What follows belongs to an exercise in optimizing a design on an open flow for small area, a short achievable clock period and few clock cycles; a production flow would make more cautious choices. Only simulation tests tie the RTL to the original design; equivalence was not proved. The series may have gaps, and a smaller design here may also do less where the tests do not look.

## flow/config.mk

```make
export PLATFORM = sky130hd
export DESIGN_NAME = uriscv_core
export DESIGN_NICKNAME = uriscv_core
export VERILOG_FILES = /design/flow/design.v
export SDC_FILE = /design/flow/constraint.sdc
export NUM_CORES = 4
export LEC_CHECK = 0
export CAP_MARGIN = 20
export CORE_MARGIN = 2
export CORE_UTILIZATION = 35
export SLEW_MARGIN = 20
```

## flow/constraint.sdc

```tcl
create_clock -name core_clock -period 10.0 [get_ports {clk}]
set_input_delay 2.0000 -clock core_clock [delete_from_list [all_inputs] [get_ports {clk}]]
set_output_delay 2.0000 -clock core_clock [all_outputs]
set_load 0.01 [all_outputs]
```

## flow/design.v

```verilog
module uriscv_alu (
    input       [3:0]   op_i,
    input       [31:0]  a_i,
    input       [31:0]  b_i,
    output      [31:0]  p_o
);
logic   [31:0]      result_r;
logic   [31:16]     shift_right_fill_r;
logic   [31:0]      shift_right_1_r;
logic   [31:0]      shift_right_2_r;
logic   [31:0]      shift_right_4_r;
logic   [31:0]      shift_right_8_r;
logic   [31:0]      shift_left_1_r;
logic   [31:0]      shift_left_2_r;
logic   [31:0]      shift_left_4_r;
logic   [31:0]      shift_left_8_r;
logic   [31:0]      sub_res_w;
assign sub_res_w = a_i - b_i;
always_comb
begin
    shift_right_fill_r = 'h0;
    shift_right_1_r    = 'h0;
    shift_right_2_r    = 'h0;
    shift_right_4_r    = 'h0;
    shift_right_8_r    = 'h0;
    shift_left_1_r     = 'h0;
    shift_left_2_r     = 'h0;
    shift_left_4_r     = 'h0;
    shift_left_8_r     = 'h0;
    case (op_i)
        4'b0001 :
        begin
             if (b_i[0] == 1'b1)
                 shift_left_1_r = {a_i[30:0],1'b0};
             else
                 shift_left_1_r = a_i;
             if (b_i[1] == 1'b1)
                 shift_left_2_r = {shift_left_1_r[29:0],2'b00};
             else
                 shift_left_2_r = shift_left_1_r;
             if (b_i[2] == 1'b1)
                 shift_left_4_r = {shift_left_2_r[27:0],4'b0000};
             else
                 shift_left_4_r = shift_left_2_r;
             if (b_i[3] == 1'b1)
                 shift_left_8_r = {shift_left_4_r[23:0],8'b00000000};
             else
                 shift_left_8_r = shift_left_4_r;
             if (b_i[4] == 1'b1)
                 result_r = {shift_left_8_r[15:0],16'b0000000000000000};
             else
                 result_r = shift_left_8_r;
        end
        4'b0010, 4'b0011:
        begin
             if (a_i[31] == 1'b1 && op_i == 4'b0011)
                 shift_right_fill_r = 16'b1111111111111111;
             else
                 shift_right_fill_r = 16'b0000000000000000;
             if (b_i[0] == 1'b1)
                 shift_right_1_r = {shift_right_fill_r[31], a_i[31:1]};
             else
                 shift_right_1_r = a_i;
             if (b_i[1] == 1'b1)
                 shift_right_2_r = {shift_right_fill_r[31:30], shift_right_1_r[31:2]};
             else
                 shift_right_2_r = shift_right_1_r;
             if (b_i[2] == 1'b1)
                 shift_right_4_r = {shift_right_fill_r[31:28], shift_right_2_r[31:4]};
             else
                 shift_right_4_r = shift_right_2_r;
             if (b_i[3] == 1'b1)
                 shift_right_8_r = {shift_right_fill_r[31:24], shift_right_4_r[31:8]};
             else
                 shift_right_8_r = shift_right_4_r;
             if (b_i[4] == 1'b1)
                 result_r = {shift_right_fill_r[31:16], shift_right_8_r[31:16]};
             else
                 result_r = shift_right_8_r;
        end
        4'b0100 :
        begin
             result_r      = (a_i + b_i);
        end
        4'b0110 :
        begin
             result_r      = sub_res_w;
        end
        4'b0111 :
        begin
             result_r      = (a_i & b_i);
        end
        4'b1000  :
        begin
             result_r      = (a_i | b_i);
        end
        4'b1001 :
        begin
             result_r      = (a_i ^ b_i);
        end
        4'b1010 :
        begin
             result_r      = (a_i < b_i) ? 32'h1 : 32'h0;
        end
        4'b1011 :
        begin
             if (a_i[31] != b_i[31])
                 result_r  = a_i[31] ? 32'h1 : 32'h0;
             else
                 result_r  = sub_res_w[31] ? 32'h1 : 32'h0;
        end
        default :
        begin
             result_r      = a_i;
        end
    endcase
end
assign p_o = result_r;
endmodule
module uriscv_branch (
    input   [31:0]      pc_i,
    input   [31:0]      opcode_i,
    input   [31:0]      rs1_val_i,
    input   [31:0]      rs2_val_i,
    output              branch_o,
    output  [31:0]      branch_target_o
);
function [0:0] less_than_signed;
    input  [31:0] x;
    input  [31:0] y;
    reg [31:0] v;
begin
    v = (x - y);
    if (x[31] != y[31])
        less_than_signed = x[31];
    else
        less_than_signed = v[31];
end
endfunction
function [0:0] greater_than_signed;
    input  [31:0] x;
    input  [31:0] y;
    reg [31:0] v;
begin
    v = (y - x);
    if (x[31] != y[31])
        greater_than_signed = y[31];
    else
        greater_than_signed = v[31];
end
endfunction
wire            type_branch_w  = (opcode_i[6:2] == 5'b11000);
wire            type_jalr_w    = (opcode_i[6:2] == 5'b11001);
wire            type_jal_w     = (opcode_i[6:2] == 5'b11011);
wire    [2:0]   func3_w        = opcode_i[14:12];  
wire            branch_beq_w   = (func3_w == 3'b000);
wire            branch_bne_w   = (func3_w == 3'b001);
wire            branch_blt_w   = (func3_w == 3'b100);
wire            branch_bge_w   = (func3_w == 3'b101);
wire            branch_bltu_w  = (func3_w == 3'b110);
wire            branch_bgeu_w  = (func3_w == 3'b111);
logic           branch_r;
logic   [31:0]  branch_target_r;
logic   [31:0]  imm12_r;
logic   [31:0]  bimm_r;
logic   [31:0]  jimm20_r;
always_comb
begin
    branch_r        = 1'b0;
    branch_target_r = 32'b0;
    imm12_r         = {{20{opcode_i[31]}}, opcode_i[31:20]};
    bimm_r          = {{19{opcode_i[31]}}, opcode_i[31],    opcode_i[7],  opcode_i[30:25], opcode_i[11:8],  1'b0};
    jimm20_r        = {{12{opcode_i[31]}}, opcode_i[19:12], opcode_i[20], opcode_i[30:25], opcode_i[24:21], 1'b0};
    branch_target_r = (pc_i + bimm_r);
    if (type_jal_w)
    begin
        branch_r        = 1'b1;
        branch_target_r = pc_i + jimm20_r;
    end
    else if (type_jalr_w)
    begin
        branch_r            = 1'b1;
        branch_target_r     = rs1_val_i + imm12_r;
        branch_target_r[0]  = 1'b0;
    end
    else if (type_branch_w)
    begin
        case (1'b1)
            branch_beq_w:  
                branch_r      = (rs1_val_i == rs2_val_i);
            branch_bne_w:  
                branch_r      = (rs1_val_i != rs2_val_i);
            branch_blt_w:  
                branch_r      = less_than_signed(rs1_val_i, rs2_val_i);
            branch_bge_w:  
                branch_r      = greater_than_signed(rs1_val_i, rs2_val_i) | (rs1_val_i == rs2_val_i);
            branch_bltu_w:  
                branch_r      = (rs1_val_i < rs2_val_i);
            branch_bgeu_w:  
                branch_r      = (rs1_val_i >= rs2_val_i);
            default : ;
        endcase
    end
end
assign branch_o        = branch_r;
assign branch_target_o = branch_target_r;
endmodule
module uriscv_lsu (
    input   [31:0]  opcode_i,
    input   [31:0]  rs1_val_i,
    input   [31:0]  rs2_val_i,
    output          mem_rd_o,
    output  [3:0]   mem_wr_o,
    output  [31:0]  mem_addr_o,
    output  [31:0]  mem_data_o,
    output          mem_misaligned_o
);
wire    [2:0]   func3_w      = opcode_i[14:12];  
wire            type_load_w  = (opcode_i[6:2] == 5'b00000);
wire            type_store_w = (opcode_i[6:2] == 5'b01000);
wire            inst_lh_w    = type_load_w  & (func3_w == 3'b001);
wire            inst_lw_w    = type_load_w  & (func3_w == 3'b010);
wire            inst_lhu_w   = type_load_w  & (func3_w == 3'b101);
wire            inst_sb_w    = type_store_w & (func3_w == 3'b000);
wire            inst_sh_w    = type_store_w & (func3_w == 3'b001);
wire            inst_sw_w    = type_store_w & (func3_w == 3'b010);
logic   [31:0]  imm12_r;
logic   [31:0]  storeimm_r;
logic   [31:0]  mem_addr_r;
logic   [31:0]  mem_data_r;
logic   [3:0]   mem_wr_r;
logic           mem_rd_r;
logic           mem_misaligned_r;
always_comb
begin
    imm12_r     = {{20{opcode_i[31]}}, opcode_i[31:20]};
    storeimm_r  = {{20{opcode_i[31]}}, opcode_i[31:25], opcode_i[11:7]};
    mem_addr_r  = rs1_val_i + (type_store_w ? storeimm_r : imm12_r);
    mem_misaligned_r = (inst_lh_w | inst_lhu_w | inst_sh_w) ? mem_addr_r[0]:
                       (inst_lw_w | inst_sw_w)              ? (|mem_addr_r[1:0]):
                       1'b0;
    mem_data_r = 32'h00000000;
    mem_wr_r   = 4'b0000;
    mem_rd_r   = 1'b0;
    case (1'b1)
        type_load_w:
            mem_rd_r   = 1'b1;
        inst_sb_w:
        begin
            case (mem_addr_r[1:0])
            2'h3 :
            begin
                mem_data_r      = {rs2_val_i[7:0], 24'h000000};
                mem_wr_r        = 4'b1000;
                mem_rd_r        = 1'b0;
            end
            2'h2 :
            begin
                mem_data_r      = {8'h00,rs2_val_i[7:0],16'h0000};
                mem_wr_r        = 4'b0100;
                mem_rd_r        = 1'b0;
            end
            2'h1 :
            begin
                mem_data_r      = {16'h0000,rs2_val_i[7:0],8'h00};
                mem_wr_r        = 4'b0010;
                mem_rd_r        = 1'b0;
            end
            2'h0 :
            begin
                mem_data_r      = {24'h000000,rs2_val_i[7:0]};
                mem_wr_r        = 4'b0001;
                mem_rd_r        = 1'b0;
            end
            default : ;
            endcase
        end
        inst_sh_w:
        begin
            case (mem_addr_r[1:0])
            2'h2 :
            begin
                mem_data_r      = {rs2_val_i[15:0],16'h0000};
                mem_wr_r        = 4'b1100;
                mem_rd_r        = 1'b0;
            end
            default :
            begin
                mem_data_r      = {16'h0000,rs2_val_i[15:0]};
                mem_wr_r        = 4'b0011;
                mem_rd_r        = 1'b0;
            end
            endcase
        end
        inst_sw_w:
        begin
            mem_data_r          = rs2_val_i;
            mem_wr_r            = 4'b1111;
            mem_rd_r            = 1'b0;
        end
        default : ;
    endcase
end
assign mem_rd_o         = mem_rd_r;
assign mem_wr_o         = mem_wr_r;
assign mem_addr_o       = mem_addr_r;
assign mem_data_o       = mem_data_r;
assign mem_misaligned_o = mem_misaligned_r;
endmodule
module uriscv_csr (
    input               clk,
    input               rst_n,
    input               intr_i,
    input   [31:0]      cpu_id_i,
    input               valid_i,
    input   [31:0]      pc_i,
    input   [31:0]      opcode_i,
    input   [31:0]      rs1_val_i,
    input   [31:0]      rs2_val_i,
    output  [31:0]      csr_rdata_o,
    input               excpn_invalid_inst_i,
    input               excpn_lsu_align_i,
    input   [31:0]      mem_addr_i,
    output  [31:0]      csr_mepc_o,
    output              exception_o,
    output  [5:0]       exception_type_o,
    output  [31:0]      exception_pc_o
);
logic   take_interrupt_w;
logic   exception_w;
wire [2:0] func3_w     = opcode_i[14:12];  
wire [4:0] rs1_w       = opcode_i[19:15];
wire type_system_w     = (opcode_i[6:2] == 5'b11100);
wire type_store_w      = (opcode_i[6:2] == 5'b01000);
wire inst_csr_w        = type_system_w && (func3_w != 3'b000 && func3_w != 3'b100);
wire inst_csrrw_w      = inst_csr_w  && (func3_w == 3'b001);
wire inst_csrrs_w      = inst_csr_w  && (func3_w == 3'b010);
wire inst_csrrc_w      = inst_csr_w  && (func3_w == 3'b011);
wire inst_csrrwi_w     = inst_csr_w  && (func3_w == 3'b101);
wire inst_csrrsi_w     = inst_csr_w  && (func3_w == 3'b110);
wire inst_csrrci_w     = inst_csr_w  && (func3_w == 3'b111);
wire inst_ecall_w      = type_system_w && (opcode_i[31:7] == 25'h000000);
wire inst_ebreak_w     = type_system_w && (opcode_i[31:7] == 25'h002000);
wire inst_mret_w       = type_system_w && (opcode_i[31:7] == 25'h604000);
wire [11:0] csr_addr_w = valid_i ? opcode_i[31:20] : 12'b0;
wire [31:0] csr_data_w = (inst_csrrwi_w || inst_csrrsi_w || inst_csrrci_w) ? {27'b0, rs1_w} : rs1_val_i;
wire        csr_set_w  = (valid_i && !exception_w) ? (inst_csrrw_w || inst_csrrs_w || inst_csrrwi_w || inst_csrrsi_w): 1'b0;
wire        csr_clr_w  = (valid_i && !exception_w) ? (inst_csrrw_w || inst_csrrc_w || inst_csrrwi_w || inst_csrrci_w): 1'b0;
reg [31:0] csr_mepc_q;
reg [31:0] csr_mepc_r;
reg [31:0] csr_mcause_q;
reg [31:0] csr_mcause_r;
reg [31:0] csr_sr_q;
reg [31:0] csr_sr_r;
reg [31:0] csr_mscratch_q;
reg [31:0] csr_mscratch_r;
reg [31:0] csr_mip_q;
reg [31:0] csr_mip_r;
reg [31:0] csr_mie_q;
reg [31:0] csr_mie_r;
reg [31:0] csr_mtvec_q;
reg [31:0] csr_mtvec_r;
reg [31:0] csr_mtval_q;
reg [31:0] csr_mtval_r;
always_comb
begin
    csr_mepc_r      = csr_mepc_q;
    csr_mcause_r    = csr_mcause_q;
    csr_sr_r        = csr_sr_q;
    csr_mscratch_r  = csr_mscratch_q;
    csr_mip_r       = csr_mip_q;
    csr_mie_r       = csr_mie_q;
    csr_mtvec_r     = csr_mtvec_q;
    csr_mtval_r     = csr_mtval_q;
    if (intr_i)
        csr_mip_r[11] = 1'b1;
    if (valid_i)
    begin
        if (exception_w || inst_ebreak_w || inst_ecall_w)
        begin
            csr_sr_r[7] = csr_sr_q[3];
            csr_sr_r[12:11]  = 3;
            csr_sr_r[3]  = 1'b0;
            csr_mepc_r           = pc_i;
            csr_mtval_r          = 32'b0;
            if (excpn_invalid_inst_i)
            begin
                csr_mcause_r   = ((0 << 31) | 2);
                csr_mtval_r    = opcode_i;
            end
            else if (inst_ebreak_w)
                csr_mcause_r   = ((0 << 31) | 3);
            else if (inst_ecall_w)
                csr_mcause_r   = ((0 << 31) | 11);
            else if (excpn_lsu_align_i)
            begin
                csr_mcause_r   = type_store_w ? ((0 << 31) | 6) : ((0 << 31) | 4);
                csr_mtval_r    = mem_addr_i;
            end
            else if (take_interrupt_w)
                csr_mcause_r   = (1'b1 << 31);
        end
        else if (inst_mret_w)
        begin
            csr_sr_r[3]  = csr_sr_r[7];
            csr_sr_r[7] = 1'b1;
            csr_sr_r[12:11] = 3;
        end
        else
        begin
            case (csr_addr_w)
                12'h341:
                begin
                    if (csr_set_w && csr_clr_w)
                        csr_mepc_r = csr_data_w;
                    else if (csr_set_w)
                        csr_mepc_r = csr_mepc_r | csr_data_w;
                    else if (csr_clr_w)
                        csr_mepc_r = csr_mepc_r & ~csr_data_w;
                end
                12'h342:
                begin
                    if (csr_set_w && csr_clr_w)
                        csr_mcause_r = csr_data_w;
                    else if (csr_set_w)
                        csr_mcause_r = csr_mcause_r | csr_data_w;
                    else if (csr_clr_w)
                        csr_mcause_r = csr_mcause_r & ~csr_data_w;
                end
                12'h300:
                begin
                    if (csr_set_w && csr_clr_w)
                        csr_sr_r = csr_data_w;
                    else if (csr_set_w)
                        csr_sr_r = csr_sr_r | csr_data_w;
                    else if (csr_clr_w)
                        csr_sr_r = csr_sr_r & ~csr_data_w;
                end
                12'h340:
                begin
                    if (csr_set_w && csr_clr_w)
                        csr_mscratch_r = csr_data_w;
                    else if (csr_set_w)
                        csr_mscratch_r = csr_mscratch_r | csr_data_w;
                    else if (csr_clr_w)
                        csr_mscratch_r = csr_mscratch_r & ~csr_data_w;
                end
                12'h344:
                begin
                    if (csr_set_w && csr_clr_w)
                        csr_mip_r = csr_data_w;
                    else if (csr_set_w)
                        csr_mip_r = csr_mip_r | csr_data_w;
                    else if (csr_clr_w)
                        csr_mip_r = csr_mip_r & ~csr_data_w;
                end
                12'h304:
                begin
                    if (csr_set_w && csr_clr_w)
                        csr_mie_r = csr_data_w;
                    else if (csr_set_w)
                        csr_mie_r = csr_mie_r | csr_data_w;
                    else if (csr_clr_w)
                        csr_mie_r = csr_mie_r & ~csr_data_w;
                end
                12'h305:
                begin
                    if (csr_set_w && csr_clr_w)
                        csr_mtvec_r = csr_data_w;
                    else if (csr_set_w)
                        csr_mtvec_r = csr_mtvec_r | csr_data_w;
                    else if (csr_clr_w)
                        csr_mtvec_r = csr_mtvec_r & ~csr_data_w;
                end
                12'h343:
                begin
                    if (csr_set_w && csr_clr_w)
                        csr_mtval_r = csr_data_w;
                    else if (csr_set_w)
                        csr_mtval_r = csr_mtval_r | csr_data_w;
                    else if (csr_clr_w)
                        csr_mtval_r = csr_mtval_r & ~csr_data_w;
                end
                default : ;
            endcase
        end
    end
end
always_ff @(posedge clk, negedge rst_n)
begin
    if (~rst_n)
    begin
        csr_mepc_q       <= 32'b0;
        csr_mcause_q     <= 32'b0;
        csr_sr_q         <= 32'b0;
        csr_mscratch_q   <= 32'b0;
        csr_mie_q        <= 32'b0;
        csr_mip_q        <= 32'b0;
        csr_mtvec_q      <= 32'b0;
        csr_mtval_q      <= 32'b0;
    end
    else
    begin
        csr_mepc_q       <= csr_mepc_r;
        csr_mcause_q     <= csr_mcause_r;
        csr_sr_q         <= csr_sr_r;
        csr_mscratch_q   <= csr_mscratch_r;
        csr_mie_q        <= csr_mie_r;
        csr_mip_q        <= csr_mip_r;
        csr_mtvec_q      <= csr_mtvec_r;
        csr_mtval_q      <= csr_mtval_r;
    end
end
reg [31:0] csr_data_r;
always_comb
begin
    csr_data_r = 32'b0;
    case (csr_addr_w)
        12'h341:      csr_data_r = csr_mepc_q & 32'hFFFFFFFF;
        12'h342:    csr_data_r = csr_mcause_q & 32'h8000000F;
        12'h300:   csr_data_r = csr_sr_q & 32'hFFFFFFFF;
        12'h305:     csr_data_r = csr_mtvec_q & 32'hFFFFFFFF;
        12'h343:     csr_data_r = csr_mtval_q & 32'hFFFFFFFF;
        12'h340:  csr_data_r = csr_mscratch_q & 32'hFFFFFFFF;
        12'h344:       csr_data_r = csr_mip_q & ((1 << 11)   |                       (1 << 7) |                       (1 << 3));
        12'h304:       csr_data_r = csr_mie_q & ((1 << 11)   |                       (1 << 7) |                       (1 << 3));
        12'h301:      csr_data_r = 32'h00001000 | 32'h40000000 | 32'h00000100;
        12'hF14:   csr_data_r = cpu_id_i;
        default:        csr_data_r = 32'b0;
    endcase
end
assign csr_rdata_o       = csr_data_r;
assign take_interrupt_w  = (|(csr_mip_q & csr_mie_q)) & csr_sr_q[3];
assign exception_w       = valid_i && (take_interrupt_w || excpn_invalid_inst_i || excpn_lsu_align_i);
assign exception_o       = exception_w;
assign exception_pc_o    = csr_mtvec_q;
assign csr_mepc_o        = csr_mepc_q;
reg [5:0] v_etype_r;
always_comb
begin
    v_etype_r = 6'b0;
    if (csr_mcause_r[31])
        v_etype_r = 6'h20;
    else
        case (csr_mcause_r)
            ((0 << 31) | 0)   : v_etype_r = 6'h10;
            ((0 << 31) | 1)        : v_etype_r = 6'h11;
            ((0 << 31) | 2): v_etype_r = 6'h12;
            ((0 << 31) | 3)         : v_etype_r = 6'h13;
            ((0 << 31) | 4)    : v_etype_r = 6'h14;
            ((0 << 31) | 5)         : v_etype_r = 6'h15;
            ((0 << 31) | 6)   : v_etype_r = 6'h16;
            ((0 << 31) | 7)        : v_etype_r = 6'h17;
            ((0 << 31) | 8)            : v_etype_r = 6'h18;
            ((0 << 31) | 9)            : v_etype_r = 6'h19;
            ((0 << 31) | 10)            : v_etype_r = 6'h1a;
            ((0 << 31) | 11)            : v_etype_r = 6'h1b;
            ((0 << 31) | 12)    : v_etype_r = 6'h1c;
            ((0 << 31) | 13)    : v_etype_r = 6'h1d;
            ((0 << 31) | 15)   : v_etype_r = 6'h1f;
            default                    : v_etype_r = 6'b0;
        endcase
end
assign exception_type_o = v_etype_r;
endmodule
module uriscv_muldiv (
    input           clk,
    input           rst_n,
    input           valid_i,
    input           inst_mul_i,
    input           inst_mulh_i,
    input           inst_mulhsu_i,
    input           inst_mulhu_i,
    input           inst_div_i,
    input           inst_divu_i,
    input           inst_rem_i,
    input           inst_remu_i,
    input   [31:0]  operand_ra_i,
    input   [31:0]  operand_rb_i,
    output          ready_o,
    output  [31:0]  result_o
);
logic   [32:0]      mul_operand_a_q;
logic   [32:0]      mul_operand_b_q;
logic               mulhi_sel_q;
logic   [64:0]      mult_result_w;
logic   [32:0]      operand_b_r;
logic   [32:0]      operand_a_r;
logic   [31:0]      mul_result_r;
logic               mul_busy_q;
logic   [31:0]      dividend_q;
logic   [62:0]      divisor_q;
logic   [31:0]      quotient_q;
logic   [31:0]      q_mask_q;
logic               div_inst_q;
logic               div_busy_q;
logic               invert_res_q;
logic   [31:0]      div_result_r;
logic   [31:0]      result_q;
logic               ready_q;
logic               stall_w;
wire mult_inst_w    = inst_mul_i     |
                      inst_mulh_i    |
                      inst_mulhsu_i  |
                      inst_mulhu_i;
always_comb
begin
    if (inst_mulhsu_i)
        operand_a_r = {operand_ra_i[31], operand_ra_i[31:0]};
    else if (inst_mulh_i)
        operand_a_r = {operand_ra_i[31], operand_ra_i[31:0]};
    else  
        operand_a_r = {1'b0, operand_ra_i[31:0]};
end
always_comb
begin
    if (inst_mulhsu_i)
        operand_b_r = {1'b0, operand_rb_i[31:0]};
    else if (inst_mulh_i)
        operand_b_r = {operand_rb_i[31], operand_rb_i[31:0]};
    else  
        operand_b_r = {1'b0, operand_rb_i[31:0]};
end
always_ff @(posedge clk, negedge rst_n)
begin
    if (~rst_n)
    begin
        mul_operand_a_q <= 33'b0;
        mul_operand_b_q <= 33'b0;
        mulhi_sel_q     <= 1'b0;
    end
    else if (valid_i && mult_inst_w)
    begin
        mul_operand_a_q <= operand_a_r;
        mul_operand_b_q <= operand_b_r;
        mulhi_sel_q     <= ~inst_mul_i;
    end
    else
    begin
        mul_operand_a_q <= 33'b0;
        mul_operand_b_q <= 33'b0;
        mulhi_sel_q     <= 1'b0;
    end
end
assign mult_result_w = {{ 32 {mul_operand_a_q[32]}}, mul_operand_a_q}*{{ 32 {mul_operand_b_q[32]}}, mul_operand_b_q};
always_comb
begin
    mul_result_r = mulhi_sel_q ? mult_result_w[63:32] : mult_result_w[31:0];
end
always_ff @(posedge clk, negedge rst_n)
begin
    if (~rst_n)
        mul_busy_q <= 1'b0;
    else
        mul_busy_q <= valid_i & mult_inst_w;
end
wire div_rem_inst_w     = inst_div_i  |
                          inst_divu_i |
                          inst_rem_i  |
                          inst_remu_i;
wire signed_operation_w = inst_div_i | inst_rem_i;
wire div_operation_w    = inst_div_i | inst_divu_i;
wire div_start_w    = valid_i & div_rem_inst_w & !stall_w;
wire div_complete_w = !(|q_mask_q) & div_busy_q;
always_ff @(posedge clk, negedge rst_n)
begin
    if (~rst_n)
    begin
        div_busy_q     <= 1'b0;
        dividend_q     <= 32'b0;
        divisor_q      <= 63'b0;
        invert_res_q   <= 1'b0;
        quotient_q     <= 32'b0;
        q_mask_q       <= 32'b0;
        div_inst_q     <= 1'b0;
    end
    else if (div_start_w)
    begin
        div_busy_q     <= 1'b1;
        div_inst_q     <= div_operation_w;
        if (signed_operation_w && operand_ra_i[31])
            dividend_q <= -operand_ra_i;
        else
            dividend_q <= operand_ra_i;
        if (signed_operation_w && operand_rb_i[31])
            divisor_q <= {-operand_rb_i, 31'b0};
        else
            divisor_q <= {operand_rb_i, 31'b0};
        invert_res_q  <= (inst_div_i && (operand_ra_i[31] != operand_rb_i[31]) && |operand_rb_i) ||
                         (inst_rem_i && operand_ra_i[31]);
        quotient_q     <= 32'b0;
        q_mask_q       <= 32'h80000000;
    end
    else if (div_complete_w)
    begin
        div_busy_q <= 1'b0;
    end
    else if (div_busy_q)
    begin
        if (divisor_q <= {31'b0, dividend_q})
        begin
            dividend_q <= dividend_q - divisor_q[31:0];
            quotient_q <= quotient_q | q_mask_q;
        end
        divisor_q <= {1'b0, divisor_q[62:1]};
        q_mask_q  <= {1'b0, q_mask_q[31:1]};
    end
end
always_comb
begin
    div_result_r = 32'b0;
    if (div_inst_q)
        div_result_r = invert_res_q ? -quotient_q : quotient_q;
    else
        div_result_r = invert_res_q ? -dividend_q : dividend_q;
end
assign stall_w = (div_busy_q & (mult_inst_w | div_rem_inst_w)) |
                 (mul_busy_q & div_rem_inst_w);
always_ff @(posedge clk, negedge rst_n)
begin
    if (~rst_n)
        ready_q <= 1'b0;
    else if (mul_busy_q)
        ready_q <= 1'b1;
    else if (div_complete_w)
        ready_q <= 1'b1;
    else
        ready_q <= 1'b0;
end
always_ff @(posedge clk, negedge rst_n)
begin
    if (~rst_n)
        result_q <= 32'b0;
    else if (div_complete_w)
        result_q <= div_result_r;
    else if (mul_busy_q)
        result_q <= mul_result_r;
end
assign result_o  = result_q;
assign ready_o   = ready_q;
endmodule
module uriscv_core #(
    parameter   SUPPORT_BRAM_REGFILE = 1,
    parameter   RST_VECTOR           = 32'h00000000
) (
    input           clk,
    input           rst_n,
    input           intr_i,
    output          mem_i_rd_o,
    output  [31:0]  mem_i_pc_o,
    input   [31:0]  mem_i_inst_i,
    input           mem_i_accept_i,
    input           mem_i_valid_i,
    output          mem_d_rd_o,
    output  [3:0]   mem_d_wr_o,
    output  [31:0]  mem_d_addr_o,
    input   [31:0]  mem_d_data_rd_i,
    output  [31:0]  mem_d_data_wr_o,
    input           mem_d_accept_i,
    input           mem_d_ack_i
);
localparam  STATE_RESET    = 3'h0;
localparam  STATE_FETCH_WB = 3'h1;
localparam  STATE_EXEC     = 3'h2;
localparam  STATE_MEM      = 3'h3;
localparam  STATE_DECODE   = 3'h4;  
logic   [2:0]   state_q;
logic   [31:0]  pc_q;
logic   [4:0]   rd_q;
logic           rd_wr_en_q;
logic   [31:0]  alu_a_q;
logic   [31:0]  alu_b_q;
logic   [3:0]   alu_func_q;
logic   [31:0]  csr_data_w;
logic           invalid_inst_r;
logic   [4:0]   rd_w;
logic   [31:0]  rs1_val_w;
logic   [31:0]  rs2_val_w;
logic   [31:0]  opcode_w;
logic           opcode_valid_w;
logic           opcode_fetch_w;
logic           exception_w;
logic   [5:0]   exception_type_w;
logic   [31:0]  exception_target_w;
logic   [31:0]  csr_mepc_w;
logic   [31:0]  load_result_r;
logic           rd_writeen_w;
logic   [31:0]  rd_val_w;
logic           mem_misaligned_w;
logic   [31:0]  mem_addr_q;
logic   [31:0]  mem_data_q;
logic   [3:0]   mem_wr_q;
logic           mem_rd_q;
logic   [1:0]   load_offset_q;
logic           load_signed_q;
logic           load_byte_q;
logic           load_half_q;
logic   [31:0]  muldiv_result_w;
logic           muldiv_ready_w;
logic           muldiv_inst_w;
uriscv_alu u_alu (
    .op_i   (alu_func_q ),
    .a_i    (alu_a_q    ),
    .b_i    (alu_b_q    ),
    .p_o    (rd_val_w   )
);
logic   [31:0]  reg_file[0:31];
logic   [31:0]  rs1_val_gpr_w;
logic   [31:0]  rs2_val_gpr_w;
logic   [31:0]  rs1_val_gpr_q;
logic   [31:0]  rs2_val_gpr_q;
always_ff @(posedge clk)
begin
    reg_file[rd_q] <= rd_writeen_w ? rd_val_w : reg_file[rd_q];
end
assign rs1_val_gpr_w = reg_file[mem_i_inst_i[19:15]];
assign rs2_val_gpr_w = reg_file[mem_i_inst_i[24:20]];
always_ff @(posedge clk)
begin
    rs1_val_gpr_q <= rs1_val_gpr_w;
    rs2_val_gpr_q <= rs2_val_gpr_w;
end
assign rs1_val_w = SUPPORT_BRAM_REGFILE ? rs1_val_gpr_q : rs1_val_gpr_w;
assign rs2_val_w = SUPPORT_BRAM_REGFILE ? rs2_val_gpr_q : rs2_val_gpr_w;
assign rd_writeen_w  = rd_wr_en_q & (state_q == STATE_FETCH_WB);
wire [31:0] x0_zero_w = reg_file[0];
wire [31:0] x1_ra_w   = reg_file[1];
wire [31:0] x2_sp_w   = reg_file[2];
wire [31:0] x3_gp_w   = reg_file[3];
wire [31:0] x4_tp_w   = reg_file[4];
wire [31:0] x5_t0_w   = reg_file[5];
wire [31:0] x6_t1_w   = reg_file[6];
wire [31:0] x7_t2_w   = reg_file[7];
wire [31:0] x8_s0_w   = reg_file[8];
wire [31:0] x9_s1_w   = reg_file[9];
wire [31:0] x10_a0_w  = reg_file[10];
wire [31:0] x11_a1_w  = reg_file[11];
wire [31:0] x12_a2_w  = reg_file[12];
wire [31:0] x13_a3_w  = reg_file[13];
wire [31:0] x14_a4_w  = reg_file[14];
wire [31:0] x15_a5_w  = reg_file[15];
wire [31:0] x16_a6_w  = reg_file[16];
wire [31:0] x17_a7_w  = reg_file[17];
wire [31:0] x18_s2_w  = reg_file[18];
wire [31:0] x19_s3_w  = reg_file[19];
wire [31:0] x20_s4_w  = reg_file[20];
wire [31:0] x21_s5_w  = reg_file[21];
wire [31:0] x22_s6_w  = reg_file[22];
wire [31:0] x23_s7_w  = reg_file[23];
wire [31:0] x24_s8_w  = reg_file[24];
wire [31:0] x25_s9_w  = reg_file[25];
wire [31:0] x26_s10_w = reg_file[26];
wire [31:0] x27_s11_w = reg_file[27];
wire [31:0] x28_t3_w  = reg_file[28];
wire [31:0] x29_t4_w  = reg_file[29];
wire [31:0] x30_t5_w  = reg_file[30];
wire [31:0] x31_t6_w  = reg_file[31];
wire type_rvc_w     = (opcode_w[1:0] != 2'b11);
wire type_load_w    = (opcode_w[6:2] == 5'b00000);
wire type_opimm_w   = (opcode_w[6:2] == 5'b00100);
wire type_auipc_w   = (opcode_w[6:2] == 5'b00101);
wire type_store_w   = (opcode_w[6:2] == 5'b01000);
wire type_op_w      = (opcode_w[6:2] == 5'b01100);
wire type_lui_w     = (opcode_w[6:2] == 5'b01101);
wire type_branch_w  = (opcode_w[6:2] == 5'b11000);
wire type_jalr_w    = (opcode_w[6:2] == 5'b11001);
wire type_jal_w     = (opcode_w[6:2] == 5'b11011);
wire type_system_w  = (opcode_w[6:2] == 5'b11100);
wire type_miscm_w   = (opcode_w[6:2] == 5'b00011);
wire [2:0] func3_w  = opcode_w[14:12];  
wire [6:0] func7_w  = opcode_w[31:25];  
wire type_alu_op_w  = (type_op_w && (func7_w == 7'b0000000)) ||
                      (type_op_w && (func7_w == 7'b0100000));
wire inst_lb_w       = (func3_w == 3'b000);
wire inst_lh_w       = (func3_w == 3'b001);
wire inst_lbu_w      = (func3_w == 3'b100);
wire inst_lhu_w      = (func3_w == 3'b101);
wire inst_ecall_w    = type_system_w && (opcode_w[31:7] == 25'h000000);
wire inst_ebreak_w   = type_system_w && (opcode_w[31:7] == 25'h002000);
wire inst_mret_w     = type_system_w && (opcode_w[31:7] == 25'h604000);
wire inst_csr_w      = type_system_w && (func3_w != 3'b000 && func3_w != 3'b100);
wire mul_inst_w      = type_op_w && (func7_w == 7'b0000001) && ~func3_w[2];
wire div_inst_w      = type_op_w && (func7_w == 7'b0000001) &&  func3_w[2];
wire inst_mul_w      = mul_inst_w && (func3_w == 3'b000);
wire inst_mulh_w     = mul_inst_w && (func3_w == 3'b001);
wire inst_mulhsu_w   = mul_inst_w && (func3_w == 3'b010);
wire inst_mulhu_w    = mul_inst_w && (func3_w == 3'b011);
wire inst_div_w      = div_inst_w && (func3_w == 3'b100);
wire inst_divu_w     = div_inst_w && (func3_w == 3'b101);
wire inst_rem_w      = div_inst_w && (func3_w == 3'b110);
wire inst_remu_w     = div_inst_w && (func3_w == 3'b111);
wire inst_nop_w      = (type_miscm_w && (func3_w == 3'b000)) |  
                       (type_miscm_w && (func3_w == 3'b001));   
logic   [2:0]   next_state_r;
always_comb
begin
    next_state_r = state_q;
    case (state_q)
        STATE_RESET:
        begin
            next_state_r = STATE_FETCH_WB;
        end
        STATE_FETCH_WB :
        begin
            if (opcode_fetch_w)
                next_state_r    = SUPPORT_BRAM_REGFILE ? STATE_DECODE : STATE_EXEC;
        end
        STATE_DECODE:
        begin
            if (mem_i_valid_i)
                next_state_r = STATE_EXEC;
        end
        STATE_EXEC :
        begin
            if (opcode_valid_w)
            begin
                if (exception_w)
                    next_state_r    = STATE_FETCH_WB;
                else if (type_load_w || type_store_w)
                    next_state_r    = STATE_MEM;
                else if (muldiv_inst_w)
                    ;
                else
                    next_state_r    = STATE_FETCH_WB;
            end
            else if (muldiv_ready_w)
                next_state_r    = STATE_FETCH_WB;
        end
        STATE_MEM :
        begin
            if (mem_d_ack_i)
                next_state_r = STATE_FETCH_WB;
        end
        default : ;
    endcase
end
always_ff @(posedge clk, negedge rst_n)
begin
    if (~rst_n)
        state_q   <= STATE_RESET;
    else
        state_q   <= next_state_r;
end
logic   [31:0]  opcode_q;
logic           opcode_valid_q;
always_ff @(posedge clk, negedge rst_n)
begin
    if (~rst_n)
        opcode_q <= 32'h0;
    else if (state_q == STATE_DECODE)
        opcode_q <= mem_i_inst_i;
end
always_ff @(posedge clk, negedge rst_n)
begin
    if (~rst_n)
        opcode_valid_q <= 1'b0;
    else if (state_q == STATE_DECODE)
        opcode_valid_q <= mem_i_valid_i;
    else
        opcode_valid_q <= 1'b0;
end
assign opcode_fetch_w = mem_i_rd_o & mem_i_accept_i;
assign opcode_w       = SUPPORT_BRAM_REGFILE ? opcode_q : mem_i_inst_i;
assign opcode_valid_w = SUPPORT_BRAM_REGFILE ? opcode_valid_q : mem_i_valid_i;
assign rd_w  = opcode_w[11:7];
assign muldiv_inst_w = mul_inst_w | div_inst_w;
logic   [31:0]      imm20_r;
logic   [31:0]      imm12_r;
always_comb
begin
    imm20_r = {opcode_w[31:12], 12'b0};
    imm12_r = {{20{opcode_w[31]}}, opcode_w[31:20]};
end
logic   [3:0]   alu_func_r;
logic   [31:0]  alu_input_a_r;
logic   [31:0]  alu_input_b_r;
logic           write_rd_r;
always_comb
begin
    alu_func_r     = 4'b0000;
    alu_input_a_r  = rs1_val_w;
    alu_input_b_r  = rs2_val_w;
    write_rd_r     = 1'b0;
    case (1'b1)
        type_alu_op_w:
        begin
            alu_input_a_r  = rs1_val_w;
            alu_input_b_r  = rs2_val_w;
        end
        type_opimm_w:
        begin
            alu_input_a_r  = rs1_val_w;
            alu_input_b_r  = imm12_r;
        end
        type_lui_w:
        begin
            alu_input_a_r  = 32'b0;
            alu_input_b_r  = imm20_r;
        end
        type_auipc_w:
        begin
            alu_input_a_r  = pc_q;
            alu_input_b_r  = imm20_r;
        end
        type_jal_w,
        type_jalr_w:
        begin
            alu_input_a_r  = pc_q;
            alu_input_b_r  = 32'd4;
        end
        default : ;
    endcase
    if (muldiv_inst_w)
        write_rd_r     = 1'b1;
    else if (type_opimm_w || type_alu_op_w)
    begin
        case (func3_w)
            3'b000:  alu_func_r =  (type_op_w & opcode_w[30]) ?
                                  4'b0110:               
                                  4'b0100;               
            3'b001:  alu_func_r = 4'b0001;            
            3'b010:  alu_func_r = 4'b1011;  
            3'b011:  alu_func_r = 4'b1010;         
            3'b100:  alu_func_r = 4'b1001;               
            3'b101:  alu_func_r = opcode_w[30] ?
                                  4'b0011:      
                                  4'b0010;            
            3'b110:  alu_func_r = 4'b1000;                
            3'b111:  alu_func_r = 4'b0111;               
        endcase
        write_rd_r = 1'b1;
    end
    else if (inst_csr_w)
    begin
        alu_func_r     = 4'b0100;
        alu_input_a_r  = 32'b0;
        alu_input_b_r  = csr_data_w;
        write_rd_r     = 1'b1;
    end
    else if (type_auipc_w || type_lui_w || type_jalr_w || type_jal_w)
    begin
        write_rd_r     = 1'b1;
        alu_func_r     = 4'b0100;
    end
    else if (type_load_w)
        write_rd_r     = 1'b1;
end
always_comb
begin
    load_result_r = 32'b0;
    if (load_byte_q)
    begin
        case (load_offset_q[1:0])
            2'h3:
                load_result_r = {24'b0, mem_d_data_rd_i[31:24]};
            2'h2:
                load_result_r = {24'b0, mem_d_data_rd_i[23:16]};
            2'h1:
                load_result_r = {24'b0, mem_d_data_rd_i[15:8]};
            2'h0:
                load_result_r = {24'b0, mem_d_data_rd_i[7:0]};
        endcase
        if (load_signed_q && load_result_r[7])
            load_result_r = {24'hFFFFFF, load_result_r[7:0]};
    end
    else if (load_half_q)
    begin
        if (load_offset_q[1])
            load_result_r = {16'b0, mem_d_data_rd_i[31:16]};
        else
            load_result_r = {16'b0, mem_d_data_rd_i[15:0]};
        if (load_signed_q && load_result_r[15])
            load_result_r = {16'hFFFF, load_result_r[15:0]};
    end
    else
        load_result_r = mem_d_data_rd_i;
end
logic           branch_w;
logic   [31:0]  branch_target_w;
uriscv_branch u_branch (
    .pc_i               (pc_q               ),
    .opcode_i           (opcode_w           ),
    .rs1_val_i          (rs1_val_w          ),
    .rs2_val_i          (rs2_val_w          ),
    .branch_o           (branch_w           ),
    .branch_target_o    (branch_target_w    )
);
always_comb
begin
    invalid_inst_r = 1'b1;
    if (   type_load_w
         | type_opimm_w
         | type_auipc_w
         | type_store_w
         | type_alu_op_w
         | type_lui_w
         | type_branch_w
         | type_jalr_w
         | type_jal_w
         | inst_ecall_w
         | inst_ebreak_w
         | inst_mret_w
         | inst_csr_w
         | inst_nop_w
         | muldiv_inst_w)
        invalid_inst_r = type_rvc_w;
end
always_ff @(posedge clk, negedge rst_n)
begin
    if (~rst_n)
    begin
        alu_func_q   <= 4'b0000;
        alu_a_q      <= 32'h00000000;
        alu_b_q      <= 32'h00000000;
        rd_q         <= 5'b00000;
        rd_wr_en_q   <= 1'b1;
    end
    else if ((state_q == STATE_MEM) && mem_d_ack_i)
    begin
        alu_func_q   <= 4'b0000;
        alu_a_q      <= load_result_r;
        alu_b_q      <= 32'b0;
    end
    else if (muldiv_ready_w)
    begin
        alu_func_q   <= 4'b0000;
        alu_a_q      <= muldiv_result_w;
        alu_b_q      <= 32'b0;
    end
    else if (opcode_valid_w)
    begin
        alu_func_q   <= alu_func_r;
        alu_a_q      <= alu_input_a_r;
        alu_b_q      <= alu_input_b_r;
        if (exception_w)
        begin
            rd_q         <= 5'b0;
            rd_wr_en_q   <= 1'b0;
        end
        else
        begin
            rd_q         <= rd_w;
            rd_wr_en_q   <= write_rd_r & (rd_w != 5'b0);
        end
    end
    else if (state_q == STATE_FETCH_WB)
       rd_wr_en_q   <= 1'b0;
end
always_ff @(posedge clk, negedge rst_n)
begin
    if (~rst_n)
        pc_q <= RST_VECTOR;
    else if (state_q == STATE_RESET)
        pc_q <= RST_VECTOR;
    else if (opcode_valid_w)
    begin
        if (exception_w || inst_ebreak_w || inst_ecall_w)
            pc_q <= exception_target_w;
        else if (inst_mret_w)
            pc_q <= csr_mepc_w;
        else if (branch_w)
            pc_q <= branch_target_w;
        else
            pc_q <= pc_q + 32'h4;
    end
end
assign mem_i_rd_o = (state_q == STATE_FETCH_WB);
assign mem_i_pc_o = pc_q;
logic           mem_rd_w;
logic   [3:0]   mem_wr_w;
logic   [31:0]  mem_addr_w;
logic   [31:0]  mem_data_w;
uriscv_lsu u_lsu (
    .opcode_i           (opcode_w           ),
    .rs1_val_i          (rs1_val_w          ),
    .rs2_val_i          (rs2_val_w          ),
    .mem_rd_o           (mem_rd_w           ),
    .mem_wr_o           (mem_wr_w           ),
    .mem_addr_o         (mem_addr_w         ),
    .mem_data_o         (mem_data_w         ),
    .mem_misaligned_o   (mem_misaligned_w   )
);
always_ff @(posedge clk, negedge rst_n)
begin
    if (~rst_n)
    begin
        mem_addr_q <= 32'h00000000;
        mem_data_q <= 32'h00000000;
        mem_wr_q   <= 4'b0000;
        mem_rd_q   <= 1'b0;
    end
    else if (opcode_valid_w && !exception_w)
    begin
        mem_addr_q <= {mem_addr_w[31:2], 2'b0};
        mem_data_q <= mem_data_w;
        mem_wr_q   <= mem_wr_w;
        mem_rd_q   <= mem_rd_w;
    end
    else if (mem_d_accept_i)
    begin
        mem_wr_q   <= 4'b0000;
        mem_rd_q   <= 1'b0;
    end
end
always_ff @(posedge clk, negedge rst_n)
begin
    if (~rst_n)
    begin
        load_signed_q  <= 1'b0;
        load_byte_q    <= 1'b0;
        load_half_q    <= 1'b0;
        load_offset_q  <= 2'b0;
    end
    else if (opcode_valid_w)
    begin
        load_signed_q  <= inst_lh_w | inst_lb_w;
        load_byte_q    <= inst_lb_w | inst_lbu_w;
        load_half_q    <= inst_lh_w | inst_lhu_w;
        load_offset_q  <= mem_addr_w[1:0];
    end
end
assign mem_d_addr_o    = mem_addr_q;
assign mem_d_data_wr_o = mem_data_q;
assign mem_d_wr_o      = mem_wr_q;
assign mem_d_rd_o      = mem_rd_q;
uriscv_csr u_csr (
    .clk                    (clk                    ),
    .rst_n                  (rst_n                  ),
    .cpu_id_i               (32'h0                  ),
    .intr_i                 (intr_i                 ),
    .valid_i                (opcode_valid_w         ),
    .opcode_i               (opcode_w               ),
    .pc_i                   (pc_q                   ),
    .rs1_val_i              (rs1_val_w              ),
    .rs2_val_i              (rs2_val_w              ),
    .csr_rdata_o            (csr_data_w             ),
    .excpn_invalid_inst_i   (invalid_inst_r         ),
    .excpn_lsu_align_i      (mem_misaligned_w       ),
    .mem_addr_i             (mem_addr_w             ),
    .csr_mepc_o             (csr_mepc_w             ),
    .exception_o            (exception_w            ),
    .exception_type_o       (exception_type_w       ),
    .exception_pc_o         (exception_target_w     )
);
uriscv_muldiv u_muldiv (
    .clk                    (clk                            ),
    .rst_n                  (rst_n                          ),
    .valid_i                (opcode_valid_w & ~exception_w  ),
    .inst_mul_i             (inst_mul_w                     ),
    .inst_mulh_i            (inst_mulh_w                    ),
    .inst_mulhsu_i          (inst_mulhsu_w                  ),
    .inst_mulhu_i           (inst_mulhu_w                   ),
    .inst_div_i             (inst_div_w                     ),
    .inst_divu_i            (inst_divu_w                    ),
    .inst_rem_i             (inst_rem_w                     ),
    .inst_remu_i            (inst_remu_w                    ),
    .operand_ra_i           (rs1_val_w                      ),
    .operand_rb_i           (rs2_val_w                      ),
    .ready_o                (muldiv_ready_w                 ),
    .result_o               (muldiv_result_w                )
);
endmodule
```

## flow/run.sh

```bash
#!/bin/bash
# synth_recipe.tcl (not shown) runs the flow's synth.tcl, then flattens the netlist and writes it again
# the make line also repeats each setting of config.mk as NAME=value (left out here)
make -C /OpenROAD-flow-scripts/flow DESIGN_CONFIG=/design/flow/config.mk WORK_HOME=/design/flow/orfs CLKGATE_MAP_FILE= SYNTH_SCRIPT=/design/flow/synth_recipe.tcl finish
```

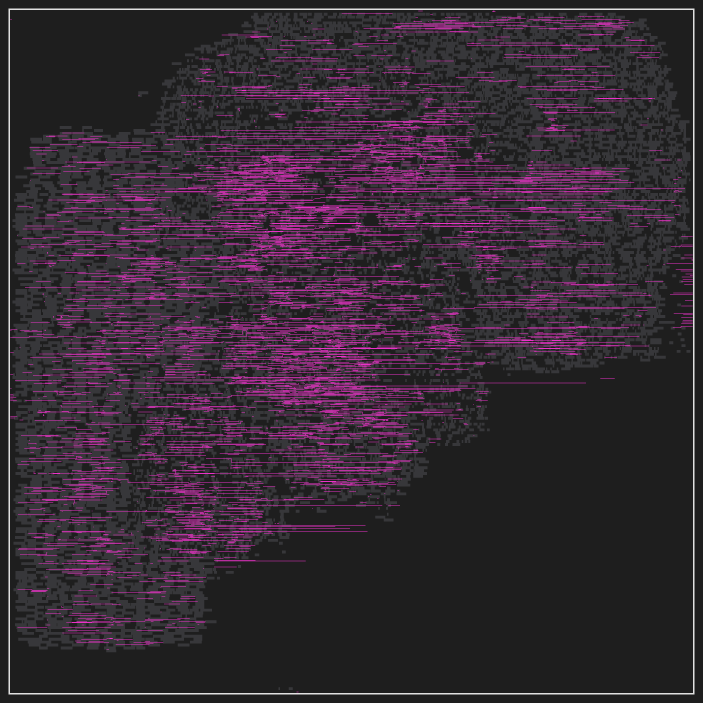
*Metal 3, run 1*
The layer holds 11% of the routed length. The layer carries 61.6 mm of wire. The longest straight run is 228 um. 1,557 nets have wire on it. The wires run mostly horizontal.
met3 Use GR: 7.16%
final WL: 563,000 um
via count: 110,000

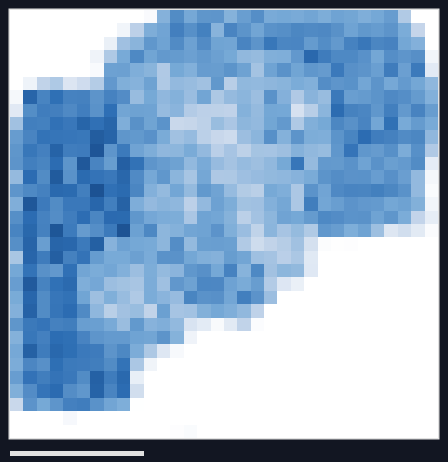
*Cell density map, run 1*
Bar = 200 um. The die is cut into 32 by 32 equal tiles; white is low, dark blue is high, 0 to 100% covered.
The fullest tile reaches 86%. The mean over all tiles is 37%. The densest ninth of the die: middle left. 4.9% of the tiles are over 75% full. The emptiest ninth of the die: lower right. 30% of the tiles are nearly empty.
Initial Util: 35.1%
Util after Layout: 39.1%

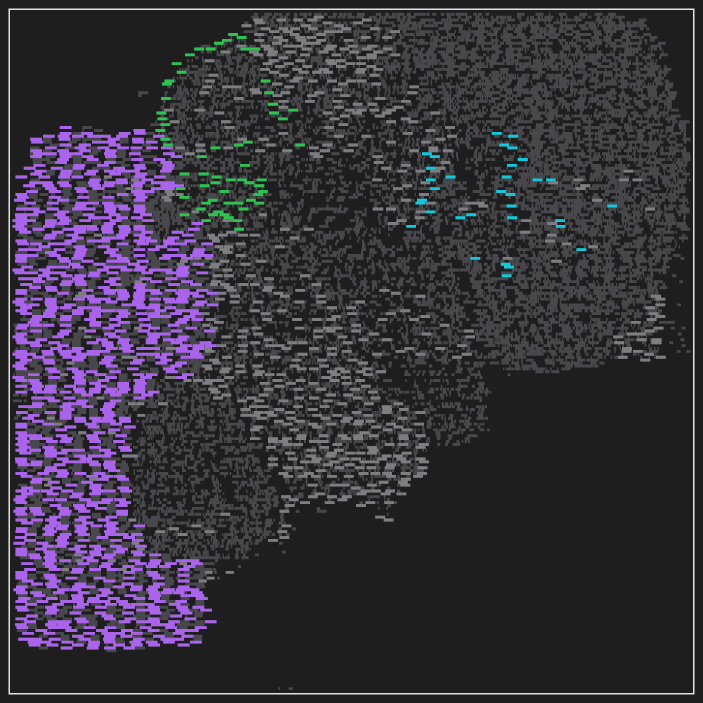
*Sequential cells coloured by netlist name, run 1*
Other sequential cells in the stronger grey, the rest of the logic in the fainter grey.
Purple stands for `reg_file`, sequential cells 1,024, where a vertical strip on the left. Cyan stands for `u_muldiv.mul_operand_a_q`, sequential cells 33, where upper right. Green stands for `u_muldiv.divisor_q`, sequential cells 63.
Another 674 sequential cells are not coloured.
Seq area share: 31.7%
Sequential Area: 49,700 um2

## run 1: stage by stage
step                      hold WS, ns  instance area [um2]  utilization, %
after CTS                       0.477               157000            39.0
after detailed placement        0.463               150000            37.3
after global routing            0.498               157000            39.1
after floorplan                 0.471               141000               -
final                           0.472               157000            39.1
after global placement          0.459               150000            37.2
## run 1: cell usage after synthesis (71+ instances only)
cell      instances  area (um2)
mux2i_1         131        1310
nor3_1          182         911
buf_1           101         379
nor2_1          596        2240
a21oi_1         792        3960
a31oi_1         143         895
edfxtp_1       1024       30700
and2_1          557        3480
or3_1            74         463
mux4_2          669       15100
a22oi_1          90         676
dfrtp_1         705       17600
o211ai_1        105         788
nand3_1         143         716
fa_1           1135       22700
clkbuf_1        750        2820
mux2_2          109        1230
o21ai_0         902        4510
xnor2_1         276        2420
nand4_1          80         500
o31ai_1          71         533
xor2_1           84         736
a21o_1          126         946
nand2_1        1478        5550
ha_1            518        6480
inv_1          1369        5140
## run 1: worst min-delay path: stages, from the launching register on
cell,delay (ns)
dfrtp_1,0.34
nand2_1,0.05
nand2_1,0.05
## run 1: kinds of logic after synthesis
family,after synthesis,share of synthesized area (%)
and+or+nand+nor,3423,11.3
AOI/OAI and AO/OA,2776,12.0
buffers and inverters,2273,6.09
DFF,1794,35.2
adders and majority gates,1653,20.7
muxes,909,12.5
xor gates and xnor gates,360,2.23
other,1,0.00266
## run 1: cell type report
cell class | instances | area [um2]
Fill cell | 38900 | 245000
Multi-Input combinational cell | 9123 | 83500
Sequential cell | 1794 | 49700
Tap cell | 5287 | 6620
Clock buffer | 269 | 5650
Inverter | 1377 | 5170
Timing Repair Buffer | 565 | 4840
Clock inverter | 115 | 1430
Antenna cell | 24 | 60.1
## run 1: metal layers
layer	vias up	GRT usage, %	part of all wire (%)
met3	1347	7.16	11
met4	40	17.3	7.6
met1	56500	35.6	38
met2	6137	40.1	43
met5	-	0	0.047
li1	46100	-	-
## run 1: path summary, 6_finish.rpt
kind / from / endpoint / slack (ns) / cells after the start
worst max-delay path: u_muldiv.mul_operand_b_q[9]$_DFF_PN0_ / u_muldiv.result_q[31]$_DFFE_PN0P_ / 0.94 / 28
worst min-delay path: mem_data_q[31]$_DFFE_PN0P_ / mem_data_q[31]$_DFFE_PN0P_ / 0.47 / 2
worst max register to register: u_muldiv.mul_operand_b_q[9]$_DFF_PN0_ / u_muldiv.result_q[31]$_DFFE_PN0P_ / 0.94 / 28
worst min register to register: mem_data_q[31]$_DFFE_PN0P_ / mem_data_q[31]$_DFFE_PN0P_ / 0.47 / 2
min in group asynchronous: rst_n / opcode_q[31]$_DFFE_PN0N_ / 1.10 / 1
max in group asynchronous: rst_n / alu_b_q[21]$_DFFE_PN0P_ / 7.28 / 2
==> results.sh, run 1 <==
export IMPL_status="timing/DRC/antenna clean"
export IMPL_timing_setup_tns_ns=0
export IMPL_setup_ws_ns=0.937
export IMPL_finalSetupViolCount=0
export IMPL_grt_pass1_vias=108000
export IMPL_cpMaxStageDelayCell="fa_1"
export IMPL_cts_tree="yes"
export IMPL_slew_violations=0
export IMPL_grt_pass1_wl_um=806000
export IMPL_fin_nets=14800
export IMPL_final_cell_mix="nand2_1, inv_1, fa_1, edfxtp_1, o21ai_0"
export IMPL_postCtsSetupRepairBufs=0
export IMPL_die_h_um=639
export IMPL_first_pass_iters=7
export IMPL_io_buffers=170
export IMPL_yosysWarningCount=6
export IMPL_final_common_cell="nand2_1"
export IMPL_core_area_um2=402000
export IMPL_cts_resized=0
export IMPL_critPathCaptureType="register"
export IMPL_hp_class="register to register"
export IMPL_synth_main_ff_cell="edfxtp_1"
export IMPL_cp_required_ns=10.80
export IMPL_postSynth_asyncResetShare_pct=39.4
export IMPL_drtAntennaViolNets=0
export IMPL_maxCapViolCount=0
export IMPL_dp_hpwl_um=409000
export IMPL_cts_root_buf="clkbuf_16"
export IMPL_netlist_area_um2=141000
export IMPL_num_rows=233
export IMPL_slowest_delay_ns=0.83
export IMPL_htreeDepth=4
export IMPL_dp_slack_ns=1.03
export IMPL_synth_seq_cells=1794
export IMPL_finalHoldViolations=0
export IMPL_crit_family="adder cells"
export IMPL_synth_edf_count=1024
export IMPL_worstPathArrival_ns=9.86
Testbench counts for the RTL of run 1, summed over its fixed seeds: cycles 259,986.
### Path with the least slack, run 1

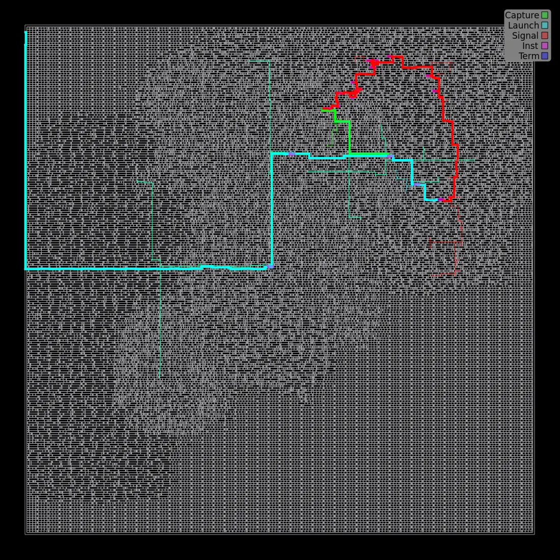

## Run 2: files that changed since run 1, shown whole
==> flow/design.v <==
module uriscv_muldiv (
    input           clk,
    input           rst_n,
    input           start_i,
    input   [2:0]   func3_i,
    input   [31:0]  operand_ra_i,
    input   [31:0]  operand_rb_i,
    output          done_o,
    output  [31:0]  result_o
);
localparam  S_IDLE = 3'd0;
localparam  S_MUL  = 3'd1;
localparam  S_NORM = 3'd2;
localparam  S_ITER = 3'd3;
localparam  S_FIN  = 3'd4;
logic   [2:0]   state_q;
logic   [4:0]   cnt_q;
logic   [33:0]  r_q;         
logic   [31:0]  d_q;         
logic   [31:0]  q_q;         
logic           neg_q;
wire        is_div   = func3_i[2];
wire        div_sgn  = ~func3_i[0];            
wire        div_quot = ~func3_i[1];            
wire        a_sgn    = (func3_i[1:0] == 2'b01) | (func3_i[1:0] == 2'b10);
wire        b_sgn    = (func3_i[1:0] == 2'b01);
wire [31:0] a = operand_ra_i;
wire [31:0] b = operand_rb_i;
logic   [8:0]   chunk_r;
always_comb
begin
    case (cnt_q[1:0])
    2'd0:    chunk_r = {1'b0, b[7:0]};
    2'd1:    chunk_r = {1'b0, b[15:8]};
    2'd2:    chunk_r = {1'b0, b[23:16]};
    default: chunk_r = {b_sgn & b[31], b[31:24]};
    endcase
end
wire signed [32:0]  mul_a_w   = {a_sgn & a[31], a};
wire signed [8:0]   mul_c_w   = chunk_r;
wire signed [41:0]  mul_pp_w  = mul_a_w * mul_c_w;
wire signed [41:0]  mul_acc_w = (state_q == S_MUL) ? {{8{r_q[33]}}, r_q} : 42'd0;
wire        [41:0]  mul_sum_w = mul_acc_w + mul_pp_w;
wire        b_zero_w = (b == 32'b0);
wire [31:0] a_abs_w  = (div_sgn & a[31]) ? -a : a;
wire [31:0] b_abs_w  = (div_sgn & b[31]) ? -b : b;
function automatic [5:0] clz32(input [31:0] x);
    integer i;
    begin
        clz32 = 6'd32;
        for (i = 0; i < 32; i = i + 1)
            if (x[i])
                clz32 = 6'd31 - i[5:0];
    end
endfunction
wire [5:0]  clz_r_w  = clz32(r_q[31:0]);
wire [5:0]  clz_d_w  = clz32(d_q);
wire [5:0]  norm_w   = clz_d_w - clz_r_w;
wire        quick_w  = (clz_d_w < clz_r_w);
wire [32:0] diff_w   = {1'b0, r_q[31:0]} - {1'b0, d_q};
wire        ge_w     = ~diff_w[32];
always_ff @(posedge clk, negedge rst_n)
begin
    if (~rst_n)
    begin
        state_q <= S_IDLE;
        cnt_q   <= 5'd0;
    end
    else
    begin
        case (state_q)
        S_IDLE:
            if (start_i)
            begin
                if (!is_div)
                begin
                    cnt_q   <= 5'd1;
                    state_q <= S_MUL;
                end
                else if (!b_zero_w)
                    state_q <= S_NORM;
            end
        S_MUL:
        begin
            cnt_q <= cnt_q + 5'd1;
            if (cnt_q[1:0] == 2'd3)
                state_q <= S_FIN;
        end
        S_NORM:
        begin
            cnt_q <= quick_w ? 5'd0 : norm_w[4:0];
            state_q <= quick_w ? S_IDLE : S_ITER;
        end
        S_ITER:
        begin
            cnt_q <= cnt_q - 5'd1;
            if (cnt_q == 5'd0)
                state_q <= S_FIN;
        end
        default:
        begin
            cnt_q   <= 5'd0;
            state_q <= S_IDLE;
        end
        endcase
    end
end
always_ff @(posedge clk)
begin
    case (state_q)
    S_IDLE:
    begin
        if (!is_div)
        begin
            r_q   <= mul_sum_w[41:8];
            q_q   <= {mul_sum_w[7:0], 24'b0};
            neg_q <= 1'b0;
        end
        else
        begin
            r_q   <= {2'b0, a_abs_w};
            d_q   <= b_abs_w;
            q_q   <= 32'b0;
            neg_q <= div_quot ? (div_sgn & (a[31] ^ b[31])) : (div_sgn & a[31]);
        end
    end
    S_MUL:
    begin
        r_q   <= mul_sum_w[41:8];
        q_q   <= {mul_sum_w[7:0], q_q[31:8]};
    end
    S_NORM:
        d_q   <= d_q << norm_w[4:0];
    S_ITER:
    begin
        if (ge_w)
            r_q[31:0] <= diff_w[31:0];
        q_q   <= {q_q[30:0], ge_w};
        d_q   <= {1'b0, d_q[31:1]};
    end
    default: ;
    endcase
end
wire        sel_q_w  = is_div ? div_quot : (func3_i[1:0] == 2'b00);
wire [31:0] res_w    = sel_q_w ? q_q : r_q[31:0];
wire [31:0] fin_w    = neg_q ? -res_w : res_w;
wire        dz_done_w = (state_q == S_IDLE) & start_i & is_div & b_zero_w;
assign done_o   = (state_q == S_FIN) | ((state_q == S_NORM) & quick_w) | dz_done_w;
assign result_o = dz_done_w ? (div_quot ? 32'hFFFFFFFF : a) : fin_w;
endmodule
module uriscv_core #(
    parameter   SUPPORT_BRAM_REGFILE = 1,
    parameter   RST_VECTOR           = 32'h00000000
) (
    input           clk,
    input           rst_n,
    input           intr_i,
    output          mem_i_rd_o,
    output  [31:0]  mem_i_pc_o,
    input   [31:0]  mem_i_inst_i,
    input           mem_i_accept_i,
    input           mem_i_valid_i,
    output          mem_d_rd_o,
    output  [3:0]   mem_d_wr_o,
    output  [31:0]  mem_d_addr_o,
    input   [31:0]  mem_d_data_rd_i,
    output  [31:0]  mem_d_data_wr_o,
    input           mem_d_accept_i,
    input           mem_d_ack_i
);
logic   [31:0]  nfa_q;           
logic           nfa_inc_q;       
logic   [1:0]   live_q;          
logic   [1:0]   disc_q;          
logic   [1:0]   sk_cnt_q;
logic   [31:0]  sk0_q;
logic   [31:0]  sk1_q;
logic           e_valid_q;
logic           e_first_q;
logic   [31:0]  pc_q;
logic   [31:0]  ir_q;
logic   [31:0]  rs1_q;
logic   [31:0]  rs2_q;
logic   [31:0]  imm_q;
logic           c_alu_q;         
logic           c_bimm_q;        
logic           c_lui_q;
logic           c_auipc_q;
logic           c_jal_q;
logic           c_jalr_q;
logic           c_branch_q;
logic           c_load_q;
logic           c_store_q;
logic           c_csr_q;
logic           c_ecall_q;
logic           c_ebreak_q;
logic           c_mret_q;
logic           c_md_q;
logic           c_illegal_q;
logic           c_wr_q;          
logic   [3:0]   c_aluop_q;
logic           ld_wait_q;
logic   [5:0]   dq_q;            
logic           e_done_w;
logic           redirect_w;
logic   [31:0]  target_w;
logic           wb_en_w;
logic   [31:0]  wb_val_w;
wire    [4:0]   e_rd_w = ir_q[11:7];
wire        sk_has_w  = (sk_cnt_q != 2'd0);
wire        arr_w     = mem_i_valid_i;
wire        arr_live_w= arr_w & (disc_q == 2'd0);
wire        arr_disc_w= arr_w & (disc_q != 2'd0);
wire [31:0] d_inst_w  = sk_has_w ? sk0_q : mem_i_inst_i;
wire        d_avail_w = sk_has_w | arr_live_w;
wire        e_free_w  = ~e_valid_q | e_done_w;
wire        e_load_w  = e_free_w & d_avail_w & ~redirect_w;
wire [4:0]  d_opc     = d_inst_w[6:2];
wire [2:0]  d_f3      = d_inst_w[14:12];
wire [6:0]  d_f7      = d_inst_w[31:25];
wire [4:0]  d_rd      = d_inst_w[11:7];
wire [4:0]  d_rs1     = d_inst_w[19:15];
wire [4:0]  d_rs2     = d_inst_w[24:20];
wire d_rvc     = (d_inst_w[1:0] != 2'b11);
wire d_load    = (d_opc == 5'b00000);
wire d_opimm   = (d_opc == 5'b00100);
wire d_auipc   = (d_opc == 5'b00101);
wire d_store   = (d_opc == 5'b01000);
wire d_op      = (d_opc == 5'b01100);
wire d_lui     = (d_opc == 5'b01101);
wire d_branch  = (d_opc == 5'b11000);
wire d_jalr    = (d_opc == 5'b11001);
wire d_jal     = (d_opc == 5'b11011);
wire d_system  = (d_opc == 5'b11100);
wire d_miscm   = (d_opc == 5'b00011);
wire d_alu_op  = d_op & ((d_f7 == 7'b0000000) | (d_f7 == 7'b0100000));
wire d_md      = d_op & (d_f7 == 7'b0000001);
wire d_ecall   = d_system & (d_inst_w[31:7] == 25'h000000);
wire d_ebreak  = d_system & (d_inst_w[31:7] == 25'h002000);
wire d_mret    = d_system & (d_inst_w[31:7] == 25'h604000);
wire d_csr     = d_system & (d_f3 != 3'b000) & (d_f3 != 3'b100);
wire d_nop     = d_miscm & (d_f3[2:1] == 2'b00);
wire d_known   = d_load | d_opimm | d_auipc | d_store | d_alu_op | d_lui |
                 d_branch | d_jalr | d_jal | d_ecall | d_ebreak | d_mret |
                 d_csr | d_nop | d_md;
wire d_illegal = ~d_known | d_rvc;
wire d_wr      = (d_md | d_opimm | d_alu_op | d_csr | d_auipc | d_lui |
                  d_jalr | d_jal | d_load) & (d_rd != 5'b0);
logic [3:0] d_aluop;
always_comb
begin
    case (d_f3)
    3'b000:  d_aluop = (d_op & d_inst_w[30]) ? 4'b0110 : 4'b0100;
    3'b001:  d_aluop = 4'b0001;
    3'b010:  d_aluop = 4'b1011;
    3'b011:  d_aluop = 4'b1010;
    3'b100:  d_aluop = 4'b1001;
    3'b101:  d_aluop = d_inst_w[30] ? 4'b0011 : 4'b0010;
    3'b110:  d_aluop = 4'b1000;
    default: d_aluop = 4'b0111;
    endcase
end
logic [31:0] d_imm;
always_comb
begin
    if (d_store)
        d_imm = {{20{d_inst_w[31]}}, d_inst_w[31:25], d_inst_w[11:7]};
    else if (d_lui | d_auipc)
        d_imm = {d_inst_w[31:12], 12'b0};
    else if (d_branch)
        d_imm = {{19{d_inst_w[31]}}, d_inst_w[31], d_inst_w[7], d_inst_w[30:25], d_inst_w[11:8], 1'b0};
    else if (d_jal)
        d_imm = {{11{d_inst_w[31]}}, d_inst_w[31], d_inst_w[19:12], d_inst_w[20], d_inst_w[30:21], 1'b0};
    else
        d_imm = {{20{d_inst_w[31]}}, d_inst_w[31:20]};
end
logic   [31:0]  rf_q [1:31];
always_ff @(posedge clk)
begin
    if (wb_en_w)
        rf_q[e_rd_w] <= wb_val_w;
end
wire [31:0] rf_rs1_w = (d_rs1 == 5'd0) ? 32'b0 : rf_q[d_rs1];
wire [31:0] rf_rs2_w = (d_rs2 == 5'd0) ? 32'b0 : rf_q[d_rs2];
wire [31:0] d_rs1_val = (wb_en_w && (e_rd_w == d_rs1)) ? wb_val_w : rf_rs1_w;
wire [31:0] d_rs2_val = (wb_en_w && (e_rd_w == d_rs2)) ? wb_val_w : rf_rs2_w;
wire [31:0] seq_fa_w = nfa_inc_q ? (nfa_q + 32'd4) : nfa_q;
assign mem_i_pc_o = redirect_w ? target_w : seq_fa_w;
logic run_q;
always_ff @(posedge clk, negedge rst_n)
    if (~rst_n)
        run_q <= 1'b0;
    else
        run_q <= 1'b1;
wire [2:0] f_occ_w = {1'b0, live_q} + {1'b0, sk_cnt_q};
assign mem_i_rd_o = redirect_w | (run_q & (f_occ_w <= 3'd1));
wire        f_acc_w = mem_i_rd_o & mem_i_accept_i;
always_ff @(posedge clk, negedge rst_n)
begin
    if (~rst_n)
    begin
        nfa_q     <= RST_VECTOR;
        nfa_inc_q <= 1'b0;
        live_q    <= 2'd0;
        disc_q    <= 2'd0;
    end
    else
    begin
        if (f_acc_w)
        begin
            nfa_q     <= mem_i_pc_o;
            nfa_inc_q <= 1'b1;
        end
        else if (redirect_w)
        begin
            nfa_q     <= target_w;
            nfa_inc_q <= 1'b0;
        end
        if (redirect_w)
        begin
            disc_q <= disc_q - {1'b0, arr_disc_w} + live_q - {1'b0, arr_live_w};
            live_q <= {1'b0, f_acc_w};
        end
        else
        begin
            disc_q <= disc_q - {1'b0, arr_disc_w};
            live_q <= live_q - {1'b0, arr_live_w} + {1'b0, f_acc_w};
        end
    end
end
wire sk_pop_w  = e_load_w & sk_has_w;
wire sk_push_w = arr_live_w & ~redirect_w & ~(e_load_w & ~sk_has_w);
always_ff @(posedge clk, negedge rst_n)
begin
    if (~rst_n)
        sk_cnt_q <= 2'd0;
    else if (redirect_w)
        sk_cnt_q <= 2'd0;
    else
        sk_cnt_q <= sk_cnt_q - {1'b0, sk_pop_w} + {1'b0, sk_push_w};
end
always_ff @(posedge clk)
begin
    if (sk_pop_w)
    begin
        sk0_q <= (sk_cnt_q == 2'd2) ? sk1_q : mem_i_inst_i;
        sk1_q <= mem_i_inst_i;
    end
    else if (sk_push_w)
    begin
        if (sk_cnt_q == 2'd0)
            sk0_q <= mem_i_inst_i;
        else
            sk1_q <= mem_i_inst_i;
    end
end
always_ff @(posedge clk, negedge rst_n)
begin
    if (~rst_n)
    begin
        e_valid_q <= 1'b0;
        e_first_q <= 1'b0;
    end
    else
    begin
        if (e_load_w)
            e_valid_q <= 1'b1;
        else if (e_done_w)
            e_valid_q <= 1'b0;
        e_first_q <= e_load_w;
    end
end
always_ff @(posedge clk)
begin
    if (e_free_w)
    begin
        ir_q        <= d_inst_w;
        rs1_q       <= d_rs1_val;
        rs2_q       <= d_rs2_val;
        imm_q       <= d_imm;
        c_alu_q     <= d_opimm | d_alu_op;
        c_bimm_q    <= ~d_op & ~d_branch;
        c_lui_q     <= d_lui;
        c_auipc_q   <= d_auipc;
        c_jal_q     <= d_jal;
        c_jalr_q    <= d_jalr;
        c_branch_q  <= d_branch;
        c_load_q    <= d_load;
        c_store_q   <= d_store;
        c_csr_q     <= d_csr;
        c_ecall_q   <= d_ecall;
        c_ebreak_q  <= d_ebreak;
        c_mret_q    <= d_mret;
        c_md_q      <= d_md;
        c_illegal_q <= d_illegal;
        c_wr_q      <= d_wr;
        c_aluop_q   <= (d_opimm | d_alu_op) ? d_aluop : 4'b0100;
    end
end
wire [2:0]  e_f3      = ir_q[14:12];
wire [31:0] alu_b_w   = c_bimm_q ? imm_q : rs2_q;
wire        alu_sub_w = c_branch_q | (c_aluop_q == 4'b0110) |
                        (c_aluop_q == 4'b1010) | (c_aluop_q == 4'b1011);
wire [32:0] alu_sum_w = {1'b0, rs1_q} + {1'b0, alu_sub_w ? ~alu_b_w : alu_b_w} + {32'b0, alu_sub_w};
wire        ltu_w     = ~alu_sum_w[32];
wire        lts_w     = (rs1_q[31] ^ alu_b_w[31]) ? rs1_q[31] : alu_sum_w[31];
wire        eq_w      = (rs1_q == rs2_q);
wire        shl_w     = (c_aluop_q == 4'b0001);
wire [31:0] sh_in_w;
wire [31:0] sh_out_w;
genvar gi;
generate
for (gi = 0; gi < 32; gi = gi + 1)
begin : g_rev
    assign sh_in_w[gi] = shl_w ? rs1_q[31-gi] : rs1_q[gi];
end
endgenerate
wire        sh_fill_w = (c_aluop_q == 4'b0011) & rs1_q[31];
wire [63:0] sh_ext_w  = {{32{sh_fill_w}}, sh_in_w} >> alu_b_w[4:0];
wire [31:0] shr_w     = sh_ext_w[31:0];
generate
for (gi = 0; gi < 32; gi = gi + 1)
begin : g_rev2
    assign sh_out_w[gi] = shl_w ? shr_w[31-gi] : shr_w[gi];
end
endgenerate
logic [31:0] alu_res_r;
always_comb
begin
    case (c_aluop_q)
    4'b0001,
    4'b0010,
    4'b0011:       alu_res_r = sh_out_w;
    4'b1010:          alu_res_r = {31'b0, ltu_w};
    4'b1011:   alu_res_r = {31'b0, lts_w};
    4'b1001:                alu_res_r = rs1_q ^ alu_b_w;
    4'b1000:                 alu_res_r = rs1_q | alu_b_w;
    4'b0111:                alu_res_r = rs1_q & alu_b_w;
    default:                    alu_res_r = alu_sum_w[31:0];
    endcase
end
wire [31:0] pc_imm_w  = pc_q + imm_q;
wire [31:0] pc4_w     = pc_q + 32'd4;
logic br_take_r;
always_comb
begin
    case (e_f3)
    3'b000:  br_take_r = eq_w;
    3'b001:  br_take_r = ~eq_w;
    3'b100:  br_take_r = lts_w;
    3'b101:  br_take_r = ~lts_w;
    3'b110:  br_take_r = ltu_w;
    3'b111:  br_take_r = ~ltu_w;
    default: br_take_r = 1'b0;
    endcase
end
wire [31:0] addr_w    = alu_sum_w[31:0];
wire        ls_half_w = (e_f3 == 3'b001) | (c_load_q & (e_f3 == 3'b101));
wire        ls_word_w = (e_f3 == 3'b010);
wire        misalign_w= (c_load_q | c_store_q) &
                        ((ls_half_w & addr_w[0]) | (ls_word_w & (addr_w[1:0] != 2'b00)));
logic   [31:0]  csr_mepc_q;
logic   [4:0]   csr_mcause_q;    
logic   [31:0]  csr_sr_q;
logic   [31:0]  csr_mscratch_q;
logic   [31:0]  csr_mip_q;
logic   [31:0]  csr_mie_q;
logic   [31:0]  csr_mtvec_q;
logic   [31:0]  csr_mtval_q;
wire [11:0] csr_addr_w = ir_q[31:20];
wire        take_int_w = (|(csr_mip_q & csr_mie_q)) & csr_sr_q[3];
wire        exc_w      = e_valid_q & e_first_q & (take_int_w | c_illegal_q | misalign_w);
wire        trap_w     = exc_w | (e_valid_q & (c_ecall_q | c_ebreak_q));
logic [31:0] csr_rdata_r;
always_comb
begin
    case (csr_addr_w)
    12'h341:      csr_rdata_r = csr_mepc_q;
    12'h342:    csr_rdata_r = {csr_mcause_q[4], 27'b0, csr_mcause_q[3:0]};
    12'h300:   csr_rdata_r = csr_sr_q;
    12'h305:     csr_rdata_r = csr_mtvec_q;
    12'h343:     csr_rdata_r = csr_mtval_q;
    12'h340:  csr_rdata_r = csr_mscratch_q;
    12'h344:       csr_rdata_r = csr_mip_q & ((1 << 11)   |                       (1 << 7) |                       (1 << 3));
    12'h304:       csr_rdata_r = csr_mie_q & ((1 << 11)   |                       (1 << 7) |                       (1 << 3));
    12'h301:      csr_rdata_r = 32'h00001000 | 32'h40000000 | 32'h00000100;
    default:        csr_rdata_r = 32'b0;
    endcase
end
wire [31:0] csr_data_w = e_f3[2] ? {27'b0, ir_q[19:15]} : rs1_q;
wire        csr_set_w  = (e_f3[1:0] == 2'b01) | (e_f3[1:0] == 2'b10);
wire        csr_clr_w  = (e_f3[1:0] == 2'b01) | (e_f3[1:0] == 2'b11);
wire        csr_we_w   = e_valid_q & c_csr_q & ~trap_w;
function automatic [31:0] csr_upd(input [31:0] old, input [31:0] data, input set, input clr);
    begin
        if (set && clr)
            csr_upd = data;
        else if (set)
            csr_upd = old | data;
        else if (clr)
            csr_upd = old & ~data;
        else
            csr_upd = old;
    end
endfunction
wire [31:0] mip_in_w = intr_i ? (csr_mip_q | (32'b1 << 11)) : csr_mip_q;
always_ff @(posedge clk, negedge rst_n)
begin
    if (~rst_n)
    begin
        csr_mepc_q     <= 32'b0;
        csr_mcause_q   <= 5'b0;
        csr_sr_q       <= 32'b0;
        csr_mscratch_q <= 32'b0;
        csr_mip_q      <= 32'b0;
        csr_mie_q      <= 32'b0;
        csr_mtvec_q    <= 32'b0;
        csr_mtval_q    <= 32'b0;
    end
    else
    begin
        csr_mip_q <= mip_in_w;
        if (trap_w)
        begin
            csr_sr_q[7] <= csr_sr_q[3];
            csr_sr_q[12:11]  <= 3;
            csr_sr_q[3]  <= 1'b0;
            csr_mepc_q           <= pc_q;
            if (c_illegal_q)
            begin
                csr_mcause_q <= 5'd2;
                csr_mtval_q  <= ir_q;
            end
            else if (c_ebreak_q)
            begin
                csr_mcause_q <= 5'd3;
                csr_mtval_q  <= 32'b0;
            end
            else if (c_ecall_q)
            begin
                csr_mcause_q <= 5'd11;
                csr_mtval_q  <= 32'b0;
            end
            else if (misalign_w)
            begin
                csr_mcause_q <= c_store_q ? 5'd6 : 5'd4;
                csr_mtval_q  <= addr_w;
            end
            else
            begin
                csr_mcause_q <= 5'b10000;
                csr_mtval_q  <= 32'b0;
            end
        end
        else if (e_valid_q & c_mret_q)
        begin
            csr_sr_q[3]  <= csr_sr_q[7];
            csr_sr_q[7] <= 1'b1;
            csr_sr_q[12:11]  <= 3;
        end
        else if (csr_we_w)
        begin
            case (csr_addr_w)
            12'h341:     csr_mepc_q     <= csr_upd(csr_mepc_q, csr_data_w, csr_set_w, csr_clr_w);
            12'h342:
            begin
                csr_mcause_q[4]   <= csr_upd({31'b0, csr_mcause_q[4]}, {31'b0, csr_data_w[31]}, csr_set_w, csr_clr_w);
                csr_mcause_q[3:0] <= csr_upd({28'b0, csr_mcause_q[3:0]}, {28'b0, csr_data_w[3:0]}, csr_set_w, csr_clr_w);
            end
            12'h300:  csr_sr_q       <= csr_upd(csr_sr_q, csr_data_w, csr_set_w, csr_clr_w);
            12'h340: csr_mscratch_q <= csr_upd(csr_mscratch_q, csr_data_w, csr_set_w, csr_clr_w);
            12'h344:      csr_mip_q      <= csr_upd(mip_in_w, csr_data_w, csr_set_w, csr_clr_w);
            12'h304:      csr_mie_q      <= csr_upd(csr_mie_q, csr_data_w, csr_set_w, csr_clr_w);
            12'h305:    csr_mtvec_q    <= csr_upd(csr_mtvec_q, csr_data_w, csr_set_w, csr_clr_w);
            12'h343:    csr_mtval_q    <= csr_upd(csr_mtval_q, csr_data_w, csr_set_w, csr_clr_w);
            default: ;
            endcase
        end
    end
end
wire        md_start_w = e_valid_q & e_first_q & c_md_q & ~trap_w;
wire        md_done_w;
wire [31:0] md_res_w;
uriscv_muldiv u_muldiv (
    .clk            (clk        ),
    .rst_n          (rst_n      ),
    .start_i        (md_start_w ),
    .func3_i        (e_f3       ),
    .operand_ra_i   (rs1_q      ),
    .operand_rb_i   (rs2_q      ),
    .done_o         (md_done_w  ),
    .result_o       (md_res_w   )
);
wire        dq_ok_w   = (dq_q != 6'd63);
wire        ls_go_w   = e_valid_q & ~trap_w & dq_ok_w;
wire        d_rd_w    = ls_go_w & c_load_q & ~ld_wait_q;
wire        d_st_w    = ls_go_w & c_store_q;
logic [3:0] st_strb_r;
always_comb
begin
    case (e_f3[1:0])
    2'b00:   st_strb_r = 4'b0001 << addr_w[1:0];
    2'b01:   st_strb_r = addr_w[1] ? 4'b1100 : 4'b0011;
    2'b10:   st_strb_r = 4'b1111;
    default: st_strb_r = 4'b0000;
    endcase
end
assign mem_d_rd_o      = d_rd_w;
assign mem_d_wr_o      = d_st_w ? st_strb_r : 4'b0000;
assign mem_d_addr_o    = {addr_w[31:2], 2'b00};
assign mem_d_data_wr_o = (e_f3[1:0] == 2'b00) ? {4{rs2_q[7:0]}} :
                         (e_f3[1:0] == 2'b01) ? {2{rs2_q[15:0]}} : rs2_q;
wire        d_req_acc_w = (mem_d_rd_o | (mem_d_wr_o != 4'b0)) & mem_d_accept_i;
wire        ld_done_w   = ld_wait_q & mem_d_ack_i & (dq_q == 6'd1);
logic [1:0] ld_off_q;
always_ff @(posedge clk, negedge rst_n)
begin
    if (~rst_n)
    begin
        ld_wait_q <= 1'b0;
        dq_q      <= 6'd0;
    end
    else
    begin
        dq_q <= dq_q + {5'b0, d_req_acc_w} - {5'b0, mem_d_ack_i};
        if (d_rd_w & mem_d_accept_i)
            ld_wait_q <= 1'b1;
        else if (ld_done_w)
            ld_wait_q <= 1'b0;
    end
end
always_ff @(posedge clk)
    if (d_rd_w)
        ld_off_q <= addr_w[1:0];
logic [31:0] ld_res_r;
logic [7:0]  lb;
logic [15:0] lh;
always_comb
begin
    case (ld_off_q)
    2'd0:    lb = mem_d_data_rd_i[7:0];
    2'd1:    lb = mem_d_data_rd_i[15:8];
    2'd2:    lb = mem_d_data_rd_i[23:16];
    default: lb = mem_d_data_rd_i[31:24];
    endcase
    lh = ld_off_q[1] ? mem_d_data_rd_i[31:16] : mem_d_data_rd_i[15:0];
    if (e_f3[1:0] == 2'b00)
        ld_res_r = {{24{lb[7] & ~e_f3[2]}}, lb};
    else if (e_f3[1:0] == 2'b01)
        ld_res_r = {{16{lh[15] & ~e_f3[2]}}, lh};
    else
        ld_res_r = mem_d_data_rd_i;
end
always_comb
begin
    if (~e_valid_q)
        e_done_w = 1'b0;
    else if (trap_w)
        e_done_w = 1'b1;
    else if (c_load_q)
        e_done_w = ld_done_w;
    else if (c_store_q)
        e_done_w = mem_d_accept_i & dq_ok_w;
    else if (c_md_q)
        e_done_w = md_done_w;
    else
        e_done_w = 1'b1;
end
assign redirect_w = e_valid_q & (trap_w | c_mret_q | c_jal_q | c_jalr_q | (c_branch_q & br_take_r));
always_comb
begin
    if (trap_w)
        target_w = csr_mtvec_q;
    else if (c_mret_q)
        target_w = csr_mepc_q;
    else if (c_jalr_q)
        target_w = {addr_w[31:1], 1'b0};
    else
        target_w = pc_imm_w;
end
assign wb_en_w = e_done_w & c_wr_q & ~trap_w;
always_comb
begin
    if (c_load_q)
        wb_val_w = ld_res_r;
    else if (c_md_q)
        wb_val_w = md_res_w;
    else if (c_csr_q)
        wb_val_w = csr_rdata_r;
    else if (c_jal_q | c_jalr_q)
        wb_val_w = pc4_w;
    else if (c_auipc_q)
        wb_val_w = pc_imm_w;
    else if (c_lui_q)
        wb_val_w = imm_q;
    else
        wb_val_w = alu_res_r;
end
always_ff @(posedge clk, negedge rst_n)
begin
    if (~rst_n)
        pc_q <= RST_VECTOR;
    else if (e_done_w)
        pc_q <= redirect_w ? target_w : pc4_w;
end
endmodule
==> flow/config.mk <==
export PLATFORM = sky130hd
export DESIGN_NAME = uriscv_core
export DESIGN_NICKNAME = uriscv_core
export VERILOG_FILES = /design/flow/design.v
export SDC_FILE = /design/flow/constraint.sdc
export NUM_CORES = 4
export LEC_CHECK = 0
export CAP_MARGIN = 20
export CORE_MARGIN = 2
export CORE_UTILIZATION = 35
export SETUP_SLACK_MARGIN = 3
export SLEW_MARGIN = 20
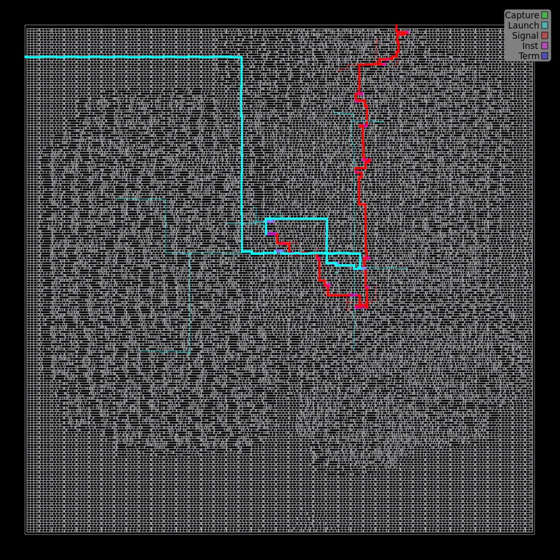
*Path with the least slack, run 2*
worst setup margin: 2.33 ns
Util after Layout: 40.6%
Final min period: 7.67 ns

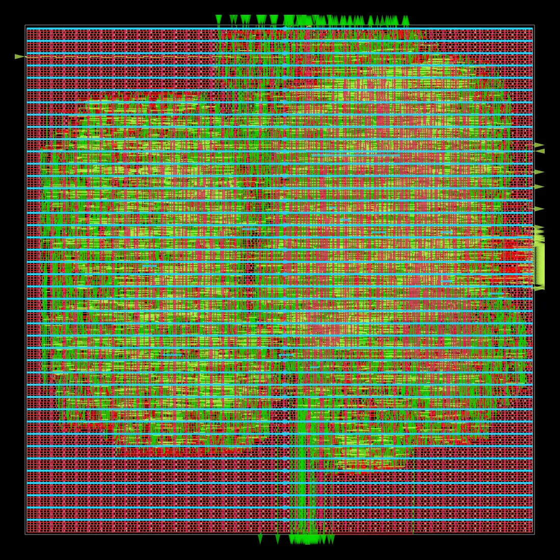
*Top view of the die, run 2*
Final Non-Filler Cells: 16,300
Top Ports: 173
Die Span X: 564 um

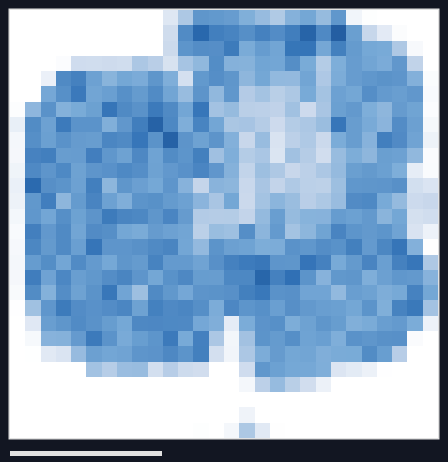
*Cell density map, run 2*
Bar = 200 um. The die is cut into 28 by 28 equal tiles; white is low, dark blue is high, 0 to 100% covered.
The fullest tile reaches 81%. 0.90% of the tiles are over 75% full. 22% of the tiles are nearly empty. The mean over all tiles is 38%.
Initial Util: 35.2%
Core Area: 312,000 um2

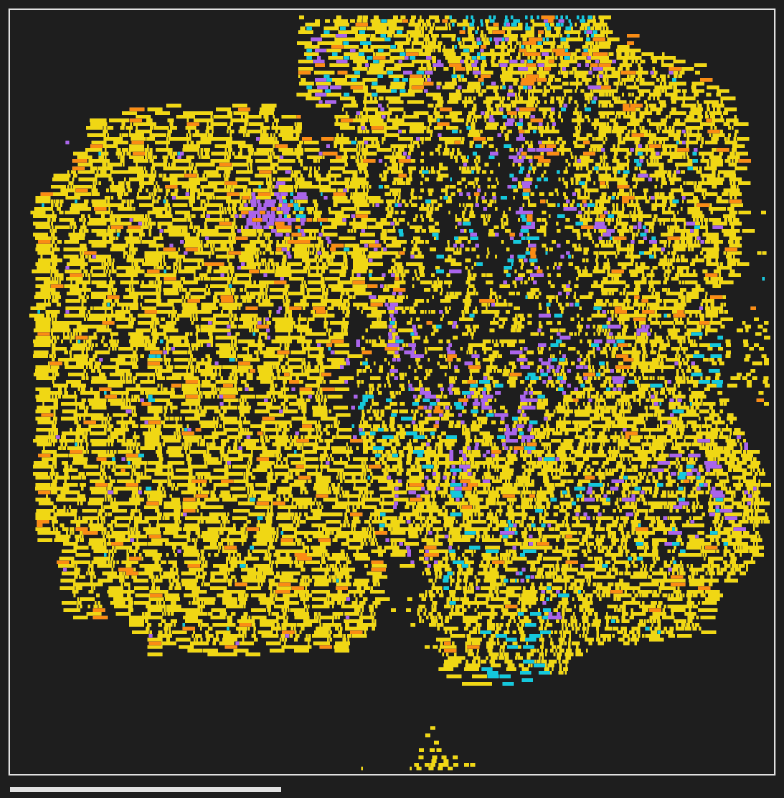
*Cell sizes after repair, run 2*
Bar = 200 um.
Cyan stands for _2 cells, cells 430, most used mux2_2. Yellow stands for _0 and _1 cells, cells 10,753, most used nand2_1. Purple stands for _3 and _4 cells, cells 653, most used buf_4. Orange stands for _6 and larger, cells 337, most used clkbuf_16.
number of non-clock buffers: 748
synthesis-to-finish area growth: 15.2%
Final Cell Area: 127,000 um2

==> run 2 against run 1 <==
  * Maximum frequency grew 18%
  * Non-clock buffer count increased by 183
  * Register-to-register slack improved by 2.0 ns
  * First-iteration DRC count increased by 18%
  * Design area shrank 19%
  * Die area decreased by 22%
  * Clock skew fell by 0.020 ns
  * Critical path depth decreased by 6
  * Critical endpoint is now mem_i_pc_o[11]
  * Largest cell class unchanged
==> results.sh, run 2 <==
export IMPL_status="timing/DRC/antenna clean"
export IMPL_worst_r2r_path_depth=27
export IMPL_cts_tree="yes"
export IMPL_worstPathArrival_ns=5.67
export IMPL_maxCapViolCount=0
export IMPL_vias_per_cell=6.27
export IMPL_synth_top_area_cell="edfxtp_1"
export IMPL_io_buffers=170
export IMPL_first_pass_iters=10
export IMPL_path_max_fanout=7
export IMPL_slew_violations=0
export IMPL_netlist_top_cells_area="edfxtp_1, nand2_1, dfrtp_1"
export IMPL_grt_pass1_vias=94500
export IMPL_synthTopCellsByCount="nand2_1, edfxtp_1, nand3_1, a21oi_1, clkbuf_1"
export IMPL_cts_root_buf="clkbuf_16"
export IMPL_cp_required_ns=8.00
export IMPL_wirelength_um=521000
export IMPL_netlist_area_um2=110000
export IMPL_synth_edf_count=1303
export IMPL_finalHoldViolations=0
export IMPL_start_kind="register"
export IMPL_htreeDepth=4
export IMPL_hp_class="register to register"
export IMPL_final_common_cell="nand2_1"
export IMPL_grt_max_degree=160
export IMPL_cts_buffer_depth=4
export IMPL_whs_path_depth=2
export IMPL_fin_nets=12700
export IMPL_final_cell_mix="nand2_1, edfxtp_1, nand3_1, a21oi_1, o21ai_0"
export IMPL_grt_pass1_wl_um=725000
export IMPL_yosys_area_top_type_share_pct=35.6
export IMPL_rsz0062_at_grt="yes"
export IMPL_vias=102000
export IMPL_fillers=30500
export IMPL_postSynth_asyncResetShare_pct=19.6
export IMPL_timing_setup_tns_ns=0
export IMPL_dp_hpwl_um=347000
export IMPL_finalSetupViolCount=0
export IMPL_critPathCaptureType="output port"
export IMPL_place_area_um2=117000
export IMPL_drtAntennaViolNets=0
export IMPL_synth_most_common_cell="nand2_1"
export IMPL_numCtsBuffers=189
export IMPL_yosysWarningCount=2
export IMPL_post_synth_num_cell_types=108
export IMPL_synth_main_ff_cell="edfxtp_1"
export IMPL_first_iter_violations=16400
export IMPL_overflow=0
export IMPL_gp_congestion=1.07
export IMPL_synth_seq_cells=1621
export IMPL_num_rows=205
Testbench counts for the RTL of run 2, summed over its fixed seeds: cycles 84,660.
## run 2: cell count changes after synthesis, sizes merged, moves of 233 or more
cell	before	now
mux4	669	44
o21ai	918	685
a311oi	7	338
and2	558	144
fa	1135	282
nand2	1479	2447
inv	1371	550
nand3	143	789
edfxtp	1024	1303
dfrtp	705	318
## run 2: worst paths after layout
kind                                             from                         end  slack, ns
setup / recovery           c_aluop_q[3]$_SDFFCE_PN0P_              mem_i_pc_o[11]       2.33
hold / removal                   nfa_q[1]$_DFFE_PN0P_        nfa_q[1]$_DFFE_PN0P_       0.47
setup reg to reg                   rs2_q[3]$_DFFE_PP_  u_muldiv.r_q[25]$_DFFE_PP_       2.89
hold reg to reg                  nfa_q[1]$_DFFE_PN0P_        nfa_q[1]$_DFFE_PN0P_       0.47
max in group asynchronous                       rst_n         e_first_q$_DFF_PN0_       7.30
min in group asynchronous                       rst_n  asynchronous set/reset pin       1.25
## run 2: area by class of cell
cell class	instances	area [um2]	area share, %
Antenna cell	21	52.6	0.0415
Sequential cell	1621	47100	37.2
Tap cell	4140	5180	4.09
Multi-Input combinational cell	8909	59300	46.9
Inverter	562	2160	1.71
Clock buffer	234	5010	3.96
Timing Repair Buffer	748	6790	5.36
Clock inverter	98	997	0.788
Timing Repair inverter	1	5.00	0.00395
## run 2: logic make-up (layout without fill, tap and decap cells)
group | Yosys count | after routing | synth area share [%]
and+or+nand+nor | 4631 | 4632 | 18.6
AOI/OAI and AO/OA | 2893 | 2896 | 17.3
DFF | 1621 | 1621 | 42.8
buffers and inverters | 1495 | 1643 | 5.33
adders and majority gates | 571 | 571 | 8.43
muxes | 418 | 422 | 4.43
xor gates and xnor gates | 385 | 385 | 3.07
other | 2 | 24 | 0.00683
## run 2: per-stage QoR
stage	util (%)	setup WS, ns	hold slack, ns	cells
after global placement	37.3	1.49	0.471	15700
after CTS	40.2	2.37	0.474	16300
after global routing	40.5	2.21	0.511	16300
after detailed placement	37.3	1.48	0.459	15700
after floorplan	-	3.01	0.439	12000
final	40.6	2.33	0.470	16300
## run 2: critical path, cell delays in order (launching register included)
cell	delay [ns]
edfxtp_1	0.44
nor2b_1	0.16
buf_4	0.17
a211oi_4	0.32
buf_6	0.18
buf_12	0.15
xnor2_4	0.12
ha_4	0.23
or4_4	0.53
o21ai_2	0.09
a2111o_1	0.22
o211ai_4	0.14
a2111o_1	0.45
a21bo_2	0.23
a41oi_4	0.30
a31oi_4	0.17
a21oi_4	0.17
buf_12	0.15
buf_8	0.11
buf_6	0.12
nand2_1	0.06
a21boi_2	0.19
buf_2	0.14
## run 2: what timing repair did
action | CTS | global route
pin swaps | 102 | 81
buffers inserted | 201 | 45
cloned | 14 | 2
setup endpoints to repair | 903 | 1346
resized for setup | 456 | 152
## run 2: metal layers
metal / GRT usage (%) / wire, um
met1: 41.1 / 196000
met2: 46.3 / 220000
met4: 19.8 / 38800
met3: 9.00 / 66700
met5: 0 / 227
### Sequential cells coloured by netlist name, run 2

Other sequential cells in the stronger grey, the rest of the logic in the fainter grey.
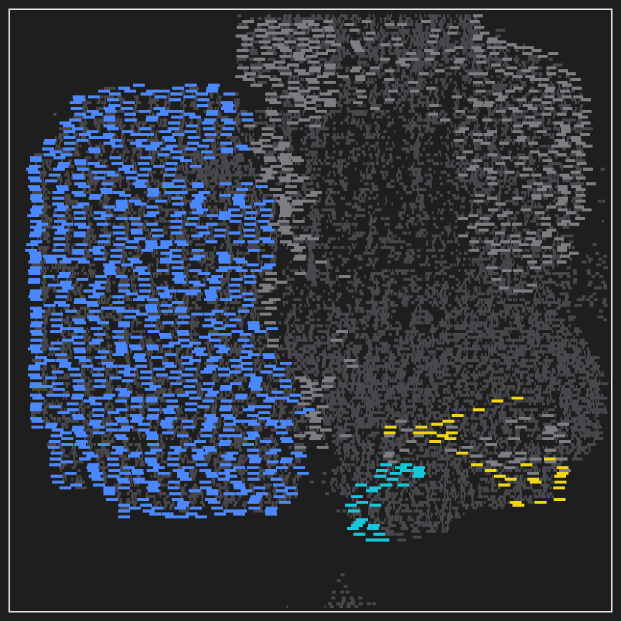

==> run 2 -> run 3 <==
--- a/flow/design.v
+++ b/flow/design.v
@@ -168,8 +168,6 @@
     input           mem_d_accept_i,
     input           mem_d_ack_i
 );
-logic   [31:0]  nfa_q;           
-logic           nfa_inc_q;       
 logic   [1:0]   live_q;          
 logic   [1:0]   disc_q;          
 logic   [1:0]   sk_cnt_q;
@@ -284,48 +282,46 @@
 wire [31:0] rf_rs2_w = (d_rs2 == 5'd0) ? 32'b0 : rf_q[d_rs2];
 wire [31:0] d_rs1_val = (wb_en_w && (e_rd_w == d_rs1)) ? wb_val_w : rf_rs1_w;
 wire [31:0] d_rs2_val = (wb_en_w && (e_rd_w == d_rs2)) ? wb_val_w : rf_rs2_w;
-wire [31:0] seq_fa_w = nfa_inc_q ? (nfa_q + 32'd4) : nfa_q;
-assign mem_i_pc_o = redirect_w ? target_w : seq_fa_w;
-logic run_q;
-always_ff @(posedge clk, negedge rst_n)
-    if (~rst_n)
-        run_q <= 1'b0;
+logic           f_rd_q;
+logic   [31:0]  f_pc_q;
+logic   [1:0]   live_n;
+logic   [1:0]   disc_n;
+logic   [1:0]   sk_cnt_n;
+assign mem_i_rd_o = f_rd_q;
+assign mem_i_pc_o = f_pc_q;
+wire        f_acc_w = f_rd_q & mem_i_accept_i;
+always_comb
+begin
+    if (redirect_w)
+    begin
+        disc_n = disc_q - {1'b0, arr_disc_w} + live_q - {1'b0, arr_live_w} + {1'b0, f_acc_w};
+        live_n = 2'd0;
+    end
     else
-        run_q <= 1'b1;
-wire [2:0] f_occ_w = {1'b0, live_q} + {1'b0, sk_cnt_q};
-assign mem_i_rd_o = redirect_w | (run_q & (f_occ_w <= 3'd1));
-wire        f_acc_w = mem_i_rd_o & mem_i_accept_i;
+    begin
+        disc_n = disc_q - {1'b0, arr_disc_w};
+        live_n = live_q - {1'b0, arr_live_w} + {1'b0, f_acc_w};
+    end
+end
+wire [2:0] f_occ_n = {1'b0, live_n} + {1'b0, sk_cnt_n};
 always_ff @(posedge clk, negedge rst_n)
 begin
     if (~rst_n)
     begin
-        nfa_q     <= RST_VECTOR;
-        nfa_inc_q <= 1'b0;
-        live_q    <= 2'd0;
-        disc_q    <= 2'd0;
+        f_rd_q  <= 1'b0;
+        f_pc_q  <= RST_VECTOR;
+        live_q  <= 2'd0;
+        disc_q  <= 2'd0;
     end
     else
     begin
-        if (f_acc_w)
-        begin
-            nfa_q     <= mem_i_pc_o;
-            nfa_inc_q <= 1'b1;
-        end
-        else if (redirect_w)
-        begin
-            nfa_q     <= target_w;
-            nfa_inc_q <= 1'b0;
-        end
+        f_rd_q <= redirect_w | (f_occ_n <= 3'd1);
         if (redirect_w)
-        begin
-            disc_q <= disc_q - {1'b0, arr_disc_w} + live_q - {1'b0, arr_live_w};
-            live_q <= {1'b0, f_acc_w};
-        end
-        else
-        begin
-            disc_q <= disc_q - {1'b0, arr_disc_w};
-            live_q <= live_q - {1'b0, arr_live_w} + {1'b0, f_acc_w};
-        end
+            f_pc_q <= target_w;
+        else if (f_acc_w)
+            f_pc_q <= f_pc_q + 32'd4;
+        live_q <= live_n;
+        disc_q <= disc_n;
     end
 end
 wire sk_pop_w  = e_load_w & sk_has_w;
@@ -334,11 +330,10 @@
 begin
     if (~rst_n)
         sk_cnt_q <= 2'd0;
-    else if (redirect_w)
-        sk_cnt_q <= 2'd0;
     else
-        sk_cnt_q <= sk_cnt_q - {1'b0, sk_pop_w} + {1'b0, sk_push_w};
+        sk_cnt_q <= sk_cnt_n;
 end
+assign sk_cnt_n = redirect_w ? 2'd0 : (sk_cnt_q - {1'b0, sk_pop_w} + {1'b0, sk_push_w});
 always_ff @(posedge clk)
 begin
     if (sk_pop_w)
@@ -591,10 +586,16 @@
     .done_o         (md_done_w  ),
     .result_o       (md_res_w   )
 );
-wire        dq_ok_w   = (dq_q != 6'd63);
-wire        ls_go_w   = e_valid_q & ~trap_w & dq_ok_w;
-wire        d_rd_w    = ls_go_w & c_load_q & ~ld_wait_q;
-wire        d_st_w    = ls_go_w & c_store_q;
+logic           m_rd_q;
+logic   [3:0]   m_wr_q;
+logic   [31:0]  m_addr_q;
+logic   [31:0]  m_data_q;
+wire        m_act_w   = m_rd_q | (m_wr_q != 4'b0);
+wire        m_free_w  = ~m_act_w | mem_d_accept_i;
+wire        dq_ok_w   = (dq_q[5:1] != 5'b11111);
+wire        ls_go_w   = e_valid_q & ~trap_w & dq_ok_w & m_free_w;
+wire        ld_iss_w  = ls_go_w & c_load_q & ~ld_wait_q;
+wire        st_iss_w  = ls_go_w & c_store_q;
 logic [3:0] st_strb_r;
 always_comb
 begin
@@ -605,13 +606,39 @@
     default: st_strb_r = 4'b0000;
     endcase
 end
-assign mem_d_rd_o      = d_rd_w;
-assign mem_d_wr_o      = d_st_w ? st_strb_r : 4'b0000;
-assign mem_d_addr_o    = {addr_w[31:2], 2'b00};
-assign mem_d_data_wr_o = (e_f3[1:0] == 2'b00) ? {4{rs2_q[7:0]}} :
-                         (e_f3[1:0] == 2'b01) ? {2{rs2_q[15:0]}} : rs2_q;
-wire        d_req_acc_w = (mem_d_rd_o | (mem_d_wr_o != 4'b0)) & mem_d_accept_i;
-wire        ld_done_w   = ld_wait_q & mem_d_ack_i & (dq_q == 6'd1);
+always_ff @(posedge clk, negedge rst_n)
+begin
+    if (~rst_n)
+    begin
+        m_rd_q <= 1'b0;
+        m_wr_q <= 4'b0;
+    end
+    else if (ld_iss_w | st_iss_w)
+    begin
+        m_rd_q <= ld_iss_w;
+        m_wr_q <= st_iss_w ? st_strb_r : 4'b0000;
+    end
+    else if (mem_d_accept_i)
+    begin
+        m_rd_q <= 1'b0;
+        m_wr_q <= 4'b0;
+    end
+end
+always_ff @(posedge clk)
+begin
+    if (ld_iss_w | st_iss_w)
+    begin
+        m_addr_q <= {addr_w[31:2], 2'b00};
+        m_data_q <= (e_f3[1:0] == 2'b00) ? {4{rs2_q[7:0]}} :
+                    (e_f3[1:0] == 2'b01) ? {2{rs2_q[15:0]}} : rs2_q;
+    end
+end
+assign mem_d_rd_o      = m_rd_q;
+assign mem_d_wr_o      = m_wr_q;
+assign mem_d_addr_o    = m_addr_q;
+assign mem_d_data_wr_o = m_data_q;
+wire        d_req_acc_w = m_act_w & mem_d_accept_i;
+wire        ld_done_w   = ld_wait_q & ~m_act_w & mem_d_ack_i & (dq_q == 6'd1);
 logic [1:0] ld_off_q;
 always_ff @(posedge clk, negedge rst_n)
 begin
@@ -623,14 +650,14 @@
     else
     begin
         dq_q <= dq_q + {5'b0, d_req_acc_w} - {5'b0, mem_d_ack_i};
-        if (d_rd_w & mem_d_accept_i)
+        if (ld_iss_w)
             ld_wait_q <= 1'b1;
         else if (ld_done_w)
             ld_wait_q <= 1'b0;
     end
 end
 always_ff @(posedge clk)
-    if (d_rd_w)
+    if (ld_iss_w)
         ld_off_q <= addr_w[1:0];
 logic [31:0] ld_res_r;
 logic [7:0]  lb;
@@ -660,7 +687,7 @@
     else if (c_load_q)
         e_done_w = ld_done_w;
     else if (c_store_q)
-        e_done_w = mem_d_accept_i & dq_ok_w;
+        e_done_w = m_free_w & dq_ok_w;
     else if (c_md_q)
         e_done_w = md_done_w;
     else
==> flow/config.mk (replaced) <==
export PLATFORM = sky130hd
export DESIGN_NAME = uriscv_core
export DESIGN_NICKNAME = uriscv_core
export VERILOG_FILES = /design/flow/design.v
export SDC_FILE = /design/flow/constraint.sdc
export NUM_CORES = 4
export LEC_CHECK = 0
export CAP_MARGIN = 40
export CORE_MARGIN = 2
export CORE_UTILIZATION = 30
export SETUP_SLACK_MARGIN = 4
export SLEW_MARGIN = 20
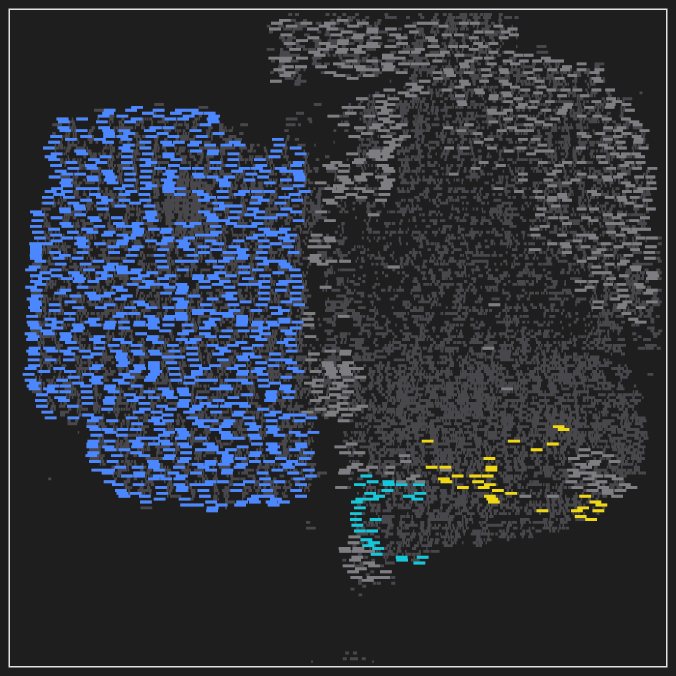
*Sequential cells coloured by netlist name, run 3*
Other sequential cells in the stronger grey, the rest of the logic in the fainter grey.
Cyan stands for `u_muldiv.d_q`, sequential cells 32, where bottom centre. Yellow stands for `u_muldiv.r_q`, sequential cells 34, where lower right. Blue stands for `rf_q`, sequential cells 992.
Sequential Area: 49,100 um2
Util after Layout: 35.2%

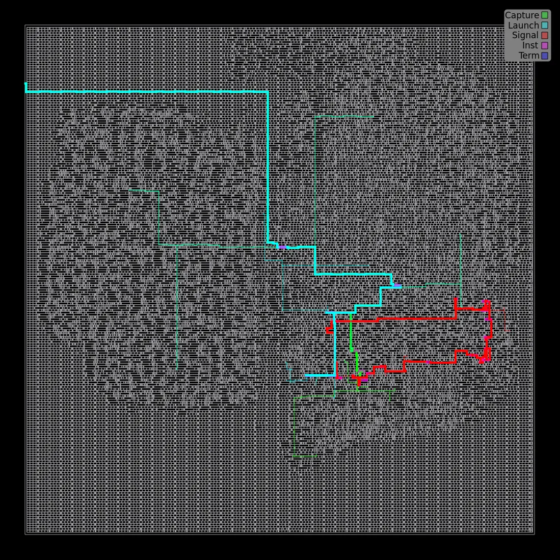
*Path with the least slack, run 3*
Setup TNS: 0 ns
Final Non-Filler Cells: 17,500
Final min period: 6.91 ns

==> run 3 against run 2 <==
  * Still clean
  * Global-route usage decreased by 4.6 points
  * Maximum frequency increased by 11%
  * Register-to-register slack improved by 0.20 ns
  * Critical endpoint is now u_muldiv.r_q[30]$_DFFE_PP_
==> results.sh, run 3 <==
export IMPL_cts_tree="yes"
export IMPL_postSynth_asyncResetShare_pct=19.1
export IMPL_first_iter_violations=16800
export IMPL_worst_r2r_path_depth=22
export IMPL_final_cell_mix="nand2_1, edfxtp_1, nand3_1, o21ai_0, a21oi_1"
export IMPL_fin_nets=13000
export IMPL_synth_most_common_cell="nand2_1"
export IMPL_yosysWarningCount=2
export IMPL_cts_buffer_depth=4
export IMPL_start_kind="register"
export IMPL_synth_top_area_cell="edfxtp_1"
export IMPL_fillers=37600
export IMPL_crit_chain="buf_12 > mux4_2 > buf_6 > and2_1 > fa_2 > inv_1 > fa_2 > fa_2 > fa_1 > inv_1 > fa_2 > ha_2 > and3_1 > nand2_1 > a21boi_0 > a311o_1 > a211o_4 > a31oi_4 > a21oi_4 > a31oi_1 > xor2_1 > o211ai_1"
export IMPL_synthTopCellsByCount="nand2_1, edfxtp_1, nand3_1, o21ai_0, clkbuf_1"
export IMPL_crit_start="u_muldiv.cnt_q[0]$_DFFE_PN0P_"
export IMPL_cts_root_buf="clkbuf_16"
export IMPL_critical_path_endpoint="u_muldiv.r_q[30]$_DFFE_PP_"
export IMPL_crit_family="adder cells"
export IMPL_post_synth_num_cell_types=104
export IMPL_gp_congestion=1.10
export IMPL_yosys_area_top_type_share_pct=36.6
export IMPL_status="timing/DRC/antenna clean"
export IMPL_critPathCaptureType="register"
export IMPL_r2r_slack_ns=3.09
export IMPL_dp_hpwl_um=367000
Testbench counts for the RTL of run 3, summed over its fixed seeds: cycles 97,181.
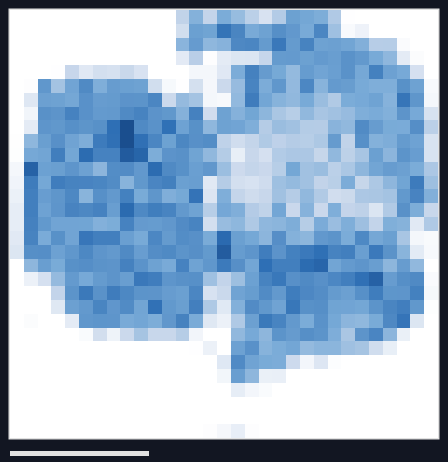
*Cell density map, run 3*
Bar = 200 um. The die is cut into 31 by 31 equal tiles; white is low, dark blue is high, 0 to 100% covered.
30% of the tiles are nearly empty. The emptiest ninth of the die: lower left. The mean over all tiles is 33%. The fullest tile reaches 88%. 1.4% of the tiles are over 75% full.
Core Area: 372,000 um2
Initial Util: 30.1%

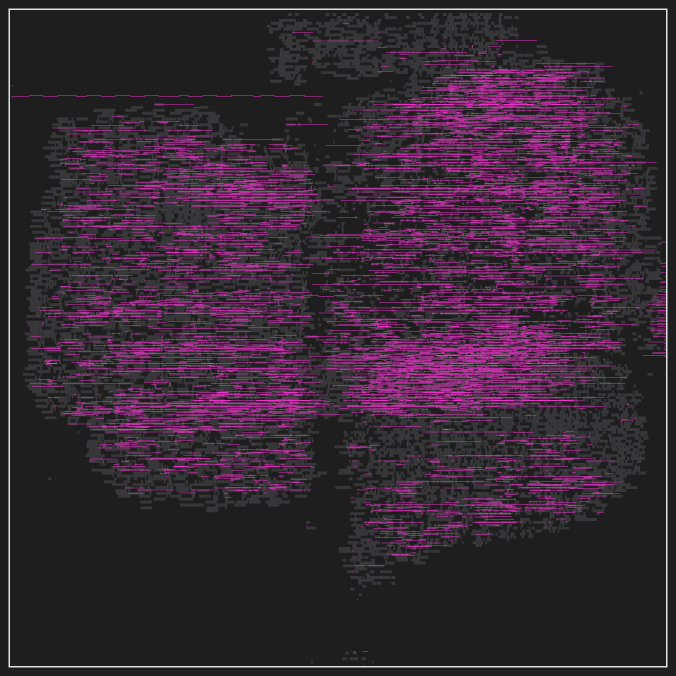
*Metal 3, run 3*
The layer holds 13% of the routed length. The wires run mostly horizontal.
final WL: 535,000 um
via count: 106,000
met3 Use GR: 8.49%

run 3: how the worst min path moves through the flow:
stage | start | endpoint | cells past startpoint
after floorplan | rs2_q[0]$_DFFE_PP_ | m_data_q[0]$_DFFE_PP_ | 0
after global placement | register | register | 2
after detailed placement | f_pc_q[0]$_DFFE_PN0P_ | f_pc_q[0]$_DFFE_PN0P_ | 2
after CTS | register | register | 2
after global routing | register | register | 2
final | f_pc_q[1]$_DFFE_PN0P_ | f_pc_q[1]$_DFFE_PN0P_ | 2
run 3: worst min-delay path, delay by kind of cell (launching register included):
kind	cells	cell delay, ns
flip-flops	1	0.35
AND/OR/NAND/NOR	2	0.11
run 3: final cells by class:
class / count / area, um2 / share of cell area, %
Inverter: 499 / 1930 / 1.48
Clock inverter: 109 / 1100 / 0.840
Multi-Input combinational cell: 9142 / 59500 / 45.5
Sequential cell: 1687 / 49100 / 37.5
Antenna cell: 24 / 60.1 / 0.0459
Timing Repair Buffer: 813 / 7840 / 5.99
Tap cell: 4972 / 6220 / 4.76
Clock buffer: 235 / 5080 / 3.88
run 3: kinds of logic (layout without fill, tap and decap cells):
kind of cell | Yosys count | in the layout | synth area share [%]
compound gates | 2861 | 2861 | 16.5
xor+xnor | 340 | 340 | 2.66
fa+ha+maj | 571 | 571 | 8.28
simple gates | 4989 | 4990 | 19.7
flops | 1687 | 1687 | 43.8
buf+inv | 1429 | 1656 | 4.92
mux | 373 | 378 | 4.12
other cells | 1 | 26 | 0.00335
run 3: metrics by stage:
stage	setup WS, ns	cell area (um2)
after global placement	2.43	120000
final	3.09	131000
after floorplan	2.87	112000
after CTS	3.22	129000
after detailed placement	2.41	121000
after global routing	2.95	131000
run 3: what timing repair did:
action	CTS	global route
gates resized for setup	155	118
pin swaps	64	75
cloned	7	5
endpoints found under the hold margin	0	0
buffers inserted	143	61
setup endpoints to repair	2178	715
run 3: layer usage:
| metal | vias to the layer above | wire (um) | GRT usage [%] |
|---|---|---|---|
| li1 | 44600 | - | - |
| met1 | 51600 | 201000 | 35.2 |
| met2 | 7914 | 224000 | 39.2 |
| met3 | 1623 | 72100 | 8.49 |
| met4 | 36 | 38000 | 15.9 |
| met5 | - | 540 | 0.227 |
### Top view of the die, run 3

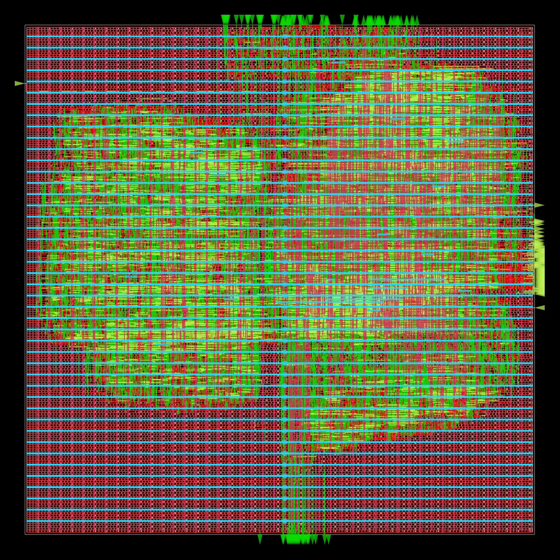

--- run 4 (changed files replaced; the others as in run 3) ---
==> flow/design.v <==
module uriscv_muldiv (
    input           clk,
    input           rst_n,
    input           start_i,
    input   [2:0]   func3_i,
    input   [31:0]  operand_ra_i,
    input   [31:0]  operand_rb_i,
    input   [31:0]  operand_ra_raw_i,
    output          done_o,
    output  [31:0]  result_o
);
localparam  S_IDLE = 3'd0;
localparam  S_MUL  = 3'd1;
localparam  S_NORM = 3'd2;
localparam  S_ITER = 3'd3;
localparam  S_FIN  = 3'd4;
logic   [2:0]   state_q;
logic   [4:0]   cnt_q;
logic   [33:0]  r_q;         
logic   [31:0]  d_q;         
logic   [31:0]  q_q;         
logic           neg_q;
logic   [9:0]   pph_q;       
wire        is_div   = func3_i[2];
wire        div_sgn  = ~func3_i[0];            
wire        div_quot = ~func3_i[1];            
wire        a_sgn    = (func3_i[1:0] == 2'b01) | (func3_i[1:0] == 2'b10);
wire        b_sgn    = (func3_i[1:0] == 2'b01);
wire [31:0] a = operand_ra_i;
wire [31:0] b = operand_rb_i;
wire [31:0] ar = operand_ra_raw_i;
wire                mul_top_w = (cnt_q[2:0] == 3'd4);
wire signed [32:0]  mul_a_w   = {a_sgn & ar[31], ar};
wire signed [8:0]   mul_c_w   = {mul_top_w & b_sgn & q_q[7], q_q[7:0]};
wire signed [41:0]  mul_pp_w  = mul_a_w * mul_c_w;
wire        [41:0]  mul_sum_w = {{8{r_q[33]}}, r_q} + {pph_q, d_q};
wire        b_zero_w = (b == 32'b0);
wire [31:0] a_abs_w  = (div_sgn & a[31]) ? -a : a;
wire [31:0] b_abs_w  = (div_sgn & b[31]) ? -b : b;
function automatic [5:0] clz32(input [31:0] x);
    integer i;
    begin
        clz32 = 6'd32;
        for (i = 0; i < 32; i = i + 1)
            if (x[i])
                clz32 = 6'd31 - i[5:0];
    end
endfunction
wire [5:0]  clz_r_w  = clz32(r_q[31:0]);
wire [5:0]  clz_d_w  = clz32(d_q);
wire [5:0]  norm_w   = clz_d_w - clz_r_w;
wire        quick_w  = (clz_d_w < clz_r_w);
wire [32:0] diff_w   = {1'b0, r_q[31:0]} - {1'b0, d_q};
wire        ge_w     = ~diff_w[32];
always_ff @(posedge clk, negedge rst_n)
begin
    if (~rst_n)
    begin
        state_q <= S_IDLE;
        cnt_q   <= 5'd0;
    end
    else
    begin
        case (state_q)
        S_IDLE:
            if (start_i)
            begin
                if (!is_div)
                begin
                    cnt_q   <= 5'd1;
                    state_q <= S_MUL;
                end
                else if (!b_zero_w)
                    state_q <= S_NORM;
            end
        S_MUL:
        begin
            cnt_q <= cnt_q + 5'd1;
            if (cnt_q[2:0] == 3'd5)
            begin
                cnt_q   <= 5'd0;
                state_q <= S_IDLE;
            end
        end
        S_NORM:
        begin
            cnt_q   <= quick_w ? 5'd0 : norm_w[4:0];
            state_q <= quick_w ? S_FIN : S_ITER;
        end
        S_ITER:
        begin
            cnt_q <= cnt_q - 5'd1;
            if (cnt_q == 5'd0)
                state_q <= S_FIN;
        end
        default:
        begin
            cnt_q   <= 5'd0;
            state_q <= S_IDLE;
        end
        endcase
    end
end
always_ff @(posedge clk)
begin
    case (state_q)
    S_IDLE:
    begin
        if (!is_div)
        begin
            r_q          <= 34'b0;
            {pph_q, d_q} <= 42'b0;
            q_q          <= b;
            neg_q        <= 1'b0;
        end
        else
        begin
            r_q   <= {2'b0, a_abs_w};
            d_q   <= b_abs_w;
            q_q   <= 32'b0;
            neg_q <= div_quot ? (div_sgn & (a[31] ^ b[31])) : (div_sgn & a[31]);
        end
    end
    S_MUL:
    begin
        r_q          <= mul_sum_w[41:8];
        q_q          <= {mul_sum_w[7:0], q_q[31:8]};
        {pph_q, d_q} <= mul_pp_w;
    end
    S_NORM:
        d_q   <= d_q << norm_w[4:0];
    S_ITER:
    begin
        if (ge_w)
            r_q[31:0] <= diff_w[31:0];
        q_q   <= {q_q[30:0], ge_w};
        d_q   <= {1'b0, d_q[31:1]};
    end
    default: ;
    endcase
end
wire        sel_q_w  = is_div ? div_quot : (func3_i[1:0] == 2'b00);
wire [31:0] res_w    = sel_q_w ? q_q : r_q[31:0];
wire [31:0] fin_w    = neg_q ? -res_w : res_w;
wire        dz_done_w  = (state_q == S_IDLE) & start_i & is_div & b_zero_w;
wire        mul_last_w = (state_q == S_MUL) & (cnt_q[2:0] == 3'd5);
wire [31:0] mul_res_w  = (func3_i[1:0] == 2'b00) ? {mul_sum_w[7:0], q_q[31:8]} : mul_sum_w[39:8];
assign done_o   = (state_q == S_FIN) | dz_done_w | mul_last_w;
assign result_o = mul_last_w ? mul_res_w :
                  dz_done_w  ? (div_quot ? 32'hFFFFFFFF : a) : fin_w;
endmodule
module uriscv_core #(
    parameter   SUPPORT_BRAM_REGFILE = 1,
    parameter   RST_VECTOR           = 32'h00000000
) (
    input           clk,
    input           rst_n,
    input           intr_i,
    output          mem_i_rd_o,
    output  [31:0]  mem_i_pc_o,
    input   [31:0]  mem_i_inst_i,
    input           mem_i_accept_i,
    input           mem_i_valid_i,
    output          mem_d_rd_o,
    output  [3:0]   mem_d_wr_o,
    output  [31:0]  mem_d_addr_o,
    input   [31:0]  mem_d_data_rd_i,
    output  [31:0]  mem_d_data_wr_o,
    input           mem_d_accept_i,
    input           mem_d_ack_i
);
logic   [1:0]   live_q;          
logic   [1:0]   disc_q;          
logic   [1:0]   sk_cnt_q;
logic   [31:0]  sk0_q;
logic   [31:0]  sk1_q;
logic           e_valid_q;
logic           e_first_q;
logic   [31:0]  pc_q;
logic   [31:0]  ir_q;
logic   [31:0]  rs1_q;
logic   [31:0]  opb_q;           
logic   [31:0]  tgt_q;           
logic           fwd1_q;          
logic           fwd2_q;          
logic           fwdb_q;          
logic           c_alu_q;         
logic           c_lui_q;
logic           c_auipc_q;
logic           c_jal_q;
logic           c_pred_q;        
logic           c_jalr_q;
logic           c_branch_q;
logic           c_load_q;
logic           c_store_q;
logic           c_csr_q;
logic           c_ecall_q;
logic           c_ebreak_q;
logic           c_mret_q;
logic           c_md_q;
logic           c_illegal_q;
logic           c_wr_q;          
logic   [3:0]   c_aluop_q;
logic           ld_wait_q;       
logic   [4:0]   lp_rd_q;
logic           lp_wr_q;
logic   [2:0]   lp_f3_q;
logic           ld_done_w;
logic           ld_iss_w;
logic           lw_en_w;
logic   [31:0]  ld_res_r;
logic   [5:0]   dq_q;            
logic           e_done_w;
logic           redirect_w;
logic   [31:0]  target_w;
logic           wb_en_w;
logic   [31:0]  wb_val_w;
wire    [4:0]   e_rd_w = ir_q[11:7];
wire    [31:0]  pc4_w  = pc_q + 32'd4;
wire        sk_has_w  = (sk_cnt_q != 2'd0);
wire        arr_w     = mem_i_valid_i;
wire        arr_live_w= arr_w & (disc_q == 2'd0);
wire        arr_disc_w= arr_w & (disc_q != 2'd0);
wire [31:0] d_inst_w  = sk_has_w ? sk0_q : mem_i_inst_i;
wire        d_avail_w = sk_has_w | arr_live_w;
wire        e_free_w  = ~e_valid_q | e_done_w;
logic       d_blk_w;
wire        e_load_w  = e_free_w & d_avail_w & ~redirect_w & ~d_blk_w;
wire [4:0]  d_opc     = d_inst_w[6:2];
wire [2:0]  d_f3      = d_inst_w[14:12];
wire [6:0]  d_f7      = d_inst_w[31:25];
wire [4:0]  d_rd      = d_inst_w[11:7];
wire [4:0]  d_rs1     = d_inst_w[19:15];
wire [4:0]  d_rs2     = d_inst_w[24:20];
wire d_rvc     = (d_inst_w[1:0] != 2'b11);
wire d_load    = (d_opc == 5'b00000);
wire d_opimm   = (d_opc == 5'b00100);
wire d_auipc   = (d_opc == 5'b00101);
wire d_store   = (d_opc == 5'b01000);
wire d_op      = (d_opc == 5'b01100);
wire d_lui     = (d_opc == 5'b01101);
wire d_branch  = (d_opc == 5'b11000);
wire d_jalr    = (d_opc == 5'b11001);
wire d_jal     = (d_opc == 5'b11011);
wire d_system  = (d_opc == 5'b11100);
wire d_miscm   = (d_opc == 5'b00011);
wire d_alu_op  = d_op & ((d_f7 == 7'b0000000) | (d_f7 == 7'b0100000));
wire d_md      = d_op & (d_f7 == 7'b0000001);
wire d_ecall   = d_system & (d_inst_w[31:7] == 25'h000000);
wire d_ebreak  = d_system & (d_inst_w[31:7] == 25'h002000);
wire d_mret    = d_system & (d_inst_w[31:7] == 25'h604000);
wire d_csr     = d_system & (d_f3 != 3'b000) & (d_f3 != 3'b100);
wire d_nop     = d_miscm & (d_f3[2:1] == 2'b00);
wire d_known   = d_load | d_opimm | d_auipc | d_store | d_alu_op | d_lui |
                 d_branch | d_jalr | d_jal | d_ecall | d_ebreak | d_mret |
                 d_csr | d_nop | d_md;
wire d_illegal = ~d_known | d_rvc;
wire d_wr      = (d_md | d_opimm | d_alu_op | d_csr | d_auipc | d_lui |
                  d_jalr | d_jal | d_load) & (d_rd != 5'b0);
logic [3:0] d_aluop;
always_comb
begin
    case (d_f3)
    3'b000:  d_aluop = (d_op & d_inst_w[30]) ? 4'b0110 : 4'b0100;
    3'b001:  d_aluop = 4'b0001;
    3'b010:  d_aluop = 4'b1011;
    3'b011:  d_aluop = 4'b1010;
    3'b100:  d_aluop = 4'b1001;
    3'b101:  d_aluop = d_inst_w[30] ? 4'b0011 : 4'b0010;
    3'b110:  d_aluop = 4'b1000;
    default: d_aluop = 4'b0111;
    endcase
end
logic [31:0] d_imm;
always_comb
begin
    if (d_store)
        d_imm = {{20{d_inst_w[31]}}, d_inst_w[31:25], d_inst_w[11:7]};
    else if (d_lui | d_auipc)
        d_imm = {d_inst_w[31:12], 12'b0};
    else if (d_branch)
        d_imm = {{19{d_inst_w[31]}}, d_inst_w[31], d_inst_w[7], d_inst_w[30:25], d_inst_w[11:8], 1'b0};
    else if (d_jal)
        d_imm = {{11{d_inst_w[31]}}, d_inst_w[31], d_inst_w[19:12], d_inst_w[20], d_inst_w[30:21], 1'b0};
    else
        d_imm = {{20{d_inst_w[31]}}, d_inst_w[31:20]};
end
logic   [31:0]  rf_q [1:31];
logic           w_en_q;
logic   [4:0]   w_rd_q;
logic   [31:0]  w_val_q;
always_ff @(posedge clk, negedge rst_n)
    if (~rst_n)
        w_en_q <= 1'b0;
    else
        w_en_q <= wb_en_w | lw_en_w;
always_ff @(posedge clk)
    if (lw_en_w)
    begin
        w_rd_q  <= lp_rd_q;
        w_val_q <= ld_res_r;
    end
    else if (wb_en_w)
    begin
        w_rd_q  <= e_rd_w;
        w_val_q <= wb_val_w;
    end
always_ff @(posedge clk)
begin
    if (w_en_q)
        rf_q[w_rd_q] <= w_val_q;
end
wire [31:0] rf_rs1_w = (d_rs1 == 5'd0) ? 32'b0 : rf_q[d_rs1];
wire [31:0] rf_rs2_w = (d_rs2 == 5'd0) ? 32'b0 : rf_q[d_rs2];
wire [31:0] d_rs1_val = (w_en_q && (w_rd_q == d_rs1)) ? w_val_q : rf_rs1_w;
wire [31:0] d_rs2_val = (w_en_q && (w_rd_q == d_rs2)) ? w_val_q : rf_rs2_w;
wire        src_en_w  = wb_en_w | lw_en_w;
wire [4:0]  src_rd_w  = lw_en_w ? lp_rd_q : e_rd_w;
wire        d_fwd1    = src_en_w && (src_rd_w == d_rs1);
wire        d_fwd2    = src_en_w && (src_rd_w == d_rs2);
wire        d_lsmd_w = d_load | d_store | d_md;
assign d_blk_w = (ld_wait_q & ~ld_done_w &
                  (d_lsmd_w | (lp_wr_q & ((lp_rd_q == d_rs1) | (lp_rd_q == d_rs2) | (lp_rd_q == d_rd))))) |
                 (ld_iss_w &
                  (d_lsmd_w | (c_wr_q & ((e_rd_w == d_rs1) | (e_rd_w == d_rs2) | (e_rd_w == d_rd)))));
wire        d_bimm    = ~d_op & ~d_branch;
logic           f_rd_q;
logic   [31:0]  f_pc_q;
logic   [1:0]   live_n;
logic   [1:0]   disc_n;
logic   [1:0]   sk_cnt_n;
assign mem_i_rd_o = f_rd_q;
assign mem_i_pc_o = f_pc_q;
wire        f_acc_w = f_rd_q & mem_i_accept_i;
wire        d_pred_w   = d_jal | (d_branch & d_inst_w[31]);
wire        d_redir_w  = e_load_w & d_pred_w;
wire [31:0] d_pc_w     = e_valid_q ? (c_pred_q ? tgt_q : pc4_w) : pc_q;
wire [31:0] d_tgt_w    = d_pc_w + d_imm;
wire        f_redir_w  = redirect_w | d_redir_w;
wire [31:0] f_target_w = redirect_w ? target_w : d_tgt_w;
always_comb
begin
    if (f_redir_w)
    begin
        disc_n = disc_q - {1'b0, arr_disc_w} + live_q - {1'b0, arr_live_w} + {1'b0, f_acc_w};
        live_n = 2'd0;
    end
    else
    begin
        disc_n = disc_q - {1'b0, arr_disc_w};
        live_n = live_q - {1'b0, arr_live_w} + {1'b0, f_acc_w};
    end
end
wire [2:0] f_occ_n = {1'b0, live_n} + {1'b0, sk_cnt_n};
always_ff @(posedge clk, negedge rst_n)
begin
    if (~rst_n)
    begin
        f_rd_q  <= 1'b0;
        f_pc_q  <= RST_VECTOR;
        live_q  <= 2'd0;
        disc_q  <= 2'd0;
    end
    else
    begin
        f_rd_q <= f_redir_w | (f_occ_n <= 3'd1);
        if (f_redir_w)
            f_pc_q <= f_target_w;
        else if (f_acc_w)
            f_pc_q <= f_pc_q + 32'd4;
        live_q <= live_n;
        disc_q <= disc_n;
    end
end
wire sk_pop_w  = e_load_w & sk_has_w;
wire sk_push_w = arr_live_w & ~f_redir_w & ~(e_load_w & ~sk_has_w);
always_ff @(posedge clk, negedge rst_n)
begin
    if (~rst_n)
        sk_cnt_q <= 2'd0;
    else
        sk_cnt_q <= sk_cnt_n;
end
assign sk_cnt_n = f_redir_w ? 2'd0 : (sk_cnt_q - {1'b0, sk_pop_w} + {1'b0, sk_push_w});
always_ff @(posedge clk)
begin
    if (sk_pop_w)
    begin
        sk0_q <= (sk_cnt_q == 2'd2) ? sk1_q : mem_i_inst_i;
        sk1_q <= mem_i_inst_i;
    end
    else if (sk_push_w)
    begin
        if (sk_cnt_q == 2'd0)
            sk0_q <= mem_i_inst_i;
        else
            sk1_q <= mem_i_inst_i;
    end
end
always_ff @(posedge clk, negedge rst_n)
begin
    if (~rst_n)
    begin
        e_valid_q <= 1'b0;
        e_first_q <= 1'b0;
    end
    else
    begin
        if (e_load_w)
            e_valid_q <= 1'b1;
        else if (e_done_w)
            e_valid_q <= 1'b0;
        e_first_q <= e_load_w;
    end
end
always_ff @(posedge clk)
begin
    if (e_free_w)
    begin
        ir_q        <= d_inst_w;
        c_pred_q    <= d_pred_w;
        c_alu_q     <= d_opimm | d_alu_op;
        c_lui_q     <= d_lui;
        c_auipc_q   <= d_auipc;
        c_jal_q     <= d_jal;
        c_jalr_q    <= d_jalr;
        c_branch_q  <= d_branch;
        c_load_q    <= d_load;
        c_store_q   <= d_store;
        c_csr_q     <= d_csr;
        c_ecall_q   <= d_ecall;
        c_ebreak_q  <= d_ebreak;
        c_mret_q    <= d_mret;
        c_md_q      <= d_md;
        c_illegal_q <= d_illegal;
        c_wr_q      <= d_wr;
        c_aluop_q   <= (d_opimm | d_alu_op) ? d_aluop : 4'b0100;
    end
end
wire unfwd_w = ~e_free_w;
always_ff @(posedge clk)
begin
    if (e_free_w)
    begin
        rs1_q  <= d_rs1_val;
        fwd1_q <= d_fwd1;
        opb_q  <= d_bimm ? d_imm : d_rs2_val;
        fwdb_q <= d_fwd2 & ~d_bimm;
        tgt_q  <= d_store ? d_rs2_val : d_tgt_w;
        fwd2_q <= d_fwd2;
    end
    else if (unfwd_w)
    begin
        if (fwd1_q)
            rs1_q <= w_val_q;
        if (fwdb_q)
            opb_q <= w_val_q;
        if (fwd2_q & c_store_q)
            tgt_q <= w_val_q;
        fwd1_q <= 1'b0;
        fwdb_q <= 1'b0;
        fwd2_q <= 1'b0;
    end
end
wire [2:0]  e_f3      = ir_q[14:12];
wire [31:0] op1_w     = fwd1_q ? w_val_q : rs1_q;
wire [31:0] alu_b_w   = fwdb_q ? w_val_q : opb_q;
wire [31:0] op2_w     = alu_b_w;                         
wire [31:0] st_data_w = fwd2_q ? w_val_q : tgt_q;        
wire        alu_sub_w = c_branch_q | (c_aluop_q == 4'b0110) |
                        (c_aluop_q == 4'b1010) | (c_aluop_q == 4'b1011);
wire [32:0] alu_sum_w = {1'b0, op1_w} + {1'b0, alu_sub_w ? ~alu_b_w : alu_b_w} + {32'b0, alu_sub_w};
wire        ltu_w     = ~alu_sum_w[32];
wire        lts_w     = (op1_w[31] ^ alu_b_w[31]) ? op1_w[31] : alu_sum_w[31];
wire        eq_w      = (op1_w == op2_w);
wire        shl_w     = (c_aluop_q == 4'b0001);
wire [31:0] sh_in_w;
wire [31:0] sh_out_w;
genvar gi;
generate
for (gi = 0; gi < 32; gi = gi + 1)
begin : g_rev
    assign sh_in_w[gi] = shl_w ? op1_w[31-gi] : op1_w[gi];
end
endgenerate
wire        sh_fill_w = (c_aluop_q == 4'b0011) & op1_w[31];
wire [63:0] sh_ext_w  = {{32{sh_fill_w}}, sh_in_w} >> alu_b_w[4:0];
wire [31:0] shr_w     = sh_ext_w[31:0];
generate
for (gi = 0; gi < 32; gi = gi + 1)
begin : g_rev2
    assign sh_out_w[gi] = shl_w ? shr_w[31-gi] : shr_w[gi];
end
endgenerate
logic [31:0] alu_res_r;
always_comb
begin
    case (c_aluop_q)
    4'b0001,
    4'b0010,
    4'b0011:       alu_res_r = sh_out_w;
    4'b1010:          alu_res_r = {31'b0, ltu_w};
    4'b1011:   alu_res_r = {31'b0, lts_w};
    4'b1001:                alu_res_r = op1_w ^ alu_b_w;
    4'b1000:                 alu_res_r = op1_w | alu_b_w;
    4'b0111:                alu_res_r = op1_w & alu_b_w;
    default:                    alu_res_r = alu_sum_w[31:0];
    endcase
end
wire [31:0] pc_imm_w  = tgt_q;
logic br_take_r;
always_comb
begin
    case (e_f3)
    3'b000:  br_take_r = eq_w;
    3'b001:  br_take_r = ~eq_w;
    3'b100:  br_take_r = lts_w;
    3'b101:  br_take_r = ~lts_w;
    3'b110:  br_take_r = ltu_w;
    3'b111:  br_take_r = ~ltu_w;
    default: br_take_r = 1'b0;
    endcase
end
wire [31:0] addr_w    = alu_sum_w[31:0];
wire        ls_half_w = (e_f3 == 3'b001) | (c_load_q & (e_f3 == 3'b101));
wire        ls_word_w = (e_f3 == 3'b010);
wire        misalign_w= (c_load_q | c_store_q) &
                        ((ls_half_w & addr_w[0]) | (ls_word_w & (addr_w[1:0] != 2'b00)));
logic   [31:0]  csr_mepc_q;
logic   [4:0]   csr_mcause_q;    
logic   [31:0]  csr_sr_q;
logic   [31:0]  csr_mscratch_q;
logic   [31:0]  csr_mip_q;
logic   [31:0]  csr_mie_q;
logic   [31:0]  csr_mtvec_q;
logic   [31:0]  csr_mtval_q;
wire [11:0] csr_addr_w = ir_q[31:20];
wire        take_int_w = (|(csr_mip_q & csr_mie_q)) & csr_sr_q[3];
wire        exc_w      = e_valid_q & e_first_q & (take_int_w | c_illegal_q | misalign_w);
wire        trap_w     = exc_w | (e_valid_q & (c_ecall_q | c_ebreak_q));
logic [31:0] csr_rdata_r;
always_comb
begin
    case (csr_addr_w)
    12'h341:      csr_rdata_r = csr_mepc_q;
    12'h342:    csr_rdata_r = {csr_mcause_q[4], 27'b0, csr_mcause_q[3:0]};
    12'h300:   csr_rdata_r = csr_sr_q;
    12'h305:     csr_rdata_r = csr_mtvec_q;
    12'h343:     csr_rdata_r = csr_mtval_q;
    12'h340:  csr_rdata_r = csr_mscratch_q;
    12'h344:       csr_rdata_r = csr_mip_q & ((1 << 11)   |                       (1 << 7) |                       (1 << 3));
    12'h304:       csr_rdata_r = csr_mie_q & ((1 << 11)   |                       (1 << 7) |                       (1 << 3));
    12'h301:      csr_rdata_r = 32'h00001000 | 32'h40000000 | 32'h00000100;
    default:        csr_rdata_r = 32'b0;
    endcase
end
wire [31:0] csr_data_w = e_f3[2] ? {27'b0, ir_q[19:15]} : op1_w;
wire        csr_set_w  = (e_f3[1:0] == 2'b01) | (e_f3[1:0] == 2'b10);
wire        csr_clr_w  = (e_f3[1:0] == 2'b01) | (e_f3[1:0] == 2'b11);
wire        csr_we_w   = e_done_w & c_csr_q & ~trap_w;
function automatic [31:0] csr_upd(input [31:0] old, input [31:0] data, input set, input clr);
    begin
        if (set && clr)
            csr_upd = data;
        else if (set)
            csr_upd = old | data;
        else if (clr)
            csr_upd = old & ~data;
        else
            csr_upd = old;
    end
endfunction
wire [31:0] mip_in_w = intr_i ? (csr_mip_q | (32'b1 << 11)) : csr_mip_q;
always_ff @(posedge clk, negedge rst_n)
begin
    if (~rst_n)
    begin
        csr_mepc_q     <= 32'b0;
        csr_mcause_q   <= 5'b0;
        csr_sr_q       <= 32'b0;
        csr_mscratch_q <= 32'b0;
        csr_mip_q      <= 32'b0;
        csr_mie_q      <= 32'b0;
        csr_mtvec_q    <= 32'b0;
        csr_mtval_q    <= 32'b0;
    end
    else
    begin
        csr_mip_q <= mip_in_w;
        if (trap_w)
        begin
            csr_sr_q[7] <= csr_sr_q[3];
            csr_sr_q[12:11]  <= 3;
            csr_sr_q[3]  <= 1'b0;
            csr_mepc_q           <= pc_q;
            if (c_illegal_q)
            begin
                csr_mcause_q <= 5'd2;
                csr_mtval_q  <= ir_q;
            end
            else if (c_ebreak_q)
            begin
                csr_mcause_q <= 5'd3;
                csr_mtval_q  <= 32'b0;
            end
            else if (c_ecall_q)
            begin
                csr_mcause_q <= 5'd11;
                csr_mtval_q  <= 32'b0;
            end
            else if (misalign_w)
            begin
                csr_mcause_q <= c_store_q ? 5'd6 : 5'd4;
                csr_mtval_q  <= addr_w;
            end
            else
            begin
                csr_mcause_q <= 5'b10000;
                csr_mtval_q  <= 32'b0;
            end
        end
        else if (e_done_w & c_mret_q)
        begin
            csr_sr_q[3]  <= csr_sr_q[7];
            csr_sr_q[7] <= 1'b1;
            csr_sr_q[12:11]  <= 3;
        end
        else if (csr_we_w)
        begin
            case (csr_addr_w)
            12'h341:     csr_mepc_q     <= csr_upd(csr_mepc_q, csr_data_w, csr_set_w, csr_clr_w);
            12'h342:
            begin
                csr_mcause_q[4]   <= csr_upd({31'b0, csr_mcause_q[4]}, {31'b0, csr_data_w[31]}, csr_set_w, csr_clr_w);
                csr_mcause_q[3:0] <= csr_upd({28'b0, csr_mcause_q[3:0]}, {28'b0, csr_data_w[3:0]}, csr_set_w, csr_clr_w);
            end
            12'h300:  csr_sr_q       <= csr_upd(csr_sr_q, csr_data_w, csr_set_w, csr_clr_w);
            12'h340: csr_mscratch_q <= csr_upd(csr_mscratch_q, csr_data_w, csr_set_w, csr_clr_w);
            12'h344:      csr_mip_q      <= csr_upd(mip_in_w, csr_data_w, csr_set_w, csr_clr_w);
            12'h304:      csr_mie_q      <= csr_upd(csr_mie_q, csr_data_w, csr_set_w, csr_clr_w);
            12'h305:    csr_mtvec_q    <= csr_upd(csr_mtvec_q, csr_data_w, csr_set_w, csr_clr_w);
            12'h343:    csr_mtval_q    <= csr_upd(csr_mtval_q, csr_data_w, csr_set_w, csr_clr_w);
            default: ;
            endcase
        end
    end
end
wire        md_start_w = e_valid_q & e_first_q & c_md_q & ~trap_w;
wire        md_done_w;
wire [31:0] md_res_w;
uriscv_muldiv u_muldiv (
    .clk            (clk        ),
    .rst_n          (rst_n      ),
    .start_i        (md_start_w ),
    .func3_i        (e_f3       ),
    .operand_ra_i   (op1_w      ),
    .operand_rb_i   (op2_w      ),
    .operand_ra_raw_i (rs1_q    ),
    .done_o         (md_done_w  ),
    .result_o       (md_res_w   )
);
logic           m_rd_q;
logic   [3:0]   m_wr_q;
logic   [31:0]  m_addr_q;
logic   [31:0]  m_data_q;
wire        m_act_w   = m_rd_q | (m_wr_q != 4'b0);
wire        m_free_w  = ~m_act_w | mem_d_accept_i;
wire        dq_ok_w   = (dq_q[5:1] != 5'b11111);
wire        ls_go_w   = e_valid_q & ~trap_w & dq_ok_w & m_free_w;
assign      ld_iss_w  = ls_go_w & c_load_q & ~ld_wait_q;
wire        st_iss_w  = ls_go_w & c_store_q;
logic [3:0] st_strb_r;
always_comb
begin
    case (e_f3[1:0])
    2'b00:   st_strb_r = 4'b0001 << addr_w[1:0];
    2'b01:   st_strb_r = addr_w[1] ? 4'b1100 : 4'b0011;
    2'b10:   st_strb_r = 4'b1111;
    default: st_strb_r = 4'b0000;
    endcase
end
always_ff @(posedge clk, negedge rst_n)
begin
    if (~rst_n)
    begin
        m_rd_q <= 1'b0;
        m_wr_q <= 4'b0;
    end
    else if (ld_iss_w | st_iss_w)
    begin
        m_rd_q <= ld_iss_w;
        m_wr_q <= st_iss_w ? st_strb_r : 4'b0000;
    end
    else if (mem_d_accept_i)
    begin
        m_rd_q <= 1'b0;
        m_wr_q <= 4'b0;
    end
end
always_ff @(posedge clk)
begin
    if (ld_iss_w | st_iss_w)
    begin
        m_addr_q <= {addr_w[31:2], 2'b00};
        m_data_q <= (e_f3[1:0] == 2'b00) ? {4{st_data_w[7:0]}} :
                    (e_f3[1:0] == 2'b01) ? {2{st_data_w[15:0]}} : st_data_w;
    end
end
assign mem_d_rd_o      = m_rd_q;
assign mem_d_wr_o      = m_wr_q;
assign mem_d_addr_o    = m_addr_q;
assign mem_d_data_wr_o = m_data_q;
wire        d_req_acc_w = m_act_w & mem_d_accept_i;
assign      ld_done_w   = ld_wait_q & ~m_act_w & mem_d_ack_i & (dq_q == 6'd1);
assign      lw_en_w     = ld_done_w & lp_wr_q;
logic [1:0] ld_off_q;
always_ff @(posedge clk, negedge rst_n)
begin
    if (~rst_n)
    begin
        ld_wait_q <= 1'b0;
        dq_q      <= 6'd0;
    end
    else
    begin
        dq_q <= dq_q + {5'b0, d_req_acc_w} - {5'b0, mem_d_ack_i};
        if (ld_iss_w)
            ld_wait_q <= 1'b1;
        else if (ld_done_w)
            ld_wait_q <= 1'b0;
    end
end
always_ff @(posedge clk)
    if (ld_iss_w)
    begin
        ld_off_q <= addr_w[1:0];
        lp_rd_q  <= e_rd_w;
        lp_wr_q  <= c_wr_q;
        lp_f3_q  <= e_f3;
    end
logic [7:0]  lb;
logic [15:0] lh;
always_comb
begin
    case (ld_off_q)
    2'd0:    lb = mem_d_data_rd_i[7:0];
    2'd1:    lb = mem_d_data_rd_i[15:8];
    2'd2:    lb = mem_d_data_rd_i[23:16];
    default: lb = mem_d_data_rd_i[31:24];
    endcase
    lh = ld_off_q[1] ? mem_d_data_rd_i[31:16] : mem_d_data_rd_i[15:0];
    if (lp_f3_q[1:0] == 2'b00)
        ld_res_r = {{24{lb[7] & ~lp_f3_q[2]}}, lb};
    else if (lp_f3_q[1:0] == 2'b01)
        ld_res_r = {{16{lh[15] & ~lp_f3_q[2]}}, lh};
    else
        ld_res_r = mem_d_data_rd_i;
end
always_comb
begin
    if (~e_valid_q)
        e_done_w = 1'b0;
    else if (trap_w)
        e_done_w = 1'b1;
    else if (c_load_q)
        e_done_w = ld_iss_w;
    else if (c_store_q)
        e_done_w = m_free_w & dq_ok_w;
    else if (c_md_q)
        e_done_w = md_done_w;
    else
        e_done_w = ~(c_wr_q & ld_done_w);   
end
wire   br_miss_w  = c_branch_q & (br_take_r ^ c_pred_q);
assign redirect_w = e_done_w & (trap_w | c_mret_q | c_jalr_q | br_miss_w);
always_comb
begin
    if (trap_w)
        target_w = csr_mtvec_q;
    else if (c_mret_q)
        target_w = csr_mepc_q;
    else if (c_jalr_q)
        target_w = {addr_w[31:1], 1'b0};
    else if (c_pred_q)
        target_w = pc4_w;            
    else
        target_w = pc_imm_w;
end
assign wb_en_w = e_done_w & c_wr_q & ~trap_w & ~c_load_q;
always_comb
begin
    if (c_md_q)
        wb_val_w = md_res_w;
    else if (c_csr_q)
        wb_val_w = csr_rdata_r;
    else if (c_jal_q | c_jalr_q)
        wb_val_w = pc4_w;
    else if (c_auipc_q)
        wb_val_w = pc_imm_w;
    else if (c_lui_q)
        wb_val_w = opb_q;
    else
        wb_val_w = alu_res_r;
end
always_ff @(posedge clk, negedge rst_n)
begin
    if (~rst_n)
        pc_q <= RST_VECTOR;
    else if (e_done_w)
        pc_q <= redirect_w ? target_w : (c_pred_q ? tgt_q : pc4_w);
end
endmodule
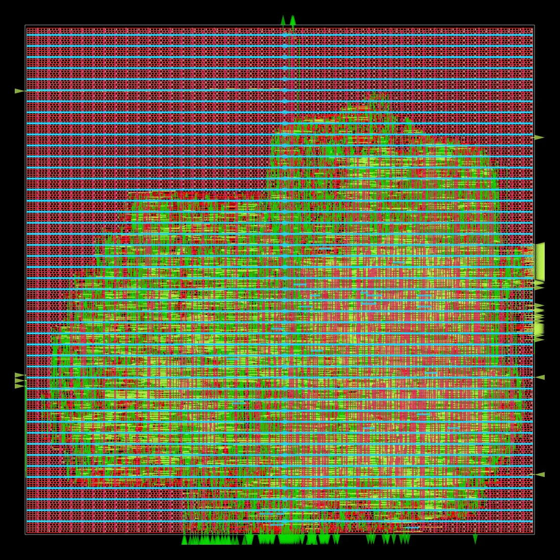
*Top view of the die, run 4*
final WL: 572,000 um
Final Cell Area: 135,000 um2

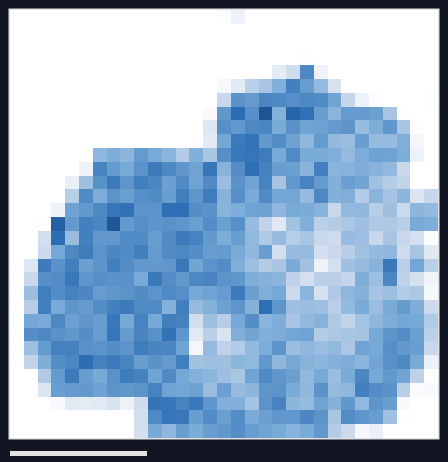
*Cell density map, run 4*
Bar = 200 um. The die is cut into 31 by 31 equal tiles; white is low, dark blue is high, 0 to 100% covered.
0.80% of the tiles are over 75% full. 33% of the tiles are nearly empty. The fullest tile reaches 85%.
Initial Util: 30.2%
Util after Layout: 34.9%
Core Area: 386,000 um2

==> run 4 against run 3 <==
  * First-iteration DRC count rose by 5.4%
  * Maximum frequency rose by 5.7%
  * Highest routed layer unchanged
  * Synthesized cell count fell by 0.76%
  * Design area rose by 2.9%
  * Routed wire length rose by 6.9%
  * Setup slack improved by 0.37 ns
  * Sequential share of layout area fell by 0.21 points
  * Non-clock buffer count fell by 72
==> results.sh, run 4 <==
export IMPL_overflow=0
export IMPL_yosysWarningCount=2
export IMPL_crit_chain="buf_4 > mux2i_1 > buf_4 > inv_1 > ha_2 > nand2_1 > or4_1 > or4_1 > a211o_4 > or4_4 > a31oi_4 > buf_12 > nand2b_4 > a211o_1 > ha_1 > inv_1 > ha_1 > and3_1 > ha_1 > fa_1 > o21bai_1"
export IMPL_max_slew_margin_pct=29.5
export IMPL_timing_setup_tns_ns=0
export IMPL_synth_xor_area_share_pct=2.91
export IMPL_synth_seq_cells=1748
export IMPL_synth_top_family_by_area="compound AO/OA/AOI/OAI gates"
export IMPL_worstPathArrival_ns=7.34
export IMPL_cts_tree="yes"
export IMPL_synth_seq_area_share_pct=43.1
export IMPL_place_area_um2=126000
export IMPL_synth_compound_area_share_pct=17.3
export IMPL_fin_nets=12800
export IMPL_synth_fa_ha_area_share_pct=7.69
export IMPL_post_synth_num_cell_types=101
export IMPL_first_iter_violations=17700
export IMPL_cts_buffer_depth=4
export IMPL_dp_hpwl_um=399000
export IMPL_gp_congestion=1.15
export IMPL_yosys_area_top_type_share_pct=35.0
export IMPL_final_cell_mix="nand2_1, edfxtp_1, o21ai_0, nor2_1, a21oi_1"
export IMPL_synthTopCellsByCount="nand2_1, edfxtp_1, o21ai_0, clkbuf_1, nor2_1"
export IMPL_synth_most_common_cell="nand2_1"
export IMPL_synth_top_area_cell="edfxtp_1"
export IMPL_critPathCaptureType="register"
export IMPL_crit_start="w_val_q[26]$_DFFE_PP_"
export IMPL_status="timing/DRC/antenna clean"
export IMPL_synth_simple_gate_area_share_pct=16.9
export IMPL_cts_root_buf="clkbuf_16"
export IMPL_postSynth_asyncResetShare_pct=18.5
export IMPL_synth_mux_area_share_pct=7.44
Testbench counts for the RTL of run 4, summed over its fixed seeds: cycles 92,488.
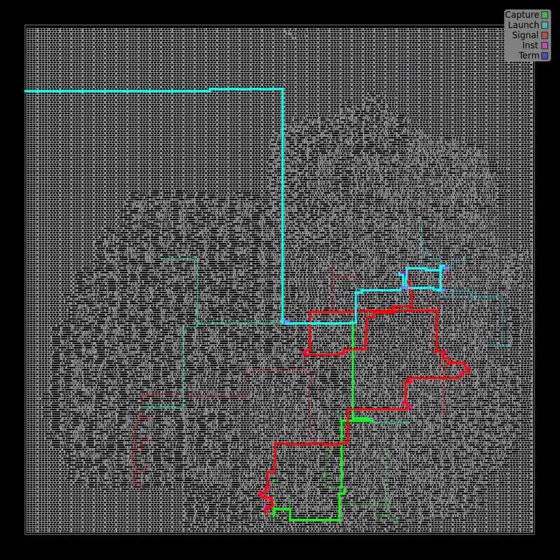
*Path with the least slack, run 4*
Final Non-Filler Cells: 17,500
Final min period: 6.54 ns
worst setup margin: 3.46 ns

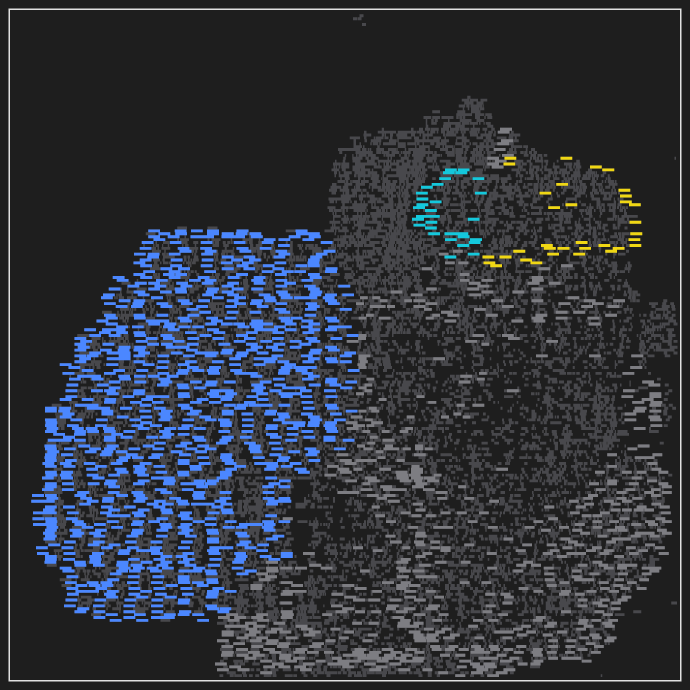
*Sequential cells coloured by netlist name, run 4*
Other sequential cells in the stronger grey, the rest of the logic in the fainter grey.
Cyan stands for `u_muldiv.d_q`, sequential cells 32. Blue stands for `rf_q`, sequential cells 992. Yellow stands for `u_muldiv.r_q`, sequential cells 34.
Sequential Area: 50,200 um2
Seq area share: 37.3%

## run 4: cell families after synthesis
| family | count (synthesis) |
|---|---|
| buf+inv | 1408 |
| flops | 1748 |
| simple gates | 4396 |
| xor+xnor | 387 |
| other cells | 1 |
| compound gates | 3053 |
| mux | 597 |
| fa+ha+maj | 568 |
## run 4: critical path, delay by kind of cell (launching register included)
kind	cells	cell delay, ns
and+or+nand+nor	6	1.94
adders and majority gates	5	1.64
buffers and inverters	5	1.22
AOI/OAI and AO/OA	4	0.82
DFF	1	0.51
muxes	1	0.26
## run 4: layout make-up
| cell class | instances | area (um2) |
|---|---|---|
| flip-flops and latches | 1748 | 50200 |
| fillers | 38800 | 251000 |
| well taps | 5175 | 6470 |
| clock inverters | 108 | 1190 |
| multi-input cells | 9005 | 62700 |
| repair buffers | 741 | 6820 |
| clock buffers | 244 | 5260 |
| diodes | 37 | 92.6 |
| inverters | 489 | 1900 |
## run 4: routing by layer
layer | GRT usage (%) | up-vias | wire (um)
li1 | - | 44800 | -
met4 | 17.6 | 44 | 43400
met1 | 36.9 | 53900 | 219000
met2 | 39.4 | 7996 | 232000
met5 | 0 | - | 290
met3 | 9.22 | 1678 | 77300
## run 4: final timing paths
kind                                                 end  slack [ns]  depth (start not counted)
max                                     f_rd_q$_DFF_PN0_        3.46                         21
min                                             register        0.49                          1
max reg2reg                             f_rd_q$_DFF_PN0_        3.46                         21
min reg2reg                                     register        0.49                          1
max in group asynchronous  u_muldiv.cnt_q[0]$_DFFE_PN0P_        7.41                          2
min in group asynchronous     asynchronous set/reset pin        1.21                          1
## run 4: repair_timing
item / 4_1_cts / 5_1_grt
cloned: 4 / 1
pin swaps: 44 / 36
gates resized for setup: 121 / 92
setup buffers: 52 / 33
hold buffers: 0 / 0
endpoints found under the setup margin: 570 / 292
## run 4: through the flow
step | hold slack, ns | setup slack (ns)
floorplan | 0.424 | 3.47
global placement | 0.472 | 2.11
detailed placement | 0.477 | 2.33
CTS | 0.491 | 3.54
global route | 0.504 | 3.42
finish | 0.489 | 3.46
### Metal 3, run 4

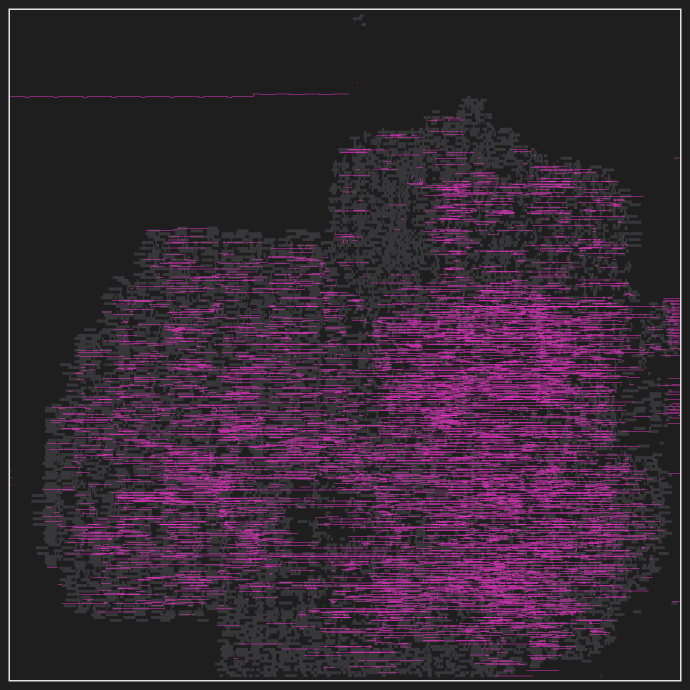

==> run 4 -> run 5 <==
--- a/flow/design.v
+++ b/flow/design.v
@@ -200,6 +200,7 @@
 logic           c_md_q;
 logic           c_illegal_q;
 logic           c_wr_q;          
+logic           c_alusel_q;      
 logic   [3:0]   c_aluop_q;
 logic           ld_wait_q;       
 logic   [4:0]   lp_rd_q;
@@ -225,7 +226,8 @@
 wire        d_avail_w = sk_has_w | arr_live_w;
 wire        e_free_w  = ~e_valid_q | e_done_w;
 logic       d_blk_w;
-wire        e_load_w  = e_free_w & d_avail_w & ~redirect_w & ~d_blk_w;
+wire        e_take_w  = e_free_w & d_avail_w & ~d_blk_w;      
+wire        e_load_w  = e_take_w & ~redirect_w;
 wire [4:0]  d_opc     = d_inst_w[6:2];
 wire [2:0]  d_f3      = d_inst_w[14:12];
 wire [6:0]  d_f7      = d_inst_w[31:25];
@@ -351,7 +353,12 @@
         live_n = live_q - {1'b0, arr_live_w} + {1'b0, f_acc_w};
     end
 end
-wire [2:0] f_occ_n = {1'b0, live_n} + {1'b0, sk_cnt_n};
+wire [2:0] f_base_w = {1'b0, live_q} + {1'b0, sk_cnt_q};
+wire       f_le0_w  = (f_base_w == 3'd0);
+wire       f_le1_w  = (f_base_w <= 3'd1);
+wire       f_le2_w  = (f_base_w <= 3'd2);
+wire       f_room_w = e_load_w ? (f_acc_w ? f_le1_w : f_le2_w)
+                               : (f_acc_w ? f_le0_w : f_le1_w);
 always_ff @(posedge clk, negedge rst_n)
 begin
     if (~rst_n)
@@ -363,7 +370,7 @@
     end
     else
     begin
-        f_rd_q <= f_redir_w | (f_occ_n <= 3'd1);
+        f_rd_q <= f_redir_w | f_room_w;
         if (f_redir_w)
             f_pc_q <= f_target_w;
         else if (f_acc_w)
@@ -382,14 +389,16 @@
         sk_cnt_q <= sk_cnt_n;
 end
 assign sk_cnt_n = f_redir_w ? 2'd0 : (sk_cnt_q - {1'b0, sk_pop_w} + {1'b0, sk_push_w});
+wire sk_popd_w  = e_take_w & sk_has_w;
+wire sk_pushd_w = arr_live_w & ~(e_take_w & ~sk_has_w);
 always_ff @(posedge clk)
 begin
-    if (sk_pop_w)
+    if (sk_popd_w)
     begin
         sk0_q <= (sk_cnt_q == 2'd2) ? sk1_q : mem_i_inst_i;
         sk1_q <= mem_i_inst_i;
     end
-    else if (sk_push_w)
+    else if (sk_pushd_w)
     begin
         if (sk_cnt_q == 2'd0)
             sk0_q <= mem_i_inst_i;
@@ -419,6 +428,7 @@
     begin
         ir_q        <= d_inst_w;
         c_pred_q    <= d_pred_w;
+        c_alusel_q  <= ~(d_md | d_csr | d_jal | d_jalr | d_auipc | d_lui);
         c_alu_q     <= d_opimm | d_alu_op;
         c_lui_q     <= d_lui;
         c_auipc_q   <= d_auipc;
@@ -787,21 +797,12 @@
         target_w = pc_imm_w;
 end
 assign wb_en_w = e_done_w & c_wr_q & ~trap_w & ~c_load_q;
-always_comb
-begin
-    if (c_md_q)
-        wb_val_w = md_res_w;
-    else if (c_csr_q)
-        wb_val_w = csr_rdata_r;
-    else if (c_jal_q | c_jalr_q)
-        wb_val_w = pc4_w;
-    else if (c_auipc_q)
-        wb_val_w = pc_imm_w;
-    else if (c_lui_q)
-        wb_val_w = opb_q;
-    else
-        wb_val_w = alu_res_r;
-end
+assign wb_val_w = ({32{c_md_q}}              & md_res_w)    |
+                  ({32{c_csr_q}}             & csr_rdata_r) |
+                  ({32{c_jal_q | c_jalr_q}}  & pc4_w)       |
+                  ({32{c_auipc_q}}           & pc_imm_w)    |
+                  ({32{c_lui_q}}             & opb_q)       |
+                  ({32{c_alusel_q}}          & alu_res_r);
 always_ff @(posedge clk, negedge rst_n)
 begin
     if (~rst_n)
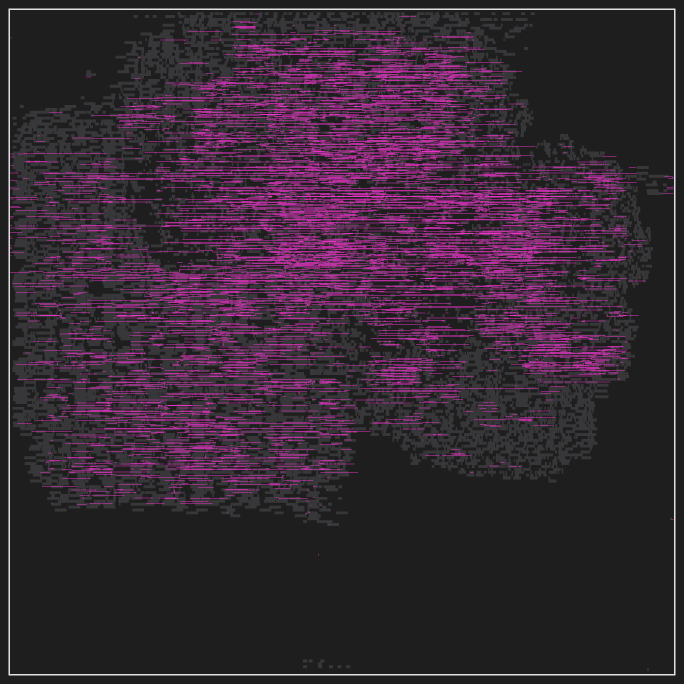
*Metal 3, run 5*
The wires run mostly horizontal. 1,776 nets have wire on it. The layer holds 13% of the routed length.
final WL: 543,000 um
via count: 101,000
met3 Use GR: 8.13%

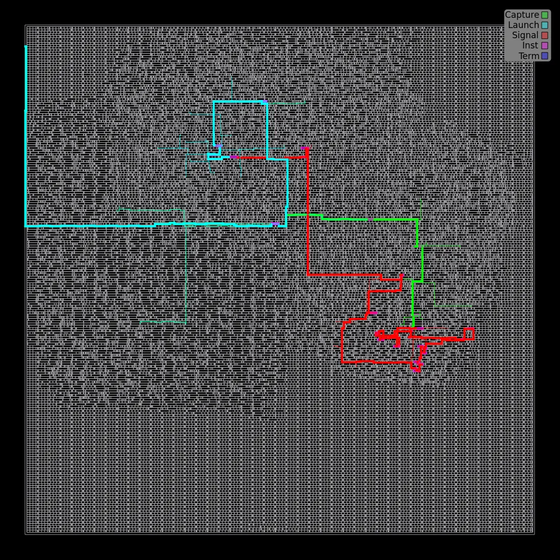
*Path with the least slack, run 5*
Util after Layout: 34.9%
worst setup margin: 3.62 ns
Final Non-Filler Cells: 16,500

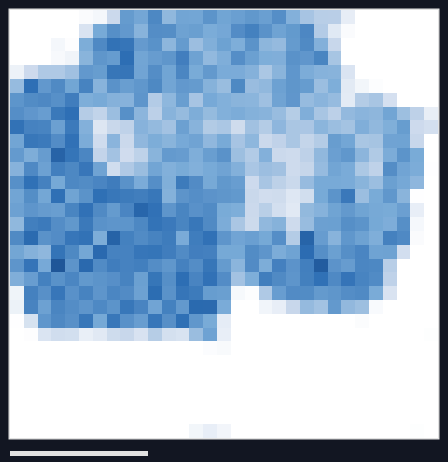
*Cell density map, run 5*
Bar = 200 um. The die is cut into 31 by 31 equal tiles; white is low, dark blue is high, 0 to 100% covered.
The densest ninth of the die: middle left. 34% of the tiles are nearly empty. 1.5% of the tiles are over 75% full. The mean over all tiles is 33%. The emptiest ninth of the die: lower right. The fullest tile reaches 85%.
Core Area: 381,000 um2
Initial Util: 30.1%

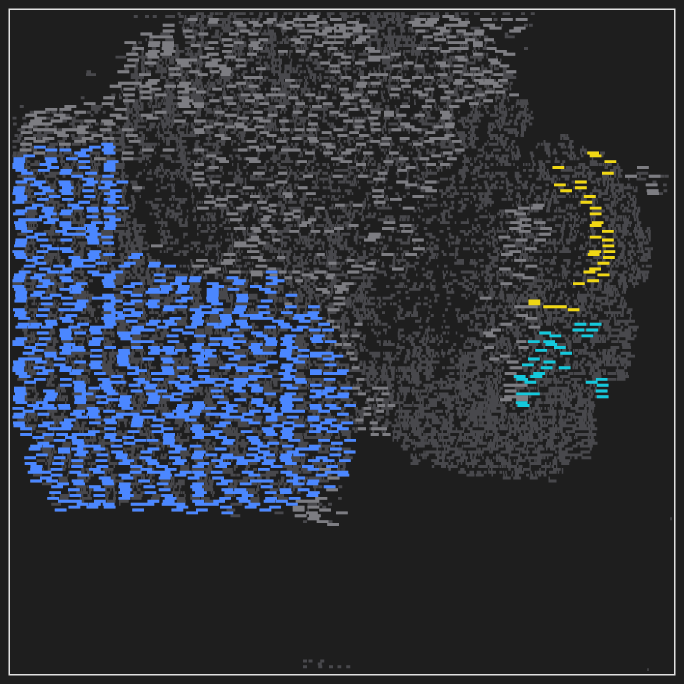
*Sequential cells coloured by netlist name, run 5*
Other sequential cells in the stronger grey, the rest of the logic in the fainter grey.
Blue stands for `rf_q`, sequential cells 992, where middle left. Cyan stands for `u_muldiv.d_q`, sequential cells 32, where middle right. Yellow stands for `u_muldiv.r_q`, sequential cells 34.
Seq area share: 37.7%

==> run 5 against run 4 <==
  * Largest cell class unchanged
  * Sequential share of layout area rose by 0.45 points
  * Setup slack gained 0.16 ns
  * Critical path depth rose by 2
  * Hold slack better by 0.021 ns
  * First-iteration DRC count shrank 6.5%
  * Maximum frequency up 2.4%
  * Design area shrank 1.1%
==> results.sh, run 5 <==
export IMPL_synthTopCellsByCount="nand2_1, edfxtp_1, o21ai_0, nor2_1, a21oi_1"
export IMPL_dr_wl_met3_um=71700
export IMPL_yosysWarningCount=2
export IMPL_clock_skew_ns=0.137
export IMPL_timing_fmax_mhz=157
export IMPL_synth_mux_area_share_pct=12.0
export IMPL_cts_root_buf="clkbuf_16"
export IMPL_timing_setup_tns_ns=0
export IMPL_yosys_area_top_type_share_pct=35.6
export IMPL_critPathCaptureType="register"
export IMPL_synth_compound_area_share_pct=16.0
export IMPL_finalSetupViolCount=0
export IMPL_synth_fa_ha_area_share_pct=7.80
export IMPL_first_iter_violations=16600
export IMPL_cts_tree="yes"
export IMPL_synth_seq_area_share_pct=43.8
export IMPL_period_minus_slack_ns=6.38
export IMPL_synth_seq_cells=1749
export IMPL_top_layer_used="met5"
export IMPL_synth_most_common_cell="nand2_1"
export IMPL_synth_top_family_by_area="compound AO/OA/AOI/OAI gates"
export IMPL_finalHoldViolations=0
export IMPL_whs_ns=0.510
export IMPL_post_synth_num_cell_types=103
export IMPL_postSynth_asyncResetShare_pct=18.5
export IMPL_wl_met2_um=225000
export IMPL_overflow=0
export IMPL_crit_chain="inv_4 > ha_4 > nand4_1 > buf_4 > bufbuf_16 > or2_2 > fa_1 > fa_1 > fa_1 > inv_1 > fa_1 > ha_1 > ha_2 > o21ai_2 > a31oi_4 > o211ai_1 > buf_4 > a31oi_4 > a31oi_4 > o21bai_1 > a21oi_1 > xor2_1 > o21ai_1"
export IMPL_cpMaxStageDelayCell="edfxtp_1"
export IMPL_regArea_um2=50200
export IMPL_maxCapViolCount=0
export IMPL_status="timing/DRC/antenna clean"
export IMPL_rsz0062_at_grt="yes"
export IMPL_syn2layout_area_growth_pct=16.1
export IMPL_dp_hpwl_um=385000
export IMPL_path_buf_inv=5
export IMPL_fin_nets=11900
export IMPL_final_cell_mix="nand2_1, edfxtp_1, o21ai_0, nor2_1, a21oi_1"
export IMPL_clkSlewWorstSetupHoldPaths_ns=0.07
export IMPL_cts_sinks=1749
export IMPL_worstPathArrival_ns=6.93
export IMPL_met1_length_um=206000
export IMPL_cts_buffer_depth=4
export IMPL_crit_family="adder cells"
export IMPL_multi_input_area_um2=61300
export IMPL_synth_xor_area_share_pct=2.85
export IMPL_fillers=38000
export IMPL_synth_top_area_cell="edfxtp_1"
export IMPL_max_slew_margin_pct=28.2
export IMPL_synth_simple_gate_area_share_pct=12.9
export IMPL_gp_congestion=1.07
export IMPL_dp_cells=16000
Testbench counts for the RTL of run 5, summed over its fixed seeds: cycles 92,488.
## run 5: cell count changes after synthesis, moves of 50 or more
cell	change
clkbuf_1	-105
a21oi_1	+53
and3_1	-144
nor3_1	-68
mux4_2	+137
inv_1	+57
mux2_2	+69
mux2i_1	+155
a32oi_1	+50
nand2_1	-654
a311oi_1	-103
## run 5: cell type report
cell class              count  area share [%]
clock inverters           116            1.00
multi-input cells        8033            46.1
inverters                 550            1.61
diodes                     38          0.0714
repair buffers            750            4.98
clock buffers             227            3.78
flip-flops and latches   1749            37.7
well taps                5038            4.74
## run 5: per-stage QoR
| step | setup WS (ns) | area, um2 | util [%] |
|---|---|---|---|
| 2_1_floorplan | 3.69 | 115000 | - |
| 3_3_place_gp | 1.69 | 124000 | 32.4 |
| 3_5_place_dp | 2.11 | 124000 | 32.6 |
| 4_1_cts | 3.73 | 132000 | 34.6 |
| 5_1_grt | 3.52 | 133000 | 34.9 |
| 6_report | 3.62 | 133000 | 34.9 |
## run 5: metal layers
metal / vias up / global-route usage, %
met2: 7216 / 38.7
met5: - / 0
met3: 1433 / 8.13
met1: 50500 / 35.3
li1: 41800 / -
met4: 18 / 16.0
## run 5: logic make-up after synthesis
logic type,after synthesis
buffers and inverters,1357
other,1
XOR/XNOR,373
multiplexers,932
flip-flops,1749
AO/OA/AOI/OAI,2826
AND/OR/NAND/NOR,3332
adder cells (fa/ha/maj),567
## run 5: what timing repair did
item | 4_1_cts | 5_1_grt
gates resized for setup | 142 | 105
buffers inserted | 39 | 43
cloned | 1 | 6
pin swaps | 45 | 49
setup endpoints to repair | 684 | 207
hold buffers | 0 | 0
## run 5: worst paths after layout
| kind | startpoint | endpoint | slack (ns) | cells after the start |
|---|---|---|---|---|
| hold reg to reg | register | register | 0.51 | 1 |
| min in group asynchronous | rst_n | asynchronous set/reset pin | 1.16 | 1 |
| setup / recovery | ir_q[13]$_DFFE_PN_ | u_muldiv.d_q[31]$_DFFE_PP_ | 3.62 | 23 |
| setup reg to reg | ir_q[13]$_DFFE_PN_ | u_muldiv.d_q[31]$_DFFE_PP_ | 3.62 | 23 |
| max in group asynchronous | rst_n | pc_q[6]$_DFFE_PN0N_ | 7.09 | 5 |
| hold / removal | register | register | 0.51 | 1 |
### Top view of the die, run 5

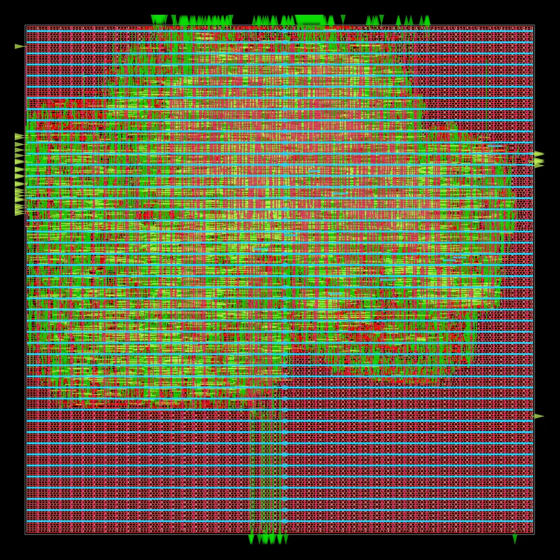

==> run 5 -> run 6 <==
--- a/flow/design.v
+++ b/flow/design.v
@@ -21,6 +21,8 @@
 logic   [31:0]  q_q;         
 logic           neg_q;
 logic   [9:0]   pph_q;       
+logic           sa_q;        
+logic           sb_q;        
 wire        is_div   = func3_i[2];
 wire        div_sgn  = ~func3_i[0];            
 wire        div_quot = ~func3_i[1];            
@@ -30,20 +32,30 @@
 wire [31:0] b = operand_rb_i;
 wire [31:0] ar = operand_ra_raw_i;
 wire                mul_top_w = (cnt_q[2:0] == 3'd4);
-wire signed [32:0]  mul_a_w   = {a_sgn & ar[31], ar};
-wire signed [8:0]   mul_c_w   = {mul_top_w & b_sgn & q_q[7], q_q[7:0]};
+wire signed [32:0]  mul_a_w   = {sa_q, ar};
+wire signed [8:0]   mul_c_w   = {mul_top_w & sb_q, q_q[7:0]};
 wire signed [41:0]  mul_pp_w  = mul_a_w * mul_c_w;
 wire        [41:0]  mul_sum_w = {{8{r_q[33]}}, r_q} + {pph_q, d_q};
 wire        b_zero_w = (b == 32'b0);
 wire [31:0] a_abs_w  = (div_sgn & a[31]) ? -a : a;
 wire [31:0] b_abs_w  = (div_sgn & b[31]) ? -b : b;
 function automatic [5:0] clz32(input [31:0] x);
-    integer i;
-    begin
-        clz32 = 6'd32;
-        for (i = 0; i < 32; i = i + 1)
-            if (x[i])
-                clz32 = 6'd31 - i[5:0];
+    reg        z16, z8, z4, z2, z1;
+    reg [15:0] y16;
+    reg [7:0]  y8;
+    reg [3:0]  y4;
+    reg [1:0]  y2;
+    begin
+        z16 = ~|x[31:16];
+        y16 = z16 ? x[15:0] : x[31:16];
+        z8  = ~|y16[15:8];
+        y8  = z8 ? y16[7:0] : y16[15:8];
+        z4  = ~|y8[7:4];
+        y4  = z4 ? y8[3:0] : y8[7:4];
+        z2  = ~|y4[3:2];
+        y2  = z2 ? y4[1:0] : y4[3:2];
+        z1  = ~y2[1];
+        clz32 = (x == 32'b0) ? 6'd32 : {1'b0, z16, z8, z4, z2, z1};
     end
 endfunction
 wire [5:0]  clz_r_w  = clz32(r_q[31:0]);
@@ -112,6 +124,8 @@
             {pph_q, d_q} <= 42'b0;
             q_q          <= b;
             neg_q        <= 1'b0;
+            sa_q         <= a_sgn & a[31];
+            sb_q         <= b_sgn & b[31];
         end
         else
         begin
@@ -201,6 +215,8 @@
 logic           c_illegal_q;
 logic           c_wr_q;          
 logic           c_alusel_q;      
+logic           c_mhalf_q;       
+logic           c_mword_q;       
 logic   [3:0]   c_aluop_q;
 logic           ld_wait_q;       
 logic   [4:0]   lp_rd_q;
@@ -320,7 +336,7 @@
 wire [4:0]  src_rd_w  = lw_en_w ? lp_rd_q : e_rd_w;
 wire        d_fwd1    = src_en_w && (src_rd_w == d_rs1);
 wire        d_fwd2    = src_en_w && (src_rd_w == d_rs2);
-wire        d_lsmd_w = d_load | d_store | d_md;
+wire        d_lsmd_w = d_load | d_md;            
 assign d_blk_w = (ld_wait_q & ~ld_done_w &
                   (d_lsmd_w | (lp_wr_q & ((lp_rd_q == d_rs1) | (lp_rd_q == d_rs2) | (lp_rd_q == d_rd))))) |
                  (ld_iss_w &
@@ -429,6 +445,8 @@
         ir_q        <= d_inst_w;
         c_pred_q    <= d_pred_w;
         c_alusel_q  <= ~(d_md | d_csr | d_jal | d_jalr | d_auipc | d_lui);
+        c_mhalf_q   <= (d_load | d_store) & ((d_f3 == 3'b001) | (d_load & (d_f3 == 3'b101)));
+        c_mword_q   <= (d_load | d_store) & (d_f3 == 3'b010);
         c_alu_q     <= d_opimm | d_alu_op;
         c_lui_q     <= d_lui;
         c_auipc_q   <= d_auipc;
@@ -532,10 +550,8 @@
     endcase
 end
 wire [31:0] addr_w    = alu_sum_w[31:0];
-wire        ls_half_w = (e_f3 == 3'b001) | (c_load_q & (e_f3 == 3'b101));
-wire        ls_word_w = (e_f3 == 3'b010);
-wire        misalign_w= (c_load_q | c_store_q) &
-                        ((ls_half_w & addr_w[0]) | (ls_word_w & (addr_w[1:0] != 2'b00)));
+wire [1:0]  ls_lo_w   = op1_w[1:0] + alu_b_w[1:0];
+wire        misalign_w= (c_mhalf_q & ls_lo_w[0]) | (c_mword_q & (ls_lo_w != 2'b00));
 logic   [31:0]  csr_mepc_q;
 logic   [4:0]   csr_mcause_q;    
 logic   [31:0]  csr_sr_q;
@@ -721,7 +737,13 @@
 assign mem_d_addr_o    = m_addr_q;
 assign mem_d_data_wr_o = m_data_q;
 wire        d_req_acc_w = m_act_w & mem_d_accept_i;
-assign      ld_done_w   = ld_wait_q & ~m_act_w & mem_d_ack_i & (dq_q == 6'd1);
+logic [5:0] ld_pos_q;
+assign      ld_done_w   = ld_wait_q & ~m_rd_q & mem_d_ack_i & (ld_pos_q == 6'd0);
+always_ff @(posedge clk)
+    if (ld_iss_w)
+        ld_pos_q <= dq_q + {5'b0, m_act_w & mem_d_accept_i} - {5'b0, mem_d_ack_i};
+    else if (mem_d_ack_i && (ld_pos_q != 6'd0))
+        ld_pos_q <= ld_pos_q - 6'd1;
 assign      lw_en_w     = ld_done_w & lp_wr_q;
 logic [1:0] ld_off_q;
 always_ff @(posedge clk, negedge rst_n)
--- a/flow/config.mk
+++ b/flow/config.mk
@@ -8,5 +8,5 @@
 export CAP_MARGIN = 40
 export CORE_MARGIN = 2
 export CORE_UTILIZATION = 30
-export SETUP_SLACK_MARGIN = 4
+export SETUP_SLACK_MARGIN = 4.5
 export SLEW_MARGIN = 20
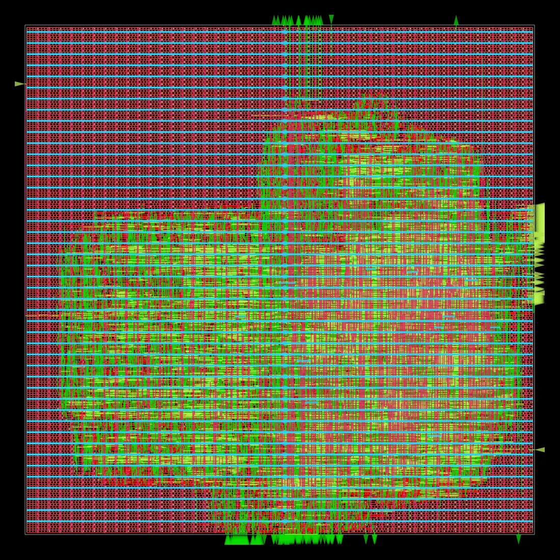
*Top view of the die, run 6*
Final Non-Filler Cells: 17,200
Rows: 227
Die Span X: 623 um
die height: 623 um

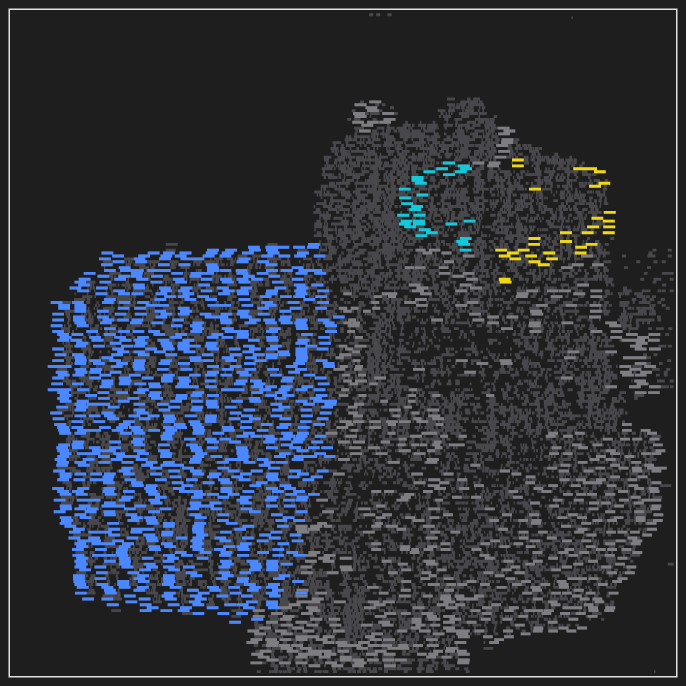
*Sequential cells coloured by netlist name, run 6*
Other sequential cells in the stronger grey, the rest of the logic in the fainter grey.
Yellow stands for `u_muldiv.r_q`, sequential cells 34. Cyan stands for `u_muldiv.d_q`, sequential cells 32. Blue stands for `rf_q`, sequential cells 992.
Another 701 sequential cells are not coloured.
Sequential Area: 50,600 um2
Seq area share: 37.4%
Util after Layout: 35.4%

==> run 6 against run 5 <==
  * Synthesized area is 0.33% higher
  * Routed wire length increased by 0.37%
  * Still clean on timing, DRC and antenna
  * Flip-flop and latch count grew 10
  * Maximum frequency grew 2.4%
  * Via count rose by 3.0%
  * Core utilization rose by 0.51 points
  * Design area increased by 1.6%
  * Synthesized cell count increased by 5.4%
==> results.sh, run 6 <==
export IMPL_syn2layout_area_growth_pct=17.6
export IMPL_fin_nets=12600
export IMPL_path_buf_inv=5
export IMPL_met1_length_um=201000
export IMPL_overflow=0
export IMPL_dr_wl_met3_um=73900
export IMPL_clkSlewWorstSetupHoldPaths_ns=0.06
export IMPL_core_area_um2=382000
export IMPL_cts_tree="yes"
export IMPL_maxCapViolCount=0
export IMPL_wl_met2_um=226000
export IMPL_yosys_area_top_type_share_pct=35.7
export IMPL_crit_family="adder cells"
export IMPL_timing_fmax_mhz=160
export IMPL_finalHoldViolations=0
export IMPL_rr_startpoint="u_muldiv.cnt_q[0]$_DFFE_PN0P_"
export IMPL_htreeDepth=4
export IMPL_cpMaxStageDelayCell="fa_2"
export IMPL_synth_most_common_cell="nand2_1"
export IMPL_netlist_area_um2=115000
export IMPL_top_layer_used="met5"
export IMPL_synthTopCellsByCount="nand2_1, edfxtp_1, o21ai_0, a21oi_1, nor2_1"
export IMPL_cts_buffer_depth=4
export IMPL_gp_congestion=1.09
export IMPL_cts_root_buf="clkbuf_16"
export IMPL_crit_start="u_muldiv.cnt_q[0]$_DFFE_PN0P_"
export IMPL_critPathCaptureType="register"
export IMPL_ctsHoldBuffers=0
export IMPL_synth_seq_cells=1759
export IMPL_dp_hpwl_um=375000
export IMPL_final_area_um2=135000
export IMPL_status="timing/DRC/antenna clean"
export IMPL_syn_inst=11700
export IMPL_clock_skew_ns=0.102
export IMPL_max_slew_margin_pct=13.1
export IMPL_synth_seq_area_share_pct=43.9
export IMPL_cts_sinks=1759
export IMPL_postSynth_asyncResetShare_pct=18.4
export IMPL_post_synth_num_cell_types=101
export IMPL_numCtsBuffers=199
export IMPL_cp_common_cell="fa_2"
export IMPL_initial_core_util_pct=30.1
export IMPL_yosysWarningCount=2
export IMPL_synth_top_area_cell="edfxtp_1"
export IMPL_first_iter_violations=17500
export IMPL_finalSetupViolCount=0
export IMPL_worstPathArrival_ns=6.83
Testbench counts for the RTL of run 6, summed over its fixed seeds: cycles 91,527.
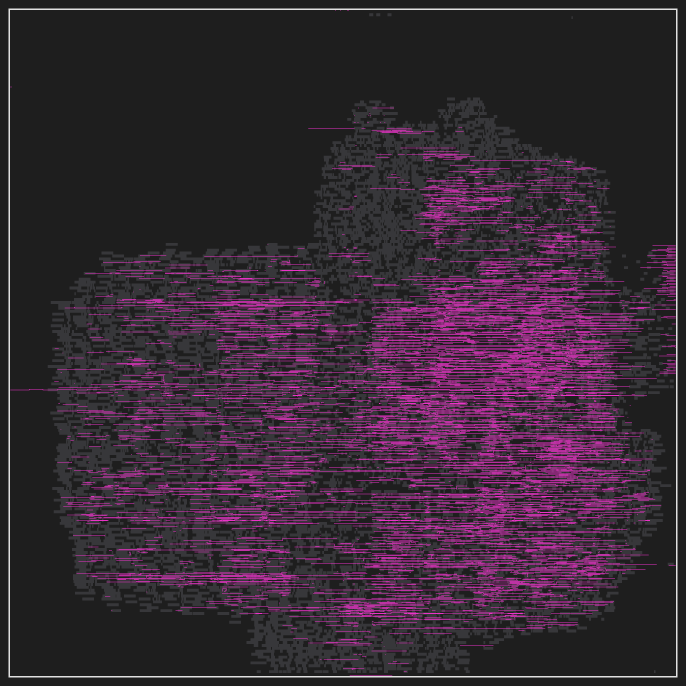
*Metal 3, run 6*
1,899 nets have wire on it. The layer carries 73.9 mm of wire. The longest straight run is 215 um. The wires run mostly horizontal.
final WL: 545,000 um
via count: 104,000
met3 Use GR: 9.02%

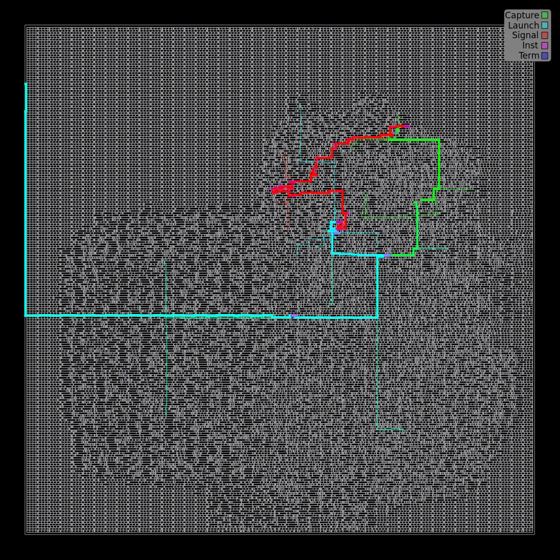
*Path with the least slack, run 6*
worst setup margin: 3.76 ns
Final min period: 6.24 ns

==> run 6: path summary, 6_finish.rpt <==
check | endpoint | slack [ns] | depth (start not counted)
worst max-delay path | u_muldiv.pph_q[5]$_SDFFCE_PN0P_ | 3.76 | 26
worst min-delay path | register | 0.49 | 2
worst max register to register | u_muldiv.pph_q[5]$_SDFFCE_PN0P_ | 3.76 | 26
min in group asynchronous | csr_mip_q[17]$_DFFE_PN0P_ | 1.11 | 1
worst min register to register | register | 0.49 | 2
max in group asynchronous | u_muldiv.cnt_q[2]$_DFFE_PN0P_ | 7.28 | 2
==> run 6: cell type report <==
cell class | count | area (um2)
inverters | 502 | 1980
clock inverters | 114 | 1250
repair buffers | 861 | 7850
fillers | 38000 | 247000
clock buffers | 253 | 5330
multi-input cells | 8634 | 61900
diodes | 17 | 42.5
flip-flops and latches | 1759 | 50600
well taps | 5038 | 6300
==> run 6: logic make-up (layout without fill, tap and decap cells) <==
group	Yosys count	in the layout	synth area share, %
compound gates	2899	2901	16.0
xor+xnor	394	394	3.00
fa+ha+maj	566	566	7.76
buf+inv	1357	1730	4.55
flops	1759	1759	43.9
mux	766	768	9.62
other cells	1	19	0.00326
simple gates	3997	4003	15.2
==> run 6: repair_timing <==
action,4_1_cts,5_1_grt
gates cloned,7,12
buffers inserted,93,121
resized for setup,186,237
setup endpoints to repair,631,398
pin swaps,89,133
==> run 6: tightest hold or removal path, delay by kind of cell (launching register included) <==
kind | cells | cell delay (ns)
DFF | 1 | 0.35
and+or+nand+nor | 1 | 0.04
AOI/OAI and AO/OA | 1 | 0.06
==> run 6: through the flow <==
stage	cells	hold WS [ns]	worst slack, ns
floorplan	11700	0.424	4.01
global placement	16400	0.462	2.63
detailed placement	16500	0.470	2.90
CTS	17000	0.483	3.74
global route	17200	0.506	3.60
finish	17200	0.485	3.76
==> run 6: per-layer routing <==
layer	global-route usage, %	vias to the layer above
met1	34.1	51100
met2	38.9	7625
li1	-	43400
met3	9.02	1686
met5	0	-
met4	17.0	22
### Cell density map, run 6

Bar = 200 um. The die is cut into 31 by 31 equal tiles; white is low, dark blue is high, 0 to 100% covered.
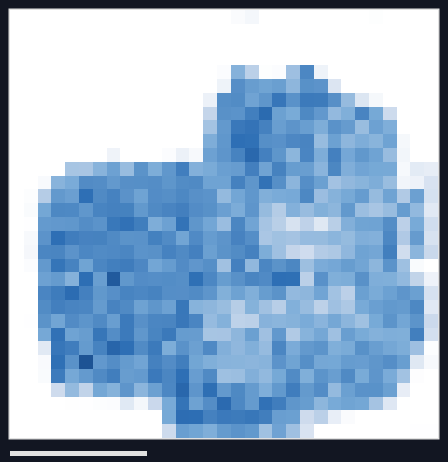

==> run 6 -> run 7 <==
--- a/flow/config.mk
+++ b/flow/config.mk
@@ -8,5 +8,6 @@
 export CAP_MARGIN = 40
 export CORE_MARGIN = 2
 export CORE_UTILIZATION = 30
+export CTS_BUF_LIST = sky130_fd_sc_hd__clkbuf_4 sky130_fd_sc_hd__clkbuf_8
 export SETUP_SLACK_MARGIN = 4.5
 export SLEW_MARGIN = 20
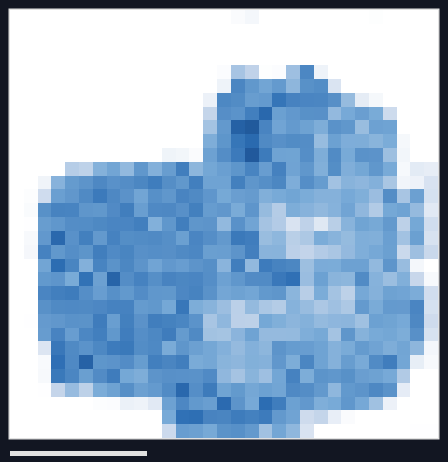
*Cell density map, run 7*
Bar = 200 um. The die is cut into 31 by 31 equal tiles; white is low, dark blue is high, 0 to 100% covered.
1.2% of the tiles are over 75% full. The fullest tile reaches 83%. 35% of the tiles are nearly empty. The emptiest ninth of the die: upper left.
Core Area: 382,000 um2
Util after Layout: 35.2%

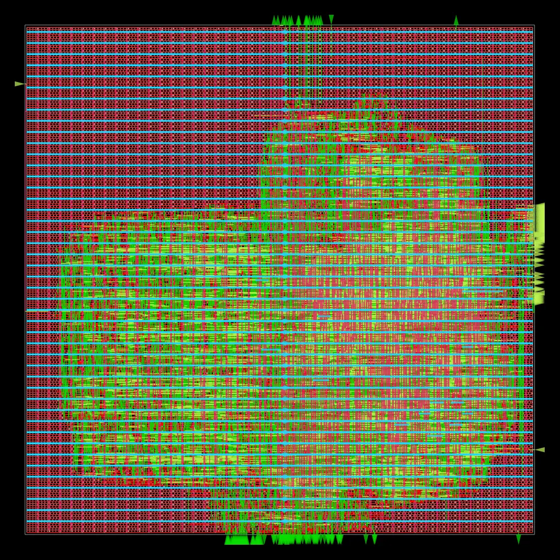
*Top view of the die, run 7*
final WL: 547,000 um
Die ar.: 388,000 um2
Final Non-Filler Cells: 17,400
Final Cell Area: 135,000 um2

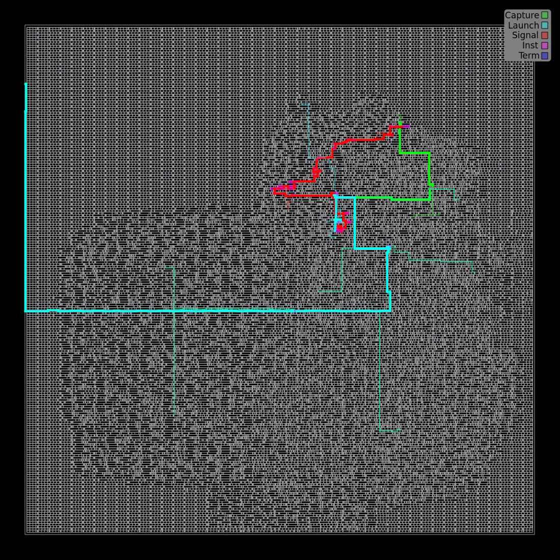
*Path with the least slack, run 7*
Final min period: 6.24 ns
worst setup margin: 3.76 ns

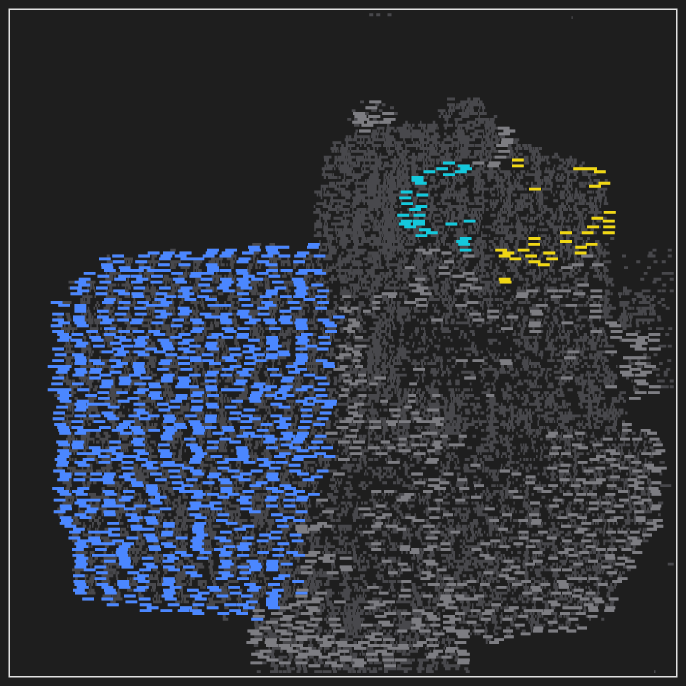
*Sequential cells coloured by netlist name, run 7*
Other sequential cells in the stronger grey, the rest of the logic in the fainter grey.
Cyan stands for `u_muldiv.d_q`, sequential cells 32. Yellow stands for `u_muldiv.r_q`, sequential cells 34. Blue stands for `rf_q`, sequential cells 992.
Another 701 sequential cells are not coloured.
Seq area share: 37.6%
Sequential Area: 50,600 um2

==> run 7 against run 6 <==
  * Still clean
  * Synthesized cell count unchanged
  * Clock skew down 0.0033 ns
  * Setup slack about the same
  * Global-route usage up 0.25 points
  * Core utilization down 0.17 points
  * Critical path depth up 1
==> results.sh, run 7 <==
export IMPL_cts_sinks=1759
export IMPL_finalSetupViolCount=0
export IMPL_post_synth_num_cell_types=101
export IMPL_cts_root_buf="clkbuf_8"
export IMPL_num_rows=227
export IMPL_syn_inst=11700
export IMPL_postSynth_asyncResetShare_pct=18.4
export IMPL_first_iter_violations=17100
export IMPL_cts_tree="yes"
export IMPL_max_slew_margin_pct=5.21
export IMPL_synthTopCellsByCount="nand2_1, edfxtp_1, o21ai_0, a21oi_1, nor2_1"
export IMPL_synth_seq_cells=1759
export IMPL_yosys_area_top_type_share_pct=35.7
export IMPL_maxCapViolCount=0
export IMPL_gp_congestion=1.09
export IMPL_yosysWarningCount=2
export IMPL_clkSlewWorstSetupHoldPaths_ns=0.06
export IMPL_status="timing/DRC/antenna clean"
export IMPL_synth_most_common_cell="nand2_1"
export IMPL_die_w_um=623
export IMPL_htreeDepth=5
export IMPL_die_h_um=623
export IMPL_synth_seq_area_share_pct=43.9
export IMPL_synth_top_area_cell="edfxtp_1"
export IMPL_ctsHoldBuffers=0
export IMPL_clock_skew_ns=0.0990
export IMPL_dp_hpwl_um=375000
export IMPL_timing_fmax_mhz=160
export IMPL_dp_cells=16500
export IMPL_finalHoldViolations=0
-- run 7: cell counts after synthesis --
Identical to the previous run, type by type.
-- run 7: through the flow --
stage          util (%)  area (um2)  setup slack, ns  hold WS (ns)
2_1_floorplan         -      116000             4.01         0.424
3_3_place_gp       32.4      124000             2.63         0.462
3_5_place_dp       32.6      125000             2.90         0.470
4_1_cts            34.9      133000             3.74         0.484
5_1_grt            35.2      135000             3.56         0.510
6_report           35.2      135000             3.76         0.484
-- run 7: path summary, 6_finish.rpt --
| check | start | to | slack [ns] | cells past startpoint |
|---|---|---|---|---|
| setup / recovery | u_muldiv.cnt_q[0]$_DFFE_PN0P_ | u_muldiv.pph_q[5]$_SDFFCE_PN0P_ | 3.76 | 27 |
| hold / removal | register | register | 0.48 | 2 |
| setup reg to reg | u_muldiv.cnt_q[0]$_DFFE_PN0P_ | u_muldiv.pph_q[5]$_SDFFCE_PN0P_ | 3.76 | 27 |
| hold reg to reg | register | register | 0.48 | 2 |
| max in group asynchronous | rst_n | u_muldiv.cnt_q[2]$_DFFE_PN0P_ | 7.51 | 2 |
| min in group asynchronous | rst_n | asynchronous set/reset pin | 1.00 | 1 |
-- run 7: routing by layer --
layer,vias up,track usage [%],wire length [um],share of wire (%)
met1,51500,34.3,201000,37
met4,26,17.5,44700,8.2
met5,-,0,223,0.041
met2,7940,39.1,225000,41
met3,1821,9.28,75000,14
li1,43700,-,-,-
-- run 7: critical path, cell delays in order, from the launching register on --
cell     delay (ns)
dfrtp_2        0.41
inv_2          0.08
ha_4           0.16
buf_12         0.10
buf_12         0.09
buf_8          0.09
nand3_4        0.11
or2_4          0.28
fa_2           0.55
fa_2           0.45
fa_2           0.55
inv_2          0.04
fa_2           0.46
ha_4           0.18
ha_4           0.17
a21o_1         0.15
a21o_1         0.18
a21oi_2        0.15
o21ai_1        0.07
and2_4         0.15
or3_4          0.32
o211a_1        0.24
o31a_1         0.32
buf_6          0.16
o21a_1         0.18
a21oi_2        0.15
xor2_1         0.14
nor2_1         0.05
-- run 7: cell type report --
type                    count  area (um2)  area share [%]
clock buffers             423        5260            3.91
inverters                 502        1980            1.47
multi-input cells        8633       61800            45.9
repair inverters            1        8.76         0.00651
clock inverters           135         948           0.705
flip-flops and latches   1759       50600            37.6
well taps                5038        6300            4.68
repair buffers            837        7690            5.71
diodes                     30        75.1          0.0558
-- run 7: cells by family after synthesis --
group                      share of synthesized area, %
muxes                                              9.62
xor gates and xnor gates                           3.00
and+or+nand+nor                                    15.2
buffers and inverters                              4.55
other                                           0.00326
adders and majority gates                          7.76
AOI/OAI and AO/OA                                  16.0
DFF                                                43.9
-- run 7: what timing repair did --
action                     in CTS  in global routing
cloned                         14                  2
pin swaps                     109                 86
resized for setup             233                142
setup endpoints to repair     628                376
setup buffers                 119                 74
### Metal 3, run 7

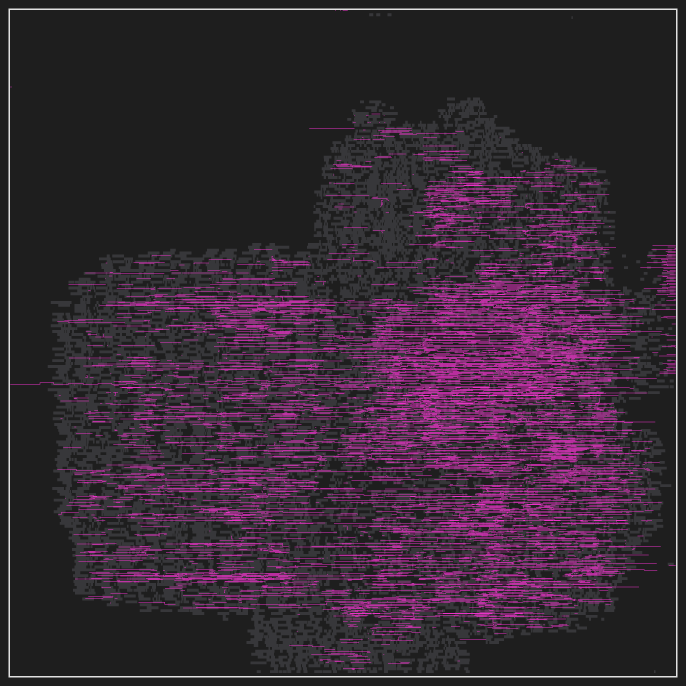

==> run 7 -> run 8 <==
--- a/flow/config.mk
+++ b/flow/config.mk
@@ -9,5 +9,5 @@
 export CORE_MARGIN = 2
 export CORE_UTILIZATION = 30
 export CTS_BUF_LIST = sky130_fd_sc_hd__clkbuf_4 sky130_fd_sc_hd__clkbuf_8
-export SETUP_SLACK_MARGIN = 4.5
+export SETUP_SLACK_MARGIN = 4.25
 export SLEW_MARGIN = 20
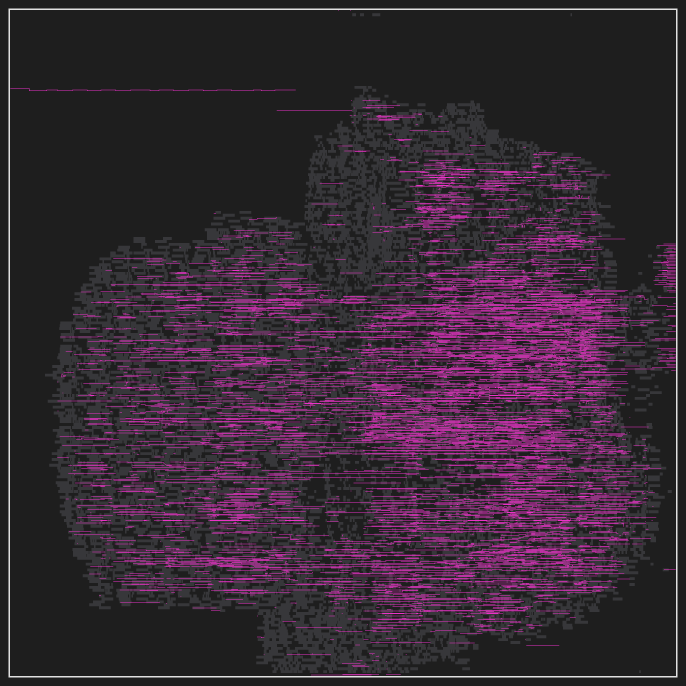
*Metal 3, run 8*
The wires run mostly horizontal. The longest straight run is 221 um. 1,923 nets have wire on it. The layer holds 13% of the routed length.
final WL: 548,000 um
met3 Use GR: 8.45%
via count: 105,000

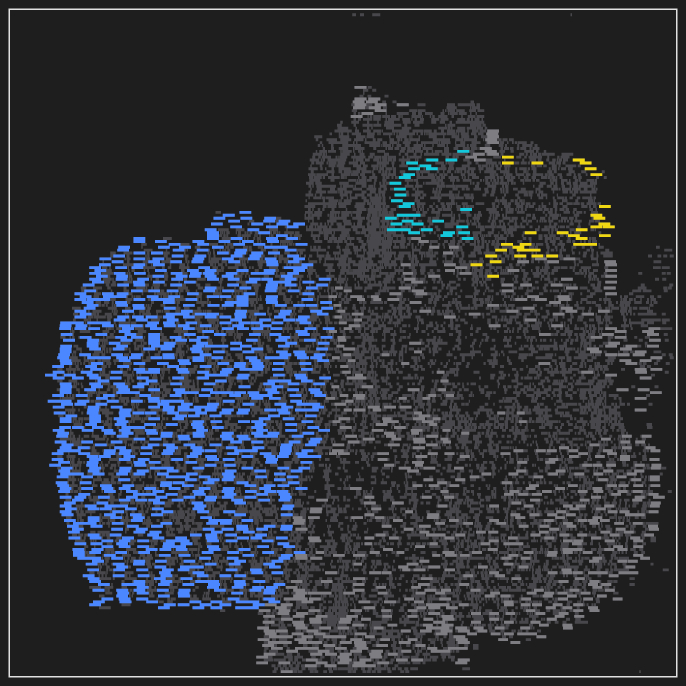
*Sequential cells coloured by netlist name, run 8*
Other sequential cells in the stronger grey, the rest of the logic in the fainter grey.
Blue stands for `rf_q`, sequential cells 992. Cyan stands for `u_muldiv.d_q`, sequential cells 32. Yellow stands for `u_muldiv.r_q`, sequential cells 34.
Seq area share: 37.6%

==> run 8 against run 7 <==
  * Global-route usage about the same
  * Clock skew down 0.017 ns
  * Non-clock buffer count increased by 11
  * Routed wire length grew 0.27%
==> results.sh, run 8 <==
export IMPL_finalSetupViolCount=0
export IMPL_gp_congestion=1.08
export IMPL_whs_path_depth=2
export IMPL_synthTopCellsByCount="nand2_1, edfxtp_1, o21ai_0, a21oi_1, nor2_1"
export IMPL_synth_seq_area_share_pct=43.9
export IMPL_clock_skew_ns=0.0818
export IMPL_post_synth_num_cell_types=101
export IMPL_clkSlewWorstSetupHoldPaths_ns=0.06
export IMPL_status="timing/DRC/antenna clean"
export IMPL_postSynth_asyncResetShare_pct=18.4
export IMPL_max_slew_margin_pct=25.6
export IMPL_r2r_slack_ns=3.61
export IMPL_worst_r2r_path_depth=32
export IMPL_reg2reg_to="u_muldiv.d_q[9]$_DFFE_PP_"
export IMPL_dp_hpwl_um=382000
export IMPL_yosys_area_top_type_share_pct=35.7
export IMPL_syn_inst=11700
export IMPL_core_area_um2=382000
export IMPL_die_w_um=623
export IMPL_cts_sinks=1759
export IMPL_period_minus_slack_ns=6.39
export IMPL_synth_top_area_cell="edfxtp_1"
export IMPL_first_iter_violations=16700
export IMPL_slowest_delay_ns=0.51
export IMPL_die_area_um2=388000
export IMPL_htreeDepth=5
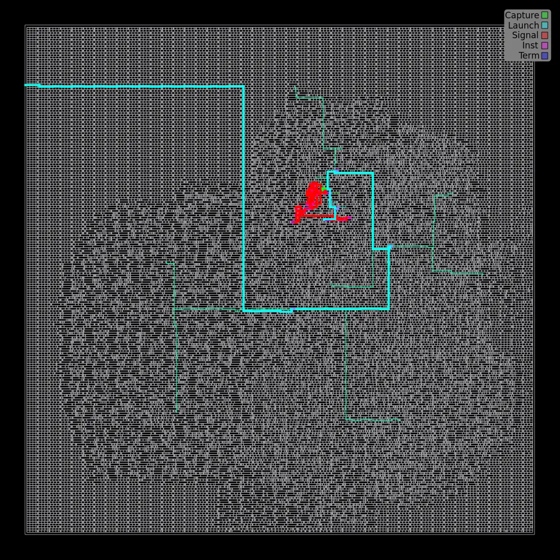
*Path with the least slack, run 8*
Util after Layout: 35.2%
worst setup margin: 3.61 ns
Final Non-Filler Cells: 17,400

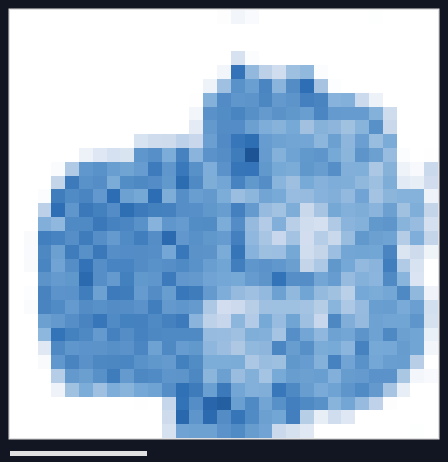
*Cell density map, run 8*
Bar = 200 um. The die is cut into 31 by 31 equal tiles; white is low, dark blue is high, 0 to 100% covered.
1.2% of the tiles are over 75% full. The fullest tile reaches 86%. The emptiest ninth of the die: upper left. The mean over all tiles is 33%.
Initial Util: 30.1%

[run 8: cell counts after synthesis]
No cell type changed its count.
[run 8: timing repair]
item,CTS,global route
setup buffers,112,72
gates cloned,4,6
gates resized for setup,157,175
setup endpoints to repair,407,270
endpoints found under the hold margin,0,0
pin swaps,55,78
hold buffers,0,0
[run 8: per-layer routing]
layer,vias up,part of all wire (%),GRT usage [%]
met4,36,7.9,17.4
met2,7670,42,39.4
met3,1758,13,8.45
met1,51500,37,34.6
li1,43600,-,-
met5,-,0.054,0
[run 8: cell type report]
cell class | instances | area (um2)
Timing Repair Buffer | 848 | 7510
Multi-Input combinational cell | 8627 | 61400
Sequential cell | 1759 | 50600
Clock inverter | 124 | 1010
Fill cell | 38200 | 248000
Clock buffer | 450 | 5590
Antenna cell | 25 | 62.6
Inverter | 502 | 1960
Tap cell | 5038 | 6300
[run 8: worst max-delay path: cells and delay by family, from the launching register on]
family / cells / cell delay (ns)
flops: 1 / 0.39
simple gates: 3 / 0.59
fa+ha+maj: 7 / 2.78
buf+inv: 19 / 2.15
compound gates: 3 / 0.32
[run 8: how the worst max path moves through the flow]
| stage | from | to | slack (ns) | cells after the start |
|---|---|---|---|---|
| after floorplan | u_muldiv.cnt_q[0]$_DFFE_PN0P_ | u_muldiv.pph_q[9]$_SDFFCE_PN0P_ | 4.01 | 25 |
| after global placement | fwd1_q$_SDFF_PP0_ | sk_cnt_q[1]$_DFF_PN0_ | 2.45 | 24 |
| after detailed placement | fwd1_q$_SDFF_PP0_ | sk_cnt_q[1]$_DFF_PN0_ | 2.51 | 24 |
| after CTS | u_muldiv.cnt_q[1]$_DFFE_PN0P_ | u_muldiv.pph_q[9]$_SDFFCE_PN0P_ | 3.70 | 25 |
| after global routing | u_muldiv.cnt_q[1]$_DFFE_PN0P_ | u_muldiv.pph_q[5]$_SDFFCE_PN0P_ | 3.47 | 25 |
| final | u_muldiv.cnt_q[1]$_DFFE_PN0P_ | u_muldiv.d_q[9]$_DFFE_PP_ | 3.61 | 32 |
[run 8: cell families after synthesis]
family | after synthesis | share of synthesized area, %
xor+xnor | 394 | 3.00
fa+ha+maj | 566 | 7.76
mux | 766 | 9.62
simple gates | 3997 | 15.2
compound gates | 2899 | 16.0
buf+inv | 1357 | 4.55
other cells | 1 | 0.00326
flops | 1759 | 43.9
[run 8: per-stage QoR]
step	worst slack [ns]	instances
after global routing	3.47	17400
final	3.61	17400
after global placement	2.45	16500
after CTS	3.70	17200
after detailed placement	2.51	16600
after floorplan	4.01	11700
### Top view of the die, run 8

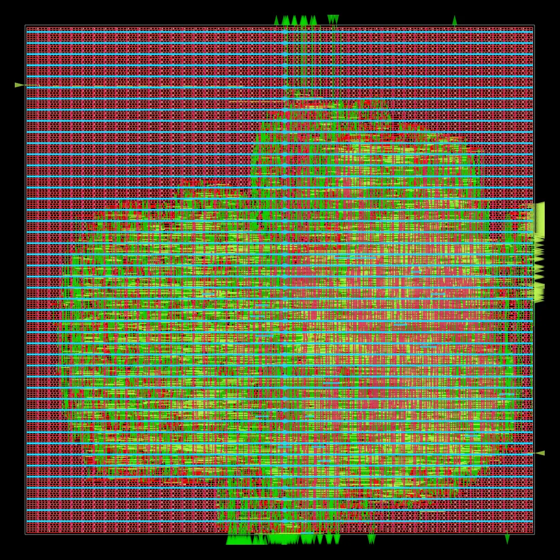

==> run 8 -> run 9 <==
--- a/flow/config.mk
+++ b/flow/config.mk
@@ -7,7 +7,6 @@
 export LEC_CHECK = 0
 export CAP_MARGIN = 40
 export CORE_MARGIN = 2
-export CORE_UTILIZATION = 30
-export CTS_BUF_LIST = sky130_fd_sc_hd__clkbuf_4 sky130_fd_sc_hd__clkbuf_8
-export SETUP_SLACK_MARGIN = 4.25
+export CORE_UTILIZATION = 40
+export SETUP_SLACK_MARGIN = 4.5
 export SLEW_MARGIN = 20
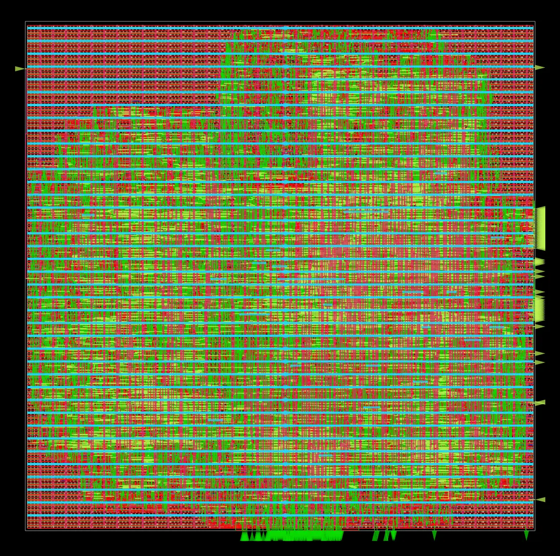
*Top view of the die, run 9*
final WL: 564,000 um
Final Cell Area: 135,000 um2
Rows: 196

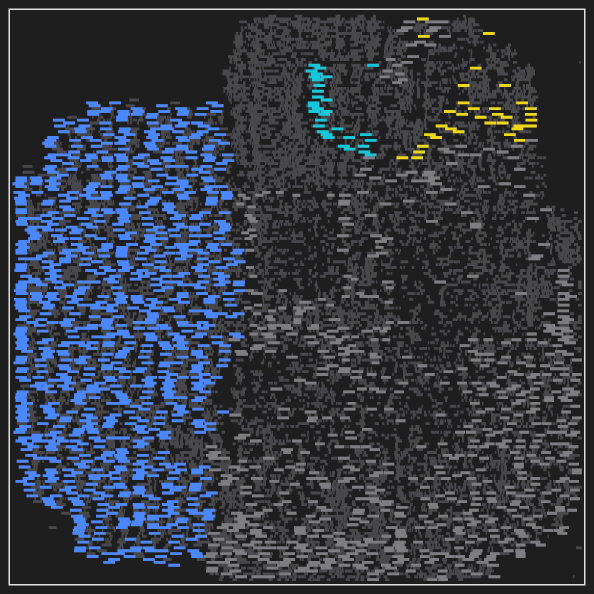
*Sequential cells coloured by netlist name, run 9*
Other sequential cells in the stronger grey, the rest of the logic in the fainter grey.
Cyan stands for `u_muldiv.d_q`, sequential cells 32, where top centre. Yellow stands for `u_muldiv.r_q`, sequential cells 34, where upper right. Blue stands for `rf_q`, sequential cells 992.
Sequential Area: 50,600 um2

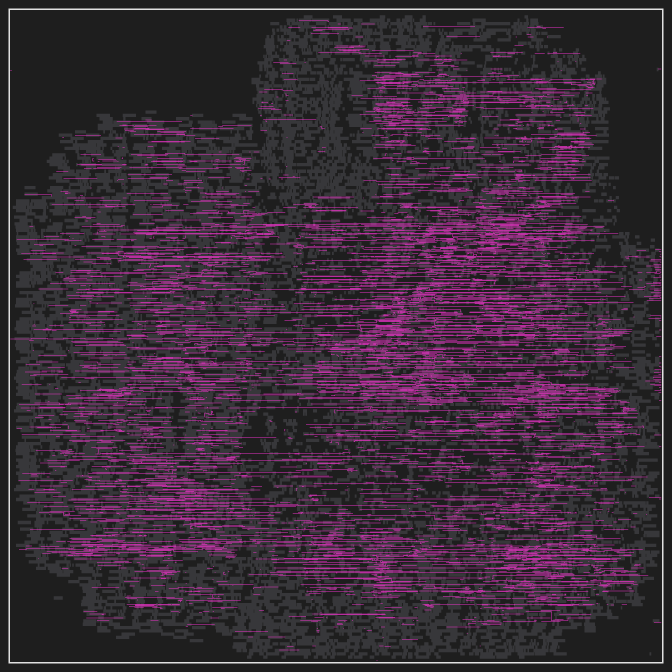
*Metal 3, run 9*
The layer carries 67.8 mm of wire. The layer holds 12% of the routed length. The wires run mostly horizontal.
met3 Use GR: 9.73%
via count: 105,000

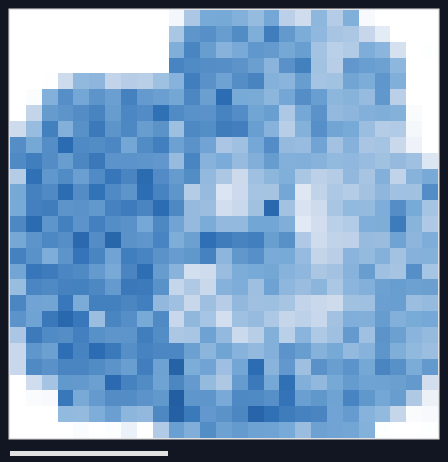
*Cell density map, run 9*
Bar = 200 um. The die is cut into 27 by 27 equal tiles; white is low, dark blue is high, 0 to 100% covered.
The fullest tile reaches 81%. The emptiest ninth of the die: upper left. 2.6% of the tiles are over 75% full. The densest ninth of the die: middle left. The mean over all tiles is 45%. 11% of the tiles are nearly empty.
Initial Util: 40.3%
Util after Layout: 47.1%
Core Area: 286,000 um2

==> run 9 against run 8 <==
  * Still clean on timing, DRC and antenna
  * Routed wire length grew 2.9%
  * First-iteration DRC count grew 0.55%
  * Sequential share of layout area is essentially flat
  * Clock skew grew 0.023 ns
  * Global-route usage grew 10 points
  * Design area is essentially flat
  * Critical path type unchanged
  * Largest cell class unchanged
==> results.sh, run 9 <==
export IMPL_htreeDepth=4
export IMPL_synth_top_area_cell="edfxtp_1"
export IMPL_path_max_fanout=5
export IMPL_setup_ws_ns=3.64
export IMPL_clkSlewWorstSetupHoldPaths_ns=0.06
export IMPL_max_slew_margin_pct=23.7
export IMPL_synthTopCellsByCount="nand2_1, edfxtp_1, o21ai_0, a21oi_1, nor2_1"
export IMPL_ctsHoldBuffers=0
export IMPL_synth_seq_cells=1759
export IMPL_die_w_um=540
export IMPL_drtAntennaViolNets=0
export IMPL_first_pass_iters=10
export IMPL_cts_sinks=1759
export IMPL_dp_slack_ns=2.63
export IMPL_post_synth_num_cell_types=101
export IMPL_place_area_um2=123000
export IMPL_overflow=0
export IMPL_synth_seq_area_share_pct=43.9
export IMPL_syn_inst=11700
export IMPL_grt_pass1_wl_um=771000
export IMPL_status="timing/DRC/antenna clean"
export IMPL_slowest_delay_ns=0.53
export IMPL_period_minus_slack_ns=6.36
export IMPL_yosysWarningCount=2
export IMPL_numCtsBuffers=206
export IMPL_dp_hpwl_um=386000
export IMPL_dp_cells=15200
export IMPL_drive_above_1_share_pct=16.1
export IMPL_timing_fmax_mhz=157
export IMPL_wl_per_cell_um=35.4
export IMPL_io_pins=173
export IMPL_cpMaxStageDelayCell="or4b_4"
export IMPL_synth_most_common_cell="nand2_1"
export IMPL_timing_setup_tns_ns=0
export IMPL_cts_tree="yes"
export IMPL_first_iter_violations=16800
export IMPL_postSynth_asyncResetShare_pct=18.4
export IMPL_gp_congestion=1.08
export IMPL_yosys_area_top_type_share_pct=35.7
export IMPL_finalSetupViolCount=0
export IMPL_die_area_um2=292000
export IMPL_clock_skew_ns=0.105
export IMPL_final_cells=15900
export IMPL_tightest_slew_ns=1.14
## run 9: changes by cell type in the layout (fill, tap and decap cells not counted), sizes merged, moves of 4 or more
cell,change
buf,+29
bufbuf,+4
dlymetal6s2s,-4
clkbuf,-185
diode,-5
bufinv,+8
clkinv,-9
inv,-10
## run 9: final timing paths
kind | from | end | slack [ns] | cells past startpoint
setup reg to reg | u_muldiv.cnt_q[1]$_DFFE_PN0P_ | u_muldiv.pph_q[0]$_SDFFCE_PN0P_ | 3.64 | 24
hold / removal | register | register | 0.49 | 2
min in group asynchronous | rst_n | asynchronous set/reset pin | 1.14 | 1
max in group asynchronous | rst_n | u_muldiv.cnt_q[2]$_DFFE_PN0P_ | 7.32 | 2
setup / recovery | u_muldiv.cnt_q[1]$_DFFE_PN0P_ | u_muldiv.pph_q[0]$_SDFFCE_PN0P_ | 3.64 | 24
hold reg to reg | register | register | 0.49 | 2
## run 9: repair_timing
action | 4_1_cts | 5_1_grt
setup endpoints to repair | 571 | 374
gates cloned | 12 | 5
gates resized for setup | 250 | 282
hold endpoints to repair | 0 | 0
setup buffers | 137 | 125
pin swaps | 95 | 139
## run 9: kinds of logic after synthesis
group,Yosys count,share of synthesized area [%]
AO/OA/AOI/OAI,2899,16.0
buffers and inverters,1357,4.55
AND/OR/NAND/NOR,3997,15.2
flip-flops,1759,43.9
other,1,0.00326
adder cells (fa/ha/maj),566,7.76
XOR/XNOR,394,3.00
multiplexers,766,9.62
## run 9: layout make-up
| cell class | count | area, um2 |
|---|---|---|
| flip-flops and latches | 1759 | 50600 |
| diodes | 20 | 50.0 |
| multi-input cells | 8628 | 62200 |
| inverters | 502 | 2000 |
| repair buffers | 881 | 8200 |
| clock inverters | 114 | 1200 |
| well taps | 3762 | 4710 |
| repair inverters | 1 | 8.76 |
| fillers | 26400 | 151000 |
| clock buffers | 261 | 5550 |
## run 9: worst max-delay path: cells and delay by family, from the launching register on
family          cells  cell delay, ns
fa+ha+maj           7            2.83
simple gates        7            1.89
compound gates      4            0.55
flops               1            0.44
buf+inv             5            0.25
xor+xnor            1            0.15
## run 9: routing by layer
| layer | track usage (%) | wire [um] | up-vias |
|---|---|---|---|
| li1 | - | - | 43400 |
| met4 | 23.9 | 44900 | 44 |
| met2 | 54.7 | 239000 | 7327 |
| met5 | 0.164 | 383 | - |
| met1 | 48.2 | 212000 | 52700 |
| met3 | 9.73 | 67800 | 1677 |
## run 9: through the flow
step	hold slack (ns)	util [%]
5_1_grt	0.509	47.1
4_1_cts	0.486	46.2
3_5_place_dp	0.473	43.0
2_1_floorplan	0.424	-
6_report	0.487	47.1
3_3_place_gp	0.464	42.8
### Path with the least slack, run 9

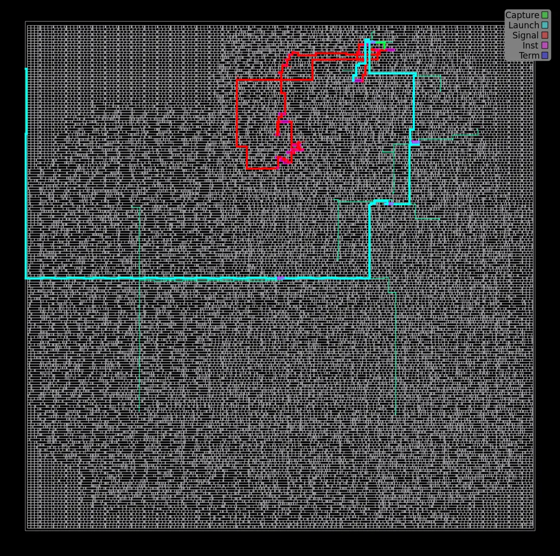

==> run 9 -> run 10 <==
--- a/flow/design.v
+++ b/flow/design.v
@@ -6,6 +6,8 @@
     input   [31:0]  operand_ra_i,
     input   [31:0]  operand_rb_i,
     input   [31:0]  operand_ra_raw_i,
+    input   [7:0]   operand_rb_raw_i,    
+    input           raw_ok_i,            
     output          done_o,
     output  [31:0]  result_o
 );
@@ -20,7 +22,8 @@
 logic   [31:0]  d_q;         
 logic   [31:0]  q_q;         
 logic           neg_q;
-logic   [9:0]   pph_q;       
+logic   [5:0]   pph_q;       
+logic   [37:0]  pphi_q;      
 logic           sa_q;        
 logic           sb_q;        
 wire        is_div   = func3_i[2];
@@ -32,10 +35,16 @@
 wire [31:0] b = operand_rb_i;
 wire [31:0] ar = operand_ra_raw_i;
 wire                mul_top_w = (cnt_q[2:0] == 3'd4);
-wire signed [32:0]  mul_a_w   = {sa_q, ar};
-wire signed [8:0]   mul_c_w   = {mul_top_w & sb_q, q_q[7:0]};
-wire signed [41:0]  mul_pp_w  = mul_a_w * mul_c_w;
-wire        [41:0]  mul_sum_w = {{8{r_q[33]}}, r_q} + {pph_q, d_q};
+wire                mul_idle_w = (state_q == S_IDLE);
+wire signed [32:0]  mul_a_w   = {mul_idle_w ? (a_sgn & ar[31]) : sa_q, ar};
+wire        [7:0]   mul_cb_w  = mul_idle_w ? operand_rb_raw_i : q_q[7:0];
+wire signed [8:0]   mul_c_w   = {mul_top_w & sb_q, mul_cb_w};
+wire signed [4:0]   mul_cl_w  = {1'b0, mul_c_w[3:0]};
+wire signed [4:0]   mul_ch_w  = mul_c_w[8:4];
+wire signed [37:0]  mul_pl_w  = mul_a_w * mul_cl_w;
+wire signed [37:0]  mul_ph_w  = mul_a_w * mul_ch_w;
+wire        [41:0]  mul_sum_w = {{8{r_q[33]}}, r_q} + {{4{pph_q[5]}}, pph_q, d_q} +
+                                {pphi_q, 4'b0};
 wire        b_zero_w = (b == 32'b0);
 wire [31:0] a_abs_w  = (div_sgn & a[31]) ? -a : a;
 wire [31:0] b_abs_w  = (div_sgn & b[31]) ? -b : b;
@@ -79,7 +88,7 @@
             begin
                 if (!is_div)
                 begin
-                    cnt_q   <= 5'd1;
+                    cnt_q   <= raw_ok_i ? 5'd2 : 5'd1;
                     state_q <= S_MUL;
                 end
                 else if (!b_zero_w)
@@ -121,8 +130,18 @@
         if (!is_div)
         begin
             r_q          <= 34'b0;
-            {pph_q, d_q} <= 42'b0;
-            q_q          <= b;
+            if (raw_ok_i)
+            begin
+                {pph_q, d_q} <= mul_pl_w;
+                pphi_q       <= mul_ph_w;
+                q_q          <= {8'b0, b[31:8]};
+            end
+            else
+            begin
+                {pph_q, d_q} <= 38'b0;
+                pphi_q       <= 38'b0;
+                q_q          <= b;
+            end
             neg_q        <= 1'b0;
             sa_q         <= a_sgn & a[31];
             sb_q         <= b_sgn & b[31];
@@ -139,7 +158,8 @@
     begin
         r_q          <= mul_sum_w[41:8];
         q_q          <= {mul_sum_w[7:0], q_q[31:8]};
-        {pph_q, d_q} <= mul_pp_w;
+        {pph_q, d_q} <= mul_pl_w;
+        pphi_q       <= mul_ph_w;
     end
     S_NORM:
         d_q   <= d_q << norm_w[4:0];
@@ -217,7 +237,10 @@
 logic           c_alusel_q;      
 logic           c_mhalf_q;       
 logic           c_mword_q;       
-logic   [3:0]   c_aluop_q;
+logic           c_sub_q;         
+logic           c_shl_q;         
+logic           c_sra_q;         
+logic           r_add_q, r_sh_q, r_slt_q, r_sltu_q, r_xor_q, r_or_q, r_and_q;
 logic           ld_wait_q;       
 logic   [4:0]   lp_rd_q;
 logic           lp_wr_q;
@@ -462,7 +485,19 @@
         c_md_q      <= d_md;
         c_illegal_q <= d_illegal;
         c_wr_q      <= d_wr;
-        c_aluop_q   <= (d_opimm | d_alu_op) ? d_aluop : 4'b0100;
+        c_sub_q     <= d_branch | ((d_opimm | d_alu_op) &
+                       ((d_aluop == 4'b0110) | (d_aluop == 4'b1010) |
+                        (d_aluop == 4'b1011)));
+        c_shl_q     <= (d_opimm | d_alu_op) & (d_aluop == 4'b0001);
+        c_sra_q     <= (d_opimm | d_alu_op) & (d_aluop == 4'b0011);
+        r_add_q     <= ~(d_opimm | d_alu_op) | (d_aluop == 4'b0100) | (d_aluop == 4'b0110);
+        r_sh_q      <= (d_opimm | d_alu_op) & ((d_aluop == 4'b0001) | (d_aluop == 4'b0010) |
+                                              (d_aluop == 4'b0011));
+        r_slt_q     <= (d_opimm | d_alu_op) & (d_aluop == 4'b1011);
+        r_sltu_q    <= (d_opimm | d_alu_op) & (d_aluop == 4'b1010);
+        r_xor_q     <= (d_opimm | d_alu_op) & (d_aluop == 4'b1001);
+        r_or_q      <= (d_opimm | d_alu_op) & (d_aluop == 4'b1000);
+        r_and_q     <= (d_opimm | d_alu_op) & (d_aluop == 4'b0111);
     end
 end
 wire unfwd_w = ~e_free_w;
@@ -495,13 +530,12 @@
 wire [31:0] alu_b_w   = fwdb_q ? w_val_q : opb_q;
 wire [31:0] op2_w     = alu_b_w;                         
 wire [31:0] st_data_w = fwd2_q ? w_val_q : tgt_q;        
-wire        alu_sub_w = c_branch_q | (c_aluop_q == 4'b0110) |
-                        (c_aluop_q == 4'b1010) | (c_aluop_q == 4'b1011);
+wire        alu_sub_w = c_sub_q;
 wire [32:0] alu_sum_w = {1'b0, op1_w} + {1'b0, alu_sub_w ? ~alu_b_w : alu_b_w} + {32'b0, alu_sub_w};
 wire        ltu_w     = ~alu_sum_w[32];
 wire        lts_w     = (op1_w[31] ^ alu_b_w[31]) ? op1_w[31] : alu_sum_w[31];
 wire        eq_w      = (op1_w == op2_w);
-wire        shl_w     = (c_aluop_q == 4'b0001);
+wire        shl_w     = c_shl_q;
 wire [31:0] sh_in_w;
 wire [31:0] sh_out_w;
 genvar gi;
@@ -511,7 +545,7 @@
     assign sh_in_w[gi] = shl_w ? op1_w[31-gi] : op1_w[gi];
 end
 endgenerate
-wire        sh_fill_w = (c_aluop_q == 4'b0011) & op1_w[31];
+wire        sh_fill_w = c_sra_q & op1_w[31];
 wire [63:0] sh_ext_w  = {{32{sh_fill_w}}, sh_in_w} >> alu_b_w[4:0];
 wire [31:0] shr_w     = sh_ext_w[31:0];
 generate
@@ -520,21 +554,13 @@
     assign sh_out_w[gi] = shl_w ? shr_w[31-gi] : shr_w[gi];
 end
 endgenerate
-logic [31:0] alu_res_r;
-always_comb
-begin
-    case (c_aluop_q)
-    4'b0001,
-    4'b0010,
-    4'b0011:       alu_res_r = sh_out_w;
-    4'b1010:          alu_res_r = {31'b0, ltu_w};
-    4'b1011:   alu_res_r = {31'b0, lts_w};
-    4'b1001:                alu_res_r = op1_w ^ alu_b_w;
-    4'b1000:                 alu_res_r = op1_w | alu_b_w;
-    4'b0111:                alu_res_r = op1_w & alu_b_w;
-    default:                    alu_res_r = alu_sum_w[31:0];
-    endcase
-end
+wire [31:0] alu_res_r = ({32{r_add_q}}  & alu_sum_w[31:0])  |
+                       ({32{r_sh_q}}   & sh_out_w)          |
+                       ({32{r_sltu_q}} & {31'b0, ltu_w})    |
+                       ({32{r_slt_q}}  & {31'b0, lts_w})    |
+                       ({32{r_xor_q}}  & (op1_w ^ alu_b_w)) |
+                       ({32{r_or_q}}   & (op1_w | alu_b_w)) |
+                       ({32{r_and_q}}  & (op1_w & alu_b_w));
 wire [31:0] pc_imm_w  = tgt_q;
 logic br_take_r;
 always_comb
@@ -682,6 +708,8 @@
     .operand_ra_i   (op1_w      ),
     .operand_rb_i   (op2_w      ),
     .operand_ra_raw_i (rs1_q    ),
+    .operand_rb_raw_i (opb_q[7:0]),
+    .raw_ok_i       (~fwd1_q & ~fwdb_q),
     .done_o         (md_done_w  ),
     .result_o       (md_res_w   )
 );
--- a/flow/config.mk
+++ b/flow/config.mk
@@ -5,8 +5,8 @@
 export SDC_FILE = /design/flow/constraint.sdc
 export NUM_CORES = 4
 export LEC_CHECK = 0
-export CAP_MARGIN = 40
+export CAP_MARGIN = 30
 export CORE_MARGIN = 2
-export CORE_UTILIZATION = 40
+export CORE_UTILIZATION = 30
 export SETUP_SLACK_MARGIN = 4.5
 export SLEW_MARGIN = 20
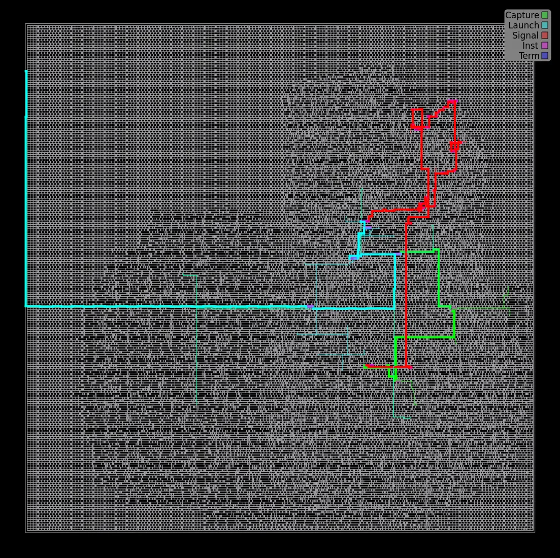
*Path with the least slack, run 10*
Final min period: 6.10 ns
Util after Layout: 36.1%
worst setup margin: 3.90 ns

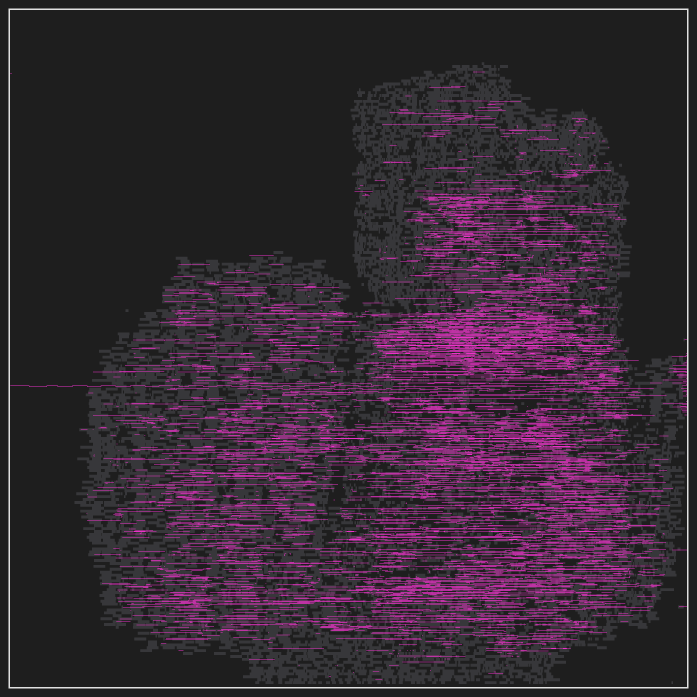
*Metal 3, run 10*
1,901 nets have wire on it. The wires run mostly horizontal. The layer carries 70.8 mm of wire. The longest straight run is 217 um. The layer holds 13% of the routed length.
final WL: 563,000 um
via count: 105,000

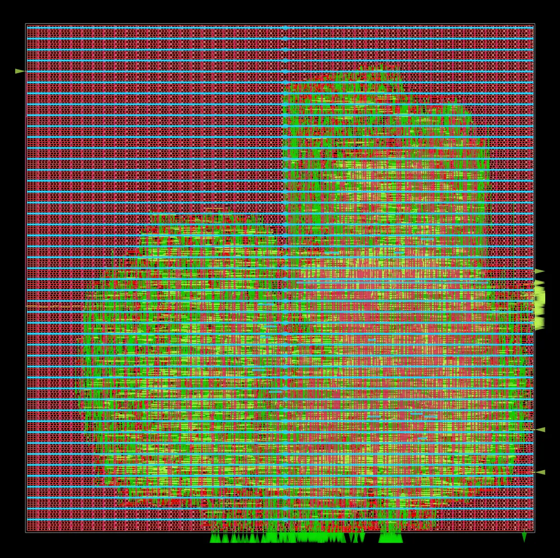
*Top view of the die, run 10*
Final Non-Filler Cells: 17,100
Die ar.: 401,000 um2
die height: 634 um
Rows: 231
Die Span X: 634 um

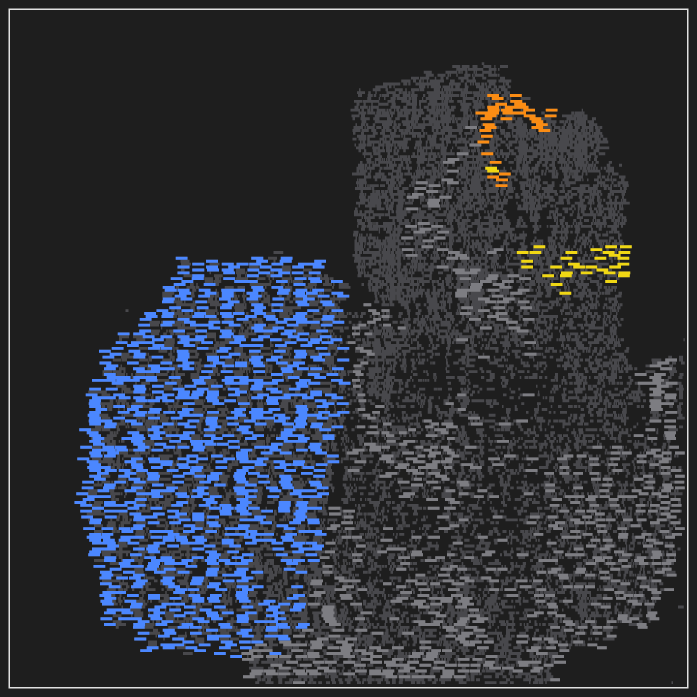
*Sequential cells coloured by netlist name, run 10*
Other sequential cells in the stronger grey, the rest of the logic in the fainter grey.
Blue stands for `rf_q`, sequential cells 992. Yellow stands for `u_muldiv.r_q`, sequential cells 34. Orange stands for `u_muldiv.pphi_q`, sequential cells 38, where upper right.
Sequential Area: 51,800 um2

==> run 10 against run 9 <==
  * Setup slack better by 0.27 ns
  * Hold slack better by 0.020 ns
  * Design area is 6.0% higher
  * Via count is 0.17% lower
  * Critical path type unchanged
  * Sequential share of layout area is 1.3 points lower
  * Highest routed layer unchanged
  * Die area is 38% higher
==> results.sh, run 10 <==
export IMPL_overflow=0
export IMPL_r2r_slack_ns=3.90
export IMPL_cts_tree="yes"
export IMPL_synth_top_area_cell="edfxtp_1"
export IMPL_grt_pass1_wl_um=768000
export IMPL_tightest_slew_ns=1.25
export IMPL_timing_setup_tns_ns=0
export IMPL_synthTopCellsByCount="edfxtp_1, nand2_1, a21oi_1, nor2_1, o21ai_0"
export IMPL_status="timing/DRC/antenna clean"
export IMPL_ctsHoldBuffers=0
export IMPL_cpMaxStageDelayCell="edfxtp_1"
export IMPL_io_pins=173
export IMPL_path_max_fanout=6
export IMPL_dp_hpwl_um=381000
export IMPL_initial_core_util_pct=30.1
export IMPL_yosysWarningCount=2
export IMPL_multi_input_area_um2=66800
export IMPL_drtAntennaViolNets=0
export IMPL_postSynth_asyncResetShare_pct=18.0
export IMPL_synth_most_common_cell="edfxtp_1"
export IMPL_first_iter_violations=17100
export IMPL_clock_skew_ns=0.101
export IMPL_slowest_delay_ns=0.51
export IMPL_timing_fmax_mhz=164
export IMPL_critPathKind="register to register"
export IMPL_syn_inst=11400
export IMPL_synth_seq_area_share_pct=43.5
export IMPL_post_synth_num_cell_types=99
export IMPL_yosys_area_top_type_share_pct=35.6
export IMPL_htreeDepth=4
export IMPL_finalSetupViolCount=0
export IMPL_drive_above_1_share_pct=20.2
export IMPL_core_area_um2=395000
export IMPL_max_slew_margin_pct=16.5
export IMPL_clkSlewWorstSetupHoldPaths_ns=0.06
export IMPL_synth_seq_cells=1799
export IMPL_cts_sinks=1799
Testbench counts for the RTL of run 10, summed over its fixed seeds: cycles 89,848.
==> run 10: path summary, 6_finish.rpt <==
| path | cells past startpoint | endpoint | from |
|---|---|---|---|
| setup / recovery | 30 | w_val_q[24]$_DFFE_PP_ | u_muldiv.d_q[0]$_DFFE_PP_ |
| hold / removal | 1 | dq_q[0]$_DFF_PN0_ | dq_q[0]$_DFF_PN0_ |
| setup reg to reg | 30 | w_val_q[24]$_DFFE_PP_ | u_muldiv.d_q[0]$_DFFE_PP_ |
| hold reg to reg | 1 | dq_q[0]$_DFF_PN0_ | dq_q[0]$_DFF_PN0_ |
| max in group asynchronous | 2 | f_pc_q[21]$_DFFE_PN0P_ | rst_n |
| min in group asynchronous | 1 | csr_mip_q[2]$_DFFE_PN0P_ | rst_n |
==> run 10: layout make-up <==
class / instances / share of cell area [%]
Antenna cell: 21 / 0.0368
Clock buffer: 255 / 3.80
Timing Repair inverter: 6 / 0.0518
Multi-Input combinational cell: 8245 / 46.9
Inverter: 568 / 1.61
Clock inverter: 113 / 0.822
Sequential cell: 1799 / 36.3
Tap cell: 5242 / 4.60
Timing Repair Buffer: 893 / 5.92
==> run 10: cell families after synthesis <==
kind of cell,count (synthesis),synth area share [%]
xor gates and xnor gates,465,3.44
AOI/OAI and AO/OA,2996,15.9
adders and majority gates,591,7.34
muxes,1020,13.4
other,1,0.00315
and+or+nand+nor,3169,12.0
buffers and inverters,1360,4.36
DFF,1799,43.5
==> run 10: metrics by stage <==
stage          hold WS (ns)  util (%)  worst slack, ns  cell area [um2]  std cells
6_report              0.507      36.1             3.90           143000      17100
5_1_grt               0.522      36.1             3.67           143000      17100
4_1_cts               0.505      35.3             4.05           139000      17000
3_5_place_dp          0.493      32.4             2.53           128000      16400
3_3_place_gp          0.489      32.4             2.47           128000      16400
2_1_floorplan         0.424         -             4.46           119000      11400
==> run 10: critical path: cells and delay by family, from the launching register on <==
kind / cells / cell delay, ns
compound gates: 14 / 2.45
flops: 1 / 0.51
fa+ha+maj: 2 / 0.51
buf+inv: 5 / 0.64
xor+xnor: 2 / 0.46
simple gates: 7 / 1.31
==> run 10: repair_timing <==
action	in CTS	in global routing
cloned	21	7
endpoints found under the setup margin	741	487
gates resized for setup	531	422
pin swaps	194	238
setup buffers	196	116
==> run 10: layer usage <==
metal / GRT usage [%] / wire length [um]
met3: 7.66 / 70800
met4: 18.5 / 48500
met5: 0.447 / 402
met1: 34.5 / 209000
met2: 38.9 / 234000
### Cell density map, run 10

Bar = 200 um. The die is cut into 32 by 32 equal tiles; white is low, dark blue is high, 0 to 100% covered.
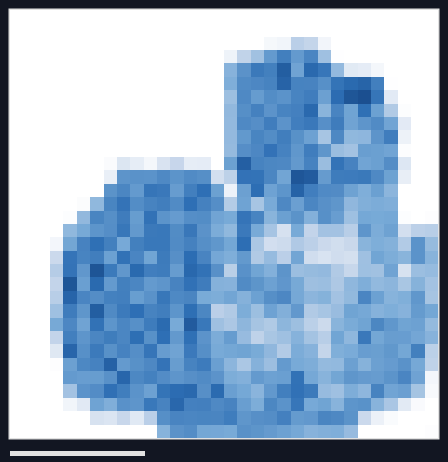

==> run 10 -> run 11 <==
--- a/flow/config.mk
+++ b/flow/config.mk
@@ -8,5 +8,5 @@
 export CAP_MARGIN = 30
 export CORE_MARGIN = 2
 export CORE_UTILIZATION = 30
-export SETUP_SLACK_MARGIN = 4.5
+export SETUP_SLACK_MARGIN = 5
 export SLEW_MARGIN = 20
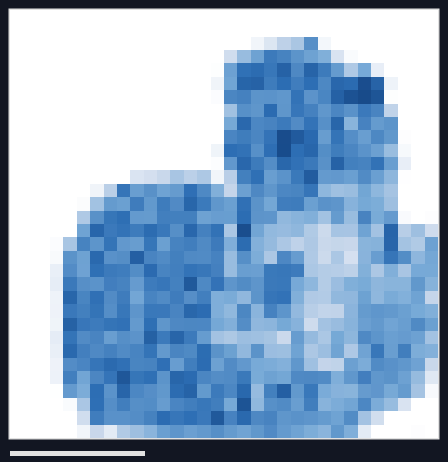
*Cell density map, run 11*
Bar = 200 um. The die is cut into 32 by 32 equal tiles; white is low, dark blue is high, 0 to 100% covered.
The fullest tile reaches 89%. 6.2% of the tiles are over 75% full. The mean over all tiles is 36%. 36% of the tiles are nearly empty. The emptiest ninth of the die: upper left.
Initial Util: 30.1%
Util after Layout: 37.7%

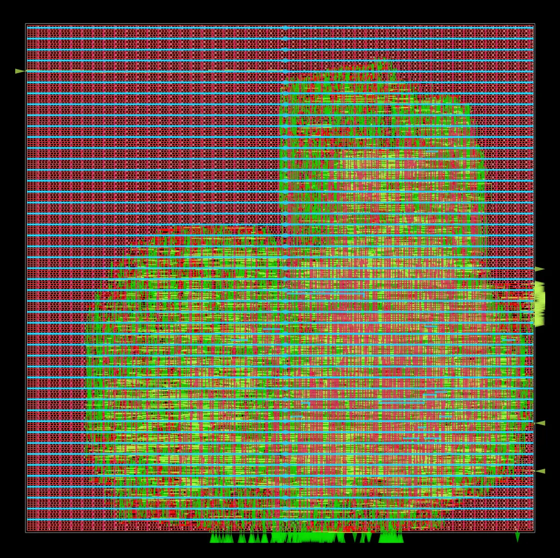
*Top view of the die, run 11*
final WL: 578,000 um
Final Non-Filler Cells: 17,500

==> run 11 against run 10 <==
  * Still clean on timing, DRC and antenna
  * Design area up 4.5%
  * Sequential share of layout area decreased by 1.6 points
  * Flip-flop and latch count stayed put
  * Cell count up 2.0%
  * Maximum frequency shrank 1.5%
  * Synthesized area stayed put
  * Routed wire length grew 2.8%
  * Hold slack improved by 0.0012 ns
  * Synthesized cell count unchanged
  * Largest cell class unchanged
  * Highest routed layer unchanged
==> results.sh, run 11 <==
export IMPL_synth_xor_area_share_pct=3.44
export IMPL_max_slew_margin_pct=15.2
export IMPL_finalSetupViolCount=0
export IMPL_cts_sinks=1799
export IMPL_path_max_fanout=7
export IMPL_synth_mux_area_share_pct=13.4
export IMPL_io_pins=173
export IMPL_synth_most_common_cell="edfxtp_1"
export IMPL_synth_seq_area_share_pct=43.5
export IMPL_synth_simple_gate_area_share_pct=12.0
export IMPL_dp_hpwl_um=384000
export IMPL_critPathKind="register to register"
export IMPL_core_area_um2=395000
export IMPL_clock_skew_ns=0.129
export IMPL_synth_top_area_cell="edfxtp_1"
export IMPL_grt_pass1_wl_um=780000
export IMPL_synthTopCellsByCount="edfxtp_1, nand2_1, a21oi_1, nor2_1, o21ai_0"
export IMPL_timing_fmax_mhz=162
export IMPL_yosys_area_top_type_share_pct=35.6
export IMPL_status="timing/DRC/antenna clean"
export IMPL_syn_inst=11400
export IMPL_die_h_um=634
export IMPL_synth_top_family_by_area="compound AO/OA/AOI/OAI gates"
export IMPL_synth_compound_area_share_pct=15.9
export IMPL_yosysWarningCount=2
export IMPL_synth_seq_cells=1799
export IMPL_first_iter_violations=17400
export IMPL_post_synth_num_cell_types=99
export IMPL_cts_tree="yes"
export IMPL_timing_setup_tns_ns=0
export IMPL_die_w_um=634
export IMPL_overflow=0
export IMPL_tightest_slew_ns=1.26
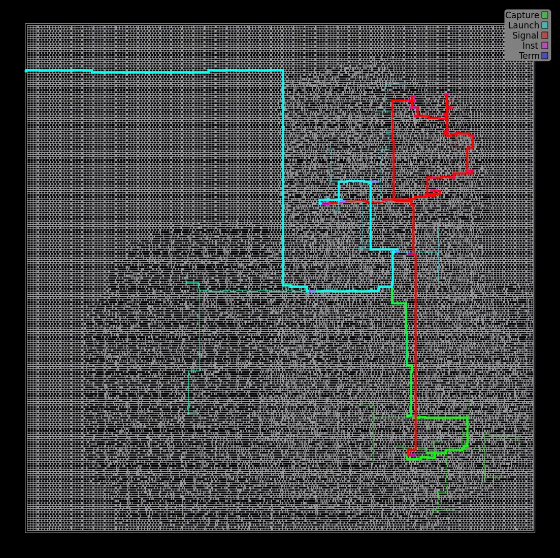
*Path with the least slack, run 11*
Final min period: 6.19 ns
worst setup margin: 3.81 ns

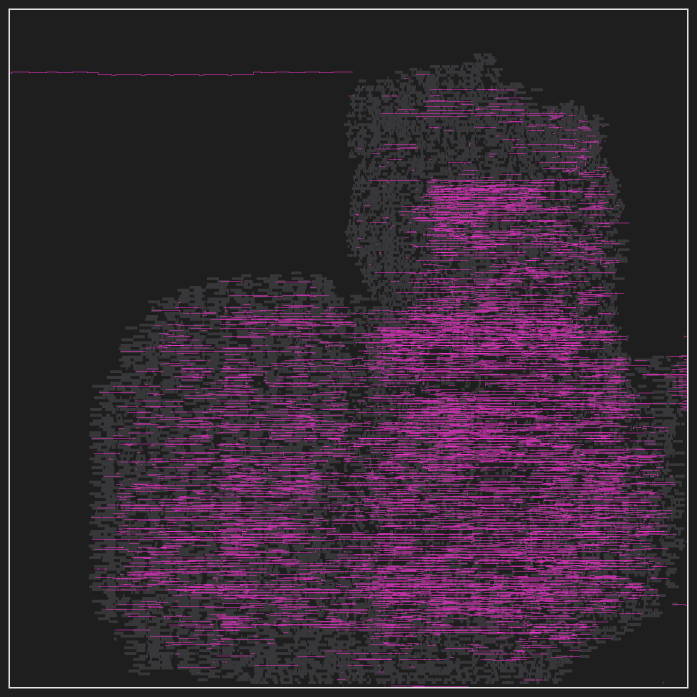
*Metal 3, run 11*
The wires run mostly horizontal. The longest straight run is 259 um. The layer holds 14% of the routed length. 2,035 nets have wire on it.
met3 Use GR: 8.38%
via count: 107,000

-- run 11: cell count changes in the layout (fill, tap and decap cells not counted), sizes merged, moves of 6 or more --
cell and delta:
clkbuf +8, clkinv +8, inv -20, buf +320
diode +6, clkinvlp +17
-- run 11: per-layer routing --
metal  GRT usage, %  share of wire (%)  wire length (um)
met2           39.5                 41            238000
met4           19.0                9.0             52000
met1           34.8                 36            209000
met5              0              0.060               345
met3           8.38                 14             78800
-- run 11: final cells by class --
class	instances	area, um2
antenna	27	67.6
clock buffer	255	5580
clock inverter	123	1340
fill	38100	246000
inverter	568	2370
multi-input combinational	8249	69100
sequential	1799	51800
tap	5242	6560
timing repair buffer	1223	12200
timing repair inverter	5	57.6
-- run 11: cells by family (layout without fill, tap and decap cells) --
kind of cell / Yosys count / count (layout)
other: 1 / 29
xor gates and xnor gates: 465 / 465
buffers and inverters: 1360 / 2174
AOI/OAI and AO/OA: 2996 / 2996
muxes: 1020 / 1020
adders and majority gates: 591 / 591
and+or+nand+nor: 3169 / 3175
DFF: 1799 / 1799
-- run 11: stage by stage --
step | instances | area [um2] | setup slack (ns) | hold WS (ns)
2_1_floorplan | 11400 | 120000 | 4.47 | 0.424
3_3_place_gp | 16400 | 128000 | 1.14 | 0.484
3_5_place_dp | 16400 | 129000 | 2.46 | 0.486
4_1_cts | 17100 | 143000 | 4.10 | 0.507
5_1_grt | 17500 | 149000 | 3.70 | 0.526
6_report | 17500 | 149000 | 3.81 | 0.508
-- run 11: path summary, 6_finish.rpt --
check	slack, ns	depth (start not counted)	start	end
worst max register to register	3.81	22	u_muldiv.d_q[5]$_DFFE_PP_	w_val_q[31]$_DFFE_PP_
max in group asynchronous	7.23	2	rst_n	u_muldiv.state_q[2]$_DFFE_PN0P_
worst min-delay path	0.51	2	csr_mip_q[1]$_DFFE_PN0P_	csr_mip_q[1]$_DFFE_PN0P_
worst min register to register	0.51	2	csr_mip_q[1]$_DFFE_PN0P_	csr_mip_q[1]$_DFFE_PN0P_
worst max-delay path	3.81	22	u_muldiv.d_q[5]$_DFFE_PP_	w_val_q[31]$_DFFE_PP_
min in group asynchronous	1.13	1	rst_n	asynchronous set/reset pin
-- run 11: worst max-delay path: cells and delay by family (launching register included) --
kind | cells | cell delay [ns]
AOI/OAI and AO/OA | 10 | 2.84
xor gates and xnor gates | 2 | 0.49
adders and majority gates | 2 | 0.70
buffers and inverters | 1 | 0.14
DFF | 1 | 0.54
and+or+nand+nor | 7 | 1.24
-- run 11: timing repair --
item | 4_1_cts | 5_1_grt
cloned | 31 | 18
setup buffers | 300 | 331
pin swaps | 278 | 348
setup endpoints to repair | 844 | 443
resized for setup | 910 | 647
### Sequential cells coloured by netlist name, run 11

Other sequential cells in the stronger grey, the rest of the logic in the fainter grey.
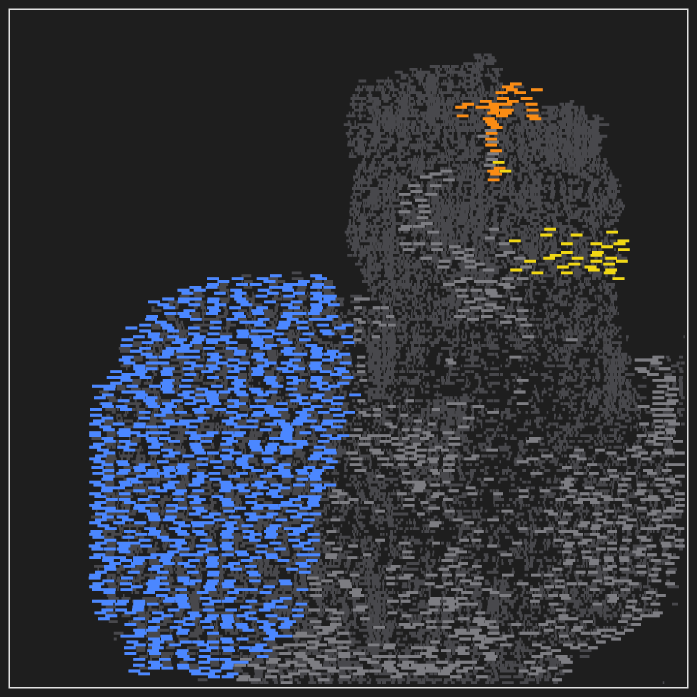

==> run 11 -> run 12 <==
--- a/flow/config.mk
+++ b/flow/config.mk
@@ -8,5 +8,6 @@
 export CAP_MARGIN = 30
 export CORE_MARGIN = 2
 export CORE_UTILIZATION = 30
-export SETUP_SLACK_MARGIN = 5
+export CTS_BUF_LIST = sky130_fd_sc_hd__clkbuf_4 sky130_fd_sc_hd__clkbuf_8
+export SETUP_SLACK_MARGIN = 4.5
 export SLEW_MARGIN = 20
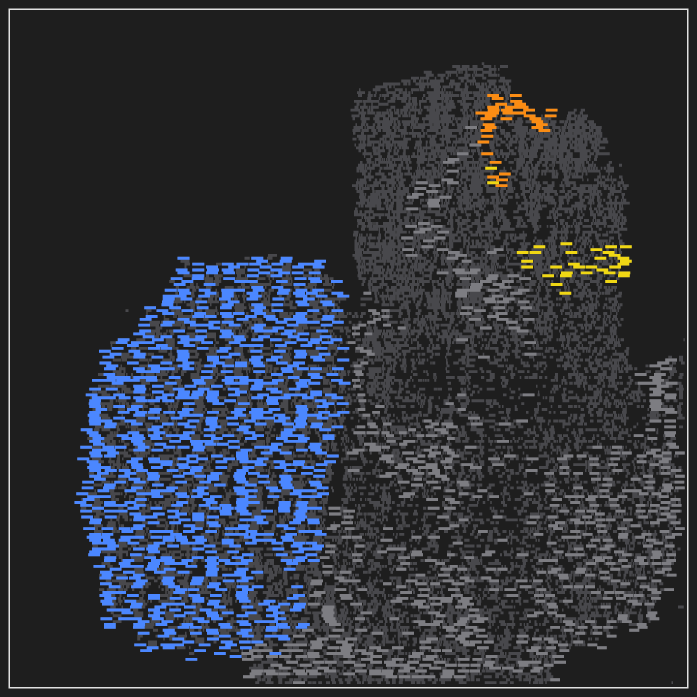
*Sequential cells coloured by netlist name, run 12*
Other sequential cells in the stronger grey, the rest of the logic in the fainter grey.
Orange stands for `u_muldiv.pphi_q`, sequential cells 38, where upper right. Blue stands for `rf_q`, sequential cells 992. Yellow stands for `u_muldiv.r_q`, sequential cells 34.
Another 735 sequential cells are not coloured.
Sequential Area: 51,800 um2
Seq area share: 36.4%
Util after Layout: 36.0%

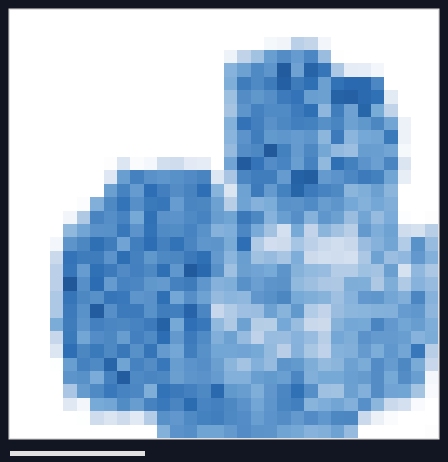
*Cell density map, run 12*
Bar = 200 um. The die is cut into 32 by 32 equal tiles; white is low, dark blue is high, 0 to 100% covered.
2.9% of the tiles are over 75% full. 36% of the tiles are nearly empty. The emptiest ninth of the die: upper left. The mean over all tiles is 34%. The fullest tile reaches 84%.
Core Area: 395,000 um2

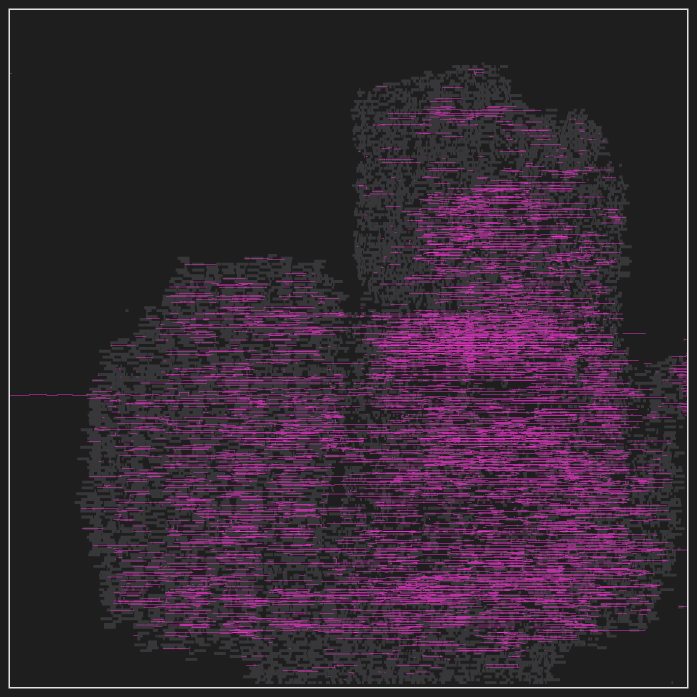
*Metal 3, run 12*
The layer carries 71.7 mm of wire. The wires run mostly horizontal. The layer holds 13% of the routed length. 1,901 nets have wire on it. The longest straight run is 217 um.
met3 Use GR: 7.95%
final WL: 561,000 um
via count: 105,000

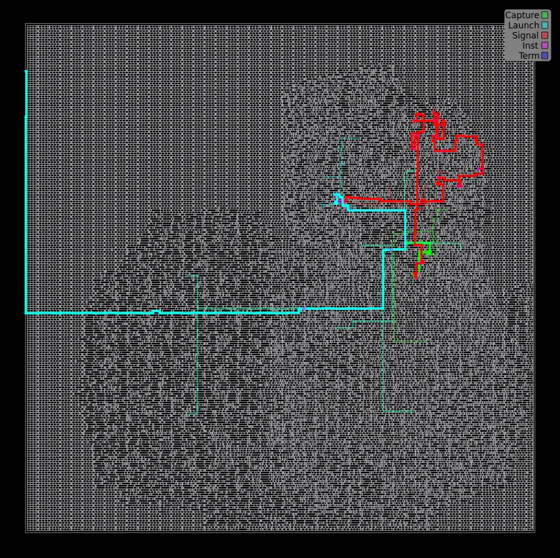
*Path with the least slack, run 12*
Final Non-Filler Cells: 17,400
Final min period: 5.96 ns

==> run 12 against run 11 <==
  * Still clean on timing, DRC and antenna
  * Cell count down 0.78%
  * Flip-flop and latch count unchanged
  * Non-clock buffer count down 313
  * First-iteration DRC count down 5.5%
  * Critical path depth up 2
  * Die area unchanged
  * Clock skew up 0.0015 ns
  * Critical endpoint is now w_val_q[27]$_DFFE_PP_
==> results.sh, run 12 <==
export IMPL_status="timing/DRC/antenna clean"
export IMPL_cts_root_buf="clkbuf_8"
export IMPL_die_w_um=634
export IMPL_rsz0062_at_grt="yes"
export IMPL_hp_class="register to register"
export IMPL_htreeDepth=5
export IMPL_slowest_delay_ns=0.53
export IMPL_synth_most_common_cell="edfxtp_1"
export IMPL_die_h_um=634
export IMPL_cts_sinks=1799
export IMPL_grt_pass1_wl_um=766000
export IMPL_post_synth_num_cell_types=99
export IMPL_crit_family="compound AO/OA/AOI/OAI gates"
export IMPL_initial_core_util_pct=30.1
export IMPL_cpMaxStageDelayCell="edfxtp_1"
export IMPL_timing_setup_tns_ns=0
export IMPL_netlist_top_cells_area="edfxtp_1, mux4_2, dfrtp_1"
export IMPL_synth_seq_area_share_pct=43.5
export IMPL_yosysWarningCount=2
export IMPL_cts_tree="yes"
export IMPL_clock_skew_ns=0.130
export IMPL_first_pass_iters=10
export IMPL_rr_startpoint="u_muldiv.d_q[4]$_DFFE_PP_"
export IMPL_worstHoldStart="dq_q[0]$_DFF_PN0_"
export IMPL_crit_start="u_muldiv.d_q[4]$_DFFE_PP_"
export IMPL_synthTopCellsByCount="edfxtp_1, nand2_1, a21oi_1, nor2_1, o21ai_0"
export IMPL_synth_main_ff_cell="edfxtp_1"
export IMPL_syn2layout_area_growth_pct=19.6
export IMPL_max_slew_margin_pct=22.3
export IMPL_tightest_slew_ns=1.16
export IMPL_io_pins=173
export IMPL_path_buf_inv=3
export IMPL_overflow=0
export IMPL_finalSetupViolCount=0
export IMPL_dp_hpwl_um=381000
export IMPL_synth_top_area_cell="edfxtp_1"
export IMPL_grt_pass1_vias=97700
export IMPL_first_iter_violations=16400
export IMPL_syn_inst=11400
export IMPL_worstPathArrival_ns=6.79
export IMPL_grt_max_degree=184
export IMPL_path_max_fanout=6
export IMPL_synth_seq_cells=1799
export IMPL_critPathKind="register to register"
export IMPL_whs_ns=0.504
export IMPL_slew_violations=0
export IMPL_grt_usage_pct=26.8
export IMPL_yosys_area_top_type_share_pct=35.6
export IMPL_timing_fmax_mhz=168
run 12: cell count changes in the layout (fill, tap and decap cells not counted), sizes merged, moves of 2 or more:
| cell | before | now |
|---|---|---|
| bufbuf | 16 | 10 |
| nor2 | 839 | 837 |
| diode | 27 | 22 |
| clkinvlp | 35 | 22 |
| buf | 1024 | 721 |
| clkbuf | 275 | 460 |
| bufinv | 24 | 11 |
| clkdlybuf4s50 | 160 | 164 |
| inv | 547 | 559 |
| clkinv | 90 | 97 |
run 12: path summary, 6_finish.rpt:
path                                              end  slack, ns  cells after the start
min reg2reg                         dq_q[0]$_DFF_PN0_       0.50                      1
max                             w_val_q[27]$_DFFE_PP_       4.04                     24
max in group asynchronous        pc_q[12]$_DFFE_PN0N_       7.47                      2
min in group asynchronous  asynchronous set/reset pin       0.97                      1
min                                 dq_q[0]$_DFF_PN0_       0.50                      1
max reg2reg                     w_val_q[27]$_DFFE_PP_       4.04                     24
run 12: metrics by stage:
stage | instances | cell area (um2) | util, % | setup slack, ns
2_1_floorplan | 11400 | 119000 | - | 4.46
3_3_place_gp | 16400 | 128000 | 32.4 | 2.47
3_5_place_dp | 16400 | 128000 | 32.4 | 2.53
4_1_cts | 17200 | 139000 | 35.1 | 4.11
5_1_grt | 17300 | 142000 | 36.0 | 3.88
6_report | 17400 | 142000 | 36.0 | 4.04
run 12: metal layers:
layer	global-route usage (%)	share of wire [%]	up-vias
met2	38.5	41	7540
met5	0.0966	0.045	-
met3	7.95	13	1715
li1	-	-	43500
met1	34.1	37	52400
met4	19.3	8.7	26
run 12: logic make-up after synthesis:
| group | count (synthesis) | share of synthesized area (%) |
|---|---|---|
| buf+inv | 1360 | 4.36 |
| flops | 1799 | 43.5 |
| xor+xnor | 465 | 3.44 |
| fa+ha+maj | 591 | 7.34 |
| other cells | 1 | 0.00315 |
| mux | 1020 | 13.4 |
| compound gates | 2996 | 15.9 |
| simple gates | 3169 | 12.0 |
run 12: worst reg2reg max path, stage by stage, from the launching register on:
cell and delay (ns):
edfxtp_1 0.53, buf_4 0.27, ha_2 0.30, o21ai_0 0.18
a31oi_2 0.28, o22ai_4 0.16, nor4_4 0.35, o21ai_2 0.12
o211ai_1 0.30, a41oi_2 0.21, xnor2_1 0.24, ha_2 0.33
o21ai_1 0.18, nand2b_1 0.10, a21oi_1 0.23, a21oi_1 0.07
a211o_1 0.36, buf_6 0.16, a211o_4 0.35, a21o_1 0.18
a21oi_2 0.16, xor2_2 0.18, buf_6 0.17, nor3_4 0.05
o31a_1 0.29
run 12: final cells by class:
class / instances / area (um2)
Timing Repair inverter: 4 / 47.5
Multi-Input combinational cell: 8245 / 66600
Sequential cell: 1799 / 51800
Antenna cell: 22 / 55.1
Timing Repair Buffer: 910 / 8560
Tap cell: 5242 / 6560
Clock buffer: 448 / 5510
Fill cell: 39100 / 253000
Inverter: 568 / 2290
Clock inverter: 117 / 858
run 12: what timing repair did:
action	in CTS	in global routing
hold buffers	0	0
resized for setup	472	439
pin swaps	173	228
endpoints found under the setup margin	741	488
setup buffers	198	131
gates cloned	17	7
### Top view of the die, run 12

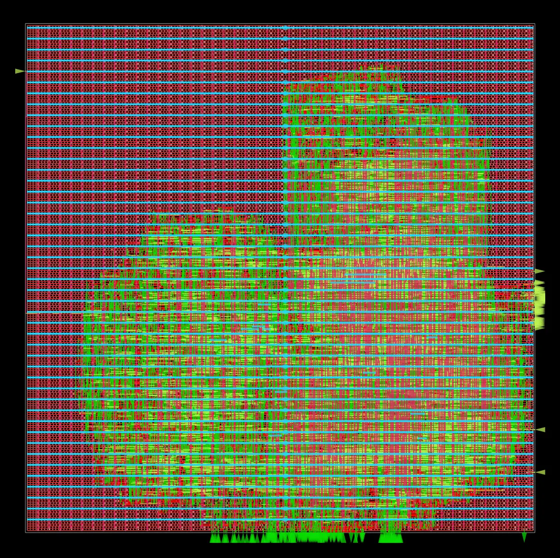

==> run 12 -> run 13 <==
--- a/flow/config.mk
+++ b/flow/config.mk
@@ -5,7 +5,7 @@
 export SDC_FILE = /design/flow/constraint.sdc
 export NUM_CORES = 4
 export LEC_CHECK = 0
-export CAP_MARGIN = 30
+export CAP_MARGIN = 40
 export CORE_MARGIN = 2
 export CORE_UTILIZATION = 30
 export CTS_BUF_LIST = sky130_fd_sc_hd__clkbuf_4 sky130_fd_sc_hd__clkbuf_8
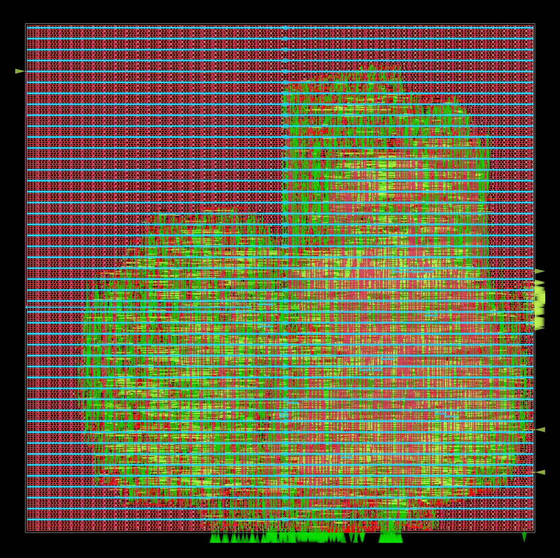
*Top view of the die, run 13*
Util after Layout: 36.1%
Final Cell Area: 143,000 um2
final WL: 563,000 um
Final Non-Filler Cells: 17,400

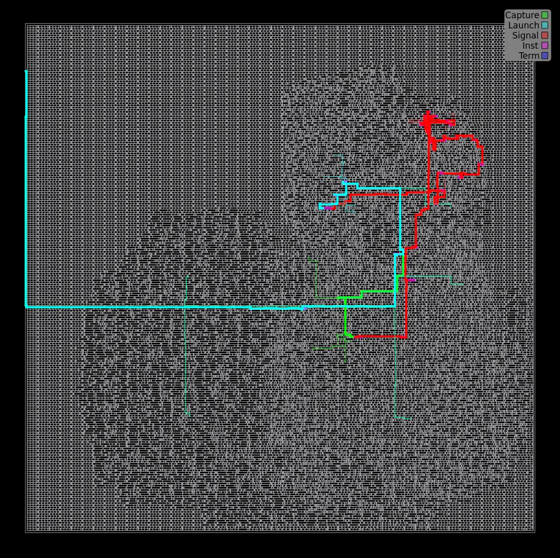
*Path with the least slack, run 13*
Final min period: 6.04 ns
worst setup margin: 3.96 ns

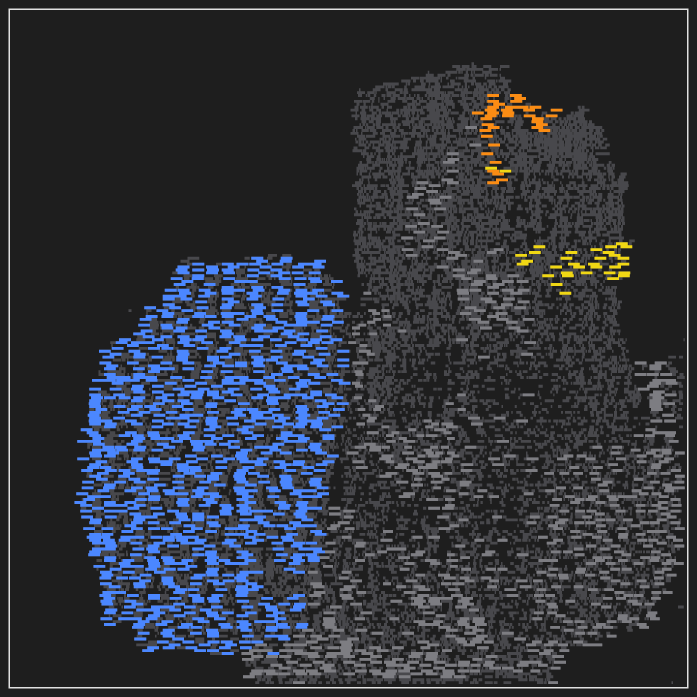
*Sequential cells coloured by netlist name, run 13*
Other sequential cells in the stronger grey, the rest of the logic in the fainter grey.
Blue stands for `rf_q`, sequential cells 992. Orange stands for `u_muldiv.pphi_q`, sequential cells 38, where upper right. Yellow stands for `u_muldiv.r_q`, sequential cells 34.
Another 735 sequential cells are not coloured.
Seq area share: 36.3%
Sequential Area: 51,800 um2

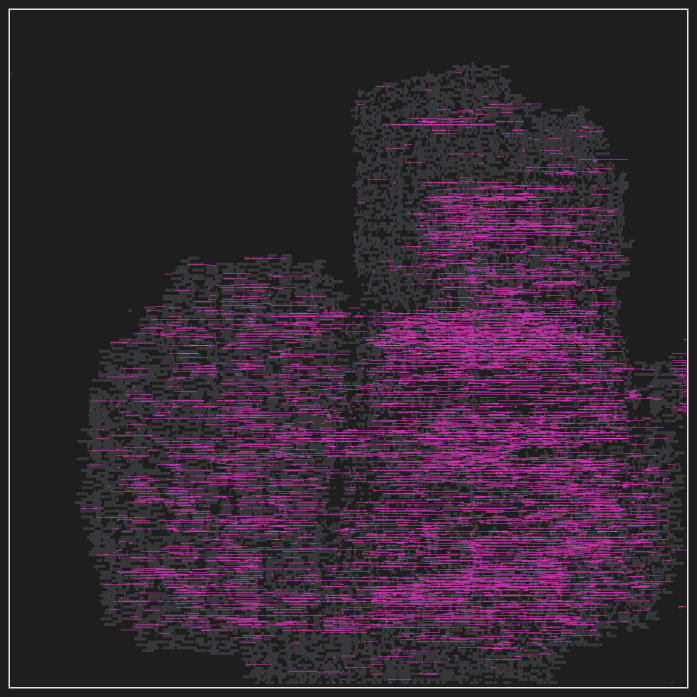
*Metal 3, run 13*
The longest straight run is 195 um. 1,952 nets have wire on it. The layer holds 13% of the routed length.
met3 Use GR: 8.09%
via count: 106,000

==> run 13 against run 12 <==
  * Flip-flop and latch count is the same
  * Critical path depth grew 4
  * Sequential share of layout area shrank 0.12 points
  * Critical endpoint is now w_val_q[23]$_DFFE_PP_
  * Register-to-register slack lost 0.08 ns
  * Via count grew 0.71%
  * Synthesized cell count is the same
  * Critical path type unchanged
  * Highest routed layer unchanged
  * Still clean on timing, DRC and antenna
==> results.sh, run 13 <==
export IMPL_status="timing/DRC/antenna clean"
export IMPL_io_pins=173
export IMPL_first_iter_violations=16700
export IMPL_synth_top_area_cell="edfxtp_1"
export IMPL_crit_family="compound AO/OA/AOI/OAI gates"
export IMPL_path_buf_inv=5
export IMPL_first_pass_iters=13
export IMPL_worstPathArrival_ns=6.82
export IMPL_cts_root_buf="clkbuf_8"
export IMPL_clock_skew_ns=0.119
export IMPL_yosys_area_top_type_share_pct=35.6
export IMPL_slew_violations=0
export IMPL_timing_setup_tns_ns=0
export IMPL_grt_pass1_wl_um=770000
export IMPL_fillers=38900
export IMPL_critPathKind="register to register"
export IMPL_synthTopCellsByCount="edfxtp_1, nand2_1, a21oi_1, nor2_1, o21ai_0"
export IMPL_htreeDepth=5
export IMPL_top_layer_used="met5"
export IMPL_grt_usage_pct=26.9
export IMPL_synth_seq_area_share_pct=43.5
export IMPL_finalSetupViolCount=0
export IMPL_netlist_top_cells_area="edfxtp_1, mux4_2, dfrtp_1"
export IMPL_grt_pass1_vias=98500
export IMPL_slowest_delay_ns=0.56
export IMPL_yosysWarningCount=2
export IMPL_synth_seq_cells=1799
export IMPL_hp_class="register to register"
export IMPL_cpMaxStageDelayCell="edfxtp_1"
run 13: cell count changes in the layout (fill, tap and decap cells not counted), sizes merged:
cell,change
buf,+15
bufbuf,+2
bufinv,+6
clkbuf,-14
clkdlybuf4s15,+2
clkinv,+3
clkinvlp,-4
diode,+5
dlygate4sd2,+1
inv,+5
nand2,+1
run 13: cells by family after synthesis:
family | after synthesis | share of synthesized area (%)
AND/OR/NAND/NOR | 3169 | 12.0
adder cells (fa/ha/maj) | 591 | 7.34
buffers and inverters | 1360 | 4.36
XOR/XNOR | 465 | 3.44
flip-flops | 1799 | 43.5
AO/OA/AOI/OAI | 2996 | 15.9
multiplexers | 1020 | 13.4
other | 1 | 0.00315
run 13: area by class of cell:
cell class                 instances  area (um2)  share of cell area, %
multi-input combinational       8246       66600                   46.7
sequential                      1799       51800                   36.3
timing repair buffer             930        8900                   6.24
tap                             5242        6560                   4.60
clock buffer                     434        5440                   3.81
inverter                         568        2280                   1.60
clock inverter                   127        1040                  0.732
antenna                           27        67.6                 0.0473
timing repair inverter             4        56.3                 0.0394
run 13: path summary, 6_finish.rpt:
path / startpoint / to / slack (ns) / cells after the start
max in group asynchronous: rst_n / f_pc_q[4]$_DFFE_PN0P_ / 7.48 / 2
setup reg to reg: u_muldiv.d_q[5]$_DFFE_PP_ / w_val_q[23]$_DFFE_PP_ / 3.96 / 28
hold reg to reg: register / register / 0.50 / 2
min in group asynchronous: rst_n / csr_mip_q[2]$_DFFE_PN0P_ / 1.00 / 1
hold / removal: register / register / 0.50 / 2
setup / recovery: u_muldiv.d_q[5]$_DFFE_PP_ / w_val_q[23]$_DFFE_PP_ / 3.96 / 28
run 13: what timing repair did:
action | CTS | global route
setup buffers | 186 | 116
hold endpoints to repair | 0 | 0
hold buffers | 0 | 0
cloned | 19 | 6
resized for setup | 477 | 399
setup endpoints to repair | 738 | 434
pin swaps | 186 | 218
run 13: per-layer routing:
metal | vias up | track usage (%)
met5 | - | 0.0121
met4 | 28 | 19.2
met3 | 1845 | 8.09
met2 | 7665 | 38.6
met1 | 52800 | 34.2
li1 | 43500 | -
run 13: per-stage QoR:
stage	instances	utilization (%)	hold WS, ns	instance area (um2)	setup slack [ns]
final	17400	36.1	0.504	143000	3.96
after CTS	17200	35.3	0.506	139000	4.15
after detailed placement	16400	32.6	0.487	129000	2.55
after floorplan	11400	-	0.424	119000	4.46
after global placement	16400	32.4	0.489	128000	2.47
after global routing	17400	36.1	0.521	143000	3.91
run 13: worst min-delay path, stage by stage (launching register included):
cell and delay (ns):
dfrtp_1 0.33, o21ai_0 0.07, o21ai_0 0.06

-- re-timing with driven ports --
The flow's constraints put no driver on any port. The routed layouts listed below were extracted and timed again, unchanged, in two steps.
Step 1, drivers: a clkbuf_16 drives clk and a buf_2 each remaining input, both assumed.
Step 2 also shifts input and output timing later by t, the mid clock arrival at the registers, as if the neighbouring blocks saw the same clock.
a / b / c = no drivers / after step 1 / after step 2; a / b = the first two.
run	shift t [ns]	setup slack, ns	worst setup path after step 2	clock arrival spread, ns
run 1	1.029	0.937 / 0.937 / 0.937	register to register	0.134 / 0.134
run 2	0.947	2.328 / 2.244 / 2.894	register to register	0.110 / 0.110
run 3	1.013	3.091 / 3.091 / 3.091	register to register	0.104 / 0.104
run 4	0.998	3.461 / 3.461 / 2.909	input to register	0.117 / 0.117
run 5	1.000	3.617 / 3.617 / 3.077	input to register	0.137 / 0.136
run 6	0.997	3.765 / 3.765 / 3.653	input to register	0.102 / 0.103
run 7	1.188	3.765 / 3.765 / 3.397	input to register	0.107 / 0.107
run 8	1.179	3.608 / 3.608 / 3.165	input to register	0.081 / 0.081
run 9	0.980	3.638 / 3.638 / 3.538	input to register	0.105 / 0.105
run 10	1.008	3.905 / 3.905 / 3.579	input to register	0.112 / 0.112
run 11	1.022	3.809 / 3.809 / 3.809	register to register	0.137 / 0.136
run 12	1.147	4.040 / 4.040 / 3.400	input to register	0.136 / 0.136
run 13	1.160	3.958 / 3.958 / 3.380	input to register	0.120 / 0.119
After both steps setup and hold are still met in every run listed. The setup slack of run 12, which loses most, moves by 0.000 ns with the drivers and by -0.640 ns with both steps.
